Background: an optimization exercise with open tools, aiming at small area. Do not read the settings as production practice.
The RTL was checked by simulation tests, not by an equivalence proof against the original design.
Not every run is shown, and edits may drop behaviour that the tests do not exercise.

**flow/run.sh**
```bash
#!/bin/bash
# synth_recipe.tcl (not shown) runs the flow's synth.tcl, then flattens the netlist and writes it again
# the make line also repeats each setting of config.mk as NAME=value (left out here)
make -C /OpenROAD-flow-scripts/flow DESIGN_CONFIG=/design/flow/config.mk WORK_HOME=/design/flow/orfs CLKGATE_MAP_FILE= SYNTH_SCRIPT=/design/flow/synth_recipe.tcl finish
```
**flow/config.mk**
```make
export PLATFORM = sky130hd
export DESIGN_NAME = system_top
export DESIGN_NICKNAME = system_top
export VERILOG_FILES = /design/flow/design.v
export SDC_FILE = /design/flow/constraint.sdc
export NUM_CORES = 4
export LEC_CHECK = 0
export CAP_MARGIN = 20
export CORE_MARGIN = 2
export CORE_UTILIZATION = 40
export SLEW_MARGIN = 20
```
**flow/constraint.sdc**
```tcl
create_clock -name core_clock -period 8.0 [get_ports {clk}]
set_input_delay 1.6000 -clock core_clock [delete_from_list [all_inputs] [get_ports {clk}]]
set_output_delay 1.6000 -clock core_clock [all_outputs]
set_load 0.01 [all_outputs]
```
**flow/design.v**
```verilog
module fifo_sync #(
    parameter DATA_WIDTH = 8,
    parameter DEPTH      = 16
)(
    input  wire                  clk,
    input  wire                  rst,
    input  wire                  wr_en,
    input  wire [DATA_WIDTH-1:0] din,
    output wire                  full,
    input  wire                  rd_en,
    output reg  [DATA_WIDTH-1:0] dout,
    output wire                  empty
);
    localparam ADDR_WIDTH = $clog2(DEPTH);
    reg [DATA_WIDTH-1:0]   mem [0:DEPTH-1];
    reg [ADDR_WIDTH-1:0]   wr_ptr;
    reg [ADDR_WIDTH-1:0]   rd_ptr;
    reg [ADDR_WIDTH:0]     count;
    assign full  = (count == DEPTH);
    assign empty = (count == 0);
    always @(posedge clk) begin
        if (rst)
            wr_ptr <= 0;
        else if (wr_en && !full) begin
            mem[wr_ptr]                 <= din;
            wr_ptr                      <= wr_ptr + 1'b1;
        end
    end
    always @(posedge clk) begin
        if (rst) begin
            rd_ptr <= 0;
            dout   <= 0;
        end else if (rd_en && !empty) begin
            dout   <= mem[rd_ptr];
            rd_ptr <= rd_ptr + 1'b1;
        end
    end
    always @(posedge clk) begin
        if (rst) count <= 0;
        else begin
            case ({wr_en && !full, rd_en && !empty})
                2'b10: count <= count + 1'b1;    
                2'b01: count <= count - 1'b1;    
                2'b11: count <= count;           
                default: count <= count;         
            endcase
        end
    end
endmodule
module uart_rx #(
    parameter integer CLOCK_FREQ = 125_000_000,
    parameter integer BAUD_RATE  = 1_953_125  
)(
    input  wire        clk,
    input  wire        rst,
    input  wire        rx,
    output reg  [7:0]  data_out,
    output reg         data_valid
);
    localparam integer TICKS_16X = CLOCK_FREQ / (BAUD_RATE * 16);
    localparam IDLE  = 2'b00;
    localparam START = 2'b01;
    localparam DATA  = 2'b10;
    localparam STOP  = 2'b11;
    reg [1:0]  current_state, next_state;
    reg [31:0] tick_cnt;
    reg [3:0]  sample_cnt;  
    reg [2:0]  bit_cnt;
    reg [7:0]  shift_reg;
    reg [1:0]  rx_sync;
    always @(posedge clk) begin
        if (rst) rx_sync <= 2'b11;
        else     rx_sync <= {rx_sync[0], rx};
    end
    wire rx_s = rx_sync[1];
    always @(posedge clk) begin
        if (rst) current_state <= IDLE;
        else     current_state <= next_state;
    end
    wire tick_done = (tick_cnt == TICKS_16X - 1);
    always @(*) begin
        next_state = current_state;
        case (current_state)
            IDLE: begin
                if (rx_s == 1'b0)  next_state = START;                   
            end
            START: begin
                if (tick_done && sample_cnt == 7 && rx_s == 1'b1)
                    next_state = IDLE;
                else if (tick_done && sample_cnt == 15)
                    next_state = DATA;  
            end
            DATA: begin
                if (tick_done && sample_cnt == 15 && bit_cnt == 7)
                    next_state = STOP;  
            end
            STOP: begin
                if (tick_done && sample_cnt == 15)
                    next_state = IDLE;  
            end
        endcase
    end
    always @(posedge clk) begin
        if (rst) begin
            tick_cnt   <= 0;
            sample_cnt <= 0;
            bit_cnt    <= 0;
            shift_reg  <= 8'b00;
            data_valid <= 1'b0;
            data_out   <= 8'b0;
        end else begin
            data_valid <= 1'b0;
            if (tick_cnt < TICKS_16X - 1) begin
                tick_cnt <= tick_cnt + 1;
            end else begin
                tick_cnt <= 0;
                case (current_state)
                    IDLE: begin
                        sample_cnt <= 0;
                        bit_cnt    <= 0;
                    end
                    START: begin
                        if (sample_cnt == 15) sample_cnt <= 0;
                        else                  sample_cnt <= sample_cnt + 1;
                    end
                    DATA: begin
                        if (sample_cnt == 7) begin
                            shift_reg[bit_cnt] <= rx_s;
                        end
                        if (sample_cnt == 15) begin
                            sample_cnt <= 0;
                            if (bit_cnt == 7) bit_cnt <= 0;
                            else              bit_cnt <= bit_cnt + 1;
                        end else begin
                            sample_cnt <= sample_cnt + 1;
                        end
                    end
                    STOP: begin
                        if (sample_cnt == 15) begin
                            sample_cnt <= 0;
                            data_out   <= shift_reg;
                            data_valid <= 1'b1;
                        end else begin
                            sample_cnt <= sample_cnt + 1;
                        end
                    end
                endcase
            end
        end
    end
endmodule
module uart_tx #(
    parameter integer CLOCK_FREQ = 125_000_000,
    parameter integer BAUD_RATE  = 1_953_125  
)(
    input  wire       clk,
    input  wire       rst,
    input  wire [7:0] data_in,
    input  wire       data_valid,
    output reg        tx,
    output reg        tx_ready
);
    localparam integer TICKS_PER_BIT = CLOCK_FREQ / BAUD_RATE;
    localparam IDLE     = 1'b0;
    localparam ACTIVE   = 1'b1;
    reg         current_state, next_state;
    reg [31:0]  tick_cnt;
    reg [3:0]   bit_cnt;      
    reg [9:0]   tx_frame;
    wire        bit_done;
    always @(posedge clk) begin
        if (rst)    current_state <= IDLE;
        else        current_state <= next_state;
    end
    always @(*) begin
        next_state = current_state;
        case (current_state)
            IDLE:   if (data_valid) next_state = ACTIVE;
            ACTIVE: if (bit_done)   next_state = (bit_cnt == 9) ? IDLE : ACTIVE;
        endcase
    end
    always @(posedge clk) begin
        if (rst) begin
            tx         <= 1'b1;
            tx_ready   <= 1'b1;
        end else begin
            case (current_state)
                IDLE: begin
                    tx       <= 1'b1;  
                    tx_ready <= 1'b1;
                    if (data_valid) begin
                        tx_frame <= {1'b1, data_in, 1'b0};
                        tx       <= 1'b0; 
                        bit_cnt  <= 0;
                        tick_cnt <= 0;
                        tx_ready <= 1'b0;
                    end
                end
                ACTIVE: begin
                    if (bit_done) begin
                        tick_cnt <= 0;
                        if (bit_cnt == 9) begin
                            tx      <= 1'b1; 
                        end else begin
                            tx      <= tx_frame[bit_cnt + 1];
                            bit_cnt <= bit_cnt + 1;
                        end
                    end else begin
                        tick_cnt    <= tick_cnt + 1;
                    end
                end
            endcase
        end
    end
    assign bit_done = (tick_cnt == TICKS_PER_BIT - 1);
endmodule
module protocol_handler(
    input wire          clk,
    input wire          rst,
    output reg          rx_rd,
    input  wire         rx_empty,
    input  wire [7:0]   rx_data,
    output reg          tx_wr,
    input  wire         tx_full,
    output reg [7:0]    tx_data,
    input wire          card_OK,     
    input wire [31:0]   UID,         
    input wire          dispensing_active, 
    output reg [4:0]    dispenser_start,
    output reg [3:0]    count_A, count_B, count_C, count_D, count_E,
    input  wire [4:0]   input_ir,
    output reg          led1
);
    localparam CMD_MAX = 32;
    localparam IDLE       = 3'd0;
    localparam FETCH      = 3'd1;
    localparam WAIT_RX    = 3'd2;
    localparam PROCESS    = 3'd3;
    localparam RESPOND    = 3'd4;
    localparam TRANSMIT   = 3'd5;
    localparam WAIT_TX    = 3'd6;
    localparam RFID_SEND  = 3'd7;
    reg [2:0] current_state, next_state;
    reg       system_authorized;          
    reg       session_captured;           
    reg [31:0] session_uid;
    reg       disp_active_prev;
    reg [7:0] rx_buf [0:CMD_MAX-1];
    reg [7:0] tx_buf [0:CMD_MAX-1];
    reg [5:0] rx_len;
    reg [5:0] tx_len;
    reg [5:0] tx_idx;
    wire [7:0] rx_upper = (rx_data >= 8'h61 && rx_data <= 8'h7A) ? (rx_data - 8'h20) : rx_data;
    localparam LOCKOUT   = 200_000;    
    localparam BLINK_BIT = 11;         
    reg [$clog2(LOCKOUT+1)-1:0] lockout_cnt;
    reg [BLINK_BIT:0] blink_timer;
    always @(posedge clk) begin
        if (rst) begin
            current_state    <= IDLE;
            disp_active_prev <= 1'b0;
        end else begin
            current_state    <= next_state;
            disp_active_prev <= dispensing_active;
        end
    end
    always @(*) begin
        next_state = current_state;
        if (card_OK && system_authorized && !session_captured && lockout_cnt == 0 && current_state == IDLE) begin
            next_state = RFID_SEND;
        end 
        else if (disp_active_prev && !dispensing_active && current_state == IDLE) begin
            next_state = RESPOND;
        end
        else begin
            case (current_state)
                IDLE:
                    if (!rx_empty) next_state = FETCH;
                FETCH:
                    next_state = WAIT_RX;
                WAIT_RX:
                    next_state = PROCESS;
                PROCESS: begin
                    if (rx_len == 0 && (rx_upper <= 8'h20)) next_state = IDLE;
                    else if (rx_upper == 8'h0A || rx_upper == 8'h0D) begin
                        if (rx_len == 1 && rx_buf[0] == "T") next_state = RFID_SEND;
                        else next_state = RESPOND;
                    end
                    else if (rx_len >= CMD_MAX) next_state = IDLE;
                    else next_state = IDLE;
                end
                RESPOND:
                    if (tx_len > 0) next_state = TRANSMIT;
                    else            next_state = IDLE;
                RFID_SEND:
                    next_state = TRANSMIT;
                TRANSMIT: begin
                    if (tx_idx < tx_len) begin
                        if (!tx_full) next_state = WAIT_TX;
                        else          next_state = TRANSMIT;
                    end else begin
                        next_state = IDLE;
                    end
                end
                WAIT_TX:
                    next_state = TRANSMIT;
                default: next_state = IDLE;
            endcase
        end
    end
    always @(posedge clk) begin
        if (rst) begin
            rx_rd             <= 1'b0;
            tx_wr             <= 1'b0;
            rx_len            <= 6'd0;
            tx_len            <= 6'd0;
            tx_idx            <= 6'd0;
            system_authorized <= 1'b0;
            session_captured  <= 1'b0;
            led1              <= 1'b0;
            lockout_cnt       <= 0;
            blink_timer       <= 0;
            session_uid       <= 32'h0;
            dispenser_start   <= 5'b00000;
            count_A           <= 4'd0;
            count_B           <= 4'd0;
            count_C           <= 4'd0;
            count_D           <= 4'd0;
            count_E           <= 4'd0;
        end else begin
            rx_rd <= 1'b0;
            tx_wr <= 1'b0;
            if (!system_authorized) begin
                led1        <= 1'b0;
                blink_timer <= 0;
            end else begin
                blink_timer <= blink_timer + 1'b1;
                if (session_captured) begin
                    led1 <= 1'b1;            
                end else begin
                    led1 <= blink_timer[BLINK_BIT];  
                end
            end
            if (lockout_cnt > 0) lockout_cnt <= lockout_cnt - 1;
            case (next_state)
                FETCH: begin
                    rx_rd <= 1'b1;
                end
                PROCESS: begin
                    if (current_state == WAIT_RX) begin
                        if (rx_len < CMD_MAX && rx_upper > 8'h20 && rx_upper != 8'h0A && rx_upper != 8'h0D) begin
                            rx_buf[rx_len] <= rx_upper;
                            rx_len         <= rx_len + 1'b1;
                        end
                    end
                end
                RESPOND: begin
                    tx_len          <= 0;
                    tx_idx          <= 0;
                    dispenser_start <= 5'b00000;
                    if (disp_active_prev && !dispensing_active) begin
						tx_buf[0] <= "D"; 
						tx_buf[1] <= "O"; 
						tx_buf[2] <= "N"; 
						tx_buf[3] <= "E"; 
						tx_buf[4] <= 8'h0A;
						tx_len    <= 5;
                    end
                    else if (rx_len == 5 && rx_buf[0] == "S" && rx_buf[1] == "T" && rx_buf[2] == "A" && rx_buf[3] == "R" && rx_buf[4] == "T") begin
                        system_authorized <= 1'b1;
                        session_captured  <= 1'b0;
                        session_uid       <= 32'h0;
                    end
                    else if (rx_len == 3 && rx_buf[0] == "E" && rx_buf[1] == "N" && rx_buf[2] == "D") begin
						system_authorized <= 1'b0;
						session_captured  <= 1'b0;
						session_uid       <= 32'h0;
						tx_buf[0] <= "S"; 
						tx_buf[1] <= "T"; 
						tx_buf[2] <= "K"; 
						tx_buf[3] <= ":";
						tx_buf[4] <= input_ir[4] ? 8'h31 : 8'h30;
						tx_buf[5] <= input_ir[3] ? 8'h31 : 8'h30;
						tx_buf[6] <= input_ir[2] ? 8'h31 : 8'h30;
						tx_buf[7] <= input_ir[1] ? 8'h31 : 8'h30;
						tx_buf[8] <= input_ir[0] ? 8'h31 : 8'h30;
						tx_buf[9] <= 8'h0A;
						tx_len    <= 10;
                    end
                    else if (system_authorized) begin
                        if (rx_len == 4 && rx_buf[0] == "P" && rx_buf[1] == "I" && rx_buf[2] == "N" && rx_buf[3] == "G") begin
							tx_buf[0] <= "P"; 
							tx_buf[1] <= "O"; 
							tx_buf[2] <= "N"; 
							tx_buf[3] <= "G"; 
							tx_buf[4] <= 8'h0A;
							tx_len    <= 5;
                        end
                        else if (rx_len == 14 && rx_buf[0] == "M" && rx_buf[1] == "E" && rx_buf[2] == "D" && !dispensing_active) begin
							count_A <= rx_buf[5] - 8'h30; 
							count_B <= rx_buf[7] - 8'h30; 
							count_C <= rx_buf[9] - 8'h30;
							count_D <= rx_buf[11] - 8'h30; 
							count_E <= rx_buf[13] - 8'h30;
							if (rx_buf[5]  > 8'h30) dispenser_start[0] <= 1'b1;
							if (rx_buf[7]  > 8'h30) dispenser_start[1] <= 1'b1;
							if (rx_buf[9]  > 8'h30) dispenser_start[2] <= 1'b1;
							if (rx_buf[11] > 8'h30) dispenser_start[3] <= 1'b1;
							if (rx_buf[13] > 8'h30) dispenser_start[4] <= 1'b1;
							tx_buf[0] <= "D"; 
							tx_buf[1] <= "I"; 
							tx_buf[2] <= "S"; 
							tx_buf[3] <= "P"; 
							tx_buf[4] <= "E"; 
							tx_buf[5] <= "N";
							tx_buf[6] <= "S"; 
							tx_buf[7] <= "I"; 
							tx_buf[8] <= "N"; 
							tx_buf[9] <= "G"; 
							tx_buf[10]<= "."; 
							tx_buf[11]<= ".";
							tx_buf[12]<= "."; 
							tx_buf[13]<= 8'h0A;
							tx_len    <= 14;
                        end else begin
                            tx_buf[0] <= "E"; tx_buf[1] <= "R"; tx_buf[2] <= "R"; tx_buf[3] <= 8'h0A;
                            tx_len    <= 4;
                        end
                    end
                    rx_len <= 6'd0;
                end
                RFID_SEND: begin
					session_captured 	<= 1'b1;  
					session_uid      	<= UID;
					tx_buf[0] 			<= "P"; 
					tx_buf[1] 			<= "I"; 
					tx_buf[2] 			<= "D"; 
					tx_buf[3] 			<= ":";
					tx_buf[4] 			<= UID[31:24]; 
					tx_buf[5] 			<= UID[23:16]; 
					tx_buf[6] 			<= UID[15:8]; 
					tx_buf[7] 			<= UID[7:0];
					tx_buf[8] 			<= 8'h0A;
					tx_len    			<= 9;
					tx_idx    			<= 0;
					rx_len    			<= 0;
					lockout_cnt 		<= LOCKOUT;
                end
                WAIT_TX: begin
                    tx_data <= tx_buf[tx_idx];
                    tx_wr   <= 1'b1;
                    tx_idx  <= tx_idx + 1'b1;
                end 
            endcase
        end
    end
endmodule
module uart_controller (
    input  wire         clk,
    input  wire         rst,
    input  wire         rx,
    output wire         tx,
    output wire         led1,
    input  wire [31:0]  UID,
    input  wire         card_OK,
    input  wire [4:0]   ir_status,
    input  wire         dispensing_active,
    output wire [4:0]   dispenser_start,
    output wire [3:0]   count_A, count_B, count_C, count_D, count_E
);
    wire [7:0]  rx_data_raw;
    wire        rx_valid_raw;
    wire [7:0]  rx_fifo_dout;
    wire        rx_fifo_empty;
    wire        rx_fifo_rd;
    wire [7:0]  tx_fifo_din;
    wire        tx_fifo_full;
    wire        tx_wr_en;
    wire [7:0]  tx_fifo_dout;
    wire        tx_fifo_empty;   
    wire        tx_ready;
    reg [1:0] current_state, next_state;
    reg        tx_fifo_rd;     
    reg        tx_data_valid;  
    localparam IDLE       = 2'b00;
    localparam FETCH_FIFO = 2'b01;
    localparam SEND_UART  = 2'b10;
    localparam WAIT_ACK   = 2'b11; 
    always @(posedge clk) begin
        if (rst)    current_state <= IDLE;
        else        current_state <= next_state;
    end
    always @(*) begin
        next_state = current_state;
        case (current_state)
            IDLE: begin
                if (!tx_fifo_empty && tx_ready) next_state = FETCH_FIFO;
            end
            FETCH_FIFO: begin
                next_state = SEND_UART;
            end
            SEND_UART: begin
                next_state = WAIT_ACK;
            end
            WAIT_ACK: begin
                if (!tx_ready) next_state = IDLE;
            end
            default: next_state = IDLE;
        endcase
    end
    always @(posedge clk) begin
        if (rst) begin
            tx_fifo_rd     <= 1'b0;
            tx_data_valid  <= 1'b0;
        end else begin
            tx_fifo_rd     <= 1'b0;
            tx_data_valid  <= 1'b0;
            case (next_state)
                FETCH_FIFO: begin
                    tx_fifo_rd    <= 1'b1; 
                end
                SEND_UART: begin
                    tx_data_valid <= 1'b1; 
                end
            endcase
        end
    end
    uart_rx u_rx (
        .clk        (clk), 
        .rst        (rst), 
        .rx         (rx),
        .data_out   (rx_data_raw), 
        .data_valid (rx_valid_raw)
    );
    fifo_sync rx_fifo (
        .clk        (clk), 
        .rst        (rst),
        .wr_en      (rx_valid_raw), 
        .din        (rx_data_raw),
        .rd_en      (rx_fifo_rd), 
        .dout       (rx_fifo_dout), 
        .empty      (rx_fifo_empty),
        .full       () 
    );
    protocol_handler handler (
        .clk        (clk), 
        .rst        (rst),
        .rx_rd      (rx_fifo_rd), 
        .rx_empty   (rx_fifo_empty), 
        .rx_data    (rx_fifo_dout),
        .tx_wr      (tx_wr_en), 
        .tx_full    (tx_fifo_full), 
        .tx_data    (tx_fifo_din),
        .led1       (led1), 
        .card_OK    (card_OK),
        .UID        (UID),
        .input_ir   (ir_status),
        .dispensing_active      (dispensing_active),
        .dispenser_start        (dispenser_start),
        .count_A                (count_A),
        .count_B                (count_B),
        .count_C                (count_C),
        .count_D                (count_D),
        .count_E                (count_E)
    );
    fifo_sync tx_fifo (
        .clk        (clk), 
        .rst        (rst),
        .wr_en      (tx_wr_en), 
        .din        (tx_fifo_din),
        .rd_en      (tx_fifo_rd), 
        .dout       (tx_fifo_dout), 
        .empty      (tx_fifo_empty),
        .full       (tx_fifo_full)
    );
    uart_tx u_tx (
        .clk        (clk), 
        .rst        (rst),
        .data_in    (tx_fifo_dout), 
        .data_valid (tx_data_valid),
        .tx         (tx), 
        .tx_ready   (tx_ready)
    );
endmodule
module spi_master #(
    parameter DATA_WIDTH = 16,      
    parameter CLK_DIV    = 32,      
    parameter CPOL       = 0,       
    parameter CPHA       = 0,       
    parameter LSB_FIRST  = 0,        
    parameter LEAD_TICKS = 15,
    parameter LAG_TICKS  = 15
)(
    input  wire                   clk,
    input  wire                   rst,
    input  wire                   start,
    input  wire [DATA_WIDTH-1:0]  tx_data,
    output reg  [DATA_WIDTH-1:0]  rx_data,
    output reg                    busy,
    output reg                    sclk,
    output reg                    mosi,
    input  wire                   miso,
    output reg                    cs_n
);
    reg [$clog2(CLK_DIV)-1:0]   clk_cnt;
    reg [$clog2(DATA_WIDTH):0]  bit_cnt;
    reg [DATA_WIDTH-1:0]        shift_reg;
    reg [1:0]                   miso_sync; 
    localparam IDLE     = 2'b00;
    localparam LEAD_IN  = 2'b01;
    localparam TRANSFER = 2'b10;
    localparam DONE     = 2'b11;
    reg [1:0] state;
    always @(posedge clk) miso_sync <= {miso_sync[0], miso};
    wire sample_edge = (CPHA == 0); 
    always @(posedge clk) begin
        if (rst) begin
            state     <= IDLE;
            sclk      <= CPOL;
            cs_n      <= 1;
            mosi      <= 0;
            rx_data   <= 0;
            bit_cnt   <= 0;
            clk_cnt   <= 0;
            shift_reg <= 0;
            busy      <= 0;
        end else begin
            case (state)
                IDLE: begin
                    cs_n    <= 1;
                    sclk    <= CPOL;
                    busy    <= 0;
                    clk_cnt <= 0;
                    if (start) begin
                        state     <= LEAD_IN;
                        shift_reg <= tx_data;
                        busy      <= 1;
                    end
                end
                LEAD_IN: begin
                    cs_n    <= 0;
                    clk_cnt <= clk_cnt + 1;
                    mosi    <= LSB_FIRST ? shift_reg[0] : shift_reg[DATA_WIDTH-1];
                    if (clk_cnt == LEAD_TICKS) begin
                        state   <= TRANSFER;
                        bit_cnt <= DATA_WIDTH;
                        clk_cnt <= 0;
                    end
                end
                TRANSFER: begin
                    if (bit_cnt > 0) begin
                        clk_cnt <= clk_cnt + 1;
                        if (clk_cnt == CLK_DIV/2 - 1) begin
                            sclk <= ~sclk;
                            if (sample_edge) begin
                                shift_reg <= LSB_FIRST ? {miso_sync[1], shift_reg[DATA_WIDTH-1:1]} : {shift_reg[DATA_WIDTH-2:0], miso_sync[1]};
                            end else begin
                                mosi <= LSB_FIRST ? shift_reg[0] : shift_reg[DATA_WIDTH-1];
                            end
                        end 
                        else if (clk_cnt == CLK_DIV - 1) begin
                            sclk    <= ~sclk;
                            clk_cnt <= 0;
                            bit_cnt <= bit_cnt - 1;
                            if (sample_edge) begin
                                if (bit_cnt > 1) 
                                    mosi <= LSB_FIRST ? shift_reg[0] : shift_reg[DATA_WIDTH-1];
                            end else begin
                                shift_reg <= LSB_FIRST ? {miso_sync[1], shift_reg[DATA_WIDTH-1:1]} : {shift_reg[DATA_WIDTH-2:0], miso_sync[1]};
                            end
                        end
                    end else begin
                        state   <= DONE;
                        clk_cnt <= 0;
                        rx_data <= shift_reg;
                    end
                end
                DONE: begin
                    clk_cnt <= clk_cnt + 1;
                    if (clk_cnt == LAG_TICKS) begin
                        cs_n    <= 1;
                        sclk    <= CPOL;
                        state   <= IDLE;
                    end
                end
            endcase
        end
    end
endmodule
module rc522 (
    input               clk,             
    input               rst,           
    input               miso,            
    output              sclk,            
    output              mosi,            
    output              cs_n,            
    output reg          nrst_pd,             
    output reg [31:0]   UID,             
    output reg          card_OK          
);
 localparam  	CommandReg              = 8'h01 << 1,    
                ComIEnReg               = 8'h02 << 1,    
                DivIEnReg               = 8'h03 << 1,    
                ComIrqReg               = 8'h04 << 1,    
                DivIrqReg               = 8'h05 << 1,    
                ErrorReg                = 8'h06 << 1,    
                Status1Reg              = 8'h07 << 1,    
                Status2Reg              = 8'h08 << 1,    
                FIFODataReg             = 8'h09 << 1,    
                FIFOLevelReg            = 8'h0A << 1,    
                WaterLevelReg           = 8'h0B << 1,    
                ControlReg              = 8'h0C << 1,    
                BitFramingReg           = 8'h0D << 1,    
                CollReg                 = 8'h0E << 1,    
                ModeReg                 = 8'h11 << 1,    
                TxModeReg               = 8'h12 << 1,    
                RxModeReg               = 8'h13 << 1,    
                TxControlReg            = 8'h14 << 1,    
                TxASKReg                = 8'h15 << 1,    
                TxSelReg                = 8'h16 << 1,    
                RxSelReg                = 8'h17 << 1,    
                RxThresholdReg          = 8'h18 << 1,    
                DemodReg                = 8'h19 << 1,    
                MfTxReg                 = 8'h1C << 1,    
                MfRxReg                 = 8'h1D << 1,    
                SerialSpeedReg          = 8'h1F << 1,    
                CRCResultRegH           = 8'h21 << 1,    
                CRCResultRegL           = 8'h22 << 1,
                ModWidthReg             = 8'h24 << 1,    
                RFCfgReg                = 8'h26 << 1,    
                GsNReg                  = 8'h27 << 1,    
                CWGsPReg                = 8'h28 << 1,    
                ModGsPReg               = 8'h29 << 1,    
                TModeReg                = 8'h2A << 1,    
                TPrescalerReg           = 8'h2B << 1,    
                TReloadRegH             = 8'h2C << 1,    
                TReloadRegL             = 8'h2D << 1,
                TCounterValueRegH       = 8'h2E << 1,    
                TCounterValueRegL       = 8'h2F << 1,
                TestSel1Reg             = 8'h31 << 1,    
                TestSel2Reg             = 8'h32 << 1,    
                TestPinEnReg            = 8'h33 << 1,    
                TestPinValueReg         = 8'h34 << 1,    
                TestBusReg              = 8'h35 << 1,    
                AutoTestReg             = 8'h36 << 1,    
                VersionReg              = 8'h37 << 1,    
                AnalogTestReg           = 8'h38 << 1,    
                TestDAC1Reg             = 8'h39 << 1,    
                TestDAC2Reg             = 8'h3A << 1,    
                TestADCReg              = 8'h3B << 1;    
    localparam  PCD_Idle                = 8'h00,         
                PCD_Mem                 = 8'h01,         
                PCD_GenerateRandomID    = 8'h02,         
                PCD_CalcCRC             = 8'h03,         
                PCD_Transmit            = 8'h04,         
                PCD_NoCmdChange         = 8'h07,         
                PCD_Receive             = 8'h08,         
                PCD_Transceive          = 8'h0C,         
                PCD_MFAuthent           = 8'h0E,         
                PCD_SoftReset           = 8'h0F;         
    localparam  PICC_CMD_REQA           = 8'h26,         
                PICC_CMD_WUPA          = 8'h52,          
		PICC_CMD_CT            = 8'h88,          
                PICC_CMD_SEL_CL1       = 8'h93,          
                PICC_CMD_SEL_CL2       = 8'h95,          
                UltraPICC_CMD_SEL_CL3       = 8'h97,          
		PICC_CMD_HLTA          = 8'h50,          
                PICC_CMD_RATS          = 8'hE0,          
                PICC_CMD_MF_AUTH_KEY_A = 8'h60,          
                PICC_CMD_MF_AUTH_KEY_B = 8'h61,          
                PICC_CMD_MF_READ       = 8'h30,          
                PICC_CMD_MF_WRITE      = 8'hA0,          
                PICC_CMD_MF_DECREMENT  = 8'hC0,          
                PICC_CMD_MF_INCREMENT  = 8'hC1,          
                PICC_CMD_MF_RESTORE    = 8'hC2,          
                PICC_CMD_MF_TRANSFER   = 8'hB0,          
                PICC_CMD_UL_WRITE      = 8'hA2;          
    reg         spi_start;  
    reg [15:0]  data_tx;    
    wire [15:0] data_rx;    
    wire        spi_busy;	 
    reg         new_card;	 
    spi_master #(
        .DATA_WIDTH     (16),
        .CLK_DIV        (32),
        .CPOL           (0),
        .CPHA           (0),
        .LEAD_TICKS     (15),
        .LAG_TICKS      (15)
    ) spi_module (
        .clk            (clk),
        .rst            (rst),
        .start          (spi_start),
        .tx_data        (data_tx),
        .rx_data        (data_rx),
        .sclk           (sclk),
        .mosi           (mosi),
        .miso           (miso),
        .cs_n           (cs_n),
        .busy           (spi_busy)
    );
    localparam  STEP_BITS = 10;          
    reg [31:0]  cnt;					 
    reg [2:0]   cnt_2; 					 
    reg [7:0]   FIFOLevelReg_Value;	 
    reg [7:0]   BCC;					 
    reg [9:0] instr_step;  
    task spi_write;
        input [7:0] reg_addr;
        input [7:0] value;
        begin
            spi_start   <= 1;
            data_tx     <= {reg_addr, value};	 
        end										 
    endtask
    task spi_read;
        input [7:0] reg_addr;
        begin
            spi_start   <= 1;							 
            data_tx     <= {reg_addr | 8'h80, 8'h00};	 
        end
    endtask
    always @(posedge clk) begin
        if (rst) begin
            instr_step      <= 0;
            spi_start       <= 0;
            nrst_pd             <= 1;   				 
            UID             <= 32'h00000000;
            cnt             <= 0;
            cnt_2           <= 0;
            new_card        <= 0;
            card_OK         <= 0;
        end else begin													 
            if  (&cnt[4:0] && spi_start)                                     
                spi_start   <= 0;											
            if  (&cnt[STEP_BITS-1:0] && ~spi_busy) begin                              
                case (instr_step)											 
                    1:  nrst_pd <= 0;                                            
                    2:  nrst_pd <= 1;                                            
                    50: spi_write (TxModeReg,       8'h00);                  
                    51: spi_write (RxModeReg,       8'h00);                  
                    52: spi_write (ModWidthReg,     8'h26);                  
                    53: spi_write (TModeReg,        8'h80);                  
                    54: spi_write (TPrescalerReg,   8'hA9);            
                    55: spi_write (TReloadRegH,     8'h03);
                    56: spi_write (TReloadRegL,     8'hE8);
                    57: spi_write (TxASKReg,        8'h40);                  
                    58: spi_write (ModeReg,         8'h3D);                  
                    59: spi_read  (TxControlReg);							 
                    60: spi_write (TxControlReg,    8'h03 | data_rx[7:0]);        
                    62: spi_write (CommandReg,      PCD_Idle);               
                    63: spi_write (ComIrqReg,       8'h7F);                  
                    64: spi_write (FIFOLevelReg,    8'h80);                  
                    65: spi_write (FIFODataReg,     PICC_CMD_REQA);          
                    66: spi_write (BitFramingReg,   8'h07);                  
                    67: spi_write (CommandReg,      PCD_Transceive);         
                    68: spi_write (BitFramingReg,   8'h87);                  
                    70: spi_read  (ComIrqReg);                               
                    71: if (data_rx[5])                                      
                            new_card <= 1;
                    73: spi_write (FIFOLevelReg,    8'h80);                  
                    74: spi_write (FIFODataReg,     PICC_CMD_SEL_CL1);       
                    75: spi_write (FIFODataReg,     8'h20);
                    76: spi_write (BitFramingReg,   8'h00);                  
                    77: spi_write (CommandReg,      PCD_Transceive);         
                    78: spi_write (BitFramingReg,   8'h80);                  
                    83: spi_read  (FIFOLevelReg);
                    84: FIFOLevelReg_Value <= data_rx[7:0];
                    85: spi_read  (FIFODataReg);
                    86: UID[31:24] <= data_rx[7:0];
                    87: spi_read  (FIFODataReg);
                    88: UID[23:16] <= data_rx[7:0];
                    89: spi_read  (FIFODataReg);
                    90: UID[15:8] <= data_rx[7:0];
                    91: spi_read  (FIFODataReg);
                    92: UID[7:0] <= data_rx[7:0];
                    93: spi_read  (FIFODataReg);
                    94: BCC <= data_rx[7:0];                                     
                    95: new_card <= 0;
                    96: if ((FIFOLevelReg_Value == 5) && (BCC == (UID[31:24] ^ UID[23:16] ^ UID[15:8] ^ UID[7:0])))
                            card_OK <= 1;
                    97: card_OK <= 0;
                endcase
                if (instr_step == 72 && ~new_card) begin  
                    cnt_2 <= cnt_2 + 1;
                    if (cnt_2 == 5) begin
                        cnt_2 <= 0;
                        instr_step <= 62;
                    end else
                        instr_step <= 70;
                end else if (instr_step == 501)
                    instr_step <= 62;
                else
                    instr_step <= instr_step + 1;
            end
            cnt <= cnt + 1;
        end
    end
endmodule
module servo_fsm_unit (
    input  wire clk,             
    input  wire rst,             
    input  wire start_trigger,   
    input  wire [3:0] num_turns, 
    output reg  pwm_out,
    output reg  busy            
);
    localparam FRAME_COUNT = 200;        
    localparam MIN_PULSE   = 20;         
    localparam MAX_PULSE   = 101;        
    localparam STEP        = 5;          
    localparam ONE_SEC     = 2_000;      
    localparam ST_IDLE       = 3'b000;
    localparam ST_PAUSE_LOW  = 3'b001;  
    localparam ST_SWEEP_UP   = 3'b010;
    localparam ST_PAUSE_HIGH = 3'b011;  
    localparam ST_SWEEP_DOWN = 3'b100;
    localparam ST_CHECK      = 3'b101;
    reg [2:0]  state;
    reg [$clog2(FRAME_COUNT)-1:0] counter;
    reg [$clog2(FRAME_COUNT)-1:0] pulse_width;
    reg [3:0]  current_turn;
    reg [$clog2(ONE_SEC)-1:0] wait_counter; 
    reg start_reg;
    wire start_edge = (start_trigger && !start_reg);
    always @(posedge clk) begin
        if (rst) begin
            state <= ST_IDLE;
            counter <= 0;
            pulse_width <= MIN_PULSE;
            current_turn <= 0;
            pwm_out <= 0;
            busy <= 0;
            start_reg <= 0;
            wait_counter <= 0;
        end else begin
            start_reg <= start_trigger;
            if (counter >= FRAME_COUNT - 1) counter <= 0;
            else counter <= counter + 1;
            pwm_out <= (counter < pulse_width);
            case (state)
                ST_IDLE: begin
                    busy <= 0;
                    current_turn <= 0;
                    pulse_width <= MIN_PULSE;
                    if (start_edge && num_turns > 0) begin
                        state <= ST_PAUSE_LOW;
                        busy <= 1;
                        wait_counter <= 0;
                    end
                end
                ST_PAUSE_LOW: begin
                    pulse_width <= MIN_PULSE;
                    if (wait_counter >= ONE_SEC - 1) begin
                        state <= ST_SWEEP_UP;
                        wait_counter <= 0;
                    end else begin
                        wait_counter <= wait_counter + 1;
                    end
                end
                ST_SWEEP_UP: begin
                    if (counter == 0) begin 
                        if (pulse_width >= MAX_PULSE) begin
                            state <= ST_PAUSE_HIGH;
                            wait_counter <= 0;
                        end else begin
                            pulse_width <= pulse_width + STEP;
                        end
                    end
                end
                ST_PAUSE_HIGH: begin
                    pulse_width <= MAX_PULSE;
                    if (wait_counter >= ONE_SEC - 1) begin
                        state <= ST_SWEEP_DOWN;
                        wait_counter <= 0;
                    end else begin
                        wait_counter <= wait_counter + 1;
                    end
                end
                ST_SWEEP_DOWN: begin
                    if (counter == 0) begin
                        if (pulse_width <= MIN_PULSE) begin
                            state <= ST_CHECK;
                        end else begin
                            pulse_width <= pulse_width - STEP;
                        end
                    end
                end
                ST_CHECK: begin
                    if (current_turn + 1 >= num_turns) begin
                        state <= ST_IDLE;
                    end else begin
                        current_turn <= current_turn + 1;
                        state <= ST_PAUSE_LOW;
                        wait_counter <= 0;
                    end
                end
                default: state <= ST_IDLE;
            endcase
        end
    end
endmodule
module servo_fsm_unit_anticlockwise (
    input  wire clk,             
    input  wire rst,             
    input  wire start_trigger,   
    input  wire [3:0] num_turns, 
    output reg  pwm_out,
    output reg  busy            
);
    localparam FRAME_COUNT = 200;        
    localparam MIN_PULSE   = 20;         
    localparam START_PULSE = 98;         
    localparam STEP        = 5;          
    localparam ONE_SEC     = 2_000;      
    localparam ST_IDLE        = 3'b000;
    localparam ST_PAUSE_START = 3'b001;  
    localparam ST_SWEEP_DOWN  = 3'b010;  
    localparam ST_PAUSE_MIN   = 3'b011;  
    localparam ST_SWEEP_UP    = 3'b100;  
    localparam ST_CHECK       = 3'b101;
    reg [2:0]  state;
    reg [$clog2(FRAME_COUNT)-1:0] counter;
    reg [$clog2(FRAME_COUNT)-1:0] pulse_width;
    reg [3:0]  current_turn;
    reg [$clog2(ONE_SEC)-1:0] wait_counter; 
    reg start_reg;
    wire start_edge = (start_trigger && !start_reg);
    always @(posedge clk) begin
        if (rst) begin
            state <= ST_IDLE;
            counter <= 0;
            pulse_width <= START_PULSE; 
            current_turn <= 0;
            pwm_out <= 0;
            busy <= 0;
            start_reg <= 0;
            wait_counter <= 0;
        end else begin
            start_reg <= start_trigger;
            if (counter >= FRAME_COUNT - 1) counter <= 0;
            else counter <= counter + 1;
            pwm_out <= (counter < pulse_width);
            case (state)
                ST_IDLE: begin
                    busy <= 0;
                    current_turn <= 0;
                    pulse_width <= START_PULSE; 
                    if (start_edge && num_turns > 0) begin
                        state <= ST_PAUSE_START;
                        busy <= 1;
                        wait_counter <= 0;
                    end
                end
                ST_PAUSE_START: begin
                    pulse_width <= START_PULSE;
                    if (wait_counter >= ONE_SEC - 1) begin
                        state <= ST_SWEEP_DOWN;
                        wait_counter <= 0;
                    end else begin
                        wait_counter <= wait_counter + 1;
                    end
                end
                ST_SWEEP_DOWN: begin
                    if (counter == 0) begin 
                        if (pulse_width <= MIN_PULSE) begin
                            state <= ST_PAUSE_MIN;
                            wait_counter <= 0;
                        end else begin
                            pulse_width <= pulse_width - STEP;
                        end
                    end
                end
                ST_PAUSE_MIN: begin
                    pulse_width <= MIN_PULSE;
                    if (wait_counter >= ONE_SEC - 1) begin
                        state <= ST_SWEEP_UP;
                        wait_counter <= 0;
                    end else begin
                        wait_counter <= wait_counter + 1;
                    end
                end
                ST_SWEEP_UP: begin
                    if (counter == 0) begin
                        if (pulse_width >= START_PULSE) begin
                            state <= ST_CHECK;
                        end else begin
                            pulse_width <= pulse_width + STEP;
                        end
                    end
                end
                ST_CHECK: begin
                    if (current_turn + 1 >= num_turns) begin
                        state <= ST_IDLE;
                    end else begin
                        current_turn <= current_turn + 1;
                        state <= ST_PAUSE_START; 
                        wait_counter <= 0;
                    end
                end
                default: state <= ST_IDLE;
            endcase
        end
    end
endmodule
module system_top (
    input  wire         clk, 
    input  wire         rst,
    input  wire         rx,
    output wire         tx,
    input  wire         miso,
    output wire         sclk,
    output wire         mosi,
    output wire         cs_n,
    output wire         nrst_pd,
    output wire [4:0]   pwm_servos,  
    input  wire [4:0]   input_ir,
	output wire [4:0] led_busy,
	output wire         led1, led2
);
    wire [31:0] UID;
    wire        card_OK;
    wire [4:0] disp_start;
    wire [3:0] s_count [0:4];   
    wire [4:0] busy_servo;
    wire dispensing_active = |busy_servo;
    assign led2     = dispensing_active;
	assign led_busy = busy_servo;
    rc522 rfid_inst (
        .clk            (clk),
        .rst            (rst),
        .miso           (miso),
        .sclk           (sclk),
        .mosi           (mosi),
        .cs_n           (cs_n),
        .nrst_pd        (nrst_pd),
        .UID            (UID),
        .card_OK        (card_OK)
    );
    wire [3:0] count_A, count_B, count_C, count_D, count_E;
    assign s_count[0] = count_A;
    assign s_count[1] = count_B;
    assign s_count[2] = count_C;
    assign s_count[3] = count_D;
    assign s_count[4] = count_E;
    uart_controller comm_inst(
        .clk            (clk),
        .rst            (rst),
        .rx             (rx),
        .tx             (tx),
        .led1           (led1),
        .UID            (UID),
        .card_OK        (card_OK),
        .ir_status      (input_ir),
        .dispensing_active  (dispensing_active),
        .dispenser_start    (disp_start),
        .count_A        (count_A),
        .count_B        (count_B),
        .count_C        (count_C),
        .count_D        (count_D),
        .count_E        (count_E)
    );
    genvar i;
    generate
        for (i = 1; i < 5; i = i + 1) begin: servo_dispensers
            servo_fsm_unit servo_inst1(
                .clk            (clk),
                .rst            (rst),
                .start_trigger  (disp_start[i]),
                .num_turns      (s_count[i]),
                .pwm_out        (pwm_servos[i]),
                .busy           (busy_servo[i])
            );
        end
    endgenerate
	servo_fsm_unit_anticlockwise servo_inst2(
		.clk            (clk),
		.rst            (rst),
		.start_trigger  (disp_start[0]),
		.num_turns      (s_count[0]),
		.pwm_out        (pwm_servos[0]),
		.busy           (busy_servo[0])
	);
endmodule
```
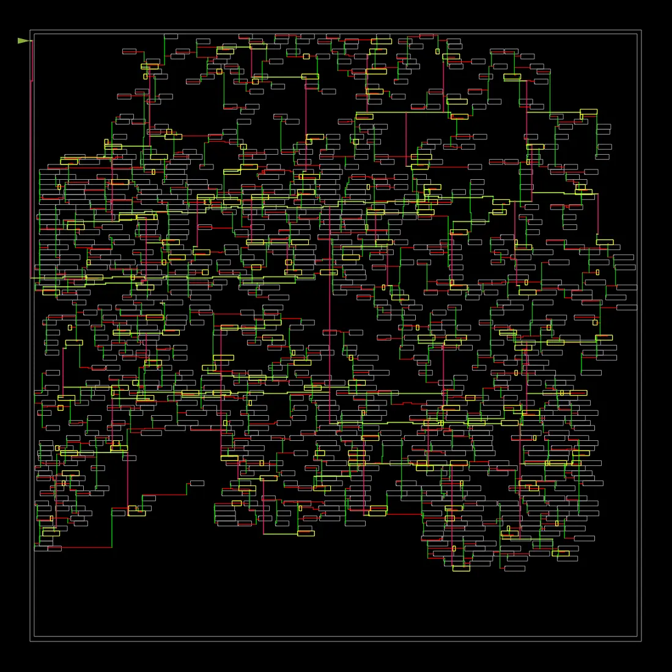
(run_1/clock_nets.png)
number of flip-flops and latches: 949
clock latency reported for the late side of the worst-skew pair: 0.67 ns
CTS sink count: 949
setup skew after layout: 0.0252 ns
final-layout clock buffer total: 136

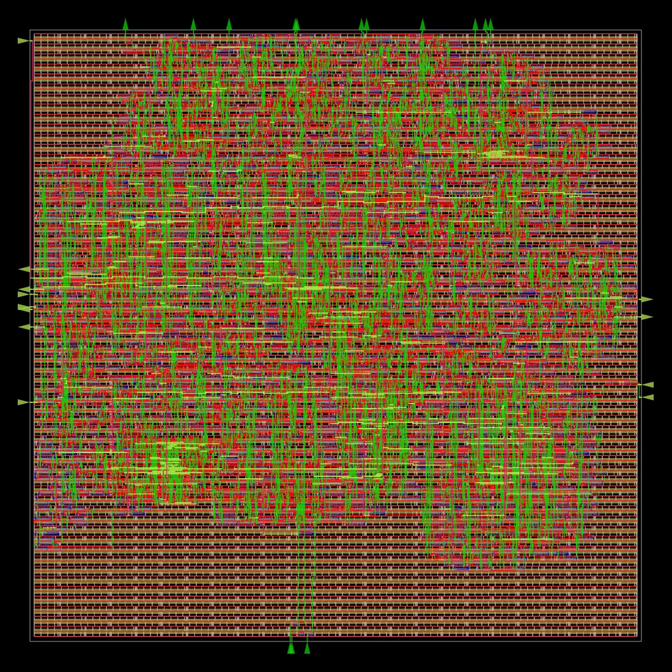
(run_1/routed.png)
wire length after detailed routing: 88,900 µm
M1 WL: 42,600 µm
met2 WL: 40,500 µm
WL met3: 3930 µm

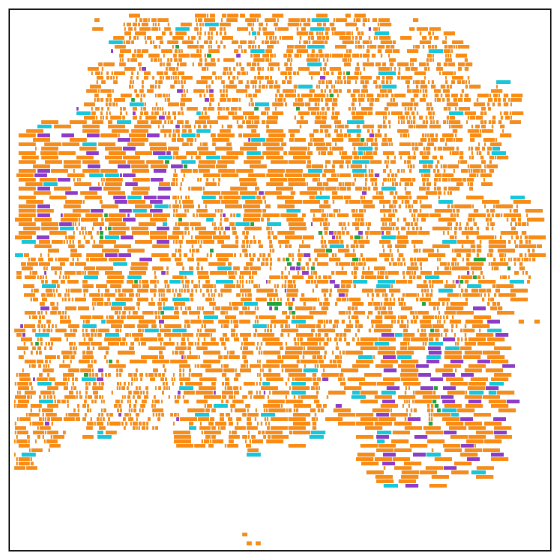
(run_1/sizing.png)
Key: purple = x2 [cells 144, most used mux4_2]; orange = x1 and smaller [cells 3,657, most used nor2_1]; green = x3 and x4 [cells 45, most used buf_4]; cyan = x6 and larger [cells 133, most used clkbuf_16]

==> impl_metrics.yaml, run 1 <==
sta:
  hold_viol: 0
  total_neg_setup_slack_ns: 0
  unrepaired_setup_endpoints_after_global_routing: "no"
  timing_worst_slew_pin_value_ns: 1.12
  setup-violations-final: 0
  final.period_utilization_pct: 54.0
  period_needed_ns: 4.32
  report.final.slew_viol_count: 0
  relSlewSlack_pct: 25.0
synth:
  synth.ff_latch_count: 949
  synth.avg_cell_area_um2: 11.0
  synthDistinctLibCells: 91
  async_reset_ff_share_pct: 0
  ys.flop_type: "sky130_fd_sc_hd__dfxtp_1"
  ys_seq_area_share_pct: 55.4
clock_tree:
  clockRootBuffer: "sky130_fd_sc_hd__clkbuf_16"
  cts_buffer_depth: 3
  tritoncts: "done"
  clk_pin_slew_worst_paths_ns: 0.06
  h-tree-depth: 3
  post_cts_setup_driven_buffer_insertion_count: 0
  numCtsBuffers: 98
  hold_buffers: 0
drt:
  drt_first_iter_violations: 2168
  top_layer_used: "met4"
  wl_per_cell_um: 16.5
  drc: 0
  drt-vias-per-instance: 5.22
  iteration_count_of_the_initial_detailed_routing_pass: 7
worst_setup_path:
  slowest_delay_ns: 0.67
  cells_traversed_along_the_worst_timing_path: "nor4_1 -> nor2b_1 -> inv_1 -> clkdlybuf4s50_1"
  timing.critical_path.fanout_max: 3
  critical_path_sink_type: "output pin"
  crit_arrival_ns: 2.72
  cp_slowest_cell: "sky130_fd_sc_hd__nor4_1"
  worstPathBufferInverterCount: 2
  cp_data_required_time_ns: 6.40
grt:
  gr-usage-all-layers_pct: 16.0
  first_pass_grt_wire_length_um: 145000
  grt_overflow: 0
  grt_start_max_net_pins: 148
cells_and_area:
  mostFrequentLayoutCell: "sky130_fd_sc_hd__nor2_1"
  final-instance-count-excl-fill: 5382
  final_nets: 4079
  layout_common_cells: "sky130_fd_sc_hd__nor2_1, sky130_fd_sc_hd__edfxtp_1, sky130_fd_sc_hd__dfxtp_1, sky130_fd_sc_hd__nand2_1, sky130_fd_sc_hd__a21oi_1"
  final.fill_count: 9926
  multi_input_area_mm2: 0.0179
  largest_registers: "comm_inst.rx_fifo.mem (128), comm_inst.tx_fifo.mem (128), comm_inst.handler.rx_buf (80)"
  antennaDiodeCount: 0
  finalCoreUtilization_pct: 45.0
  seqCellArea_mm2: 0.0237
  final_area_mm2: 0.0479
  flow.area_growth_from_synthesis_pct: 11.9
placement:
  dp_cells: 5200
  dp_hpwl_um: 59000
  gp_routability_congestion: 0.847
  dpl_cell_area_mm2: 0.0446
  io_buffers: 25
outcome:
  run_status: "timing/DRC/antenna clean"
die:
  core_mm2: 0.107
  fp.dieArea_mm2: 0.110
  x_dimension_of_the_die_um: 331
  start_util_pct: 40.2
  chipHeight_um: 331
  number_of_rows_created_at_floorplan: 120
run 1: final timing paths:
kind | from | depth (start not counted) | end | slack (ns)
worst max-delay path | servo_dispensers[3].servo_inst1.busy | 4 | led2 | 3.68
worst min register to register | rfid_inst.spi_module.miso_sync[0] | 0 | rfid_inst.spi_module.miso_sync[1] | 0.34
worst min-delay path | rfid_inst.spi_module.miso_sync[0] | 0 | rfid_inst.spi_module.miso_sync[1] | 0.34
worst max register to register | comm_inst.handler.lockout_cnt[0] | 10 | comm_inst.handler.tx_buf[7][4] | 4.02
run 1: final cells by class:
cell class              count  share of cell area [%]
clock buffers             136                    5.91
clock inverters            46                    1.06
inverters                 171                    1.34
multi-input cells        2621                    37.4
flip-flops and latches    949                    49.6
well taps                1403                    3.66
repair buffers             56                    1.04
run 1: cell families (layout without fill, tap and decap cells):
family                   Yosys count  after routing  synth area share (%)
adder cells (fa/ha/maj)          173            173                  5.18
flip-flops                       949            949                  55.4
AND/OR/NAND/NOR                 1401           1401                  15.7
XOR/XNOR                         231            231                  4.72
other                              1             30               0.00876
buffers and inverters            337            409                  3.11
AO/OA/AOI/OAI                    596            596                  8.97
multiplexers                     190            190                  6.85
run 1: stage by stage:
step                      setup WS [ns]  hold WS [ns]
after floorplan                    2.79         0.310
after global placement             4.06         0.337
after detailed placement           4.04         0.335
after CTS                          3.51         0.348
after global routing               3.46         0.353
final                              3.68         0.341
run 1: per-layer routing:
layer	up-vias	global-route usage, %
met4	0	3.85
met5	-	0
met3	115	2.78
met1	13500	22.4
met2	515	25.7
li1	14000	-
run 1: worst register-to-register path, delay by kind of cell (launching register included):
| kind | cells | cell delay [ns] |
|---|---|---|
| and+or+nand+nor | 3 | 1.57 |
| AOI/OAI and AO/OA | 2 | 0.43 |
| buffers and inverters | 4 | 1.11 |
| DFF | 1 | 0.34 |
| adders and majority gates | 1 | 0.19 |
run 1: cells in the mapped netlist, types with 8 or more instances:
master | count | share of area [%]
sky130_fd_sc_hd__a2111oi_0 | 11 | 0.22
sky130_fd_sc_hd__nor3_1 | 88 | 1.0
sky130_fd_sc_hd__o211ai_1 | 11 | 0.19
sky130_fd_sc_hd__buf_4 | 11 | 0.19
sky130_fd_sc_hd__mux2i_1 | 103 | 2.4
sky130_fd_sc_hd__and3_1 | 54 | 0.79
sky130_fd_sc_hd__o21bai_1 | 9 | 0.16
sky130_fd_sc_hd__nand3b_1 | 10 | 0.18
sky130_fd_sc_hd__a21oi_1 | 213 | 2.5
sky130_fd_sc_hd__ha_1 | 166 | 4.8
sky130_fd_sc_hd__inv_1 | 168 | 1.5
sky130_fd_sc_hd__nand3_1 | 126 | 1.5
sky130_fd_sc_hd__or3_1 | 29 | 0.42
sky130_fd_sc_hd__xnor2_1 | 119 | 2.4
sky130_fd_sc_hd__or4_1 | 21 | 0.37
sky130_fd_sc_hd__a21o_1 | 49 | 0.86
sky130_fd_sc_hd__nand2b_1 | 35 | 0.51
sky130_fd_sc_hd__nand2_1 | 311 | 2.7
sky130_fd_sc_hd__nor2b_1 | 26 | 0.38
sky130_fd_sc_hd__nor2_1 | 481 | 4.2
sky130_fd_sc_hd__a31oi_1 | 23 | 0.34
sky130_fd_sc_hd__xor2_1 | 112 | 2.3
sky130_fd_sc_hd__a221oi_1 | 11 | 0.22
sky130_fd_sc_hd__clkbuf_1 | 131 | 1.1
sky130_fd_sc_hd__nand4_1 | 39 | 0.57
sky130_fd_sc_hd__and2_1 | 51 | 0.74
sky130_fd_sc_hd__o21a_1 | 15 | 0.26
sky130_fd_sc_hd__a22o_1 | 8 | 0.16
sky130_fd_sc_hd__o31ai_1 | 10 | 0.18
sky130_fd_sc_hd__buf_1 | 19 | 0.17
sky130_fd_sc_hd__dfxtp_1 | 475 | 22
sky130_fd_sc_hd__mux4_2 | 82 | 4.3
sky130_fd_sc_hd__nor3b_1 | 23 | 0.40
sky130_fd_sc_hd__and4_1 | 8 | 0.16
sky130_fd_sc_hd__nor4b_1 | 14 | 0.29
sky130_fd_sc_hd__or3b_2 | 9 | 0.18
sky130_fd_sc_hd__a22oi_1 | 13 | 0.23
sky130_fd_sc_hd__o21ai_0 | 99 | 1.2
sky130_fd_sc_hd__a211oi_1 | 38 | 0.67
sky130_fd_sc_hd__nor4_1 | 42 | 0.61
sky130_fd_sc_hd__edfxtp_1 | 474 | 33
--- run 2 (changed files replaced; the others as in run 1) ---
==> flow/design.v <==
module fifo_sync #(
    parameter W = 8
)(
    input  wire         clk,
    input  wire         rst,
    input  wire         wr_en,
    input  wire [W-1:0] din,
    input  wire         rd_en,
    input  wire [3:0]   ridx,
    output wire [W-1:0] q,
    output reg  [4:0]   count
);
    reg [16*W-1:0] mem;
    wire wr_ok = wr_en && !count[4];
    always @(posedge clk) begin
        if (wr_ok) mem <= {mem[15*W-1:0], din};
    end
    always @(posedge clk) begin
        if (rst)                  count <= 5'd0;
        else if (wr_ok && !rd_en) count <= count + 5'd1;
        else if (!wr_ok && rd_en) count <= count - 5'd1;
    end
    assign q = mem[ridx*W +: W];
endmodule
module uart_rx (
    input  wire       clk,
    input  wire       rst,
    input  wire       rx,
    input  wire       tick,
    output reg        valid,
    output reg  [4:0] sym
);
    localparam IDLE = 2'b00, START = 2'b01, DATA = 2'b10, STOP = 2'b11;
    reg [1:0] state, next_state;
    reg [3:0] sample_cnt;
    reg [2:0] bit_cnt;
    reg [7:0] shift_reg;
    reg [1:0] rx_sync;
    always @(posedge clk) begin
        if (rst) rx_sync <= 2'b11;
        else     rx_sync <= {rx_sync[0], rx};
    end
    wire rx_s = rx_sync[1];
    always @(*) begin
        next_state = state;
        case (state)
            IDLE:  if (!rx_s) next_state = START;
            START: if (tick && sample_cnt == 4'd7 && rx_s) next_state = IDLE;
                   else if (tick && sample_cnt == 4'd15)   next_state = DATA;
            DATA:  if (tick && sample_cnt == 4'd15 && bit_cnt == 3'd7) next_state = STOP;
            STOP:  if (tick && sample_cnt == 4'd15) next_state = IDLE;
        endcase
    end
    always @(posedge clk) begin
        if (rst) begin
            state      <= IDLE;
            sample_cnt <= 4'd0;
            bit_cnt    <= 3'd0;
            valid      <= 1'b0;
        end else begin
            state <= next_state;
            valid <= 1'b0;
            if (tick) begin
                case (state)
                    IDLE:  sample_cnt <= 4'd0;
                    START: sample_cnt <= sample_cnt + 4'd1;
                    DATA: begin
                        if (sample_cnt == 4'd7) shift_reg <= {rx_s, shift_reg[7:1]};
                        if (sample_cnt == 4'd15) bit_cnt <= bit_cnt + 3'd1;
                        sample_cnt <= sample_cnt + 4'd1;
                    end
                    STOP: begin
                        if (sample_cnt == 4'd15) valid <= 1'b1;
                        sample_cnt <= sample_cnt + 4'd1;
                    end
                endcase
            end
        end
    end
    wire [7:0] u = (shift_reg >= 8'h61 && shift_reg <= 8'h7A) ? shift_reg - 8'h20 : shift_reg;
    always @(*) begin
        case (u)
            8'h0A, 8'h0D: sym = 5'd10;
            "P": sym = 5'd0;
            "A": sym = 5'd1;
            "R": sym = 5'd2;
            "S": sym = 5'd3;
            "T": sym = 5'd4;
            "E": sym = 5'd5;
            "D": sym = 5'd6;
            "G": sym = 5'd7;
            "I": sym = 5'd9;
            "M": sym = 5'd13;
            "N": sym = 5'd14;
            default:
                if (u <= 8'h20)      sym = 5'd8;
                else if (u <= 8'h30) sym = 5'd11;
                else                 sym = {1'b1, u[3:0]};
        endcase
    end
endmodule
module protocol_handler (
    input  wire         clk,
    input  wire         rst,
    output wire         rx_rd,
    input  wire         rx_empty,
    input  wire [4:0]   rx_sym,       
    output wire         tx_wr,
    input  wire         tx_full,
    output reg  [7:0]   tx_data,
    input  wire         card_OK,
    input  wire [31:0]  UID,
    input  wire [4:0]   busy,
    output wire [4:0]   go,           
    output wire [19:0]  turns,
    input  wire [4:0]   input_ir,
    output reg          led1
);
    localparam [2:0] IDLE = 3'd0, FETCH = 3'd1, WAIT_RX = 3'd2, PROCESS = 3'd3,
                     RESPOND = 3'd4, TRANSMIT = 3'd5, WAIT_TX = 3'd6, RFID_SEND = 3'd7;
    localparam [2:0] W_NONE = 3'd0, W_START = 3'd1, W_END = 3'd2, W_PING = 3'd3,
                     W_MED = 3'd4, W_T = 3'd5;
    localparam [2:0] M_NONE = 3'd0, M_DONE = 3'd1, M_STK = 3'd2, M_PONG = 3'd3,
                     M_DISP = 3'd4, M_ERR = 3'd5, M_PID = 3'd6;
    localparam LOCKOUT   = 200_000;
    localparam BLINK_BIT = 11;
    reg [2:0]  state, next_state;
    reg        eol;
    reg [3:0]  idx;         
    reg [2:0]  kind;        
    reg [31:0] data;        
    reg        system_authorized;
    reg        session_captured;
    reg        disp_active_prev;
    reg [4:0]  dispenser_start;
    reg [$clog2(LOCKOUT+1)-1:0] lockout_cnt;
    reg [BLINK_BIT:0] blink_timer;
    wire dispensing_active = |busy;
    wire done_evt = disp_active_prev && !dispensing_active;
    wire       s_h   = rx_sym[4];
    wire [3:0] s_x   = rx_sym[3:0];
    wire       s_eol = (rx_sym == 5'd10);
    wire       s_prt = !(rx_sym == 5'd10 || rx_sym == 5'd8);
    wire       s_gt  = s_h || !(s_x == 4'd8 || s_x == 4'd10 || s_x == 4'd11 || s_x == 4'd12 || s_x == 4'd15);
    wire [3:0] s_nib = (rx_sym == 5'd6) ? 4'd4 : s_x;
    wire c_P = rx_sym == 5'd0, c_A = rx_sym == 5'd1, c_R = rx_sym == 5'd2, c_S = rx_sym == 5'd3,
         c_T = rx_sym == 5'd4, c_E = rx_sym == 5'd5, c_D = rx_sym == 5'd6, c_G = rx_sym == 5'd7,
         c_I = rx_sym == 5'd9, c_M = rx_sym == 5'd13, c_N = rx_sym == 5'd14;
    reg [3:0] tx_len;
    always @(*) begin
        case (kind)
            M_DONE, M_PONG: tx_len = 4'd5;
            M_STK:          tx_len = 4'd10;
            M_DISP:         tx_len = 4'd14;
            M_ERR:          tx_len = 4'd4;
            M_PID:          tx_len = 4'd9;
            default:        tx_len = 4'd0;
        endcase
    end
    always @(*) begin
        tx_data = 8'h0A;
        case (kind)
            M_DONE: case (idx)
                4'd0: tx_data = "D"; 4'd1: tx_data = "O"; 4'd2: tx_data = "N"; 4'd3: tx_data = "E";
                default: ;
            endcase
            M_STK: case (idx)
                4'd0: tx_data = "S"; 4'd1: tx_data = "T"; 4'd2: tx_data = "K"; 4'd3: tx_data = ":";
                4'd4: tx_data = {7'h18, data[4]};
                4'd5: tx_data = {7'h18, data[3]};
                4'd6: tx_data = {7'h18, data[2]};
                4'd7: tx_data = {7'h18, data[1]};
                4'd8: tx_data = {7'h18, data[0]};
                default: ;
            endcase
            M_PONG: case (idx)
                4'd0: tx_data = "P"; 4'd1: tx_data = "O"; 4'd2: tx_data = "N"; 4'd3: tx_data = "G";
                default: ;
            endcase
            M_DISP: case (idx)
                4'd0: tx_data = "D"; 4'd1: tx_data = "I"; 4'd2: tx_data = "S"; 4'd3: tx_data = "P";
                4'd4: tx_data = "E"; 4'd5: tx_data = "N"; 4'd6: tx_data = "S"; 4'd7: tx_data = "I";
                4'd8: tx_data = "N"; 4'd9: tx_data = "G"; 4'd10: tx_data = "."; 4'd11: tx_data = ".";
                4'd12: tx_data = ".";
                default: ;
            endcase
            M_ERR: case (idx)
                4'd0: tx_data = "E"; 4'd1: tx_data = "R"; 4'd2: tx_data = "R";
                default: ;
            endcase
            M_PID: case (idx)
                4'd0: tx_data = "P"; 4'd1: tx_data = "I"; 4'd2: tx_data = "D"; 4'd3: tx_data = ":";
                4'd4: tx_data = data[31:24];
                4'd5: tx_data = data[23:16];
                4'd6: tx_data = data[15:8];
                4'd7: tx_data = data[7:0];
                default: ;
            endcase
            default: ;
        endcase
    end
    assign rx_rd = (state == FETCH);
    assign tx_wr = (state == WAIT_TX);
    always @(*) begin
        next_state = state;
        if (card_OK && system_authorized && !session_captured && lockout_cnt == 0 && state == IDLE)
            next_state = RFID_SEND;
        else if (done_evt && state == IDLE)
            next_state = RESPOND;
        else begin
            case (state)
                IDLE:      if (!rx_empty) next_state = FETCH;
                FETCH:     next_state = WAIT_RX;
                WAIT_RX:   next_state = PROCESS;
                PROCESS: begin
                    if (!eol || idx == 4'd0)            next_state = IDLE;
                    else if (idx == 4'd1 && kind == W_T) next_state = RFID_SEND;
                    else                                next_state = RESPOND;
                end
                RESPOND:   next_state = (tx_len != 4'd0) ? TRANSMIT : IDLE;
                RFID_SEND: next_state = TRANSMIT;
                TRANSMIT: begin
                    if (idx < tx_len) begin
                        if (!tx_full) next_state = WAIT_TX;
                    end else
                        next_state = IDLE;
                end
                WAIT_TX:   next_state = TRANSMIT;
            endcase
        end
    end
    wire med_ok = (next_state == RESPOND) && !disp_active_prev && !dispensing_active &&
                  system_authorized && idx == 4'd14 && kind == W_MED;
    genvar g;
    generate
        for (g = 0; g < 5; g = g + 1) begin : cnts
            assign turns[4*g+3:4*g] = data[5*g+3:5*g];
            assign go[g] = med_ok && data[5*g+4] && !dispenser_start[g] && (data[5*g+3:5*g] != 4'd0);
        end
    endgenerate
    always @(posedge clk) begin
        if (rst) begin
            state             <= IDLE;
            disp_active_prev  <= 1'b0;
            idx               <= 4'd0;
            system_authorized <= 1'b0;
            session_captured  <= 1'b0;
            led1              <= 1'b0;
            lockout_cnt       <= 0;
            blink_timer       <= 0;
            dispenser_start   <= 5'b00000;
        end else begin
            state            <= next_state;
            disp_active_prev <= dispensing_active;
            if (!system_authorized) begin
                led1        <= 1'b0;
                blink_timer <= 0;
            end else begin
                blink_timer <= blink_timer + 1'b1;
                led1        <= session_captured ? 1'b1 : blink_timer[BLINK_BIT];
            end
            if (lockout_cnt != 0) lockout_cnt <= lockout_cnt - 1'b1;
            case (next_state)
                PROCESS: begin
                    eol <= s_eol;
                    if (s_prt) begin
                        if (idx != 4'd15) idx <= idx + 4'd1;
                        case (idx)
                            4'd0: kind <= c_S ? W_START : c_E ? W_END : c_P ? W_PING :
                                          c_M ? W_MED : c_T ? W_T : W_NONE;
                            4'd1: if ((kind == W_START && !c_T) || (kind == W_END && !c_N) ||
                                      (kind == W_PING && !c_I) || (kind == W_MED && !c_E)) kind <= W_NONE;
                            4'd2: if ((kind == W_START && !c_A) || (kind == W_END && !c_D) ||
                                      (kind == W_PING && !c_N) || (kind == W_MED && !c_D)) kind <= W_NONE;
                            4'd3: if ((kind == W_START && !c_R) || (kind == W_PING && !c_G)) kind <= W_NONE;
                            4'd4: if (kind == W_START && !c_T) kind <= W_NONE;
                            4'd5:  data[4:0]   <= {s_gt, s_nib};
                            4'd7:  data[9:5]   <= {s_gt, s_nib};
                            4'd9:  data[14:10] <= {s_gt, s_nib};
                            4'd11: data[19:15] <= {s_gt, s_nib};
                            4'd13: data[24:20] <= {s_gt, s_nib};
                            default: ;
                        endcase
                    end
                end
                RESPOND: begin
                    idx             <= 4'd0;
                    dispenser_start <= 5'b00000;
                    kind            <= M_NONE;
                    if (done_evt)
                        kind <= M_DONE;
                    else if (idx == 4'd5 && kind == W_START) begin
                        system_authorized <= 1'b1;
                        session_captured  <= 1'b0;
                    end
                    else if (idx == 4'd3 && kind == W_END) begin
                        system_authorized <= 1'b0;
                        session_captured  <= 1'b0;
                        data[4:0]         <= input_ir;
                        kind              <= M_STK;
                    end
                    else if (system_authorized) begin
                        if (idx == 4'd4 && kind == W_PING)
                            kind <= M_PONG;
                        else if (idx == 4'd14 && kind == W_MED && !dispensing_active) begin
                            dispenser_start <= {data[24], data[19], data[14], data[9], data[4]};
                            kind            <= M_DISP;
                        end
                        else
                            kind <= M_ERR;
                    end
                end
                RFID_SEND: begin
                    session_captured <= 1'b1;
                    data             <= UID;
                    kind             <= M_PID;
                    idx              <= 4'd0;
                    lockout_cnt      <= LOCKOUT;
                end
                TRANSMIT: begin
                    if (state == WAIT_TX) idx <= idx + 4'd1;
                end
                IDLE: begin
                    if (state == TRANSMIT) idx <= 4'd0;
                end
                default: ;
            endcase
        end
    end
endmodule
module uart_controller (
    input  wire         clk,
    input  wire         rst,
    input  wire         rx,
    output wire         tx,
    output wire         led1,
    input  wire         tick,
    input  wire [31:0]  UID,
    input  wire         card_OK,
    input  wire [4:0]   ir_status,
    input  wire [4:0]   busy,
    output wire [4:0]   go,
    output wire [19:0]  turns
);
    wire       rx_valid;
    wire [4:0] rx_sym_in;
    wire [4:0] rx_sym;
    wire [4:0] rx_count;
    wire       rx_rd;
    uart_rx u_rx (
        .clk(clk), .rst(rst), .rx(rx), .tick(tick),
        .valid(rx_valid), .sym(rx_sym_in)
    );
    fifo_sync #(.W(5)) rx_fifo (
        .clk(clk), .rst(rst), .wr_en(rx_valid), .din(rx_sym_in),
        .rd_en(rx_rd), .ridx(rx_count[3:0]), .q(rx_sym), .count(rx_count)
    );
    wire       tx_wr;
    wire [7:0] tx_din;
    wire [4:0] tx_count;
    protocol_handler handler (
        .clk(clk), .rst(rst),
        .rx_rd(rx_rd), .rx_empty(rx_count == 5'd0), .rx_sym(rx_sym),
        .tx_wr(tx_wr), .tx_full(tx_count[4]), .tx_data(tx_din),
        .card_OK(card_OK), .UID(UID),
        .busy(busy), .go(go), .turns(turns),
        .input_ir(ir_status), .led1(led1)
    );
    reg  [9:0] p;
    reg  [7:0] tx_byte;
    wire [7:0] tx_q;
    wire [3:0] k = p[9:6];
    fifo_sync #(.W(8)) tx_fifo (
        .clk(clk), .rst(rst), .wr_en(tx_wr), .din(tx_din),
        .rd_en(p == 10'd62), .ridx(tx_count[3:0]), .q(tx_q), .count(tx_count)
    );
    always @(posedge clk) begin
        if (rst)               p <= 10'd0;
        else if (p == 10'd0)   begin if (tx_count != 5'd0) p <= 10'd62; end
        else if (p == 10'd704) p <= 10'd0;
        else                   p <= p + 10'd1;
    end
    always @(posedge clk) begin
        if (p == 10'd63) tx_byte <= tx_q;
    end
    assign tx = (k == 4'd1) ? 1'b0 :
                (k >= 4'd2 && k <= 4'd9) ? tx_byte[k - 4'd2] : 1'b1;
endmodule
module rc522 (
    input  wire        clk,
    input  wire        rst,
    input  wire        miso,
    output wire        sclk,
    output reg         mosi,
    output wire        cs_n,
    output wire        nrst_pd,
    output reg  [31:0] UID,
    output wire        card_OK,
    output wire [1:0]  tick_ph
);
    localparam [7:0] CommandReg    = 8'h01 << 1,
                     ComIrqReg     = 8'h04 << 1,
                     FIFODataReg   = 8'h09 << 1,
                     FIFOLevelReg  = 8'h0A << 1,
                     BitFramingReg = 8'h0D << 1,
                     ModeReg       = 8'h11 << 1,
                     TxModeReg     = 8'h12 << 1,
                     RxModeReg     = 8'h13 << 1,
                     TxControlReg  = 8'h14 << 1,
                     TxASKReg      = 8'h15 << 1,
                     ModWidthReg   = 8'h24 << 1,
                     TModeReg      = 8'h2A << 1,
                     TPrescalerReg = 8'h2B << 1,
                     TReloadRegH   = 8'h2C << 1,
                     TReloadRegL   = 8'h2D << 1;
    localparam [7:0] PCD_Idle = 8'h00, PCD_Transceive = 8'h0C;
    localparam [7:0] PICC_CMD_REQA = 8'h26, PICC_CMD_SEL_CL1 = 8'h93;
    localparam [7:0] RD = 8'h80;
    reg [9:0]  cnt;         
    reg [8:0]  step;        
    reg [2:0]  cnt_2;
    reg        ok;          
    reg        xfer;        
    reg [15:0] sr;          
    reg [1:0]  miso_sync;
    assign tick_ph = cnt[1:0];
    assign nrst_pd = (step != 9'd2);
    assign card_OK = (step == 9'd97) && ok;
    wire stp = &cnt;
    reg        w;
    reg [15:0] d;
    always @(*) begin
        w = 1'b1;
        d = 16'h0000;
        case (step)
            9'd50: d = {TxModeReg,     8'h00};
            9'd51: d = {RxModeReg,     8'h00};
            9'd52: d = {ModWidthReg,   8'h26};
            9'd53: d = {TModeReg,      8'h80};
            9'd54: d = {TPrescalerReg, 8'hA9};
            9'd55: d = {TReloadRegH,   8'h03};
            9'd56: d = {TReloadRegL,   8'hE8};
            9'd57: d = {TxASKReg,      8'h40};
            9'd58: d = {ModeReg,       8'h3D};
            9'd59: d = {TxControlReg | RD, 8'h00};
            9'd60: d = {TxControlReg,  8'h03 | sr[7:0]};
            9'd62: d = {CommandReg,    PCD_Idle};
            9'd63: d = {ComIrqReg,     8'h7F};
            9'd64: d = {FIFOLevelReg,  8'h80};
            9'd65: d = {FIFODataReg,   PICC_CMD_REQA};
            9'd66: d = {BitFramingReg, 8'h07};
            9'd67: d = {CommandReg,    PCD_Transceive};
            9'd68: d = {BitFramingReg, 8'h87};
            9'd70: d = {ComIrqReg | RD, 8'h00};
            9'd73: d = {FIFOLevelReg,  8'h80};
            9'd74: d = {FIFODataReg,   PICC_CMD_SEL_CL1};
            9'd75: d = {FIFODataReg,   8'h20};
            9'd76: d = {BitFramingReg, 8'h00};
            9'd77: d = {CommandReg,    PCD_Transceive};
            9'd78: d = {BitFramingReg, 8'h80};
            9'd83: d = {FIFOLevelReg | RD, 8'h00};
            9'd85, 9'd87, 9'd89, 9'd91, 9'd93:
                   d = {FIFODataReg | RD, 8'h00};
            default: w = 1'b0;
        endcase
    end
    assign cs_n = !(xfer && cnt >= 10'd2 && cnt <= 10'd545);
    assign sclk = xfer && cnt >= 10'd33 && cnt <= 10'd528 && (cnt[4:0] != 5'd0) && (!cnt[4] || cnt[3:0] == 4'd0);
    wire sample = xfer && cnt[4:0] == 5'd0 && cnt >= 10'd32 && cnt <= 10'd512;
    wire shift_out = xfer && ((cnt == 10'd1) || (cnt[4:0] == 5'd16 && cnt >= 10'd48 && cnt <= 10'd496));
    always @(posedge clk) miso_sync <= {miso_sync[0], miso};
    always @(posedge clk) begin
        if (stp) begin
            case (step)
                9'd84: ok <= (sr[7:0] == 8'd5);
                9'd94: ok <= ok && (sr[7:0] == (UID[31:24] ^ UID[23:16] ^ UID[15:8] ^ UID[7:0]));
                default: ;
            endcase
        end
    end
    always @(posedge clk) begin
        if (rst) begin
            cnt   <= 10'd0;
            step  <= 9'd0;
            cnt_2 <= 3'd0;
            UID   <= 32'h0;
            xfer  <= 1'b0;
            sr    <= 16'h0;
            mosi  <= 1'b0;
        end else begin
            cnt <= cnt + 10'd1;
            if (stp) begin
                xfer <= w;
                if (w) sr <= d;
                case (step)
                    9'd86: UID[31:24] <= sr[7:0];
                    9'd88: UID[23:16] <= sr[7:0];
                    9'd90: UID[15:8]  <= sr[7:0];
                    9'd92: UID[7:0]   <= sr[7:0];
                    default: ;
                endcase
                if (step == 9'd72 && !sr[5]) begin
                    if (cnt_2 == 3'd5) begin
                        cnt_2 <= 3'd0;
                        step  <= 9'd62;
                    end else begin
                        cnt_2 <= cnt_2 + 3'd1;
                        step  <= 9'd70;
                    end
                end else if (step == 9'd501)
                    step <= 9'd62;
                else
                    step <= step + 9'd1;
            end else begin
                if (sample)    sr   <= {sr[14:0], miso_sync[1]};
                if (shift_out) mosi <= sr[15];
            end
        end
    end
endmodule
module servo_fsm_unit #(parameter ACW = 0) (
    input  wire       clk,
    input  wire       rst,
    input  wire [7:0] counter,
    input  wire       go,
    input  wire [3:0] turns,
    output reg        pwm_out,
    output wire       busy
);
    localparam [6:0] P1 = ACW ? 7'd98 : 7'd20;
    localparam [6:0] P2 = ACW ? 7'd20 : 7'd101;
    localparam [2:0] ST_IDLE  = 3'd0,
                     ST_IDLEB = 3'd1,    
                     ST_START = 3'd2,    
                     ST_PA1   = 3'd3,
                     ST_SW1   = 3'd4,
                     ST_PA2   = 3'd5,
                     ST_SW2   = 3'd6,
                     ST_CHK   = 3'd7;
    reg [2:0] state;
    reg [6:0] pw;
    reg [3:0] zc;
    reg [3:0] rem;
    wire z = (counter == 8'd0);
    assign busy = (state != ST_IDLE) && (state != ST_START);
    wire sw1_end = ACW ? (pw <= 7'd20) : (pw >= 7'd101);
    wire sw2_end = ACW ? (pw >= 7'd98) : (pw <= 7'd20);
    wire [6:0] pw_sw1 = ACW ? pw - 7'd5 : pw + 7'd5;
    wire [6:0] pw_sw2 = ACW ? pw + 7'd5 : pw - 7'd5;
    always @(posedge clk) begin
        if (rst) begin
            state   <= ST_IDLE;
            pw      <= P1;
            pwm_out <= 1'b0;
        end else begin
            pwm_out <= (counter < {1'b0, pw});
            case (state)
                ST_IDLE, ST_IDLEB: begin
                    pw    <= P1;
                    state <= ST_IDLE;
                    if (go) begin
                        state <= ST_START;
                        rem   <= turns;
                    end
                end
                ST_START: begin
                    pw    <= P1;
                    zc    <= 4'd0;
                    state <= ST_PA1;
                end
                ST_PA1: begin
                    pw <= P1;
                    if (z) begin
                        zc <= (zc == 4'd9) ? 4'd0 : zc + 4'd1;
                        if (zc == 4'd9) state <= ST_SW1;
                    end
                end
                ST_SW1: begin
                    if (z) begin
                        if (sw1_end) state <= ST_PA2;
                        else         pw    <= pw_sw1;
                    end
                end
                ST_PA2: begin
                    pw <= P2;
                    if (z) begin
                        zc <= (zc == 4'd9) ? 4'd0 : zc + 4'd1;
                        if (zc == 4'd9) state <= ST_SW2;
                    end
                end
                ST_SW2: begin
                    if (z) begin
                        if (sw2_end) state <= ST_CHK;
                        else         pw    <= pw_sw2;
                    end
                end
                ST_CHK: begin
                    if (rem <= 4'd1) state <= ST_IDLEB;
                    else begin
                        rem   <= rem - 4'd1;
                        state <= ST_PA1;
                    end
                end
            endcase
        end
    end
endmodule
module servo_bank (
    input  wire        clk,
    input  wire        rst,
    input  wire [4:0]  go,
    input  wire [19:0] turns,
    output wire [4:0]  pwm,
    output wire [4:0]  busy
);
    reg [7:0] counter;    
    always @(posedge clk) begin
        if (rst)                   counter <= 8'd0;
        else if (counter >= 8'd199) counter <= 8'd0;
        else                       counter <= counter + 8'd1;
    end
    genvar i;
    generate
        for (i = 0; i < 5; i = i + 1) begin : servo
            servo_fsm_unit #(.ACW(i == 0)) u (
                .clk(clk), .rst(rst), .counter(counter),
                .go(go[i]), .turns(turns[4*i+3:4*i]),
                .pwm_out(pwm[i]), .busy(busy[i])
            );
        end
    endgenerate
endmodule
module system_top (
    input  wire         clk,
    input  wire         rst,
    input  wire         rx,
    output wire         tx,
    input  wire         miso,
    output wire         sclk,
    output wire         mosi,
    output wire         cs_n,
    output wire         nrst_pd,
    output wire [4:0]   pwm_servos,
    input  wire [4:0]   input_ir,
    output wire [4:0]   led_busy,
    output wire         led1, led2
);
    wire [31:0] UID;
    wire        card_OK;
    wire [1:0]  tick_ph;       
    wire [4:0]  busy_servo;
    wire [4:0]  go;
    wire [19:0] turns;
    assign led_busy = busy_servo;
    assign led2     = |busy_servo;
    rc522 rfid_inst (
        .clk(clk), .rst(rst), .miso(miso), .sclk(sclk), .mosi(mosi), .cs_n(cs_n),
        .nrst_pd(nrst_pd), .UID(UID), .card_OK(card_OK), .tick_ph(tick_ph)
    );
    uart_controller comm_inst (
        .clk(clk), .rst(rst), .rx(rx), .tx(tx), .led1(led1),
        .tick(&tick_ph), .UID(UID), .card_OK(card_OK), .ir_status(input_ir),
        .busy(busy_servo), .go(go), .turns(turns)
    );
    servo_bank servos (
        .clk(clk), .rst(rst), .go(go), .turns(turns),
        .pwm(pwm_servos), .busy(busy_servo)
    );
endmodule
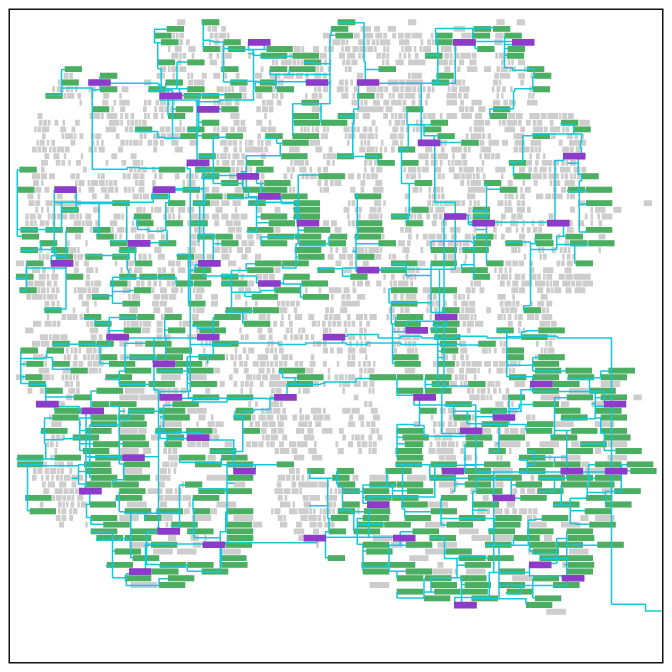
(run_2/clock_wires.png)
Key: green = flip-flops [count 523]; purple = clock-net drivers [count 56]; cyan = clock wires [length 6,920 µm]
There are 57 routed clock nets.

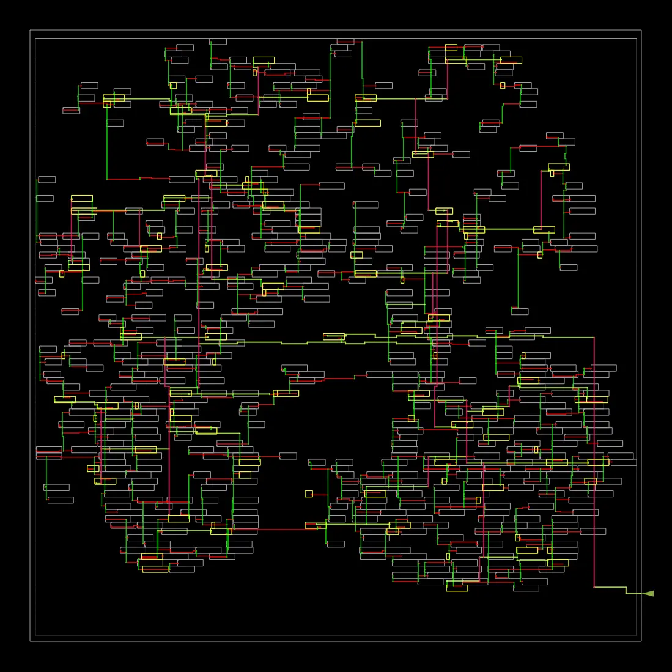
(run_2/clock_nets.png)
CTS sink count: 523
final-layout clock buffer total: 78

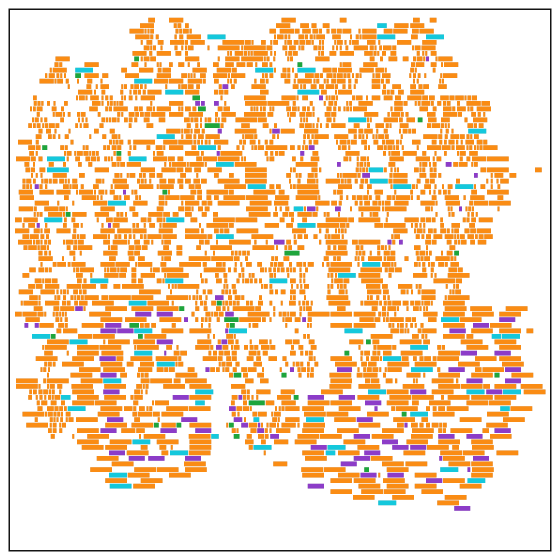
(run_2/sizing.png)
Synth-to-Final Area Change: 9.89%
final instance area: 0.0299 mm²
number of ordinary and repair buffers in the finished layout: 46
smallest setup slack after layout: 2.59 ns

==> impl_metrics.yaml, run 2 <==
sta:
  fmax_achieved_ghz: 0.185
  setup-violations-final: 0
  final.period_utilization_pct: 67.6
  timing_worst_slew_pin_value_ns: 1.04
  unrepaired_setup_endpoints_after_global_routing: "no"
  relSlewSlack_pct: 30.3
  final.hold.worst_slack_ns: 0.336
  total_neg_setup_slack_ns: 0
  period_needed_ns: 5.41
  worst_clock_skew_ns: 0.0137
  hold_viol: 0
  report.final.slew_viol_count: 0
die:
  x_dimension_of_the_die_um: 265
  io_pins: 26
  number_of_rows_created_at_floorplan: 95
  fp.dieArea_mm2: 0.0701
  core_mm2: 0.0673
  start_util_pct: 40.4
  chipHeight_um: 265
synth:
  most_numerous_cell_in_the_yosys_netlist: "sky130_fd_sc_hd__edfxtp_1"
  ys.flop_type: "sky130_fd_sc_hd__edfxtp_1"
  synth_largest_type_area_fraction_pct: 33.2
  ys_seq_area_share_pct: 49.6
  synth.avg_cell_area_um2: 10.4
  post-synth-top-area-cell: "sky130_fd_sc_hd__edfxtp_1"
  synth-warning-count: 9
  async_reset_ff_share_pct: 0
  synth.ff_latch_count: 523
  syn_area_mm2: 0.0272
  synthesis.instances: 2618
  synth_enable_flop_cells: 301
  yosys-top-cells-count: "sky130_fd_sc_hd__edfxtp_1, sky130_fd_sc_hd__nor2_1, sky130_fd_sc_hd__dfxtp_1"
  synthDistinctLibCells: 95
  synth.area.top_cells: "sky130_fd_sc_hd__edfxtp_1, sky130_fd_sc_hd__dfxtp_1, sky130_fd_sc_hd__ha_1"
clock_tree:
  tritoncts: "done"
  post_cts_setup_driven_buffer_insertion_count: 0
  hold_buffers: 0
  h-tree-depth: 2
  clockRootBuffer: "sky130_fd_sc_hd__clkbuf_16"
  clk_pin_slew_worst_paths_ns: 0.07
  cts_buffer_depth: 3
  numCtsBuffers: 56
  cts-resized-gates: 0
  worstSkewPairLatency_ns: 0.61
grt:
  grt_start_max_net_pins: 87
  grt_overflow: 0
  gr-usage-all-layers_pct: 17.4
  number_of_global_route_vias_before_repair: 18800
  antenna_violations_before_repair: 2
  first_pass_grt_wire_length_um: 100000
worst_setup_path:
  slowest_delay_ns: 0.74
  worstReg2RegStart: "comm_inst.handler.kind[1]"
  r2r_slack_ns: 2.59
  cells_traversed_along_the_worst_timing_path: "inv_1 -> nand2_1 -> nor2_1 -> nor2_1 -> ha_1 -> nand3_1 -> a211oi_1 -> nor4_1 -> nor4bb_1 -> buf_4 -> or3_1 -> nand4_1 -> o21ai_1 -> inv_1 -> ha_1 -> or4_1 -> o211ai_2"
  cp_slowest_cell: "sky130_fd_sc_hd__or3_1"
  timing.critical_path.fanout_max: 26
  crit_path_start_kind: "register"
  cp_data_required_time_ns: 8.54
  crit_arrival_ns: 5.95
  worst_r2r_path_depth: 17
  crit_type: "register to register"
  critical_path_sink_type: "register"
outcome:
  run_status: "timing/DRC/antenna clean"
drt:
  drt-vias-per-instance: 5.57
  drc: 0
  drt.antenna.violating_nets: 0
  iteration_count_of_the_initial_detailed_routing_pass: 5
  drt_first_iter_violations: 1539
  routed-via-count: 19400
  wl_per_cell_um: 17.7
  routed_wirelength_um: 61900
cells_and_area:
  largest_register: "comm_inst.tx_fifo.mem"
  largest_register_ffs: 128
  layout-drive-gt1-share_pct: 7.84
  layout_common_cells: "sky130_fd_sc_hd__edfxtp_1, sky130_fd_sc_hd__nor2_1, sky130_fd_sc_hd__dfxtp_1, sky130_fd_sc_hd__nand2_1, sky130_fd_sc_hd__a21oi_1"
  largest_registers: "comm_inst.tx_fifo.mem (128), comm_inst.rx_fifo.mem (80), servos.servo.u.pw (35)"
  final_nets: 2697
  mostFrequentLayoutCell: "sky130_fd_sc_hd__edfxtp_1"
  final-instance-count-excl-fill: 3487
  final.fill_count: 6317
  antennaDiodeCount: 0
placement:
  dpl_cell_area_mm2: 0.0280
  gp_routability_congestion: 0.863
  dp_hpwl_um: 42500
  io_buffers: 25
  dp_cells: 3382
min_path:
  hold_path.class: "register to register"
  min_path_cells: 0
  timing.hold.worst.start: "rfid_inst.miso_sync[0]"
  holdPathEnd: "rfid_inst.miso_sync[1]"
flow_run:
  max-cap-violations: 0
[run 2: kinds of logic (layout without fill, tap and decap cells)]
| logic type | Yosys count | after routing | synth area share (%) |
|---|---|---|---|
| mux | 121 | 121 | 6.85 |
| flops | 523 | 523 | 49.6 |
| xor+xnor | 139 | 139 | 4.48 |
| compound gates | 598 | 598 | 14.1 |
| simple gates | 851 | 851 | 15.4 |
| fa+ha+maj | 120 | 120 | 5.72 |
| buf+inv | 266 | 262 | 3.94 |
[run 2: worst max path at each step]
stage / cells past startpoint / startpoint / to / slack (ns)
floorplan: 9 / comm_inst.rx_fifo.count[4] / comm_inst.rx_fifo.count[4] / 2.07
global placement: 17 / comm_inst.handler.kind[1] / register / 2.85
detailed placement: 17 / comm_inst.handler.kind[1] / register / 2.68
CTS: 17 / comm_inst.handler.kind[1] / register / 2.67
global route: 16 / comm_inst.handler.kind[1] / register / 2.20
finish: 17 / comm_inst.handler.kind[1] / register / 2.59
[run 2: layout make-up]
| type | instances | area, µm² | share of cell area [%] |
|---|---|---|---|
| Clock buffer | 78 | 1580 | 5.27 |
| Clock inverter | 26 | 250 | 0.838 |
| Inverter | 112 | 420 | 1.41 |
| Multi-Input combinational cell | 1829 | 12600 | 42.3 |
| Sequential cell | 523 | 13500 | 45.1 |
| Tap cell | 873 | 1090 | 3.66 |
| Timing Repair Buffer | 46 | 409 | 1.37 |
[run 2: per-layer routing]
metal	global-route usage [%]	routed length, µm	vias up
li1	-	-	9492
met1	23.8	28900	9382
met2	27.9	28300	419
met3	3.01	2830	115
met4	6.00	1830	4
met5	0	27	-
[run 2: stage by stage]
stage          worst slack (ns)  util (%)
2_1_floorplan              2.07         -
3_3_place_gp               2.85      41.7
3_5_place_dp               2.68      41.7
4_1_cts                    2.67      44.4
5_1_grt                    2.20      44.4
6_report                   2.59      44.4
[run 2: critical path, delay by kind of cell (launching register included)]
kind                     cells  cell delay (ns)
AO/OA/AOI/OAI                3             0.93
flip-flops                   1             0.60
AND/OR/NAND/NOR              9             2.65
buffers and inverters        3             0.62
adder cells (fa/ha/maj)      2             0.52
==> run 2 -> run 3 <==
--- a/flow/design.v
+++ b/flow/design.v
@@ -523,3 +523,7 @@
     input  wire       rst,
-    input  wire [7:0] counter,
+    input  wire       z,           
+    input  wire [5:0] q,
+    input  wire       lt_p1,       
+    input  wire       lt_p2,       
+    input  wire [6:0] dn,          
     input  wire       go,
@@ -529,4 +533,2 @@
 );
-    localparam [6:0] P1 = ACW ? 7'd98 : 7'd20;
-    localparam [6:0] P2 = ACW ? 7'd20 : 7'd101;
     localparam [2:0] ST_IDLE  = 3'd0,
@@ -539,12 +541,20 @@
                      ST_CHK   = 3'd7;
+    localparam [4:0] SW_LAST = ACW ? 5'd16 : 5'd17;
     reg [2:0] state;
-    reg [6:0] pw;
-    reg [3:0] zc;
+    reg [4:0] k;
     reg [3:0] rem;
-    wire z = (counter == 8'd0);
     assign busy = (state != ST_IDLE) && (state != ST_START);
-    wire sw1_end = ACW ? (pw <= 7'd20) : (pw >= 7'd101);
-    wire sw2_end = ACW ? (pw >= 7'd98) : (pw <= 7'd20);
-    wire [6:0] pw_sw1 = ACW ? pw - 7'd5 : pw + 7'd5;
-    wire [6:0] pw_sw2 = ACW ? pw + 7'd5 : pw - 7'd5;
+    wire up_lt = ({1'b0, q} < {2'b00, k} + 7'd4);           
+    wire dn_lt = !dn[6] && ({2'b00, k} <= dn);               
+    reg pwm_next;
+    always @(*) begin
+        case (state)
+            ST_SW1:  pwm_next = ACW ? dn_lt : up_lt;
+            ST_SW2:  pwm_next = ACW ? up_lt : dn_lt;
+            ST_PA2:  pwm_next = lt_p2;
+            default: pwm_next = lt_p1;
+        endcase
+    end
+    wire pa_last = (k == 5'd9);
+    wire sw_last = (k == SW_LAST);
     always @(posedge clk) begin
@@ -552,9 +562,7 @@
             state   <= ST_IDLE;
-            pw      <= P1;
             pwm_out <= 1'b0;
         end else begin
-            pwm_out <= (counter < {1'b0, pw});
+            pwm_out <= pwm_next;
             case (state)
                 ST_IDLE, ST_IDLEB: begin
-                    pw    <= P1;
                     state <= ST_IDLE;
@@ -566,30 +574,15 @@
                 ST_START: begin
-                    pw    <= P1;
-                    zc    <= 4'd0;
+                    k     <= 5'd0;
                     state <= ST_PA1;
                 end
-                ST_PA1: begin
-                    pw <= P1;
-                    if (z) begin
-                        zc <= (zc == 4'd9) ? 4'd0 : zc + 4'd1;
-                        if (zc == 4'd9) state <= ST_SW1;
-                    end
-                end
-                ST_SW1: begin
+                ST_PA1, ST_PA2: begin
                     if (z) begin
-                        if (sw1_end) state <= ST_PA2;
-                        else         pw    <= pw_sw1;
+                        k <= pa_last ? 5'd0 : k + 5'd1;
+                        if (pa_last) state <= state + 3'd1;
                     end
                 end
-                ST_PA2: begin
-                    pw <= P2;
+                ST_SW1, ST_SW2: begin
                     if (z) begin
-                        zc <= (zc == 4'd9) ? 4'd0 : zc + 4'd1;
-                        if (zc == 4'd9) state <= ST_SW2;
-                    end
-                end
-                ST_SW2: begin
-                    if (z) begin
-                        if (sw2_end) state <= ST_CHK;
-                        else         pw    <= pw_sw2;
+                        k <= sw_last ? 5'd0 : k + 5'd1;
+                        if (sw_last) state <= state + 3'd1;
                     end
@@ -615,8 +608,20 @@
 );
-    reg [7:0] counter;    
+    reg [5:0] q;
+    reg [2:0] r;
     always @(posedge clk) begin
-        if (rst)                   counter <= 8'd0;
-        else if (counter >= 8'd199) counter <= 8'd0;
-        else                       counter <= counter + 8'd1;
+        if (rst) begin
+            q <= 6'd0;
+            r <= 3'd0;
+        end else if (r == 3'd4) begin
+            r <= 3'd0;
+            q <= (q == 6'd39) ? 6'd0 : q + 6'd1;
+        end else
+            r <= r + 3'd1;
     end
+    wire z     = (q == 6'd0) && (r == 3'd0);
+    wire lt20  = (q < 6'd4);                                    
+    wire lt101 = (q < 6'd20) || (q == 6'd20 && r == 3'd0);      
+    wire lt98  = (q < 6'd19) || (q == 6'd19 && r < 3'd3);       
+    wire [6:0] dn_cw  = 7'd20 - {1'b0, q} - {6'd0, r != 3'd0};
+    wire [6:0] dn_acw = 7'd19 - {1'b0, q} - {6'd0, r >= 3'd3};
     genvar i;
@@ -625,3 +630,6 @@
             servo_fsm_unit #(.ACW(i == 0)) u (
-                .clk(clk), .rst(rst), .counter(counter),
+                .clk(clk), .rst(rst), .z(z), .q(q),
+                .lt_p1(i == 0 ? lt98 : lt20),
+                .lt_p2(i == 0 ? lt20 : lt101),
+                .dn(i == 0 ? dn_acw : dn_cw),
                 .go(go[i]), .turns(turns[4*i+3:4*i]),
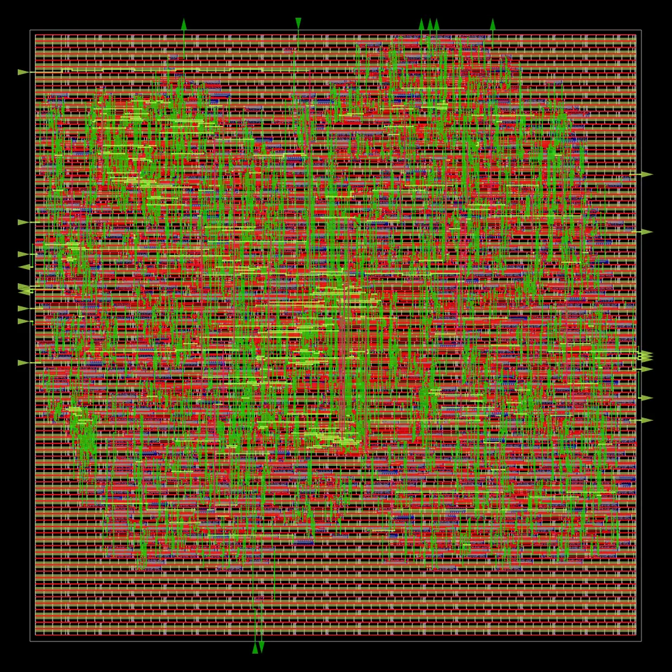
(run_3/routed.png)
WL met3: 2800 µm
M1 WL: 28,500 µm

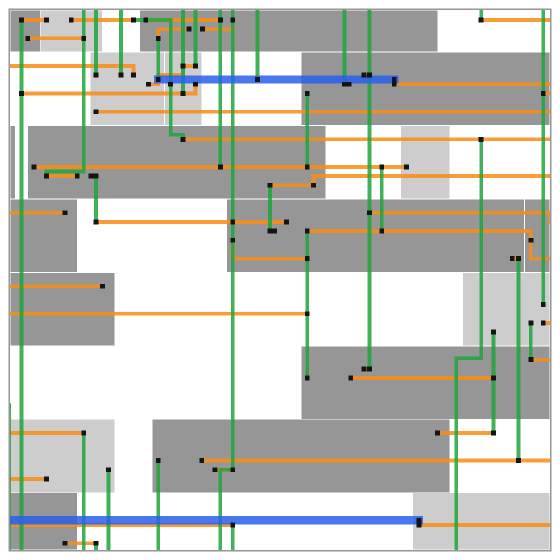
(run_3/closeup.png)
Region (55, 55) to (75, 75) µm. Cells in grey, sequential cells in the stronger grey; small squares are vias.
Key: blue = M3; green = M2; orange = M1
11 logic cells have their middle in the window. Netlist names of flops here include comm_inst.rx_fifo.mem (6). Sequential cells in the window: 6. Most frequent: edfxtp_1 (6).

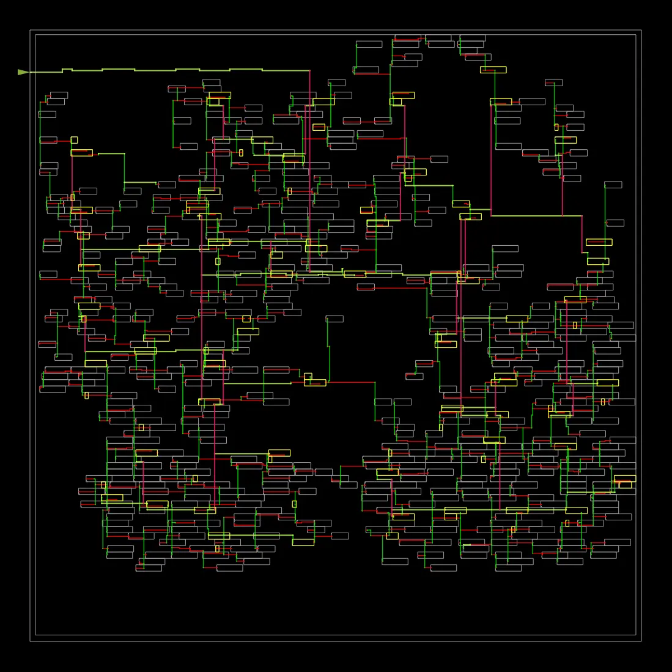
(run_3/clock_nets.png)
CTS buffer count: 52
setup skew after layout: 0.0219 ns
number of flip-flops and latches: 494
final-layout clock buffer total: 72

==> impl_metrics.yaml, run 3 <==
sta:
  timing_worst_slew_pin_value_ns: 1.09
  relSlewSlack_pct: 27.1
  period_needed_ns: 4.68
  hold_viol: 0
  total_neg_setup_slack_ns: 0
cells_and_area:
  largest_register_ffs: 128
  multi_input_area_mm2: 0.0124
  antennaDiodeCount: 0
  layout-drive-gt1-share_pct: 7.80
  mostFrequentLayoutCell: "sky130_fd_sc_hd__nor2_1"
drt:
  wl_per_cell_um: 18.1
  drt.antenna.violating_nets: 0
  drc: 0
  drt-vias-per-instance: 5.56
  drt_first_iter_violations: 1571
  routed-via-count: 18700
grt:
  number_of_global_route_vias_before_repair: 18000
  first_pass_grt_wire_length_um: 98200
  use_met1_pct: 25.3
  grt_start_max_net_pins: 97
  antenna_violations_before_repair: 0
min_path:
  hold_path.class: "register to register"
synth:
  most_numerous_cell_in_the_yosys_netlist: "sky130_fd_sc_hd__nor2_1"
  synthDistinctLibCells: 84
  post-synth-top-area-cell: "sky130_fd_sc_hd__edfxtp_1"
  synthesis.instances: 2494
  syn_area_mm2: 0.0263
  synth.area.top_cells: "sky130_fd_sc_hd__edfxtp_1, sky130_fd_sc_hd__dfxtp_1, sky130_fd_sc_hd__ha_1"
  synth-warning-count: 9
die:
  x_dimension_of_the_die_um: 260
  chipHeight_um: 260
  number_of_rows_created_at_floorplan: 94
  core_mm2: 0.0654
  fp.dieArea_mm2: 0.0678
worst_setup_path:
  critical_path_sink_type: "register"
  timing.critical_path.fanout_max: 27
  crit_arrival_ns: 5.13
  cp_slowest_cell: "sky130_fd_sc_hd__edfxtp_1"
  crit_path_start_kind: "register"
  crit_type: "register to register"
clock_tree:
  worstSkewPairLatency_ns: 0.60
  clk_pin_slew_worst_paths_ns: 0.07
  h-tree-depth: 2
  tritoncts: "done"
  clockRootBuffer: "sky130_fd_sc_hd__clkbuf_16"
  post_cts_setup_driven_buffer_insertion_count: 0
placement:
  gp_routability_congestion: 0.888
  io_buffers: 25
outcome:
  run_status: "timing/DRC/antenna clean"
flow_run:
  max-cap-violations: 0
## run 3: path summary, 6_finish.rpt
path,from,to,slack (ns),cells after the start
worst max-delay path,comm_inst.handler.kind[1],register,3.32,15
worst min-delay path,rfid_inst.miso_sync[0],rfid_inst.miso_sync[1],0.33,0
worst max register to register,comm_inst.handler.kind[1],register,3.32,15
worst min register to register,rfid_inst.miso_sync[0],rfid_inst.miso_sync[1],0.33,0
## run 3: final cells by class
type,instances,area share (%)
Sequential cell,494,44.7
Multi-Input combinational cell,1754,42.8
Inverter,112,1.45
Timing Repair Buffer,42,1.32
Tap cell,864,3.73
Clock buffer,72,5.13
Clock inverter,25,0.850
## run 3: worst register-to-register path, stage by stage, from the launching register on
cell	delay, ns
sky130_fd_sc_hd__edfxtp_1	0.74
sky130_fd_sc_hd__nand2b_1	0.42
sky130_fd_sc_hd__a21o_1	0.26
sky130_fd_sc_hd__ha_1	0.18
sky130_fd_sc_hd__a21o_1	0.16
sky130_fd_sc_hd__a2111oi_0	0.56
sky130_fd_sc_hd__a22o_1	0.31
sky130_fd_sc_hd__nor2_2	0.08
sky130_fd_sc_hd__o211a_2	0.16
sky130_fd_sc_hd__or2_0	0.33
sky130_fd_sc_hd__or3_1	0.39
sky130_fd_sc_hd__a21oi_1	0.27
sky130_fd_sc_hd__inv_1	0.11
sky130_fd_sc_hd__ha_1	0.32
sky130_fd_sc_hd__mux2i_1	0.12
sky130_fd_sc_hd__o21ai_0	0.11
## run 3: logic make-up (layout without fill, tap and decap cells)
logic type      after synthesis  after routing  share of synthesized area, %
flops                       494            494                          49.3
xor+xnor                    122            122                          4.06
compound gates              493            493                          12.1
fa+ha+maj                   166            166                          7.98
buf+inv                     246            251                          3.67
simple gates                851            851                          15.4
mux                         122            122                          7.52
## run 3: routing by layer
| layer | share of wire [%] | vias up |
|---|---|---|
| li1 | - | 9052 |
| met4 | 2.3 | 0 |
| met2 | 46 | 470 |
| met3 | 4.6 | 89 |
| met1 | 47 | 9081 |
| met5 | 0 | - |
## run 3: stage by stage
stage | cells | worst slack, ns | area [µm²] | hold WS, ns
after floorplan | 2494 | 2.02 | 26300 | 0.310
after global placement | 3265 | 3.43 | 27200 | 0.315
after detailed placement | 3266 | 3.35 | 27300 | 0.316
after CTS | 3363 | 3.33 | 29000 | 0.330
after global routing | 3363 | 2.96 | 29000 | 0.345
final | 3363 | 3.32 | 29000 | 0.327
==> run 3 -> run 4 <==
--- a/flow/design.v
+++ b/flow/design.v
@@ -135,4 +135,7 @@
     reg [4:0]  dispenser_start;
-    reg [$clog2(LOCKOUT+1)-1:0] lockout_cnt;
-    reg [BLINK_BIT:0] blink_timer;
+    localparam [17:0] LK_LOAD = 18'h00001, LK_TERM = 18'h3324b;
+    reg [17:0] lockout;
+    wire       lockout_done = (lockout == LK_TERM);
+    reg [10:0] blink_lo;
+    reg        blink_hi;
     wire dispensing_active = |busy;
@@ -205,3 +208,3 @@
         next_state = state;
-        if (card_OK && system_authorized && !session_captured && lockout_cnt == 0 && state == IDLE)
+        if (card_OK && system_authorized && !session_captured && lockout_done && state == IDLE)
             next_state = RFID_SEND;
@@ -248,4 +251,5 @@
             led1              <= 1'b0;
-            lockout_cnt       <= 0;
-            blink_timer       <= 0;
+            lockout           <= LK_TERM;
+            blink_lo          <= 11'd0;
+            blink_hi          <= 1'b0;
             dispenser_start   <= 5'b00000;
@@ -255,9 +259,11 @@
             if (!system_authorized) begin
-                led1        <= 1'b0;
-                blink_timer <= 0;
+                led1     <= 1'b0;
+                blink_lo <= 11'd0;
+                blink_hi <= 1'b0;
             end else begin
-                blink_timer <= blink_timer + 1'b1;
-                led1        <= session_captured ? 1'b1 : blink_timer[BLINK_BIT];
+                blink_lo <= {blink_lo[9:0], blink_lo[10] ^ blink_lo[8] ^ (blink_lo[9:0] == 10'd0)};
+                if (blink_lo == 11'h400) blink_hi <= !blink_hi;
+                led1     <= session_captured ? 1'b1 : blink_hi;
             end
-            if (lockout_cnt != 0) lockout_cnt <= lockout_cnt - 1'b1;
+            if (!lockout_done) lockout <= {lockout[16:0], lockout[17] ^ lockout[10]};
             case (next_state)
@@ -317,3 +323,3 @@
                     idx              <= 4'd0;
-                    lockout_cnt      <= LOCKOUT;
+                    lockout          <= LK_LOAD;
                 end
@@ -524,6 +530,6 @@
     input  wire       z,           
-    input  wire [5:0] q,
+    input  wire [2:0] r,
+    input  wire [5:0] x,           
     input  wire       lt_p1,       
     input  wire       lt_p2,       
-    input  wire [6:0] dn,          
     input  wire       go,
@@ -541,3 +547,3 @@
                      ST_CHK   = 3'd7;
-    localparam [4:0] SW_LAST = ACW ? 5'd16 : 5'd17;
+    localparam [4:0] SWK = ACW ? 5'd16 : 5'd17;
     reg [2:0] state;
@@ -546,4 +552,5 @@
     assign busy = (state != ST_IDLE) && (state != ST_START);
-    wire up_lt = ({1'b0, q} < {2'b00, k} + 7'd4);           
-    wire dn_lt = !dn[6] && ({2'b00, k} <= dn);               
+    wire r_ok = (state == ST_SW1) ? (ACW ? (r == 3'd3) : (r == 3'd0))
+                                  : (ACW ? (r == 3'd0) : (r == 3'd1));
+    wire fall = r_ok && (x == {1'b0, k});
     reg pwm_next;
@@ -551,10 +558,8 @@
         case (state)
-            ST_SW1:  pwm_next = ACW ? dn_lt : up_lt;
-            ST_SW2:  pwm_next = ACW ? up_lt : dn_lt;
-            ST_PA2:  pwm_next = lt_p2;
-            default: pwm_next = lt_p1;
+            ST_SW1, ST_SW2: pwm_next = z || (pwm_out && !fall);
+            ST_PA2:         pwm_next = lt_p2;
+            default:        pwm_next = lt_p1;
         endcase
     end
-    wire pa_last = (k == 5'd9);
-    wire sw_last = (k == SW_LAST);
+    wire k0 = (k == 5'd0);
     always @(posedge clk) begin
@@ -574,15 +579,12 @@
                 ST_START: begin
-                    k     <= 5'd0;
+                    k     <= 5'd9;
                     state <= ST_PA1;
                 end
-                ST_PA1, ST_PA2: begin
+                ST_PA1, ST_SW1, ST_PA2, ST_SW2: begin
                     if (z) begin
-                        k <= pa_last ? 5'd0 : k + 5'd1;
-                        if (pa_last) state <= state + 3'd1;
-                    end
-                end
-                ST_SW1, ST_SW2: begin
-                    if (z) begin
-                        k <= sw_last ? 5'd0 : k + 5'd1;
-                        if (sw_last) state <= state + 3'd1;
+                        if (k0) begin
+                            state <= state + 3'd1;
+                            k     <= state[0] ? SWK : 5'd9;
+                        end else
+                            k <= k - 5'd1;
                     end
@@ -590,2 +592,3 @@
                 ST_CHK: begin
+                    k <= 5'd9;
                     if (rem <= 4'd1) state <= ST_IDLEB;
@@ -624,4 +627,4 @@
     wire lt98  = (q < 6'd19) || (q == 6'd19 && r < 3'd3);       
-    wire [6:0] dn_cw  = 7'd20 - {1'b0, q} - {6'd0, r != 3'd0};
-    wire [6:0] dn_acw = 7'd19 - {1'b0, q} - {6'd0, r >= 3'd3};
+    wire [5:0] x_cw  = r[0] ? q - 6'd3 : 6'd21 - q;
+    wire [5:0] x_acw = r[0] ? q - 6'd3 : 6'd20 - q;
     genvar i;
@@ -630,6 +633,6 @@
             servo_fsm_unit #(.ACW(i == 0)) u (
-                .clk(clk), .rst(rst), .z(z), .q(q),
+                .clk(clk), .rst(rst), .z(z), .r(r),
+                .x(i == 0 ? x_acw : x_cw),
                 .lt_p1(i == 0 ? lt98 : lt20),
                 .lt_p2(i == 0 ? lt20 : lt101),
-                .dn(i == 0 ? dn_acw : dn_cw),
                 .go(go[i]), .turns(turns[4*i+3:4*i]),
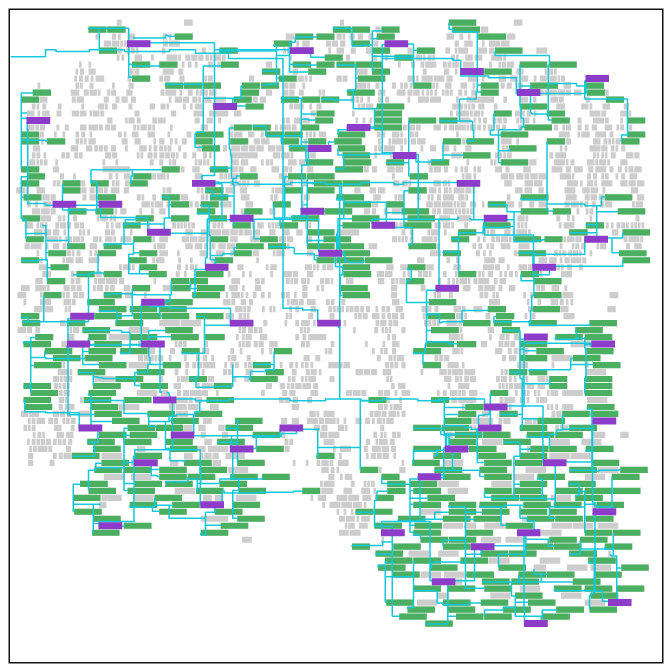
(run_4/clock_wires.png)
Key: cyan = clock wires [length 6,550 µm]; green = flip-flops [count 494]; purple = clock-net drivers [count 54]
There are 55 routed clock nets. Position of the flops: all over the die.

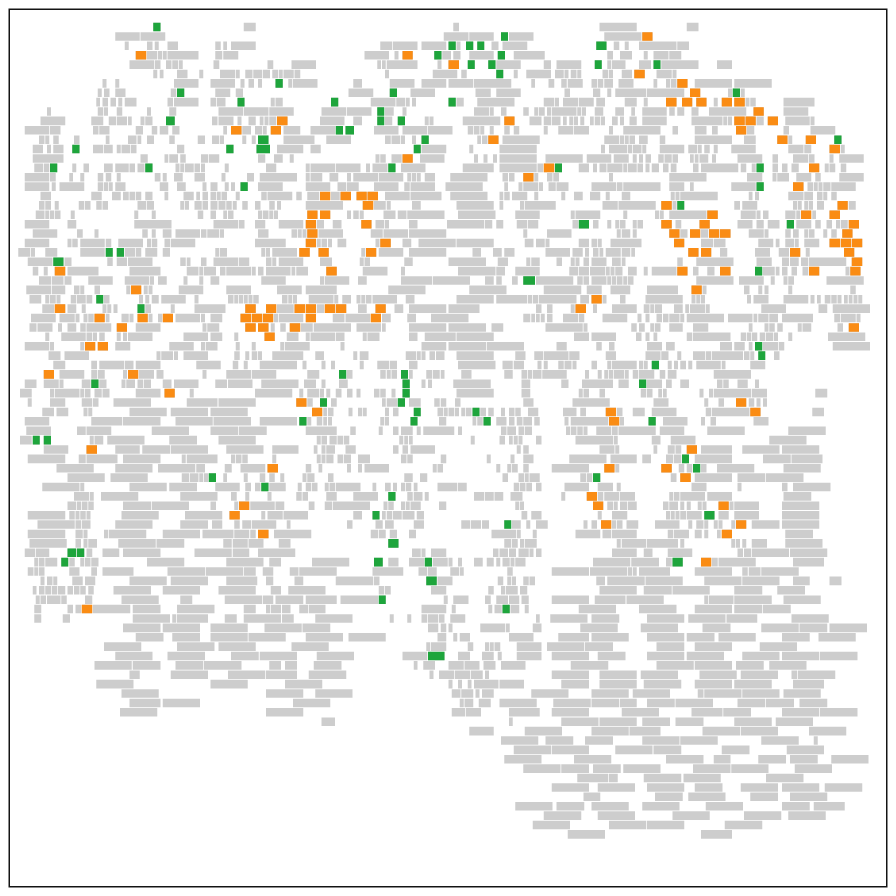
(run_4/gates.png)
Key: orange = xor and xnor cells [cells 127]; green = and/or cells [cells 89]

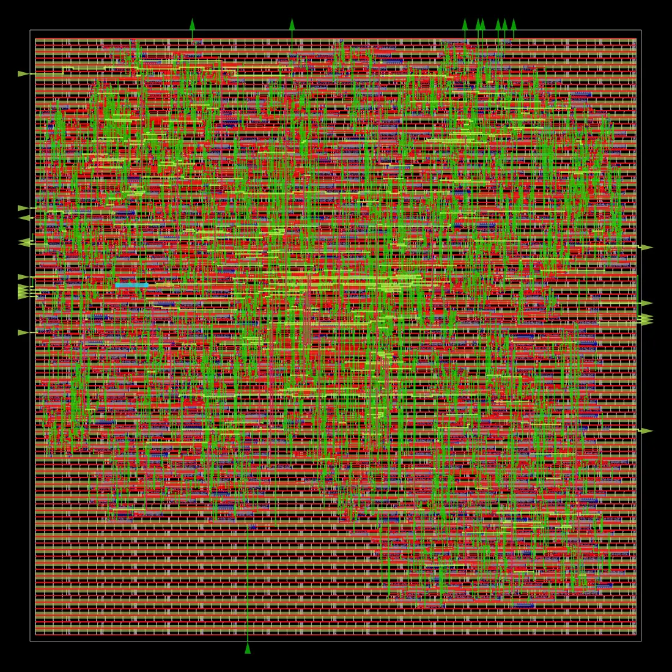
(run_4/routed.png)
detail-routed net length per standard cell: 18.3 µm
met2 WL: 26,600 µm

==> impl_metrics.yaml, run 4 <==
cells_and_area:
  final_area_mm2: 0.0277
  largest_registers: "comm_inst.tx_fifo.mem (128), comm_inst.rx_fifo.mem (80)"
  layout_common_cells: "sky130_fd_sc_hd__edfxtp_1, sky130_fd_sc_hd__nor2_1, sky130_fd_sc_hd__nand2_1, sky130_fd_sc_hd__dfxtp_1, sky130_fd_sc_hd__a21oi_1"
  mostFrequentLayoutCell: "sky130_fd_sc_hd__edfxtp_1"
  largest_register_ffs: 128
  antennaDiodeCount: 0
  largest_register: "comm_inst.tx_fifo.mem"
  layout-drive-gt1-share_pct: 8.73
  final_nets: 2401
sta:
  final.hold.worst_slack_ns: 0.341
  setup-violations-final: 0
  unrepaired_setup_endpoints_after_global_routing: "no"
  total_neg_setup_slack_ns: 0
  fmax_achieved_ghz: 0.183
  hold_viol: 0
  final.period_utilization_pct: 68.3
  period_needed_ns: 5.46
  timing_worst_slew_pin_value_ns: 1.10
  worst_clock_skew_ns: 0.0222
  relSlewSlack_pct: 26.2
worst_setup_path:
  timing.critical_path.fanout_max: 17
  slowest_delay_ns: 0.82
  crit_type: "register to register"
  crit_arrival_ns: 5.68
  crit_path_start_kind: "register"
  cp_slowest_cell: "sky130_fd_sc_hd__a2111oi_1"
  cp_data_required_time_ns: 8.22
  critical_path_sink_type: "register"
clock_tree:
  numCtsBuffers: 54
  hold_buffers: 0
  cts-resized-gates: 0
  cts_buffer_depth: 3
  clk_pin_slew_worst_paths_ns: 0.06
  post_cts_setup_driven_buffer_insertion_count: 0
  h-tree-depth: 2
  tritoncts: "done"
  cts_num_sinks: 494
  clockRootBuffer: "sky130_fd_sc_hd__clkbuf_16"
die:
  number_of_rows_created_at_floorplan: 91
  fp.dieArea_mm2: 0.0644
  x_dimension_of_the_die_um: 254
  core_mm2: 0.0617
  io_pins: 26
  chipHeight_um: 254
  start_util_pct: 40.5
drt:
  iteration_count_of_the_initial_detailed_routing_pass: 8
  routed_wirelength_um: 58300
  drt.antenna.violating_nets: 0
  drc: 0
  drt_first_iter_violations: 1542
placement:
  gp_routability_congestion: 0.906
  dpl_cell_area_mm2: 0.0259
  io_buffers: 25
synth:
  syn_area_mm2: 0.0250
  yosys-top-cells-count: "sky130_fd_sc_hd__edfxtp_1, sky130_fd_sc_hd__nor2_1, sky130_fd_sc_hd__nand2_1"
  synth.ff_latch_count: 494
  synthDistinctLibCells: 86
  async_reset_ff_share_pct: 0
  most_numerous_cell_in_the_yosys_netlist: "sky130_fd_sc_hd__edfxtp_1"
  post-synth-top-area-cell: "sky130_fd_sc_hd__edfxtp_1"
  synth.avg_cell_area_um2: 10.7
  synth-warning-count: 9
  synthesis.instances: 2336
  ys_seq_area_share_pct: 51.9
  synth_largest_type_area_fraction_pct: 36.8
  ys.flop_type: "sky130_fd_sc_hd__edfxtp_1"
  synth.area.top_cells: "sky130_fd_sc_hd__edfxtp_1, sky130_fd_sc_hd__dfxtp_1, sky130_fd_sc_hd__mux4_2"
min_path:
  hold_path.class: "register to register"
grt:
  gr-usage-all-layers_pct: 18.0
  grt_overflow: 0
  antenna_violations_before_repair: 2
  number_of_global_route_vias_before_repair: 17000
  grt_start_max_net_pins: 90
  first_pass_grt_wire_length_um: 93100
flow_run:
  max-cap-violations: 0
outcome:
  run_status: "timing/DRC/antenna clean"
==> run 4: final timing paths <==
check	startpoint	endpoint	slack, ns	cells past startpoint
worst max-delay path	comm_inst.handler.kind[1]	servos.servo[1].u.rem[1]	2.54	14
worst min-delay path	rfid_inst.miso_sync[0]	rfid_inst.miso_sync[1]	0.34	0
worst min register to register	rfid_inst.miso_sync[0]	rfid_inst.miso_sync[1]	0.34	0
worst max register to register	comm_inst.handler.kind[1]	servos.servo[1].u.rem[1]	2.54	14
==> run 4: per-layer routing <==
layer / global-route usage [%] / routed length [µm] / vias up
li1: - / - / 8520
met1: 25.5 / 27200 / 8628
met2: 28.3 / 26600 / 468
met3: 3.09 / 3130 / 97
met4: 5.14 / 1320 / 2
met5: 0 / 11 / -
==> run 4: cell type report <==
type                    count  area (µm²)
fillers                  5815       34000
flip-flops and latches    494       13000
multi-input cells        1622       11200
clock buffers              71        1530
well taps                 837        1050
repair buffers             42         377
inverters                  88         330
clock inverters            31         278
==> run 4: critical path, delay by kind of cell (launching register included) <==
| family | cells | cell delay [ns] |
|---|---|---|
| adders and majority gates | 1 | 0.27 |
| buffers and inverters | 1 | 0.08 |
| and+or+nand+nor | 8 | 2.62 |
| AOI/OAI and AO/OA | 4 | 1.51 |
| DFF | 1 | 0.60 |
==> run 4: per-stage QoR <==
step           worst slack (ns)  std cells  util (%)
3_3_place_gp               2.42       3082      41.9
6_report                   2.54       3185      44.8
2_1_floorplan             0.210       2336         -
5_1_grt                    1.98       3185      44.8
3_5_place_dp               2.17       3082      41.9
4_1_cts                    2.16       3184      44.8
==> run 4: cells by family after synthesis <==
logic type | Yosys count | share of synthesized area, %
DFF | 494 | 51.9
buffers and inverters | 220 | 3.51
xor gates and xnor gates | 127 | 4.46
muxes | 115 | 7.59
and+or+nand+nor | 805 | 15.6
AOI/OAI and AO/OA | 485 | 12.4
adders and majority gates | 90 | 4.57
==> run 4 -> run 5 <==
--- a/flow/design.v
+++ b/flow/design.v
@@ -148,2 +148,13 @@
     wire [3:0] s_nib = (rx_sym == 5'd6) ? 4'd4 : s_x;
+    reg [3:0] s_turns;
+    always @(*) begin
+        case (s_nib)
+            4'd1: s_turns = 4'b1000;  4'd2: s_turns = 4'b1100;  4'd3: s_turns = 4'b1110;
+            4'd4: s_turns = 4'b1111;  4'd5: s_turns = 4'b0111;  4'd6: s_turns = 4'b1011;
+            4'd7: s_turns = 4'b0101;  4'd8: s_turns = 4'b1010;  4'd9: s_turns = 4'b1101;
+            4'd10: s_turns = 4'b0110; 4'd11: s_turns = 4'b0011; 4'd12: s_turns = 4'b1001;
+            4'd13: s_turns = 4'b0100; 4'd14: s_turns = 4'b0010; 4'd15: s_turns = 4'b0001;
+            default: s_turns = 4'b0000;
+        endcase
+    end
     wire c_P = rx_sym == 5'd0, c_A = rx_sym == 5'd1, c_R = rx_sym == 5'd2, c_S = rx_sym == 5'd3,
@@ -282,7 +293,7 @@
                             4'd4: if (kind == W_START && !c_T) kind <= W_NONE;
-                            4'd5:  data[4:0]   <= {s_gt, s_nib};
-                            4'd7:  data[9:5]   <= {s_gt, s_nib};
-                            4'd9:  data[14:10] <= {s_gt, s_nib};
-                            4'd11: data[19:15] <= {s_gt, s_nib};
-                            4'd13: data[24:20] <= {s_gt, s_nib};
+                            4'd5:  data[4:0]   <= {s_gt, s_turns};
+                            4'd7:  data[9:5]   <= {s_gt, s_turns};
+                            4'd9:  data[14:10] <= {s_gt, s_turns};
+                            4'd11: data[19:15] <= {s_gt, s_turns};
+                            4'd13: data[24:20] <= {s_gt, s_turns};
                             default: ;
@@ -550,3 +561,4 @@
     reg [4:0] k;
-    reg [3:0] rem;
+    reg [3:0] rem;          
+    localparam [3:0] TURN1 = 4'b1000;
     assign busy = (state != ST_IDLE) && (state != ST_START);
@@ -593,5 +605,5 @@
                     k <= 5'd9;
-                    if (rem <= 4'd1) state <= ST_IDLEB;
+                    if (rem == TURN1) state <= ST_IDLEB;
                     else begin
-                        rem   <= rem - 4'd1;
+                        rem   <= {rem[2:0], rem[3] ^ rem[2]};
                         state <= ST_PA1;
--- a/flow/config.mk
+++ b/flow/config.mk
@@ -9,3 +9,5 @@
 export CORE_MARGIN = 2
-export CORE_UTILIZATION = 40
+export CORE_UTILIZATION = 65
+export CTS_CLUSTER_DIAMETER = 100
+export CTS_CLUSTER_SIZE = 28
 export SLEW_MARGIN = 20
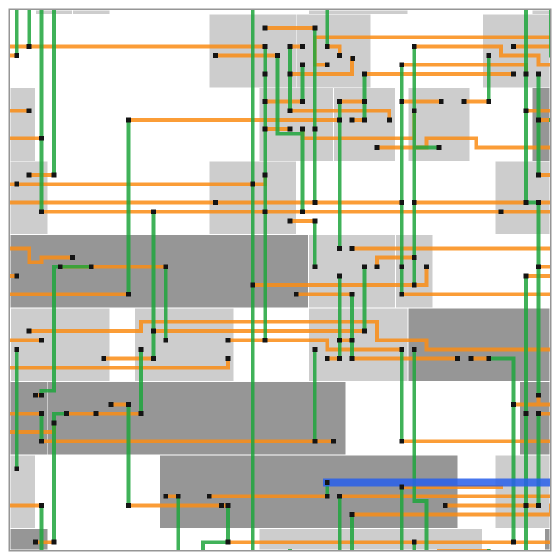
(run_5/closeup.png)
Region (40, 40) to (60, 60) µm. Cells in grey, sequential cells in the stronger grey; small squares are vias.
Key: orange = M1; blue = M3; green = M2
Netlist names of flops here include comm_inst.rx_fifo.mem (3). Sequential cells in the window: 3. Most frequent: mux2i_1 (3), edfxtp_1 (3). 17 logic cells have their middle in the window.

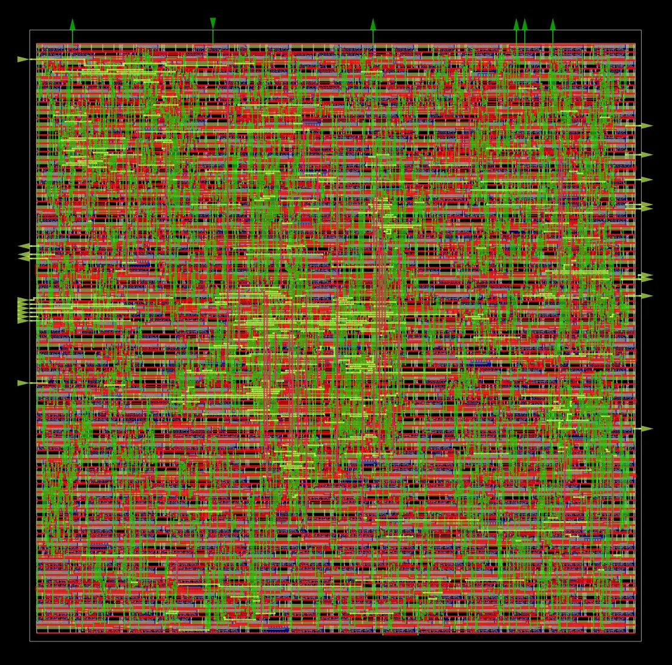
(run_5/routed.png)
M1 WL: 24,400 µm
via count: 17,500
WL met3: 2840 µm
met2 WL: 25,200 µm
detail-routed net length per standard cell: 19.4 µm

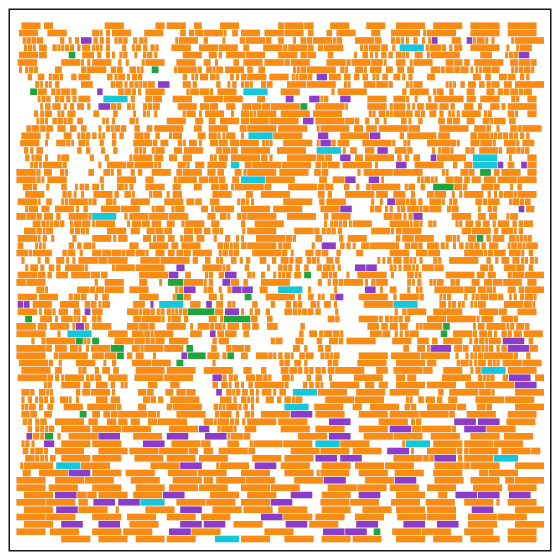
(run_5/sizing.png)
Key: purple = x2 [cells 103, most used mux4_2]; orange = x1 and smaller [cells 2,113, most used edfxtp_1]; cyan = x6 and larger [cells 23, most used clkbuf_16]; green = x3 and x4 [cells 27, most used buf_4]

==> impl_metrics.yaml, run 5 <==
outcome:
  run_status: "timing/DRC/antenna clean"
worst_setup_path:
  worstPathBufferInverterCount: 0
  cp_top_family: "simple AND/OR/NAND/NOR gates"
  worst_r2r_path_depth: 11
  r2r_slack_ns: 3.10
  setup.worst_path.end: "comm_inst.handler.data[0]"
cells_and_area:
  layout_common_cells: "sky130_fd_sc_hd__edfxtp_1, sky130_fd_sc_hd__nor2_1, sky130_fd_sc_hd__dfxtp_1, sky130_fd_sc_hd__nand2_1, sky130_fd_sc_hd__a21oi_1"
  layout-drive-gt1-share_pct: 6.75
  final_nets: 2352
  flow.area_growth_from_synthesis_pct: 4.31
  final-instance-count-excl-fill: 2777
sta:
  timing_worst_slew_pin_value_ns: 1.06
  fmax_achieved_ghz: 0.204
  total_neg_setup_slack_ns: 0
  hold_viol: 0
  report.final.slew_viol_count: 0
  worst_clock_skew_ns: 0.0218
  unrepaired_setup_endpoints_after_global_routing: "no"
die:
  number_of_rows_created_at_floorplan: 71
  fp.dieArea_mm2: 0.0401
  x_dimension_of_the_die_um: 200
  core_mm2: 0.0378
clock_tree:
  clk_pin_slew_worst_paths_ns: 0.11
  tritoncts: "done"
  h-tree-depth: 1
  cts_buffer_depth: 3
  cts-resized-gates: 0
drt:
  drc: 0
  routed_wirelength_um: 53900
  drt.antenna.violating_nets: 0
placement:
  io_buffers: 25
  dp_hpwl_um: 37400
  dp_cells: 2739
grt:
  gr-usage-all-layers_pct: 26.5
  number_of_global_route_vias_before_repair: 16500
  grt_start_max_net_pins: 82
synth:
  synthesis.instances: 2329
  syn_area_mm2: 0.0251
  most_numerous_cell_in_the_yosys_netlist: "sky130_fd_sc_hd__edfxtp_1"
  synth.avg_cell_area_um2: 10.8
flow_run:
  max-cap-violations: 0
## run 5: cell count changes in the layout (fill, tap and decap cells not counted), moves of 12 or more
cell                        previous run  this run
sky130_fd_sc_hd__mux2i_1              51        88
sky130_fd_sc_hd__nand3_1              45        61
sky130_fd_sc_hd__inv_1                85        72
sky130_fd_sc_hd__a221oi_1             19         6
sky130_fd_sc_hd__mux2_2                5        18
sky130_fd_sc_hd__nand2_1             204       174
sky130_fd_sc_hd__clkbuf_16            55        22
sky130_fd_sc_hd__a21oi_1             167       145
sky130_fd_sc_hd__clkinv_2             12         0
## run 5: cell type report
type	count	area, µm²
Tap cell	511	639
Inverter	75	282
Sequential cell	494	13000
Timing Repair Buffer	43	383
Fill cell	2917	11700
Clock inverter	2	17.5
Multi-Input combinational cell	1616	11300
Clock buffer	36	603
## run 5: cells by family after synthesis
family,count (synthesis),synth area share (%)
AND/OR/NAND/NOR,778,15.2
flip-flops,494,51.7
AO/OA/AOI/OAI,477,12.2
buffers and inverters,219,3.52
multiplexers,157,8.82
XOR/XNOR,112,3.92
adder cells (fa/ha/maj),92,4.65
## run 5: how the worst min path moves through the flow
stage | from | endpoint | slack [ns]
after floorplan | rfid_inst.miso_sync[0] | rfid_inst.miso_sync[1] | 0.31
after global placement | rfid_inst.miso_sync[0] | rfid_inst.miso_sync[1] | 0.32
after detailed placement | rfid_inst.miso_sync[0] | rfid_inst.miso_sync[1] | 0.32
after CTS | rfid_inst.miso_sync[0] | rfid_inst.miso_sync[1] | 0.37
after global routing | rfid_inst.miso_sync[0] | rfid_inst.miso_sync[1] | 0.38
final | rfid_inst.miso_sync[0] | rfid_inst.miso_sync[1] | 0.36
## run 5: worst reg2reg max path: stages (launching register included)
cell,delay [ns]
sky130_fd_sc_hd__edfxtp_1,0.73
sky130_fd_sc_hd__nor2b_1,0.51
sky130_fd_sc_hd__o21ai_0,0.25
sky130_fd_sc_hd__ha_1,0.33
sky130_fd_sc_hd__and3_1,0.16
sky130_fd_sc_hd__o211ai_1,0.19
sky130_fd_sc_hd__a211o_1,0.34
sky130_fd_sc_hd__nor2_1,0.12
sky130_fd_sc_hd__and2_1,0.39
sky130_fd_sc_hd__nor2b_1,0.62
sky130_fd_sc_hd__o21ai_0,0.26
sky130_fd_sc_hd__a211oi_1,0.64
## run 5: per-stage QoR
step / hold WS, ns / setup slack [ns] / utilization (%) / instance area [µm²]
3_5_place_dp: 0.322 / 3.11 / 67.4 / 25500
3_3_place_gp: 0.316 / 3.27 / 67.4 / 25500
6_report: 0.357 / 3.10 / 69.0 / 26100
4_1_cts: 0.368 / 3.08 / 69.0 / 26100
5_1_grt: 0.382 / 2.72 / 69.0 / 26100
2_1_floorplan: 0.310 / 0.0907 / - / 25100
## run 5: layer usage
metal / track usage [%] / vias up / part of all wire [%] / wire length, µm
met5: 0 / - / 0 / 0
met4: 7.91 / 0 / 2.6 / 1420
met3: 2.95 / 90 / 5.3 / 2840
met2: 42.7 / 530 / 47 / 25200
met1: 38.1 / 8555 / 45 / 24400
li1: - / 8343 / - / -
==> run 5 -> run 6 <==
==> flow/flow/run.sh (new file) <==
#!/bin/bash
# Own layout flow: the standard synthesis; then its combinational logic
# is mapped again by ABC with an area-oriented script (flow/remap.abc), the
# registers kept as the standard synthesis made them; then the standard
# layout steps on that netlist. Each tool's output goes to a log file here.
set -euo pipefail
R=orfs/results/$FLOW_PLATFORM/system_top/base
YOSYS=yosys
if [[ -x $FLOW_HOME/../tools/install/yosys/bin/yosys ]]; then YOSYS=$FLOW_HOME/../tools/install/yosys/bin/yosys; fi
export REMAP_LIB=$FLOW_HOME/platforms/$FLOW_PLATFORM/lib/sky130_fd_sc_hd__tt_025C_1v80.lib

bash standard.sh synth > std_synth.log 2>&1
cp $R/1_2_yosys.v std_1_2_yosys.v
$YOSYS -c flow/remap1.tcl > remap1.log 2>&1
$YOSYS -c flow/remap2.tcl > remap2.log 2>&1
cp remapped.v $R/1_2_yosys.v
bash standard.sh > std_layout.log 2>&1
==> flow/flow/abc.constr (new file) <==
set_driving_cell sky130_fd_sc_hd__buf_1
set_load 5
==> flow/flow/remap.abc (new file) <==
&get -n
&st
&dc2
&dch -f
&nf -a
&put
mfs2
&get -n
&st
&dc2
&dch -f
&nf -a
&put
topo
stime -c
dnsize -c
==> flow/flow/remap1.tcl (new file) <==
# Map the standard synthesis's combinational cells back to gates (registers
# stay as they are) and map them again with flow/remap.abc.
yosys read_liberty -ignore_miss_func $::env(REMAP_LIB)
yosys blackbox sky130_fd_sc_hd__dfbbn_1 sky130_fd_sc_hd__dfbbn_2 sky130_fd_sc_hd__dfbbp_1 sky130_fd_sc_hd__dfrbp_1 sky130_fd_sc_hd__dfrbp_2 sky130_fd_sc_hd__dfrtn_1 sky130_fd_sc_hd__dfrtp_1 sky130_fd_sc_hd__dfrtp_2 sky130_fd_sc_hd__dfrtp_4 sky130_fd_sc_hd__dfsbp_1 sky130_fd_sc_hd__dfsbp_2 sky130_fd_sc_hd__dfstp_1 sky130_fd_sc_hd__dfstp_2 sky130_fd_sc_hd__dfstp_4 sky130_fd_sc_hd__dfxbp_1 sky130_fd_sc_hd__dfxbp_2 sky130_fd_sc_hd__dfxtp_1 sky130_fd_sc_hd__dfxtp_2 sky130_fd_sc_hd__dfxtp_4 sky130_fd_sc_hd__dlclkp_1 sky130_fd_sc_hd__dlclkp_2 sky130_fd_sc_hd__dlclkp_4 sky130_fd_sc_hd__dlrbn_1 sky130_fd_sc_hd__dlrbn_2 sky130_fd_sc_hd__dlrbp_1 sky130_fd_sc_hd__dlrbp_2 sky130_fd_sc_hd__dlrtn_1 sky130_fd_sc_hd__dlrtn_2 sky130_fd_sc_hd__dlrtn_4 sky130_fd_sc_hd__dlrtp_1 sky130_fd_sc_hd__dlrtp_2 sky130_fd_sc_hd__dlrtp_4 sky130_fd_sc_hd__dlxbn_1 sky130_fd_sc_hd__dlxbn_2 sky130_fd_sc_hd__dlxbp_1 sky130_fd_sc_hd__dlxtn_1 sky130_fd_sc_hd__dlxtn_2 sky130_fd_sc_hd__dlxtn_4 sky130_fd_sc_hd__dlxtp_1 sky130_fd_sc_hd__edfxbp_1 sky130_fd_sc_hd__edfxtp_1 sky130_fd_sc_hd__lpflow_inputisolatch_1 sky130_fd_sc_hd__sdfbbn_1 sky130_fd_sc_hd__sdfbbn_2 sky130_fd_sc_hd__sdfbbp_1 sky130_fd_sc_hd__sdfrbp_1 sky130_fd_sc_hd__sdfrbp_2 sky130_fd_sc_hd__sdfrtn_1 sky130_fd_sc_hd__sdfrtp_1 sky130_fd_sc_hd__sdfrtp_2 sky130_fd_sc_hd__sdfrtp_4 sky130_fd_sc_hd__sdfsbp_1 sky130_fd_sc_hd__sdfsbp_2 sky130_fd_sc_hd__sdfstp_1 sky130_fd_sc_hd__sdfstp_2 sky130_fd_sc_hd__sdfstp_4 sky130_fd_sc_hd__sdfxbp_1 sky130_fd_sc_hd__sdfxbp_2 sky130_fd_sc_hd__sdfxtp_1 sky130_fd_sc_hd__sdfxtp_2 sky130_fd_sc_hd__sdfxtp_4 sky130_fd_sc_hd__sdlclkp_1 sky130_fd_sc_hd__sdlclkp_2 sky130_fd_sc_hd__sdlclkp_4 sky130_fd_sc_hd__sedfxbp_1 sky130_fd_sc_hd__sedfxbp_2 sky130_fd_sc_hd__sedfxtp_1 sky130_fd_sc_hd__sedfxtp_2 sky130_fd_sc_hd__sedfxtp_4
yosys read_verilog std_1_2_yosys.v
yosys hierarchy -top $::env(FLOW_TOP)
yosys flatten
yosys delete {t:$scopeinfo}
yosys opt_clean -purge
yosys abc -script flow/remap.abc -liberty $::env(REMAP_LIB) -dont_use sky130_fd_sc_hd__probe_p_8 -dont_use sky130_fd_sc_hd__probec_p_8 -dont_use sky130_fd_sc_hd__lpflow_bleeder_1 -dont_use sky130_fd_sc_hd__lpflow_clkbufkapwr_1 -dont_use sky130_fd_sc_hd__lpflow_clkbufkapwr_16 -dont_use sky130_fd_sc_hd__lpflow_clkbufkapwr_2 -dont_use sky130_fd_sc_hd__lpflow_clkbufkapwr_4 -dont_use sky130_fd_sc_hd__lpflow_clkbufkapwr_8 -dont_use sky130_fd_sc_hd__lpflow_clkinvkapwr_1 -dont_use sky130_fd_sc_hd__lpflow_clkinvkapwr_16 -dont_use sky130_fd_sc_hd__lpflow_clkinvkapwr_2 -dont_use sky130_fd_sc_hd__lpflow_clkinvkapwr_4 -dont_use sky130_fd_sc_hd__lpflow_clkinvkapwr_8 -dont_use sky130_fd_sc_hd__lpflow_decapkapwr_12 -dont_use sky130_fd_sc_hd__lpflow_decapkapwr_3 -dont_use sky130_fd_sc_hd__lpflow_decapkapwr_4 -dont_use sky130_fd_sc_hd__lpflow_decapkapwr_6 -dont_use sky130_fd_sc_hd__lpflow_decapkapwr_8 -dont_use sky130_fd_sc_hd__lpflow_inputiso0n_1 -dont_use sky130_fd_sc_hd__lpflow_inputiso0p_1 -dont_use sky130_fd_sc_hd__lpflow_inputiso1n_1 -dont_use sky130_fd_sc_hd__lpflow_inputiso1p_1 -dont_use sky130_fd_sc_hd__lpflow_inputisolatch_1 -dont_use sky130_fd_sc_hd__lpflow_isobufsrc_1 -dont_use sky130_fd_sc_hd__lpflow_isobufsrc_16 -dont_use sky130_fd_sc_hd__lpflow_isobufsrc_2 -dont_use sky130_fd_sc_hd__lpflow_isobufsrc_4 -dont_use sky130_fd_sc_hd__lpflow_isobufsrc_8 -dont_use sky130_fd_sc_hd__lpflow_isobufsrckapwr_16 -dont_use sky130_fd_sc_hd__lpflow_lsbuf_lh_hl_isowell_tap_1 -dont_use sky130_fd_sc_hd__lpflow_lsbuf_lh_hl_isowell_tap_2 -dont_use sky130_fd_sc_hd__lpflow_lsbuf_lh_hl_isowell_tap_4 -dont_use sky130_fd_sc_hd__lpflow_lsbuf_lh_isowell_4 -dont_use sky130_fd_sc_hd__lpflow_lsbuf_lh_isowell_tap_1 -dont_use sky130_fd_sc_hd__lpflow_lsbuf_lh_isowell_tap_2 -dont_use sky130_fd_sc_hd__lpflow_lsbuf_lh_isowell_tap_4 -dont_use sky130_fd_sc_hd__fill_1 -dont_use sky130_fd_sc_hd__fill_2 -dont_use sky130_fd_sc_hd__fill_4 -dont_use sky130_fd_sc_hd__fill_8  -constr flow/abc.constr
yosys opt_clean -purge
yosys write_verilog -noattr -nohex -nodec remap_tmp.v
==> flow/flow/remap2.tcl (new file) <==
# Tie cells and pass-through buffers as the standard synthesis adds them.
yosys read_liberty -lib $::env(REMAP_LIB)
yosys read_verilog remap_tmp.v
yosys hierarchy -top $::env(FLOW_TOP)
yosys opt_clean -purge
yosys hilomap -singleton -hicell sky130_fd_sc_hd__conb_1 HI -locell sky130_fd_sc_hd__conb_1 LO
yosys insbuf -buf sky130_fd_sc_hd__buf_4 A X
yosys check -assert -mapped
yosys tee -o remap_stat.txt stat -liberty $::env(REMAP_LIB)
yosys write_verilog -nohex -nodec remapped.v
==> flow/standard.sh (new file) <==
#!/bin/bash
# synth_recipe.tcl (not shown) runs the flow's synth.tcl, then flattens the netlist and writes it again
# the make line also repeats each setting of config.mk as NAME=value (left out here)
make -C /OpenROAD-flow-scripts/flow DESIGN_CONFIG=/design/flow/config.mk WORK_HOME=/design/flow/orfs CLKGATE_MAP_FILE= SYNTH_SCRIPT=/design/flow/synth_recipe.tcl "${@:-finish}"
removed: flow/run.sh
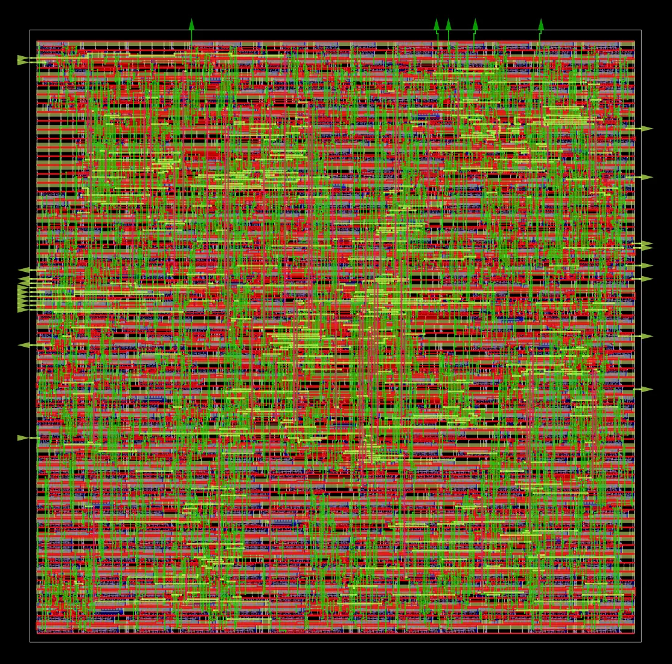
(run_6/routed.png)
via count: 17,200
global router's overall resource usage: 29.7%
wire length after detailed routing: 53,800 µm

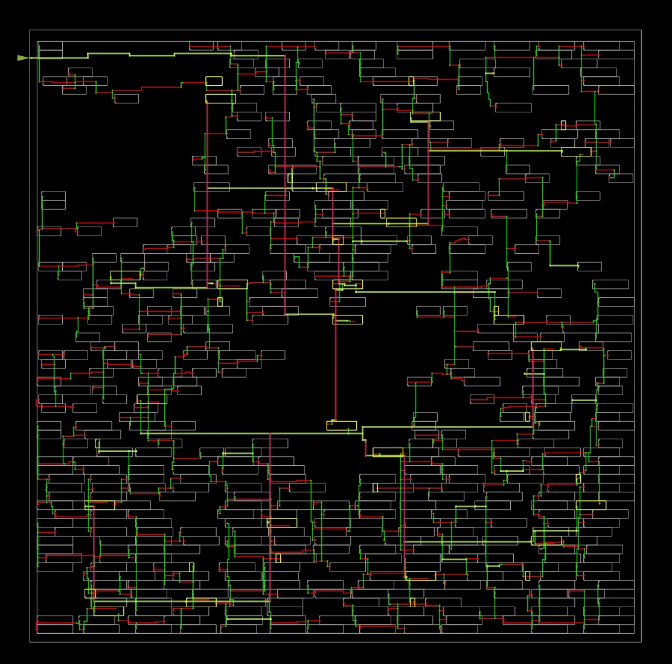
(run_6/clock_nets.png)
clock latency reported for the late side of the worst-skew pair: 0.56 ns
CTS buffer count: 21
final-layout clock buffer total: 35
CTS sink count: 494

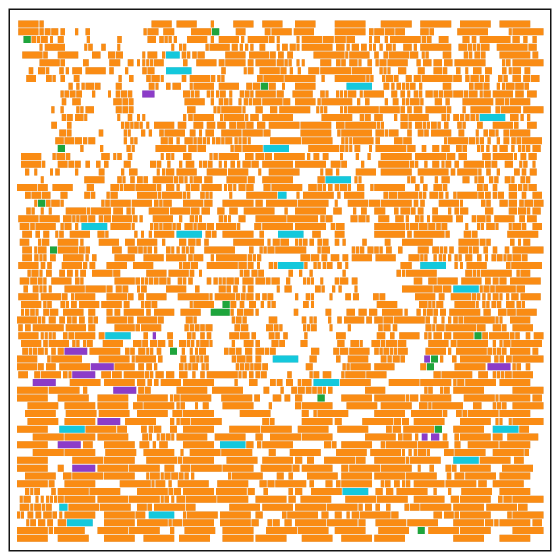
(run_6/sizing.png)
number of ordinary and repair buffers in the finished layout: 38
smallest setup slack after layout: 3.16 ns

==> impl_metrics.yaml, run 6 <==
drt:
  iteration_count_of_the_initial_detailed_routing_pass: 7
  drt.antenna.violating_nets: 0
  drc: 0
die:
  chipHeight_um: 188
  start_util_pct: 65.9
  fp.dieArea_mm2: 0.0355
  x_dimension_of_the_die_um: 188
  io_pins: 26
clock_tree:
  clockRootBuffer: "sky130_fd_sc_hd__clkbuf_16"
  hold_buffers: 0
  h-tree-depth: 1
  clk_pin_slew_worst_paths_ns: 0.11
  tritoncts: "done"
sta:
  worst_clock_skew_ns: 0.0177
  hold_viol: 0
  final.period_utilization_pct: 60.5
  setup-violations-final: 0
  final.hold.worst_slack_ns: 0.351
  unrepaired_setup_endpoints_after_global_routing: "no"
  total_neg_setup_slack_ns: 0
  relSlewSlack_pct: 28.3
  period_needed_ns: 4.84
grt:
  number_of_global_route_vias_before_repair: 16200
  first_pass_grt_wire_length_um: 85900
  grt_start_max_net_pins: 90
worst_setup_path:
  crit_path_start_kind: "register"
  cp_data_required_time_ns: 8.20
  worstReg2RegStart: "rfid_inst.step[2]"
  timing.critical_path.fanout_max: 20
  critPathLaunch: "rfid_inst.step[2]"
  crit_type: "register to register"
  critical_path_sink_type: "register"
cells_and_area:
  mostFrequentLayoutCell: "sky130_fd_sc_hd__edfxtp_1"
  largest_registers: "comm_inst.tx_fifo.mem (128), comm_inst.rx_fifo.mem (80)"
  layout-drive-gt1-share_pct: 2.47
  antennaDiodeCount: 0
  flow.area_growth_from_synthesis_pct: 6.80
  final_nets: 2140
  final.fill_count: 2443
flow_run:
  max-cap-violations: 0
outcome:
  run_status: "timing/DRC/antenna clean"
synth:
  synth.avg_cell_area_um2: 10.7
  synth-warning-count: 9
  syn_area_mm2: 0.0221
placement:
  gp_routability_congestion: 0.967
min_path:
  timing.hold.worst.start: "rfid_inst.miso_sync[0]"
-- run 6: final timing paths --
| path | endpoint | slack (ns) | depth (start not counted) |
|---|---|---|---|
| setup / recovery | servos.servo[3].u.rem[3] | 3.16 | 8 |
| hold / removal | rfid_inst.miso_sync[1] | 0.35 | 0 |
| setup reg to reg | servos.servo[3].u.rem[3] | 3.16 | 8 |
| hold reg to reg | rfid_inst.miso_sync[1] | 0.35 | 0 |
-- run 6: final cells by class --
class | instances | area [µm²] | share of cell area [%]
Multi-Input combinational cell | 1541 | 9020 | 38.2
Inverter | 35 | 131 | 0.556
Clock inverter | 3 | 21.3 | 0.0901
Clock buffer | 35 | 588 | 2.49
Sequential cell | 494 | 13000 | 54.8
Tap cell | 448 | 561 | 2.37
Timing Repair Buffer | 38 | 345 | 1.46
-- run 6: per-layer routing --
layer | global-route usage (%) | share of wire [%] | up-vias
met2 | 47.3 | 46 | 746
met4 | 10.1 | 3.5 | 0
li1 | - | - | 8010
met3 | 3.32 | 6.6 | 126
met1 | 42.9 | 44 | 8275
met5 | 0 | 0 | -
-- run 6: per-stage QoR --
step                      instance area (µm²)  worst slack (ns)  util [%]  cells
after floorplan                         22100             0.502         -   2075
after global routing                    23600              2.92      70.4   2594
after CTS                               23600              3.34      70.4   2594
final                                   23600              3.16      70.4   2594
after global placement                  23000              3.62      68.6   2556
after detailed placement                23000              3.37      68.6   2556
-- run 6: worst max-delay path, stage by stage (launching register included) --
cell	delay, ns
sky130_fd_sc_hd__dfxtp_1	0.50
sky130_fd_sc_hd__nor2_1	0.43
sky130_fd_sc_hd__nor4b_1	0.55
sky130_fd_sc_hd__nand4_1	0.44
sky130_fd_sc_hd__or4b_1	0.38
sky130_fd_sc_hd__nand3_1	0.38
sky130_fd_sc_hd__nor4_1	1.00
sky130_fd_sc_hd__a311oi_1	0.28
sky130_fd_sc_hd__nor3_1	0.53
==> run 6 -> run 7 <==
==> flow/flow/remap.abc (replaced) <==
&get -n
&st
&deepsyn -T 60
&dch -f
&nf -a
&put
mfs2
&get -n
&st
&dc2
&dch -f
&nf -a
&put
mfs2
&get -n
&st
&dch -f
&nf -a
&put
topo
stime -c
dnsize -c
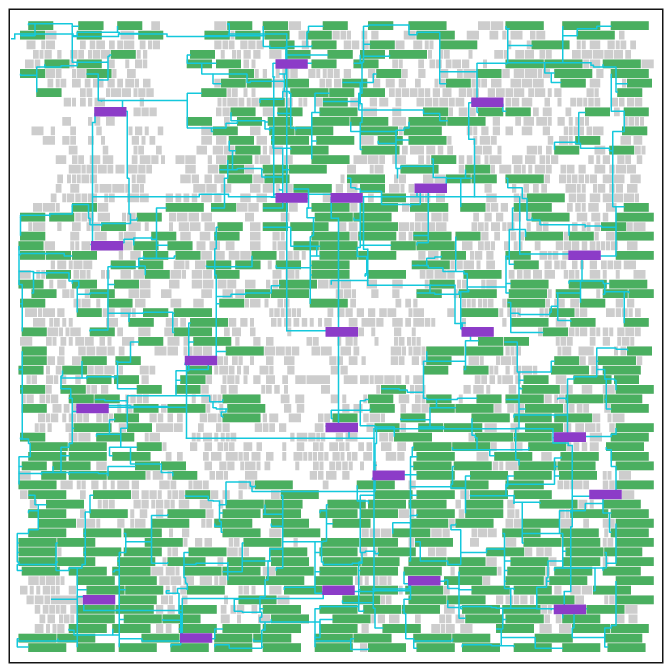
(run_7/clock_wires.png)
setup skew after layout: 0.0166 ns

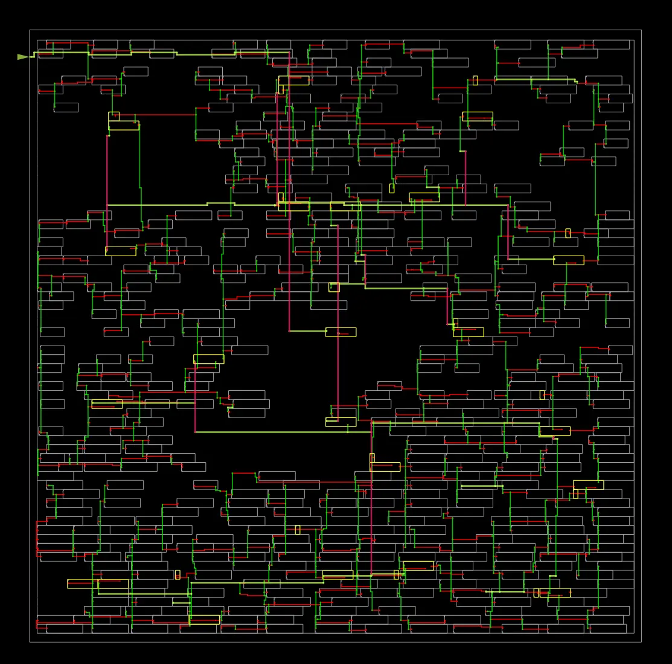
(run_7/clock_nets.png)

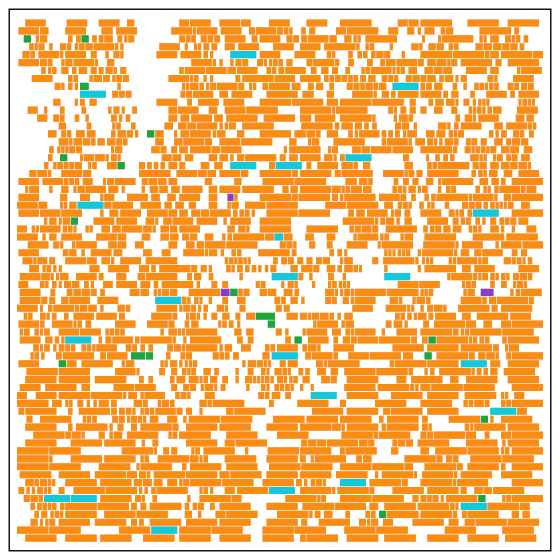
(run_7/sizing.png)
Key: cyan = x6 and larger [cells 23, most used clkbuf_16]; purple = x2 [cells 3]; green = x3 and x4 [cells 19, most used buf_4]; orange = x1 and smaller [cells 1,952, most used edfxtp_1]

==> impl_metrics.yaml, run 7 <==
outcome:
  run_status: "timing/DRC/antenna clean"
placement:
  io_buffers: 25
  gp_routability_congestion: 0.995
cells_and_area:
  antennaDiodeCount: 0
  seqCellArea_mm2: 0.0130
  layout_common_cells: "sky130_fd_sc_hd__edfxtp_1, sky130_fd_sc_hd__dfxtp_1, sky130_fd_sc_hd__nor2_1, sky130_fd_sc_hd__nand2_1, sky130_fd_sc_hd__a21oi_1"
  layout-drive-gt1-share_pct: 2.25
  largest_register_ffs: 128
  largest_registers: "comm_inst.tx_fifo.mem (128), comm_inst.rx_fifo.mem (80)"
  finalCoreUtilization_pct: 70.5
  multi_input_area_mm2: 0.00829
  final_nets: 1992
clock_tree:
  h-tree-depth: 1
  post_cts_setup_driven_buffer_insertion_count: 0
  clockRootBuffer: "sky130_fd_sc_hd__clkbuf_16"
  cts_buffer_depth: 3
  hold_buffers: 0
  cts-resized-gates: 0
  worstSkewPairLatency_ns: 0.56
  clk_pin_slew_worst_paths_ns: 0.11
worst_setup_path:
  worst_r2r_path_depth: 11
  crit_arrival_ns: 5.26
  critical_path_sink_type: "register"
  crit_type: "register to register"
  cp_data_required_time_ns: 8.46
  timing.critical_path.fanout_max: 19
  r2r_slack_ns: 3.21
sta:
  period_needed_ns: 4.79
  unrepaired_setup_endpoints_after_global_routing: "no"
  setup-violations-final: 0
  relSlewSlack_pct: 24.2
  final_critical_path_setup_slack_ns: 3.21
  hold_viol: 0
  total_neg_setup_slack_ns: 0
  fmax_achieved_ghz: 0.209
  timing_worst_slew_pin_value_ns: 1.11
grt:
  first_pass_grt_wire_length_um: 79600
  number_of_global_route_vias_before_repair: 14800
  grt_overflow: 0
  gr-usage-all-layers_pct: 29.0
drt:
  drt_first_iter_violations: 1914
  drt-vias-per-instance: 6.61
  iteration_count_of_the_initial_detailed_routing_pass: 8
  routed-via-count: 16100
min_path:
  min_path_cells: 0
  hold_path.class: "register to register"
die:
  chipHeight_um: 185
  x_dimension_of_the_die_um: 185
  fp.dieArea_mm2: 0.0343
  number_of_rows_created_at_floorplan: 66
  start_util_pct: 65.9
  io_pins: 26
synth:
  synth-warning-count: 9
  synth.avg_cell_area_um2: 11.1
  syn_area_mm2: 0.0214
flow_run:
  max-cap-violations: 0
## run 7: cell count changes in the layout (fill, tap and decap cells not counted), moves of 16 or more
cell / change
sky130_fd_sc_hd__nand2_1: -95
sky130_fd_sc_hd__a21oi_1: -46
sky130_fd_sc_hd__nor2_1: -38
sky130_fd_sc_hd__a22o_1: +36
sky130_fd_sc_hd__a22oi_1: -28
sky130_fd_sc_hd__o22ai_1: +24
sky130_fd_sc_hd__and3_1: -16
## run 7: area by class of cell
| cell class | instances | area share, % |
|---|---|---|
| flip-flops and latches | 494 | 56.6 |
| well taps | 442 | 2.42 |
| inverters | 34 | 0.557 |
| multi-input cells | 1392 | 36.2 |
| clock buffers | 35 | 2.62 |
| repair buffers | 40 | 1.57 |
| clock inverters | 2 | 0.0765 |
## run 7: worst paths after layout
kind / from / to
setup / recovery: rfid_inst.step[3] / register
hold / removal: rfid_inst.miso_sync[0] / rfid_inst.miso_sync[1]
setup reg to reg: rfid_inst.step[3] / register
hold reg to reg: rfid_inst.miso_sync[0] / rfid_inst.miso_sync[1]
## run 7: critical path, stage by stage, from the launching register on
cell,delay [ns]
sky130_fd_sc_hd__dfxtp_1,0.74
sky130_fd_sc_hd__clkinv_1,0.36
sky130_fd_sc_hd__a2111oi_0,1.00
sky130_fd_sc_hd__o2111ai_1,0.48
sky130_fd_sc_hd__nand2_1,0.28
sky130_fd_sc_hd__nor3_1,0.10
sky130_fd_sc_hd__o211ai_1,0.16
sky130_fd_sc_hd__a32oi_1,0.15
sky130_fd_sc_hd__o32ai_1,0.72
sky130_fd_sc_hd__and2_0,0.35
sky130_fd_sc_hd__o21ai_0,0.17
sky130_fd_sc_hd__a21o_1,0.19
## run 7: routing by layer
layer  vias to the layer above  wire (µm)  global-route usage [%]
met5                         -          0                       0
met4                         0       1360                    7.97
met3                       102       3600                    3.05
met2                       704      23400                    46.4
met1                      7791      22000                    42.3
li1                       7533          -                       -
## run 7: per-stage QoR
stage	cells	hold slack (ns)	area, µm²
CTS	2439	0.353	22900
detailed placement	2402	0.330	22300
global placement	2402	0.314	22300
floorplan	1925	0.310	21400
finish	2439	0.351	22900
global route	2439	0.358	22900
==> run 7 -> run 8 <==
--- a/flow/flow/remap.abc
+++ b/flow/flow/remap.abc
@@ -9,3 +9,3 @@
 &st
-&dc2
+&deepsyn -T 60
 &dch -f
--- a/flow/config.mk
+++ b/flow/config.mk
@@ -9,3 +9,3 @@
 export CORE_MARGIN = 2
-export CORE_UTILIZATION = 65
+export CORE_UTILIZATION = 82
 export CTS_CLUSTER_DIAMETER = 100
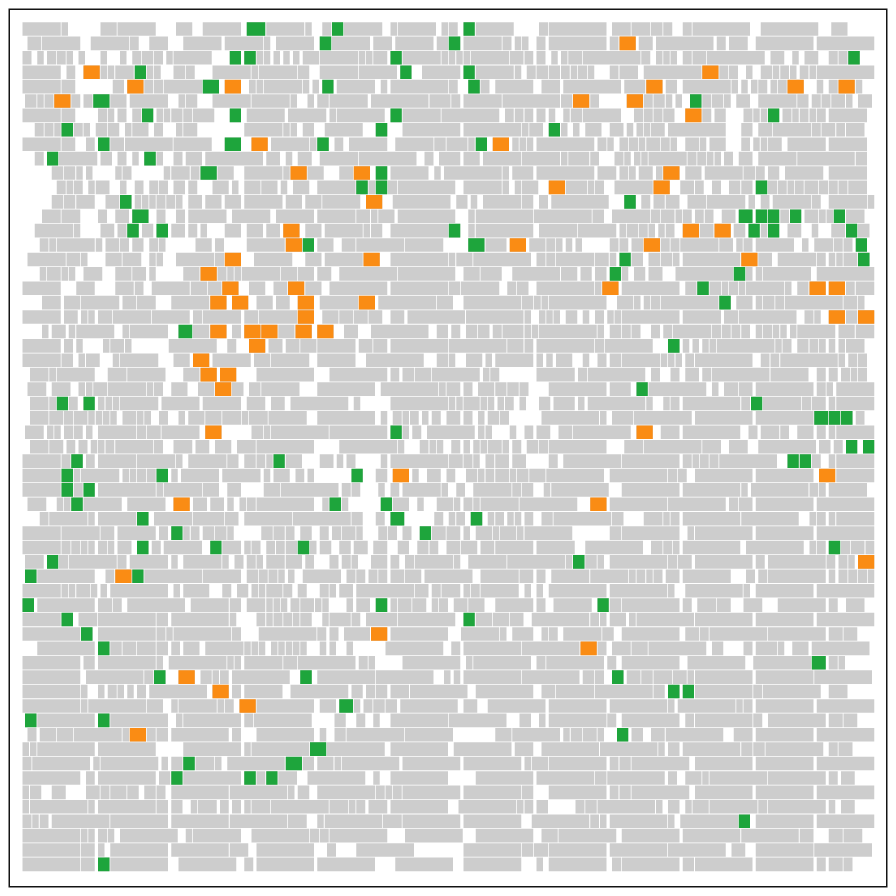
(run_8/gates.png)
Key: green = and/or cells [cells 120, where all over the die]; orange = xor and xnor cells [cells 66]

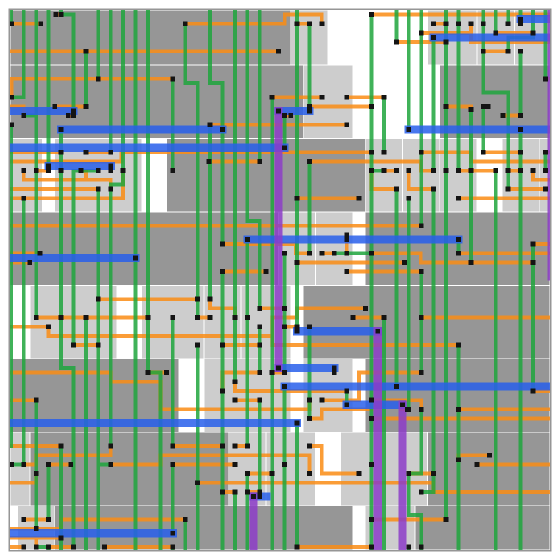
(run_8/closeup.png)
Region (31, 31) to (51, 51) µm. Cells in grey, sequential cells in the stronger grey; small squares are vias.
Key: purple = M4; green = M2; blue = M3; orange = M1
Sequential cells in the window: 10. Most frequent: nor2_1 (6), edfxtp_1 (6), nand2_1 (5). 35 logic cells have their middle in the window. Netlist names of flops here include comm_inst.rx_fifo.mem (6), comm_inst.rx_fifo.count (4).

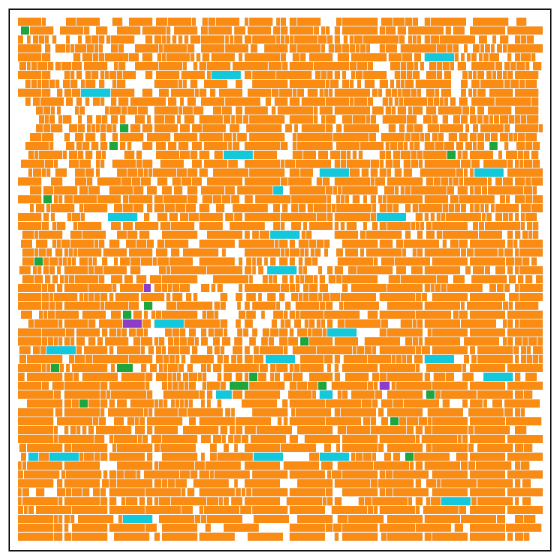
(run_8/sizing.png)
Key: purple = x2 [cells 3]; cyan = x6 and larger [cells 25, most used clkbuf_16]; green = x3 and x4 [cells 19, most used buf_4]; orange = x1 and smaller [cells 1,975, most used edfxtp_1]

==> impl_metrics.yaml, run 8 <==
outcome:
  run_status: "timing/DRC/antenna clean"
die:
  chipHeight_um: 165
  number_of_rows_created_at_floorplan: 59
  core_mm2: 0.0258
  io_pins: 26
synth:
  syn_area_mm2: 0.0214
  synth-warning-count: 9
  synthesis.instances: 1947
sta:
  worst_clock_skew_ns: 0.0283
  hold_viol: 0
  period_needed_ns: 4.27
  relSlewSlack_pct: 31.8
  final.period_utilization_pct: 53.4
placement:
  gp_routability_congestion: 1.04
  dp_hpwl_um: 38200
worst_setup_path:
  timing.critical_path.fanout_max: 13
  cp_top_family: "compound AO/OA/AOI/OAI gates"
  worst_r2r_path_depth: 12
  cp_slowest_cell: "sky130_fd_sc_hd__nor4_1"
drt:
  drt_first_iter_violations: 3174
  routed_wirelength_um: 56900
  routed-via-count: 17700
  iteration_count_of_the_initial_detailed_routing_pass: 10
cells_and_area:
  layout_common_cells: "sky130_fd_sc_hd__edfxtp_1, sky130_fd_sc_hd__nand2_1, sky130_fd_sc_hd__nor2_1, sky130_fd_sc_hd__dfxtp_1, sky130_fd_sc_hd__a21oi_1"
  antennaDiodeCount: 0
  final_nets: 2016
  mostFrequentLayoutCell: "sky130_fd_sc_hd__edfxtp_1"
  flow.area_growth_from_synthesis_pct: 6.56
  seqCellArea_mm2: 0.0130
  largest_register_ffs: 128
clock_tree:
  cts_num_sinks: 494
  cts-resized-gates: 0
  clockRootBuffer: "sky130_fd_sc_hd__clkbuf_16"
  clk_pin_slew_worst_paths_ns: 0.11
  hold_buffers: 0
  worstSkewPairLatency_ns: 0.57
grt:
  antenna_violations_before_repair: 0
## run 8: worst max-delay path by stage
stage	slack, ns	endpoint	from	depth (start not counted)
final	3.73	register	comm_inst.rx_fifo.count[2]	12
after global routing	3.47	register	comm_inst.rx_fifo.count[2]	12
after CTS	3.82	sclk	rfid_inst.cnt[7]	8
after detailed placement	3.56	servos.servo[1].u.rem[3]	rst	5
after global placement	3.69	servos.servo[1].u.rem[0]	rst	5
after floorplan	1.18	comm_inst.tx_fifo.count[3]	comm_inst.handler.state[0]	9
## run 8: layout make-up
| class | count | area share (%) |
|---|---|---|
| Sequential cell | 494 | 56.9 |
| Multi-Input combinational cell | 1414 | 36.4 |
| Clock buffer | 36 | 2.60 |
| Tap cell | 335 | 1.84 |
| Timing Repair Buffer | 42 | 1.67 |
| Inverter | 34 | 0.561 |
| Clock inverter | 2 | 0.0769 |
## run 8: metal layers
layer / global-route usage, % / share of wire (%)
met5: 0 / 0
met2: 68.1 / 48
met3: 7.29 / 12
met4: 19.2 / 5.7
met1: 52.1 / 35
## run 8: per-stage QoR
step | cell area, µm² | worst slack (ns) | cells
floorplan | 21400 | 1.18 | 1947
CTS | 22800 | 3.82 | 2357
global placement | 22200 | 3.69 | 2319
detailed placement | 22200 | 3.56 | 2319
global route | 22800 | 3.47 | 2357
finish | 22800 | 3.73 | 2357
==> run 8 -> run 9 <==
--- a/flow/config.mk
+++ b/flow/config.mk
@@ -9,5 +9,5 @@
 export CORE_MARGIN = 2
-export CORE_UTILIZATION = 82
+export CORE_UTILIZATION = 75
 export CTS_CLUSTER_DIAMETER = 100
-export CTS_CLUSTER_SIZE = 28
+export CTS_CLUSTER_SIZE = 30
 export SLEW_MARGIN = 20
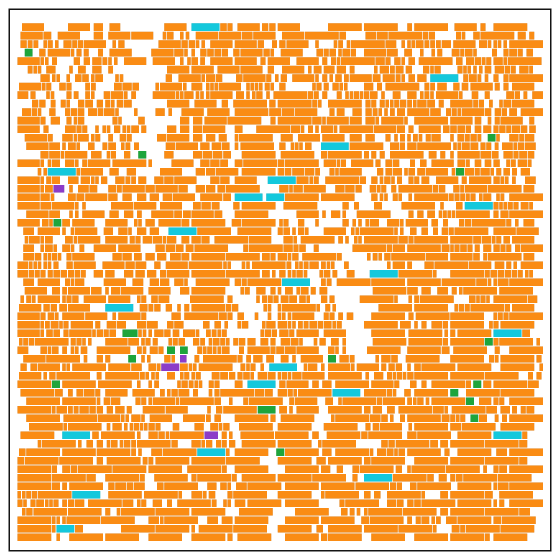
(run_9/sizing.png)
Key: green = x3 and x4 [cells 18, most used buf_4]; orange = x1 and smaller [cells 1,974, most used edfxtp_1]; cyan = x6 and larger [cells 22, most used clkbuf_16]; purple = x2 [cells 4]

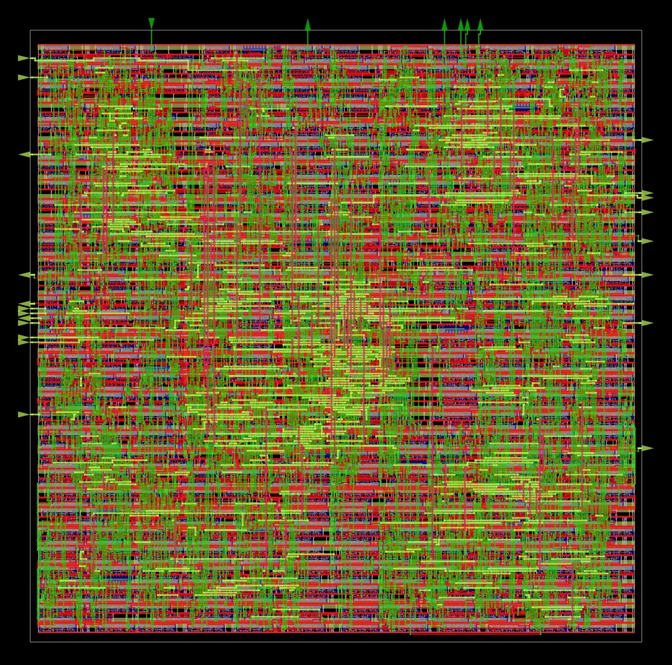
(run_9/routed.png)
global router's overall resource usage: 34.2%
WL met3: 4970 µm

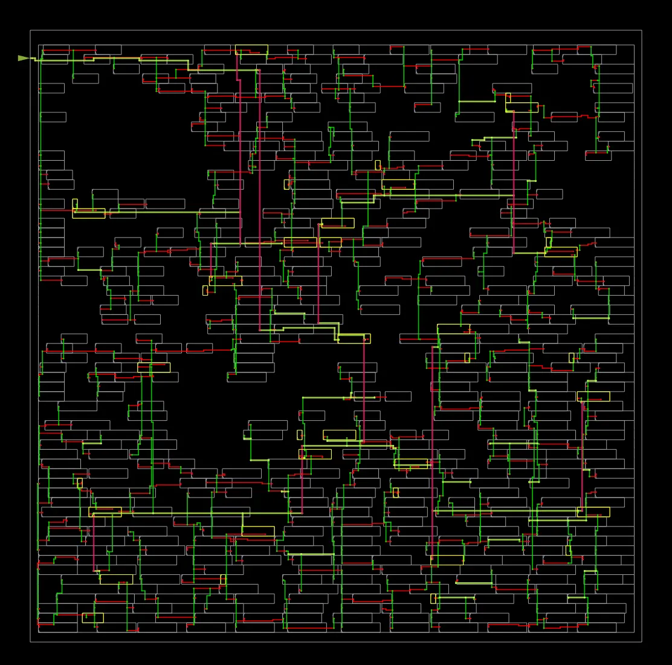
(run_9/clock_nets.png)
CTS buffer count: 20
setup skew after layout: 0.0274 ns
clock latency reported for the late side of the worst-skew pair: 0.57 ns

==> impl_metrics.yaml, run 9 <==
cells_and_area:
  final.fill_count: 1688
  layout-drive-gt1-share_pct: 2.18
  layout_common_cells: "sky130_fd_sc_hd__edfxtp_1, sky130_fd_sc_hd__nand2_1, sky130_fd_sc_hd__nor2_1, sky130_fd_sc_hd__dfxtp_1, sky130_fd_sc_hd__a21oi_1"
  flow.area_growth_from_synthesis_pct: 6.65
  largest_register_ffs: 128
  mostFrequentLayoutCell: "sky130_fd_sc_hd__edfxtp_1"
  largest_registers: "comm_inst.tx_fifo.mem (128), comm_inst.rx_fifo.mem (80)"
  antennaDiodeCount: 0
  largest_register: "comm_inst.tx_fifo.mem"
  final_area_mm2: 0.0228
sta:
  fmax_achieved_ghz: 0.227
  unrepaired_setup_endpoints_after_global_routing: "no"
  total_neg_setup_slack_ns: 0
  hold_viol: 0
  period_needed_ns: 4.41
  report.final.slew_viol_count: 0
  relSlewSlack_pct: 31.0
  timing_worst_slew_pin_value_ns: 1.03
worst_setup_path:
  slowest_delay_ns: 0.89
  cp_slowest_cell: "sky130_fd_sc_hd__o41ai_1"
  crit_arrival_ns: 4.60
  worstPathBufferInverterCount: 2
  cells_traversed_along_the_worst_timing_path: "clkinv_1 -> o21ai_0 -> o22a_1 -> or3b_1 -> nand4_1 -> o32ai_2 -> buf_4 -> and4_1 -> nand2_1 -> o41ai_1"
  cp_top_family: "compound AO/OA/AOI/OAI gates"
  crit_type: "register to register"
  timing.critical_path.fanout_max: 20
  crit_path_start_kind: "register"
grt:
  grt_start_max_net_pins: 84
  first_pass_grt_wire_length_um: 83500
  number_of_global_route_vias_before_repair: 15700
  antenna_violations_before_repair: 0
  grt_overflow: 0
clock_tree:
  tritoncts: "done"
  cts-resized-gates: 0
  post_cts_setup_driven_buffer_insertion_count: 0
  cts_num_sinks: 494
  cts_buffer_depth: 3
  hold_buffers: 0
  h-tree-depth: 1
die:
  number_of_rows_created_at_floorplan: 61
  x_dimension_of_the_die_um: 173
  io_pins: 26
  start_util_pct: 76.5
synth:
  synthesis.instances: 1947
  synth-warning-count: 9
  syn_area_mm2: 0.0214
placement:
  dpl_cell_area_mm2: 0.0222
  gp_routability_congestion: 1.05
  io_buffers: 25
drt:
  routed-via-count: 16900
  drt.antenna.violating_nets: 0
  drt_first_iter_violations: 2816
  iteration_count_of_the_initial_detailed_routing_pass: 10
outcome:
  run_status: "timing/DRC/antenna clean"
## run 9: layer usage
| layer | vias up | track usage (%) | wire, µm |
|---|---|---|---|
| li1 | 7594 | - | - |
| met1 | 8077 | 48.1 | 20800 |
| met2 | 1099 | 56.6 | 25100 |
| met3 | 142 | 3.85 | 4970 |
| met4 | 0 | 10.9 | 1590 |
| met5 | - | 0 | 0 |
## run 9: path summary, 6_finish.rpt
kind	start	to	slack (ns)	cells after the start
setup / recovery	rfid_inst.step[0]	servos.servo[1].u.rem[3]	3.59	10
setup reg to reg	rfid_inst.step[0]	servos.servo[1].u.rem[3]	3.59	10
hold / removal	rfid_inst.miso_sync[0]	rfid_inst.miso_sync[1]	0.34	0
hold reg to reg	rfid_inst.miso_sync[0]	rfid_inst.miso_sync[1]	0.34	0
## run 9: worst reg2reg max path: stages (launching register included)
cell	delay [ns]
sky130_fd_sc_hd__dfxtp_1	0.68
sky130_fd_sc_hd__clkinv_1	0.38
sky130_fd_sc_hd__o21ai_0	0.34
sky130_fd_sc_hd__o22a_1	0.23
sky130_fd_sc_hd__or3b_1	0.27
sky130_fd_sc_hd__nand4_1	0.20
sky130_fd_sc_hd__o32ai_2	0.24
sky130_fd_sc_hd__buf_4	0.28
sky130_fd_sc_hd__and4_1	0.39
sky130_fd_sc_hd__nand2_1	0.14
sky130_fd_sc_hd__o41ai_1	0.89
## run 9: layout make-up
cell class	instances	area (µm²)	area share, %
repair buffers	40	360	1.58
clock buffers	34	553	2.43
well taps	378	473	2.08
flip-flops and latches	494	13000	56.8
inverters	34	128	0.560
multi-input cells	1414	8290	36.4
clock inverters	2	32.5	0.143
## run 9: per-stage QoR
step / hold WS (ns) / cells / worst slack [ns] / util, %
after global placement: 0.313 / 2360 / 3.65 / 79.4
after global routing: 0.347 / 2396 / 3.41 / 81.6
after CTS: 0.337 / 2396 / 3.66 / 81.5
final: 0.338 / 2396 / 3.59 / 81.6
after detailed placement: 0.319 / 2360 / 3.42 / 79.4
after floorplan: 0.310 / 1947 / 1.18 / -
==> run 9 -> run 10 <==
--- a/flow/flow/run.sh
+++ b/flow/flow/run.sh
@@ -16,2 +16,4 @@
 cp remapped.v $R/1_2_yosys.v
-bash standard.sh > std_layout.log 2>&1
+# The port buffers are the smallest buffer rather than the one buffer_ports
+# picks by default.
+bash standard.sh "BUFFER_PORTS_ARGS=-buffer_cell sky130_fd_sc_hd__buf_1" finish > std_layout.log 2>&1
--- a/flow/config.mk
+++ b/flow/config.mk
@@ -9,5 +9,5 @@
 export CORE_MARGIN = 2
-export CORE_UTILIZATION = 75
+export CORE_UTILIZATION = 65
 export CTS_CLUSTER_DIAMETER = 100
-export CTS_CLUSTER_SIZE = 30
+export CTS_CLUSTER_SIZE = 28
 export SLEW_MARGIN = 20
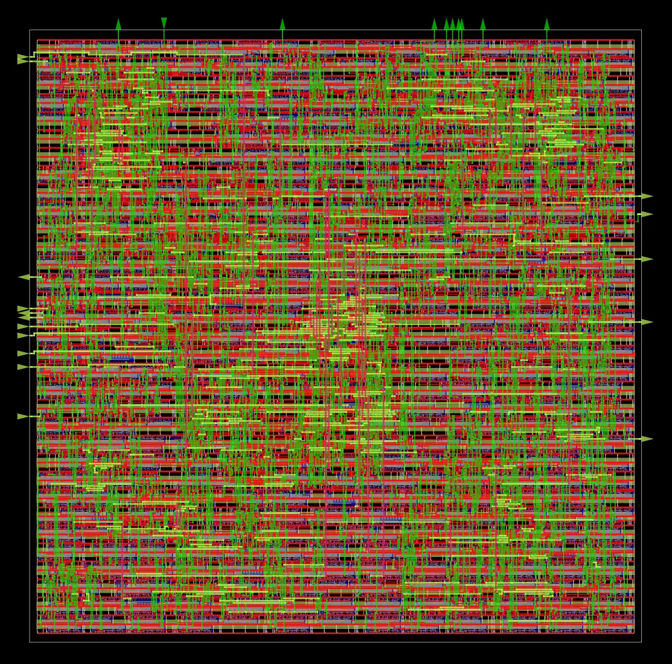
(run_10/routed.png)
M1 WL: 21,500 µm
Top Layer Used: met4

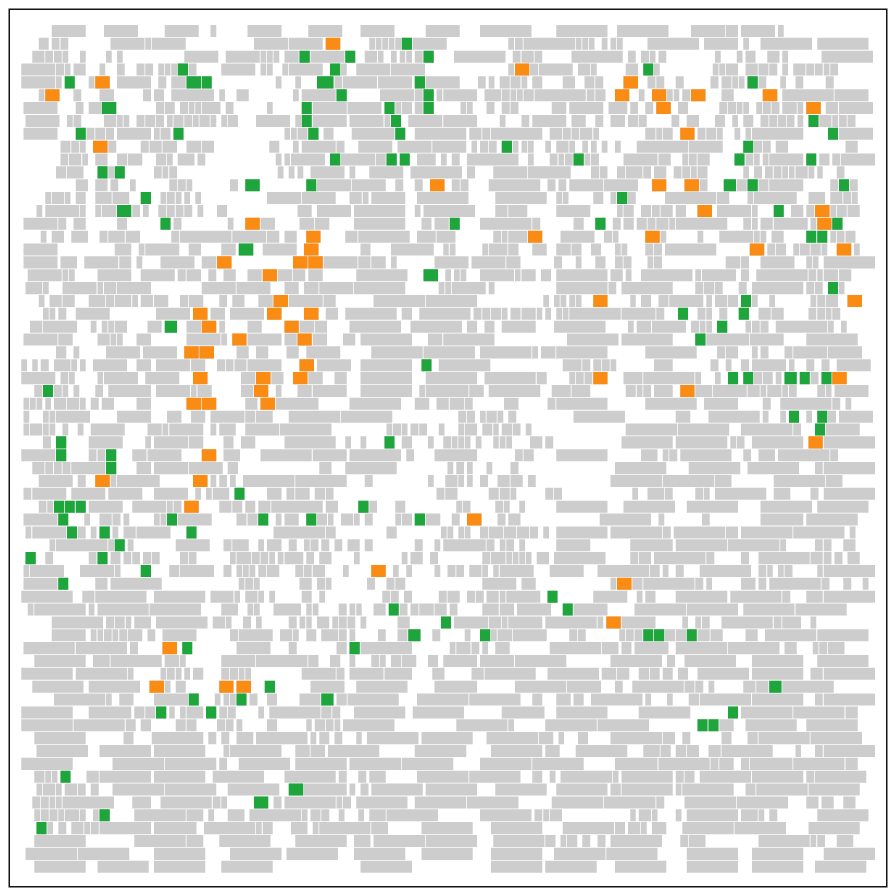
(run_10/gates.png)
Key: orange = xor and xnor cells [cells 66]; green = and/or cells [cells 120, where all over the die]

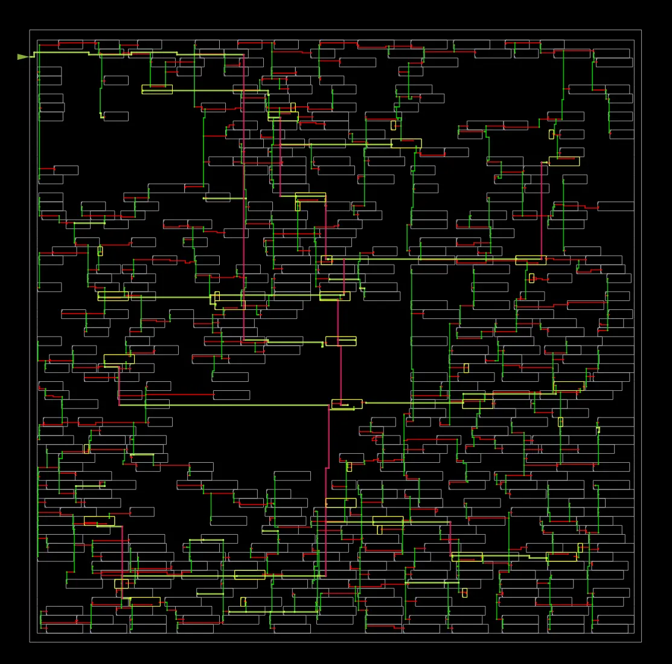
(run_10/clock_nets.png)
setup skew after layout: 0.0210 ns
final-layout clock buffer total: 36
CTS buffer count: 21

==> impl_metrics.yaml, run 10 <==
outcome:
  run_status: "timing/DRC/antenna clean"
cells_and_area:
  largest_register_ffs: 128
  final_nets: 2016
  flow.area_growth_from_synthesis_pct: 6.45
  layout_common_cells: "sky130_fd_sc_hd__edfxtp_1, sky130_fd_sc_hd__nand2_1, sky130_fd_sc_hd__nor2_1, sky130_fd_sc_hd__dfxtp_1, sky130_fd_sc_hd__a21oi_1"
  mostFrequentLayoutCell: "sky130_fd_sc_hd__edfxtp_1"
  largest_register: "comm_inst.tx_fifo.mem"
  antennaDiodeCount: 0
  largest_registers: "comm_inst.tx_fifo.mem (128), comm_inst.rx_fifo.mem (80)"
grt:
  grt_start_max_net_pins: 84
  first_pass_grt_wire_length_um: 78400
  gr-usage-all-layers_pct: 28.5
  grt_overflow: 0
  number_of_global_route_vias_before_repair: 15000
  antenna_violations_before_repair: 0
worst_setup_path:
  timing.critical_path.fanout_max: 20
  crit_type: "register to register"
  cp_data_required_time_ns: 8.18
  critical_path_sink_type: "register"
  crit_path_start_kind: "register"
  crit_arrival_ns: 4.51
clock_tree:
  tritoncts: "done"
  cts_num_sinks: 494
  clockRootBuffer: "sky130_fd_sc_hd__clkbuf_16"
  post_cts_setup_driven_buffer_insertion_count: 0
  worstSkewPairLatency_ns: 0.56
  clk_pin_slew_worst_paths_ns: 0.11
  h-tree-depth: 1
  cts_buffer_depth: 3
  hold_buffers: 0
die:
  number_of_rows_created_at_floorplan: 66
  start_util_pct: 65.8
  fp.dieArea_mm2: 0.0343
  core_mm2: 0.0325
  io_pins: 26
  x_dimension_of_the_die_um: 185
drt:
  drt.antenna.violating_nets: 0
  drc: 0
  iteration_count_of_the_initial_detailed_routing_pass: 6
  wl_per_cell_um: 20.1
  routed-via-count: 16200
  routed_wirelength_um: 49600
placement:
  dp_hpwl_um: 34800
  io_buffers: 25
  gp_routability_congestion: 0.969
sta:
  fmax_achieved_ghz: 0.231
  report.final.slew_viol_count: 0
  unrepaired_setup_endpoints_after_global_routing: "no"
  timing_worst_slew_pin_value_ns: 1.02
  setup-violations-final: 0
  hold_viol: 0
  total_neg_setup_slack_ns: 0
  relSlewSlack_pct: 32.0
min_path:
  hold_path.class: "register to register"
synth:
  synthesis.instances: 1947
  synth-warning-count: 9
  syn_area_mm2: 0.0214
  synth.avg_cell_area_um2: 11.0
flow_run:
  max-cap-violations: 0
## run 10: per-layer routing
layer | track usage (%) | share of wire [%] | vias to the layer above
met2 | 46.4 | 46 | 726
met3 | 3.46 | 7.6 | 96
met5 | 0 | 0 | -
li1 | - | - | 7602
met1 | 40.8 | 43 | 7738
met4 | 7.56 | 2.5 | 0
## run 10: layout make-up
cell class              instances  area (µm²)
clock buffers                  36         582
clock inverters                 2        20.0
fillers                      2395        9710
inverters                      34         128
multi-input cells            1414        8290
flip-flops and latches        494       13000
well taps                     442         553
repair buffers                 42         225
## run 10: critical path, cell delays in order (launching register included)
cell                       delay [ns]
sky130_fd_sc_hd__dfxtp_1         0.67
sky130_fd_sc_hd__clkinv_1        0.38
sky130_fd_sc_hd__o21ai_0         0.35
sky130_fd_sc_hd__o22a_1          0.22
sky130_fd_sc_hd__or3b_1          0.27
sky130_fd_sc_hd__nand4_1         0.20
sky130_fd_sc_hd__o32ai_2         0.27
sky130_fd_sc_hd__buf_4           0.29
sky130_fd_sc_hd__and4_1          0.35
sky130_fd_sc_hd__nand2_1         0.12
sky130_fd_sc_hd__o41ai_1         0.85
## run 10: metrics by stage
| step | worst slack (ns) | instance area, µm² | utilization (%) | cells | hold WS [ns] |
|---|---|---|---|---|---|
| finish | 3.67 | 22700 | 70.1 | 2464 | 0.358 |
| global route | 3.32 | 22700 | 70.1 | 2464 | 0.365 |
| CTS | 3.68 | 22700 | 70.1 | 2464 | 0.357 |
| detailed placement | 3.48 | 22100 | 68.2 | 2426 | 0.318 |
| global placement | 3.61 | 22100 | 68.2 | 2426 | 0.314 |
| floorplan | 1.18 | 21400 | - | 1947 | 0.310 |
## run 10: final timing paths
| path | start | end | slack, ns | depth (start not counted) |
|---|---|---|---|---|
| max reg2reg | rfid_inst.step[0] | servos.servo[1].u.rem[2] | 3.67 | 10 |
| min reg2reg | rfid_inst.miso_sync[0] | rfid_inst.miso_sync[1] | 0.36 | 0 |
| max | rfid_inst.step[0] | servos.servo[1].u.rem[2] | 3.67 | 10 |
| min | rfid_inst.miso_sync[0] | rfid_inst.miso_sync[1] | 0.36 | 0 |
==> run 10 -> run 11 <==
--- a/flow/design.v
+++ b/flow/design.v
@@ -443,4 +443,4 @@
     assign tick_ph = cnt[1:0];
-    assign nrst_pd = (step != 9'd2);
-    assign card_OK = (step == 9'd97) && ok;
+    assign nrst_pd = (step != 9'd464);
+    assign card_OK = (step == 9'd47) && ok;
     wire stp = &cnt;
@@ -452,29 +452,29 @@
         case (step)
-            9'd50: d = {TxModeReg,     8'h00};
-            9'd51: d = {RxModeReg,     8'h00};
-            9'd52: d = {ModWidthReg,   8'h26};
-            9'd53: d = {TModeReg,      8'h80};
-            9'd54: d = {TPrescalerReg, 8'hA9};
-            9'd55: d = {TReloadRegH,   8'h03};
-            9'd56: d = {TReloadRegL,   8'hE8};
-            9'd57: d = {TxASKReg,      8'h40};
-            9'd58: d = {ModeReg,       8'h3D};
-            9'd59: d = {TxControlReg | RD, 8'h00};
-            9'd60: d = {TxControlReg,  8'h03 | sr[7:0]};
-            9'd62: d = {CommandReg,    PCD_Idle};
-            9'd63: d = {ComIrqReg,     8'h7F};
-            9'd64: d = {FIFOLevelReg,  8'h80};
-            9'd65: d = {FIFODataReg,   PICC_CMD_REQA};
-            9'd66: d = {BitFramingReg, 8'h07};
-            9'd67: d = {CommandReg,    PCD_Transceive};
-            9'd68: d = {BitFramingReg, 8'h87};
-            9'd70: d = {ComIrqReg | RD, 8'h00};
-            9'd73: d = {FIFOLevelReg,  8'h80};
-            9'd74: d = {FIFODataReg,   PICC_CMD_SEL_CL1};
-            9'd75: d = {FIFODataReg,   8'h20};
-            9'd76: d = {BitFramingReg, 8'h00};
-            9'd77: d = {CommandReg,    PCD_Transceive};
-            9'd78: d = {BitFramingReg, 8'h80};
-            9'd83: d = {FIFOLevelReg | RD, 8'h00};
-            9'd85, 9'd87, 9'd89, 9'd91, 9'd93:
+            9'd0: d = {TxModeReg,     8'h00};
+            9'd1: d = {RxModeReg,     8'h00};
+            9'd2: d = {ModWidthReg,   8'h26};
+            9'd3: d = {TModeReg,      8'h80};
+            9'd4: d = {TPrescalerReg, 8'hA9};
+            9'd5: d = {TReloadRegH,   8'h03};
+            9'd6: d = {TReloadRegL,   8'hE8};
+            9'd7: d = {TxASKReg,      8'h40};
+            9'd8: d = {ModeReg,       8'h3D};
+            9'd9: d = {TxControlReg | RD, 8'h00};
+            9'd10: d = {TxControlReg,  8'h03 | sr[7:0]};
+            9'd12: d = {CommandReg,    PCD_Idle};
+            9'd13: d = {ComIrqReg,     8'h7F};
+            9'd14: d = {FIFOLevelReg,  8'h80};
+            9'd15: d = {FIFODataReg,   PICC_CMD_REQA};
+            9'd16: d = {BitFramingReg, 8'h07};
+            9'd17: d = {CommandReg,    PCD_Transceive};
+            9'd18: d = {BitFramingReg, 8'h87};
+            9'd20: d = {ComIrqReg | RD, 8'h00};
+            9'd23: d = {FIFOLevelReg,  8'h80};
+            9'd24: d = {FIFODataReg,   PICC_CMD_SEL_CL1};
+            9'd25: d = {FIFODataReg,   8'h20};
+            9'd26: d = {BitFramingReg, 8'h00};
+            9'd27: d = {CommandReg,    PCD_Transceive};
+            9'd28: d = {BitFramingReg, 8'h80};
+            9'd33: d = {FIFOLevelReg | RD, 8'h00};
+            9'd35, 9'd37, 9'd39, 9'd41, 9'd43:
                    d = {FIFODataReg | RD, 8'h00};
@@ -491,4 +491,4 @@
             case (step)
-                9'd84: ok <= (sr[7:0] == 8'd5);
-                9'd94: ok <= ok && (sr[7:0] == (UID[31:24] ^ UID[23:16] ^ UID[15:8] ^ UID[7:0]));
+                9'd34: ok <= (sr[7:0] == 8'd5);
+                9'd44: ok <= ok && (sr[7:0] == (UID[31:24] ^ UID[23:16] ^ UID[15:8] ^ UID[7:0]));
                 default: ;
@@ -500,3 +500,3 @@
             cnt   <= 10'd0;
-            step  <= 9'd0;
+            step  <= 9'd462;
             cnt_2 <= 3'd0;
@@ -512,18 +512,18 @@
                 case (step)
-                    9'd86: UID[31:24] <= sr[7:0];
-                    9'd88: UID[23:16] <= sr[7:0];
-                    9'd90: UID[15:8]  <= sr[7:0];
-                    9'd92: UID[7:0]   <= sr[7:0];
+                    9'd36: UID[31:24] <= sr[7:0];
+                    9'd38: UID[23:16] <= sr[7:0];
+                    9'd40: UID[15:8]  <= sr[7:0];
+                    9'd42: UID[7:0]   <= sr[7:0];
                     default: ;
                 endcase
-                if (step == 9'd72 && !sr[5]) begin
+                if (step == 9'd22 && !sr[5]) begin
                     if (cnt_2 == 3'd5) begin
                         cnt_2 <= 3'd0;
-                        step  <= 9'd62;
+                        step  <= 9'd12;
                     end else begin
                         cnt_2 <= cnt_2 + 3'd1;
-                        step  <= 9'd70;
+                        step  <= 9'd20;
                     end
-                end else if (step == 9'd501)
-                    step <= 9'd62;
+                end else if (step == 9'd451)
+                    step <= 9'd12;
                 else
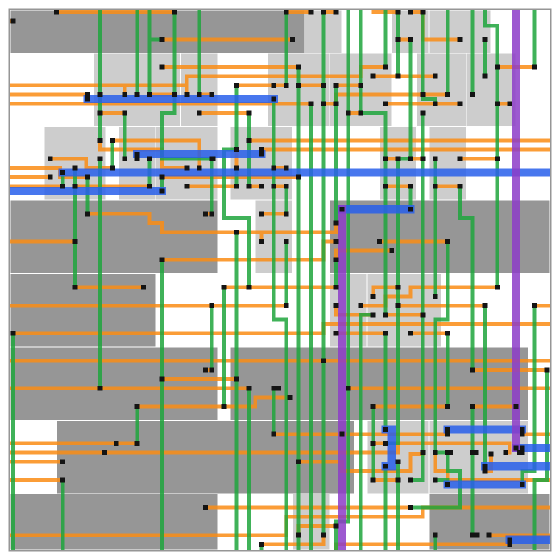
(run_11/closeup.png)
Region (36, 36) to (56, 56) µm. Cells in grey, sequential cells in the stronger grey; small squares are vias.

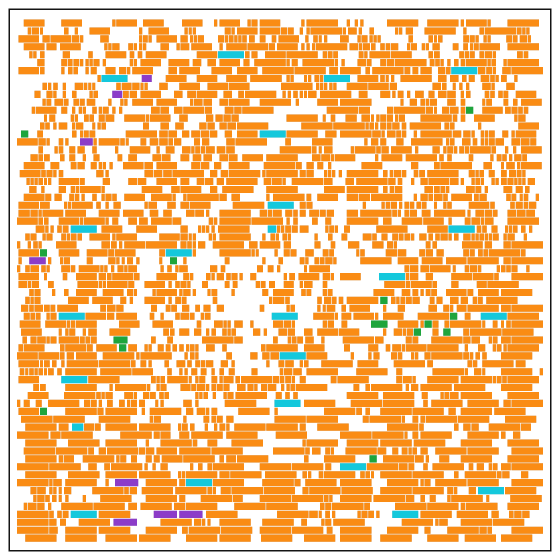
(run_11/sizing.png)
Key: orange = x1 and smaller [cells 1,965, most used edfxtp_1]; green = x3 and x4 [cells 14, most used buf_4]; cyan = x6 and larger [cells 23, most used clkbuf_16]; purple = x2 [cells 8, most used mux4_2]

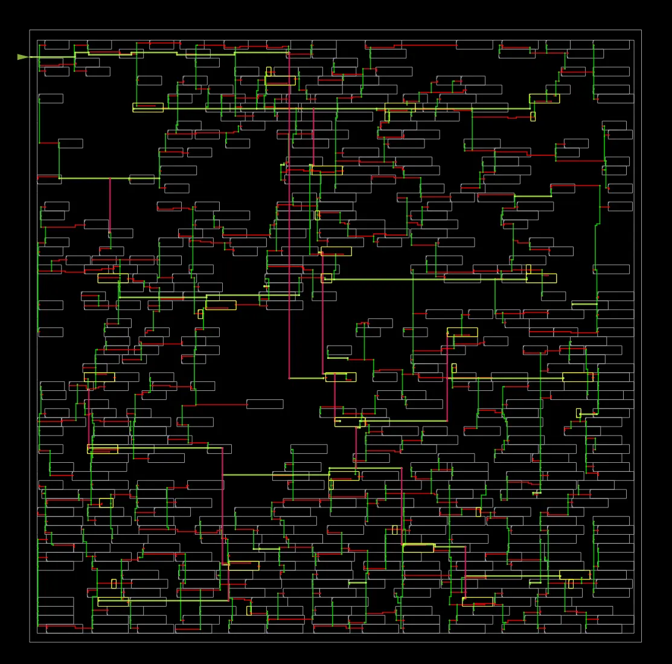
(run_11/clock_nets.png)
setup skew after layout: 0.0182 ns
final-layout clock buffer total: 35

==> impl_metrics.yaml, run 11 <==
cells_and_area:
  layout_common_cells: "sky130_fd_sc_hd__edfxtp_1, sky130_fd_sc_hd__nor2_1, sky130_fd_sc_hd__nand2_1, sky130_fd_sc_hd__dfxtp_1, sky130_fd_sc_hd__a21oi_1"
  final_area_mm2: 0.0227
  flow.area_growth_from_synthesis_pct: 6.25
  largest_register_ffs: 128
  largest_registers: "comm_inst.tx_fifo.mem (128), comm_inst.rx_fifo.mem (80)"
  final_nets: 2005
  largest_register: "comm_inst.tx_fifo.mem"
  mostFrequentLayoutCell: "sky130_fd_sc_hd__edfxtp_1"
  antennaDiodeCount: 0
  final-instance-count-excl-fill: 2452
  layout-drive-gt1-share_pct: 2.24
min_path:
  hold_path.class: "register to register"
worst_setup_path:
  crit_type: "register to register"
  cp_data_required_time_ns: 8.50
  critical_path_sink_type: "register"
  crit_arrival_ns: 5.75
  crit_path_start_kind: "register"
  timing.critical_path.fanout_max: 31
drt:
  routed_wirelength_um: 49500
  wl_per_cell_um: 20.2
  drt.antenna.violating_nets: 0
  iteration_count_of_the_initial_detailed_routing_pass: 7
  routed-via-count: 16100
  drt_first_iter_violations: 1689
  drc: 0
  drt-vias-per-instance: 6.55
placement:
  preCtsSetupSlack_ns: 2.84
  gp_routability_congestion: 0.948
  dpl_cell_area_mm2: 0.0221
  dp_hpwl_um: 34100
  io_buffers: 25
  dp_cells: 2415
sta:
  total_neg_setup_slack_ns: 0
  relSlewSlack_pct: 26.2
  hold_viol: 0
  fmax_achieved_ghz: 0.190
  period_needed_ns: 5.25
  final_critical_path_setup_slack_ns: 2.75
  report.final.slew_viol_count: 0
  setup-violations-final: 0
  unrepaired_setup_endpoints_after_global_routing: "no"
  final.period_utilization_pct: 65.6
  timing_worst_slew_pin_value_ns: 1.11
synth:
  syn_area_mm2: 0.0214
  synth-warning-count: 9
  synth.avg_cell_area_um2: 11.0
  synthesis.instances: 1942
grt:
  first_pass_grt_wire_length_um: 78200
  gr-usage-all-layers_pct: 28.5
  antenna_violations_before_repair: 0
  number_of_global_route_vias_before_repair: 14800
  grt_overflow: 0
  grt_start_max_net_pins: 83
outcome:
  run_status: "timing/DRC/antenna clean"
die:
  number_of_rows_created_at_floorplan: 66
  core_mm2: 0.0325
  fp.dieArea_mm2: 0.0344
  x_dimension_of_the_die_um: 185
  start_util_pct: 65.9
  chipHeight_um: 185
  io_pins: 26
clock_tree:
  clk_pin_slew_worst_paths_ns: 0.11
  post_cts_setup_driven_buffer_insertion_count: 0
  worstSkewPairLatency_ns: 0.56
  tritoncts: "done"
  numCtsBuffers: 21
  h-tree-depth: 1
  cts_buffer_depth: 3
  cts-resized-gates: 0
  clockRootBuffer: "sky130_fd_sc_hd__clkbuf_16"
  cts_num_sinks: 494
  hold_buffers: 0
flow_run:
  max-cap-violations: 0
run 11: worst paths after layout:
kind,from,to,slack (ns),cells past startpoint
max reg2reg,comm_inst.handler.idx[2],register,2.75,10
min reg2reg,rfid_inst.miso_sync[0],rfid_inst.miso_sync[1],0.35,0
max,comm_inst.handler.idx[2],register,2.75,10
min,rfid_inst.miso_sync[0],rfid_inst.miso_sync[1],0.35,0
run 11: per-stage QoR:
stage | util [%] | hold slack, ns
after global placement | 68.1 | 0.309
after floorplan | - | 0.310
after CTS | 69.9 | 0.358
final | 70.0 | 0.354
after global routing | 70.0 | 0.358
after detailed placement | 68.1 | 0.334
run 11: worst max-delay path, stage by stage, from the launching register on:
cell                       delay (ns)
sky130_fd_sc_hd__dfxtp_1         0.58
sky130_fd_sc_hd__nor2_1          0.45
sky130_fd_sc_hd__nand3_1         0.24
sky130_fd_sc_hd__nor4_1          0.81
sky130_fd_sc_hd__nand2b_1        0.94
sky130_fd_sc_hd__nor2_1          0.26
sky130_fd_sc_hd__nand2_1         0.22
sky130_fd_sc_hd__o22ai_1         0.16
sky130_fd_sc_hd__mux2_1          0.43
sky130_fd_sc_hd__o311ai_0        0.83
sky130_fd_sc_hd__mux2i_1         0.26
run 11: area by class of cell:
type	count	area (µm²)
sequential	494	13000
multi-input combinational	1413	8320
clock buffer	35	578
inverter	30	113
fill	2420	9740
tap	442	553
timing repair buffer	36	180
clock inverter	2	20.0
run 11: metal layers:
layer / part of all wire, % / vias up / track usage [%]
met2: 47 / 660 / 46.4
met4: 2.9 / 0 / 9.49
met3: 6.4 / 110 / 3.26
li1: - / 7545 / -
met5: 0 / - / 0
met1: 44 / 7738 / 40.2
==> run 11 -> run 12 <==
--- a/flow/flow/run.sh
+++ b/flow/flow/run.sh
@@ -2,3 +2,3 @@
 # Own layout flow: the standard synthesis; then its combinational logic
-# is mapped again by ABC with an area-oriented script (flow/remap.abc), the
+# is mapped again by ABC with area-oriented scripts (flow/remap_*.abc), the
 # registers kept as the standard synthesis made them; then the standard
@@ -13,4 +13,21 @@
 cp $R/1_2_yosys.v std_1_2_yosys.v
-$YOSYS -c flow/remap1.tcl > remap1.log 2>&1
-$YOSYS -c flow/remap2.tcl > remap2.log 2>&1
+# Four mappings (ABC scripts flow/remap_[abc].abc, with a seed for ABC's
+# deepsyn); the smallest is kept.
+CANDS=("a 0" "a 1" "b 0" "c 0")
+for S in 0 1 2 3; do
+  set -- ${CANDS[$S]}
+  sed "s/@SEED@/$2/" flow/remap_$1.abc > remap_s$S.abc
+  ( export REMAP_SCRIPT=remap_s$S.abc REMAP_OUT=remap_tmp_s$S.v REMAP_FINAL=remapped_s$S.v REMAP_STAT=remap_stat_s$S.txt
+    $YOSYS -c flow/remap1.tcl > remap1_s$S.log 2>&1 && $YOSYS -c flow/remap2.tcl > remap2_s$S.log 2>&1 ) &
+done
+wait
+best=""; best_area=""
+for S in 0 1 2 3; do
+  [[ -s remapped_s$S.v && -s remap_stat_s$S.txt ]] || continue
+  a=$(grep "Chip area" remap_stat_s$S.txt | head -1 | awk '{print $NF}')
+  echo "candidate $S (${CANDS[$S]}): area $a" >> remap_choice.log
+  if [[ -z $best_area ]] || awk -v a="$a" -v b="$best_area" 'BEGIN {exit !(a < b)}'; then best=$S; best_area=$a; fi
+done
+echo "kept candidate $best ($best_area)" >> remap_choice.log
+cp remapped_s$best.v remapped.v
 cp remapped.v $R/1_2_yosys.v
==> flow/flow/remap1.tcl (replaced) <==
# Map the standard synthesis's combinational cells back to gates (registers
# stay as they are) and map them again with the ABC script REMAP_SCRIPT.
yosys read_liberty -ignore_miss_func $::env(REMAP_LIB)
yosys blackbox sky130_fd_sc_hd__dfbbn_1 sky130_fd_sc_hd__dfbbn_2 sky130_fd_sc_hd__dfbbp_1 sky130_fd_sc_hd__dfrbp_1 sky130_fd_sc_hd__dfrbp_2 sky130_fd_sc_hd__dfrtn_1 sky130_fd_sc_hd__dfrtp_1 sky130_fd_sc_hd__dfrtp_2 sky130_fd_sc_hd__dfrtp_4 sky130_fd_sc_hd__dfsbp_1 sky130_fd_sc_hd__dfsbp_2 sky130_fd_sc_hd__dfstp_1 sky130_fd_sc_hd__dfstp_2 sky130_fd_sc_hd__dfstp_4 sky130_fd_sc_hd__dfxbp_1 sky130_fd_sc_hd__dfxbp_2 sky130_fd_sc_hd__dfxtp_1 sky130_fd_sc_hd__dfxtp_2 sky130_fd_sc_hd__dfxtp_4 sky130_fd_sc_hd__dlclkp_1 sky130_fd_sc_hd__dlclkp_2 sky130_fd_sc_hd__dlclkp_4 sky130_fd_sc_hd__dlrbn_1 sky130_fd_sc_hd__dlrbn_2 sky130_fd_sc_hd__dlrbp_1 sky130_fd_sc_hd__dlrbp_2 sky130_fd_sc_hd__dlrtn_1 sky130_fd_sc_hd__dlrtn_2 sky130_fd_sc_hd__dlrtn_4 sky130_fd_sc_hd__dlrtp_1 sky130_fd_sc_hd__dlrtp_2 sky130_fd_sc_hd__dlrtp_4 sky130_fd_sc_hd__dlxbn_1 sky130_fd_sc_hd__dlxbn_2 sky130_fd_sc_hd__dlxbp_1 sky130_fd_sc_hd__dlxtn_1 sky130_fd_sc_hd__dlxtn_2 sky130_fd_sc_hd__dlxtn_4 sky130_fd_sc_hd__dlxtp_1 sky130_fd_sc_hd__edfxbp_1 sky130_fd_sc_hd__edfxtp_1 sky130_fd_sc_hd__lpflow_inputisolatch_1 sky130_fd_sc_hd__sdfbbn_1 sky130_fd_sc_hd__sdfbbn_2 sky130_fd_sc_hd__sdfbbp_1 sky130_fd_sc_hd__sdfrbp_1 sky130_fd_sc_hd__sdfrbp_2 sky130_fd_sc_hd__sdfrtn_1 sky130_fd_sc_hd__sdfrtp_1 sky130_fd_sc_hd__sdfrtp_2 sky130_fd_sc_hd__sdfrtp_4 sky130_fd_sc_hd__sdfsbp_1 sky130_fd_sc_hd__sdfsbp_2 sky130_fd_sc_hd__sdfstp_1 sky130_fd_sc_hd__sdfstp_2 sky130_fd_sc_hd__sdfstp_4 sky130_fd_sc_hd__sdfxbp_1 sky130_fd_sc_hd__sdfxbp_2 sky130_fd_sc_hd__sdfxtp_1 sky130_fd_sc_hd__sdfxtp_2 sky130_fd_sc_hd__sdfxtp_4 sky130_fd_sc_hd__sdlclkp_1 sky130_fd_sc_hd__sdlclkp_2 sky130_fd_sc_hd__sdlclkp_4 sky130_fd_sc_hd__sedfxbp_1 sky130_fd_sc_hd__sedfxbp_2 sky130_fd_sc_hd__sedfxtp_1 sky130_fd_sc_hd__sedfxtp_2 sky130_fd_sc_hd__sedfxtp_4
yosys read_verilog std_1_2_yosys.v
yosys hierarchy -top $::env(FLOW_TOP)
yosys flatten
yosys delete {t:$scopeinfo}
yosys opt_clean -purge
yosys abc -script $::env(REMAP_SCRIPT) -liberty $::env(REMAP_LIB) -dont_use sky130_fd_sc_hd__probe_p_8 -dont_use sky130_fd_sc_hd__probec_p_8 -dont_use sky130_fd_sc_hd__lpflow_bleeder_1 -dont_use sky130_fd_sc_hd__lpflow_clkbufkapwr_1 -dont_use sky130_fd_sc_hd__lpflow_clkbufkapwr_16 -dont_use sky130_fd_sc_hd__lpflow_clkbufkapwr_2 -dont_use sky130_fd_sc_hd__lpflow_clkbufkapwr_4 -dont_use sky130_fd_sc_hd__lpflow_clkbufkapwr_8 -dont_use sky130_fd_sc_hd__lpflow_clkinvkapwr_1 -dont_use sky130_fd_sc_hd__lpflow_clkinvkapwr_16 -dont_use sky130_fd_sc_hd__lpflow_clkinvkapwr_2 -dont_use sky130_fd_sc_hd__lpflow_clkinvkapwr_4 -dont_use sky130_fd_sc_hd__lpflow_clkinvkapwr_8 -dont_use sky130_fd_sc_hd__lpflow_decapkapwr_12 -dont_use sky130_fd_sc_hd__lpflow_decapkapwr_3 -dont_use sky130_fd_sc_hd__lpflow_decapkapwr_4 -dont_use sky130_fd_sc_hd__lpflow_decapkapwr_6 -dont_use sky130_fd_sc_hd__lpflow_decapkapwr_8 -dont_use sky130_fd_sc_hd__lpflow_inputiso0n_1 -dont_use sky130_fd_sc_hd__lpflow_inputiso0p_1 -dont_use sky130_fd_sc_hd__lpflow_inputiso1n_1 -dont_use sky130_fd_sc_hd__lpflow_inputiso1p_1 -dont_use sky130_fd_sc_hd__lpflow_inputisolatch_1 -dont_use sky130_fd_sc_hd__lpflow_isobufsrc_1 -dont_use sky130_fd_sc_hd__lpflow_isobufsrc_16 -dont_use sky130_fd_sc_hd__lpflow_isobufsrc_2 -dont_use sky130_fd_sc_hd__lpflow_isobufsrc_4 -dont_use sky130_fd_sc_hd__lpflow_isobufsrc_8 -dont_use sky130_fd_sc_hd__lpflow_isobufsrckapwr_16 -dont_use sky130_fd_sc_hd__lpflow_lsbuf_lh_hl_isowell_tap_1 -dont_use sky130_fd_sc_hd__lpflow_lsbuf_lh_hl_isowell_tap_2 -dont_use sky130_fd_sc_hd__lpflow_lsbuf_lh_hl_isowell_tap_4 -dont_use sky130_fd_sc_hd__lpflow_lsbuf_lh_isowell_4 -dont_use sky130_fd_sc_hd__lpflow_lsbuf_lh_isowell_tap_1 -dont_use sky130_fd_sc_hd__lpflow_lsbuf_lh_isowell_tap_2 -dont_use sky130_fd_sc_hd__lpflow_lsbuf_lh_isowell_tap_4 -dont_use sky130_fd_sc_hd__fill_1 -dont_use sky130_fd_sc_hd__fill_2 -dont_use sky130_fd_sc_hd__fill_4 -dont_use sky130_fd_sc_hd__fill_8  -constr flow/abc.constr
yosys opt_clean -purge
yosys write_verilog -noattr -nohex -nodec $::env(REMAP_OUT)
--- a/flow/flow/remap2.tcl
+++ b/flow/flow/remap2.tcl
@@ -2,3 +2,3 @@
 yosys read_liberty -lib $::env(REMAP_LIB)
-yosys read_verilog remap_tmp.v
+yosys read_verilog $::env(REMAP_OUT)
 yosys hierarchy -top $::env(FLOW_TOP)
@@ -8,3 +8,3 @@
 yosys check -assert -mapped
-yosys tee -o remap_stat.txt stat -liberty $::env(REMAP_LIB)
-yosys write_verilog -nohex -nodec remapped.v
+yosys tee -o $::env(REMAP_STAT) stat -liberty $::env(REMAP_LIB)
+yosys write_verilog -nohex -nodec $::env(REMAP_FINAL)
==> flow/flow/remap_a.abc (new file) <==
&get -n
&st
&deepsyn -T 60 -S @SEED@
&dch -f
&nf -a -p -R 1000 -F 8 -A 4
&put
mfs2
&get -n
&st
&deepsyn -T 60 -S @SEED@
&dch -f
&nf -a -p -R 1000 -F 8 -A 4
&put
mfs2
&get -n
&st
&dch -f
&nf -a -p -R 1000 -F 8 -A 4
&put
topo
stime -c
dnsize -c
==> flow/flow/remap_b.abc (new file) <==
&get -n
&st
&deepsyn -T 60 -S @SEED@
&dch -f
&nf -a -p -R 1000 -F 8 -A 4 -C 32
&put
mfs2
&get -n
&st
&deepsyn -T 60 -S @SEED@
&dch -f
&nf -a -p -R 1000 -F 8 -A 4 -C 32
&put
mfs2
&get -n
&st
&dch -f
&nf -a -p -R 1000 -F 8 -A 4 -C 32
&put
topo
stime -c
dnsize -c
==> flow/flow/remap_c.abc (new file) <==
&get -n
&st
&deepsyn -T 60 -S @SEED@
&dch -f
&nf -a -p -R 1000 -F 16 -A 8
&put
mfs2
&get -n
&st
&deepsyn -T 60 -S @SEED@
&dch -f
&nf -a -p -R 1000 -F 16 -A 8
&put
mfs2
&get -n
&st
&dch -f
&nf -a -p -R 1000 -F 16 -A 8
&put
topo
stime -c
dnsize -c
removed: flow/flow/remap.abc
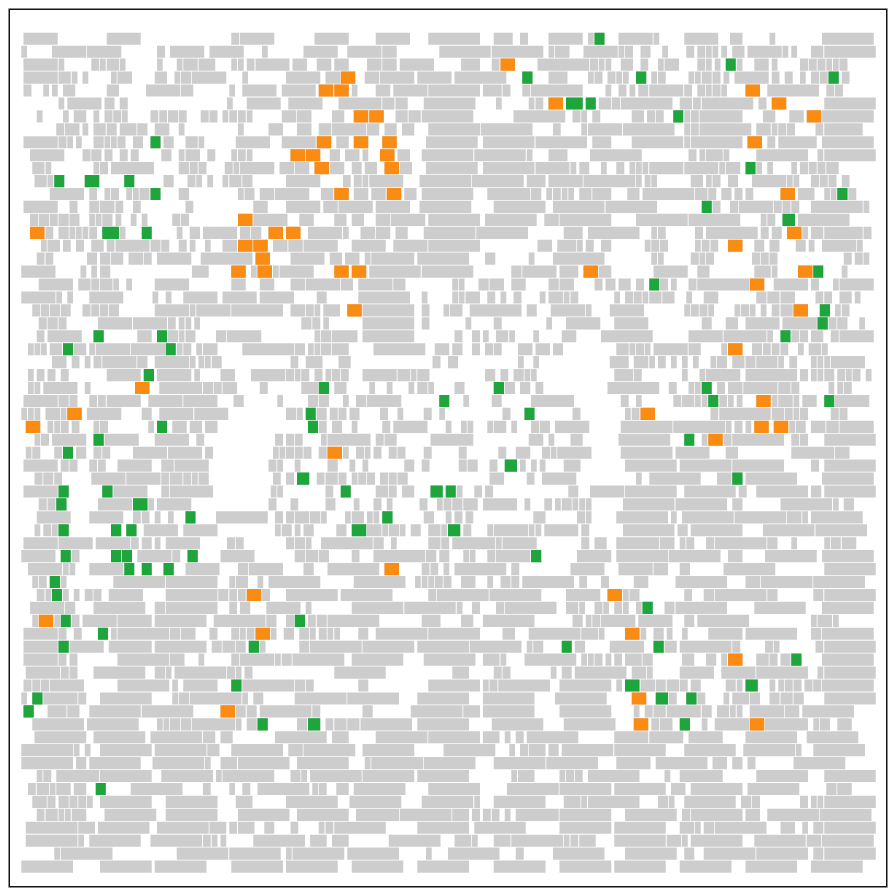
(run_12/gates.png)
Key: orange = xor and xnor cells [cells 61, where all over the die]; green = and/or cells [cells 89]

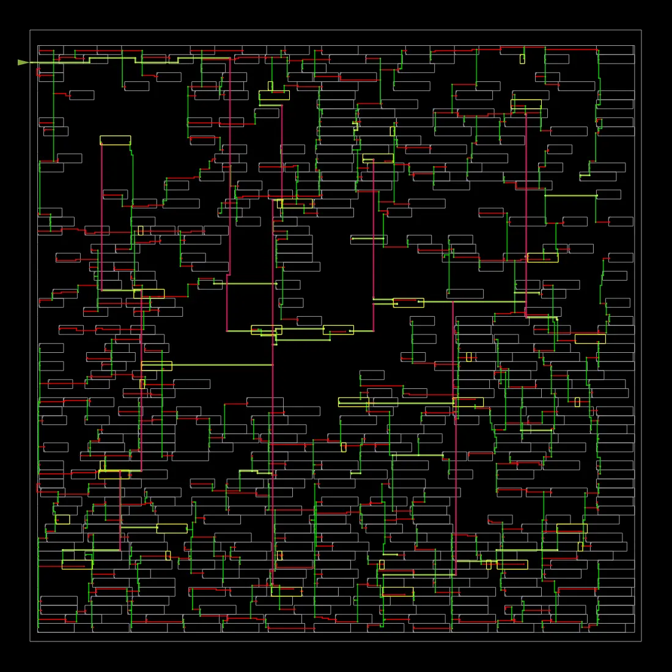
(run_12/clock_nets.png)
setup skew after layout: 0.0172 ns
clock latency reported for the late side of the worst-skew pair: 0.55 ns
final-layout clock buffer total: 36

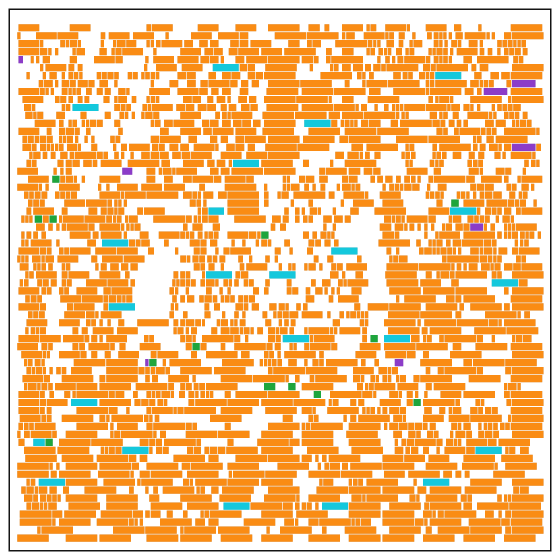
(run_12/sizing.png)
Key: orange = x1 and smaller [cells 1,936, most used edfxtp_1]; purple = x2 [cells 8, most used mux4_2]; cyan = x6 and larger [cells 23, most used clkbuf_16]; green = x3 and x4 [cells 13, most used buf_4]

==> impl_metrics.yaml, run 12 <==
worst_setup_path:
  crit_type: "register to register"
  worstPathBufferInverterCount: 0
  critical_path_sink_type: "register"
  slowest_delay_ns: 0.70
  worst_r2r_path_depth: 15
  cp_top_family: "simple AND/OR/NAND/NOR gates"
  cp_slowest_cell: "sky130_fd_sc_hd__dfxtp_1"
  timing.critical_path.fanout_max: 18
  crit_path_start_kind: "register"
  critPathLaunch: "comm_inst.handler.idx[1]"
  crit_arrival_ns: 5.51
  cells_traversed_along_the_worst_timing_path: "or2_0 -> a21oi_1 -> or4_1 -> nand4_1 -> o21ai_0 -> nand2_1 -> o21ai_0 -> a21oi_1 -> and2_0 -> nand2_1 -> nor2_1 -> nand2_1 -> o31ai_1 -> o31ai_1 -> nor2_1"
  timing.rr.end: "servos.servo[2].u.rem[1]"
  r2r_slack_ns: 2.72
  crit_top_cell: "sky130_fd_sc_hd__nand2_1"
  cp_data_required_time_ns: 8.23
drt:
  drc: 0
  drt_first_iter_violations: 1937
  routed_wirelength_um: 48200
  drt-vias-per-instance: 6.52
  routed-via-count: 15800
  wl_per_cell_um: 20.0
cells_and_area:
  mostFrequentLayoutCell: "sky130_fd_sc_hd__edfxtp_1"
  largest_register: "comm_inst.tx_fifo.mem"
  flow.area_growth_from_synthesis_pct: 6.25
  final_nets: 1975
  layout_common_cells: "sky130_fd_sc_hd__edfxtp_1, sky130_fd_sc_hd__dfxtp_1, sky130_fd_sc_hd__nor2_1, sky130_fd_sc_hd__nand2_1, sky130_fd_sc_hd__a21oi_1"
  largest_register_ffs: 128
  antennaDiodeCount: 0
  largest_registers: "comm_inst.tx_fifo.mem (128), comm_inst.rx_fifo.mem (80)"
placement:
  dp_hpwl_um: 32900
  gp_routability_congestion: 0.964
  io_buffers: 25
  preCtsSetupSlack_ns: 2.31
synth:
  synthesis.instances: 1910
  syn_area_mm2: 0.0211
  synth.avg_cell_area_um2: 11.1
  synth-warning-count: 9
clock_tree:
  cts_num_sinks: 494
  cts_buffer_depth: 3
  cts-resized-gates: 0
  tritoncts: "done"
  clockRootBuffer: "sky130_fd_sc_hd__clkbuf_16"
  post_cts_setup_driven_buffer_insertion_count: 0
  h-tree-depth: 1
  numCtsBuffers: 21
  hold_buffers: 0
min_path:
  hold_path.class: "register to register"
  holdPathEnd: "rfid_inst.miso_sync[1]"
  timing.hold.worst.start: "rfid_inst.miso_sync[0]"
  min_path_cells: 0
sta:
  report.final.slew_viol_count: 0
  hold_viol: 0
  relSlewSlack_pct: 25.9
  final.period_utilization_pct: 66.1
  fmax_achieved_ghz: 0.189
  timing_worst_slew_pin_value_ns: 1.11
  total_neg_setup_slack_ns: 0
  unrepaired_setup_endpoints_after_global_routing: "no"
  period_needed_ns: 5.28
  setup-violations-final: 0
die:
  x_dimension_of_the_die_um: 184
  number_of_rows_created_at_floorplan: 65
  start_util_pct: 66.4
  fp.dieArea_mm2: 0.0339
  io_pins: 26
  core_mm2: 0.0318
outcome:
  run_status: "timing/DRC/antenna clean"
flow_run:
  max-cap-violations: 0
grt:
  first_pass_grt_wire_length_um: 76700
  number_of_global_route_vias_before_repair: 14400
  antenna_violations_before_repair: 0
  grt_start_max_net_pins: 82
## run 12: metal layers
layer  up-vias  share of wire (%)  GRT usage (%)
li1       7435                  -              -
met1      7602                 44           41.3
met2       636                 47           45.7
met3        81                6.2           2.33
met4         0                2.6           7.07
met5         -                  0              0
## run 12: layout make-up
class	instances	area, µm²
inverter	30	113
sequential	494	13000
clock inverter	1	11.3
timing repair buffer	38	200
tap	435	544
multi-input combinational	1381	8030
fill	2321	9370
clock buffer	36	582
## run 12: worst max-delay path by stage
| stage | endpoint | slack (ns) | cells after the start |
|---|---|---|---|
| 2_1_floorplan | comm_inst.tx_fifo.count[4] | 0.53 | 8 |
| 3_3_place_gp | register | 2.54 | 15 |
| 3_5_place_dp | register | 2.31 | 15 |
| 4_1_cts | register | 2.26 | 15 |
| 5_1_grt | servos.servo[2].u.rem[3] | 2.23 | 15 |
| 6_report | servos.servo[2].u.rem[1] | 2.72 | 15 |
## run 12: worst reg2reg max path, delay by kind of cell, from the launching register on
kind            cells  cell delay, ns
simple gates        9            2.97
flops               1            0.70
compound gates      6            1.29
## run 12: per-stage QoR
stage	area (µm²)	hold WS (ns)	utilization (%)	cells
after floorplan	21100	0.310	-	1910
after global placement	21800	0.310	68.6	2377
after detailed placement	21800	0.314	68.6	2377
after CTS	22400	0.341	70.5	2414
after global routing	22400	0.343	70.5	2415
final	22400	0.339	70.5	2415

==> notes/layouts.md <==
Pictures saved along the way, in no particular order.

Clock nets.
picture 1
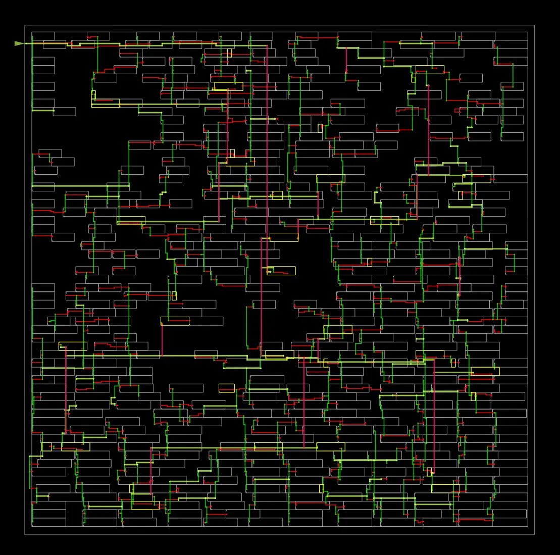
picture 2
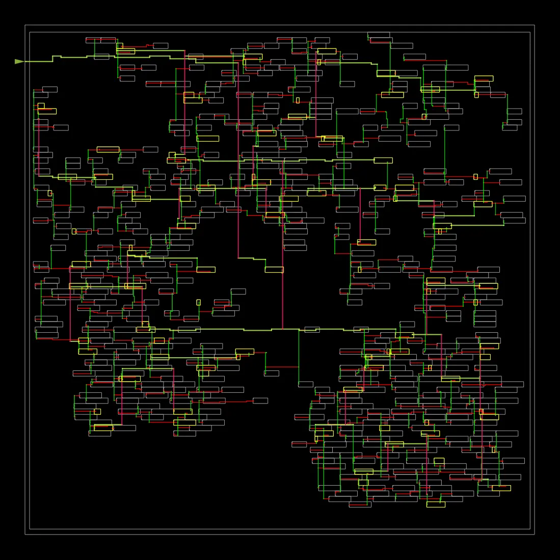
picture 3
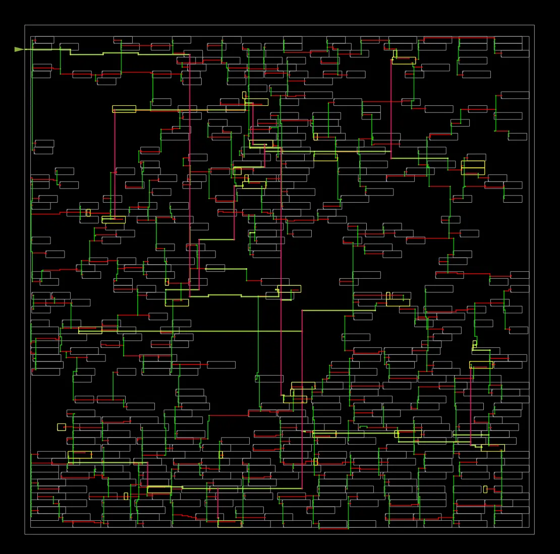
run 8 -> picture 1
run 5 -> picture 3
run 4 -> picture 2
Of these, most clock buffers: picture 2


==> gallery <==
Clock distribution.
shot_01.png
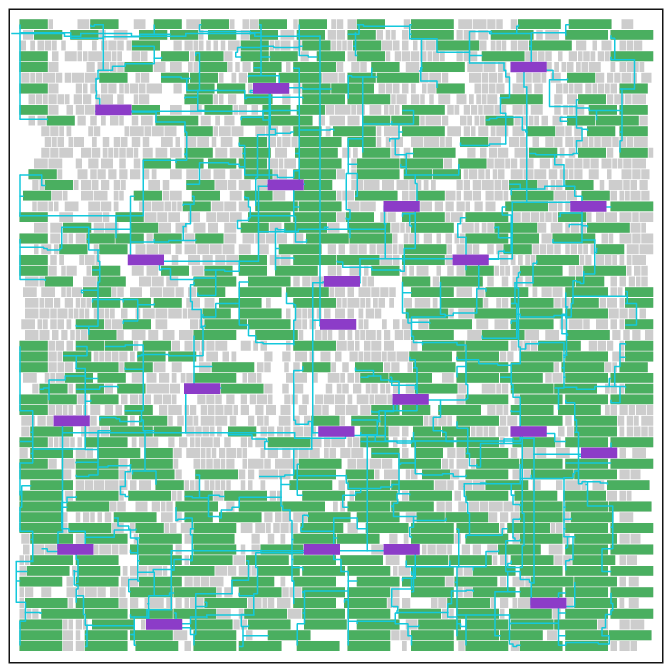
shot_02.png
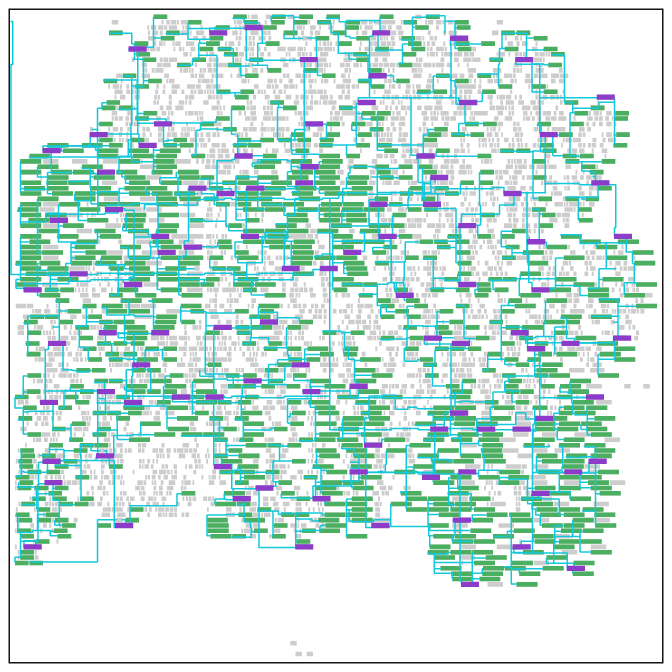
shot_03.png
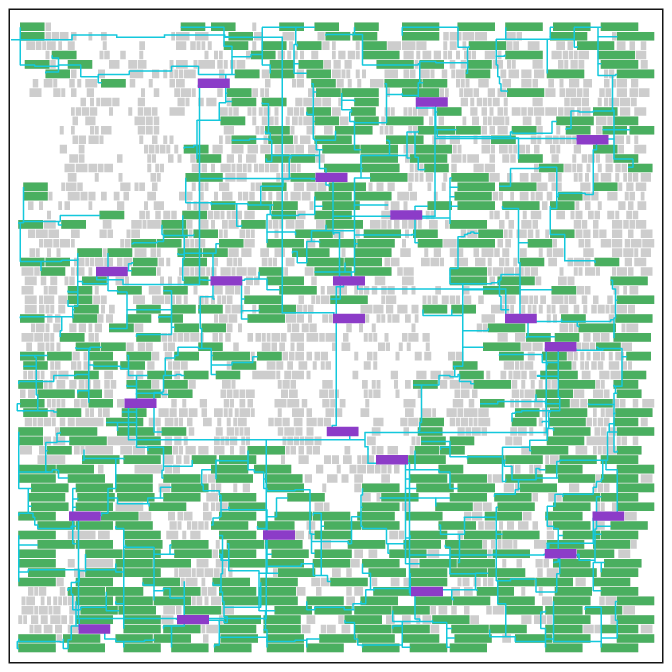
shot_04.png
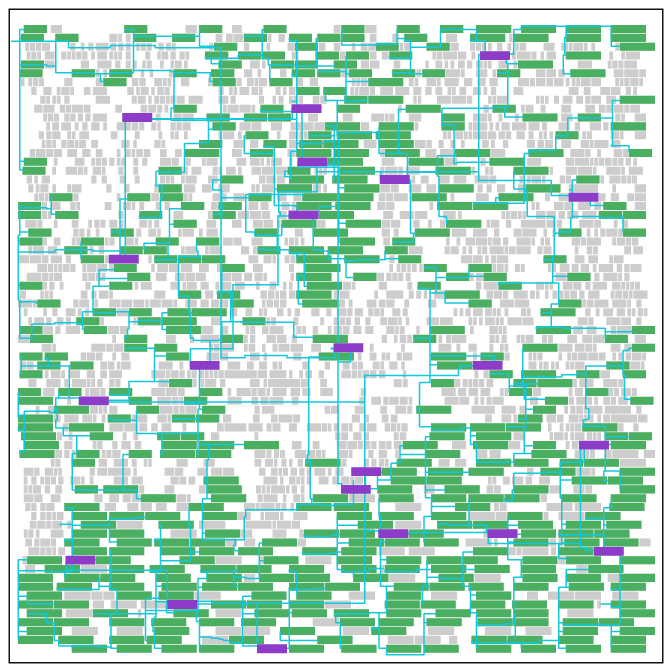
shot_05.png
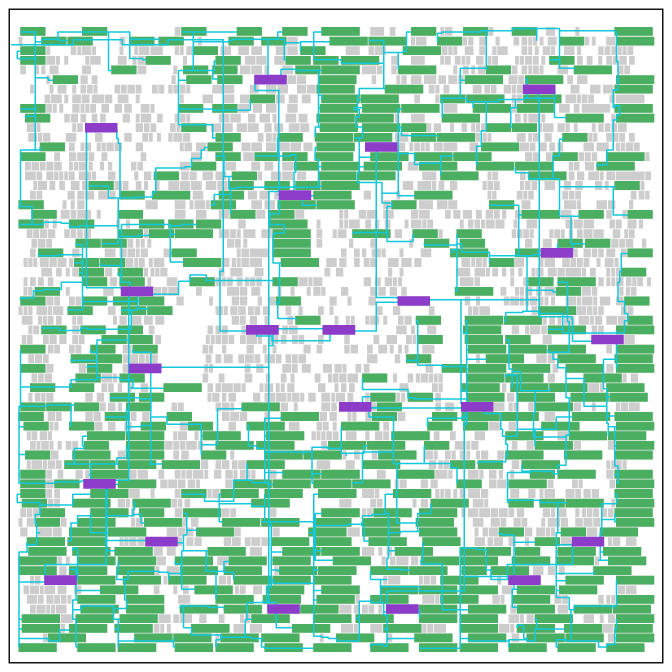
shot_06.png
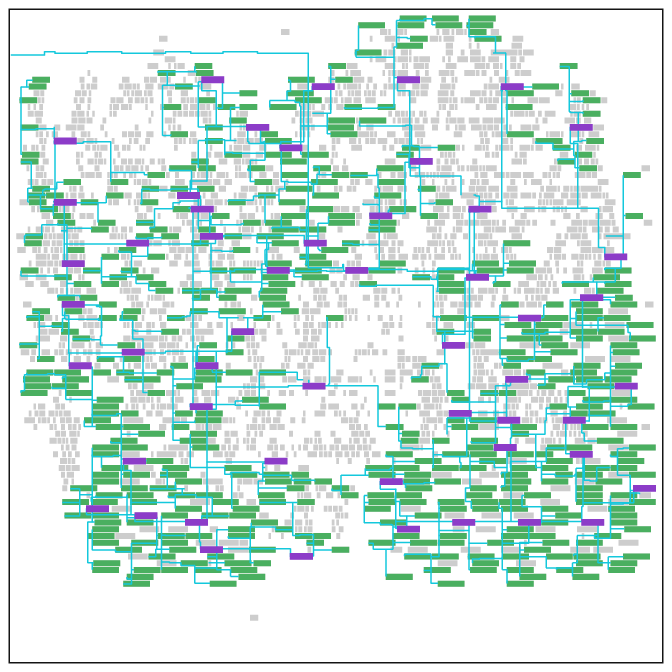
shot_03.png -> run 6
shot_02.png -> run 1
shot_06.png -> run 3
shot_05.png -> run 12
shot_01.png -> run 8
shot_04.png -> run 5
Of these, most sequential cells: shot_02.png

==> port drivers added, routing unchanged <==
In the flow no input, the clock included, has a driving cell. The finished layouts below were timed again as built, in two steps.
Step 1, drivers: a clkbuf_16 drives clk and a buf_2 each remaining input, both assumed.
Step 2 moves the port delays by t, midway between the first and last clock arrival at a register: inputs arrive t later, outputs are due t later. That takes back most of the time a late clock gives input paths.
Three values: ideal, step 1, step 2; two values: the first two.
run	t, ns	slack for setup (ns)	clock arrival spread, ns	slew at the worst register clock pin (ns)	worst slew at a driven data input, ns
run 1	0.721	3.678 / 3.614 / 4.015	0.026 / 0.026	0.07 / 0.07	0.05
run 2	0.663	2.594 / 2.594 / 2.594	0.014 / 0.015	0.07 / 0.07	0.07
run 3	0.647	3.315 / 3.315 / 3.315	0.023 / 0.024	0.07 / 0.07	0.07
run 4	0.659	2.540 / 2.540 / 2.540	0.030 / 0.031	0.06 / 0.06	0.07
run 5	0.630	3.103 / 3.103 / 3.103	0.022 / 0.022	0.11 / 0.11	0.06
run 6	0.607	3.156 / 3.156 / 3.156	0.021 / 0.021	0.11 / 0.11	0.06
run 7	0.605	3.206 / 3.206 / 3.206	0.017 / 0.017	0.11 / 0.11	0.06
run 8	0.606	3.732 / 3.732 / 3.537	0.030 / 0.030	0.12 / 0.12	0.05
run 9	0.611	3.588 / 3.588 / 3.368	0.032 / 0.031	0.12 / 0.12	0.06
run 10	0.601	3.670 / 3.670 / 3.477	0.022 / 0.022	0.11 / 0.11	0.05
run 11	0.608	2.750 / 2.750 / 2.750	0.019 / 0.020	0.12 / 0.12	0.04
run 12	0.601	2.716 / 2.716 / 2.716	0.026 / 0.025	0.11 / 0.11	0.04
After both steps setup and hold are still met in every run listed. For run 9, which loses most, drivers alone change the setup slack by 0.000 ns; drivers and shift together by -0.220 ns.
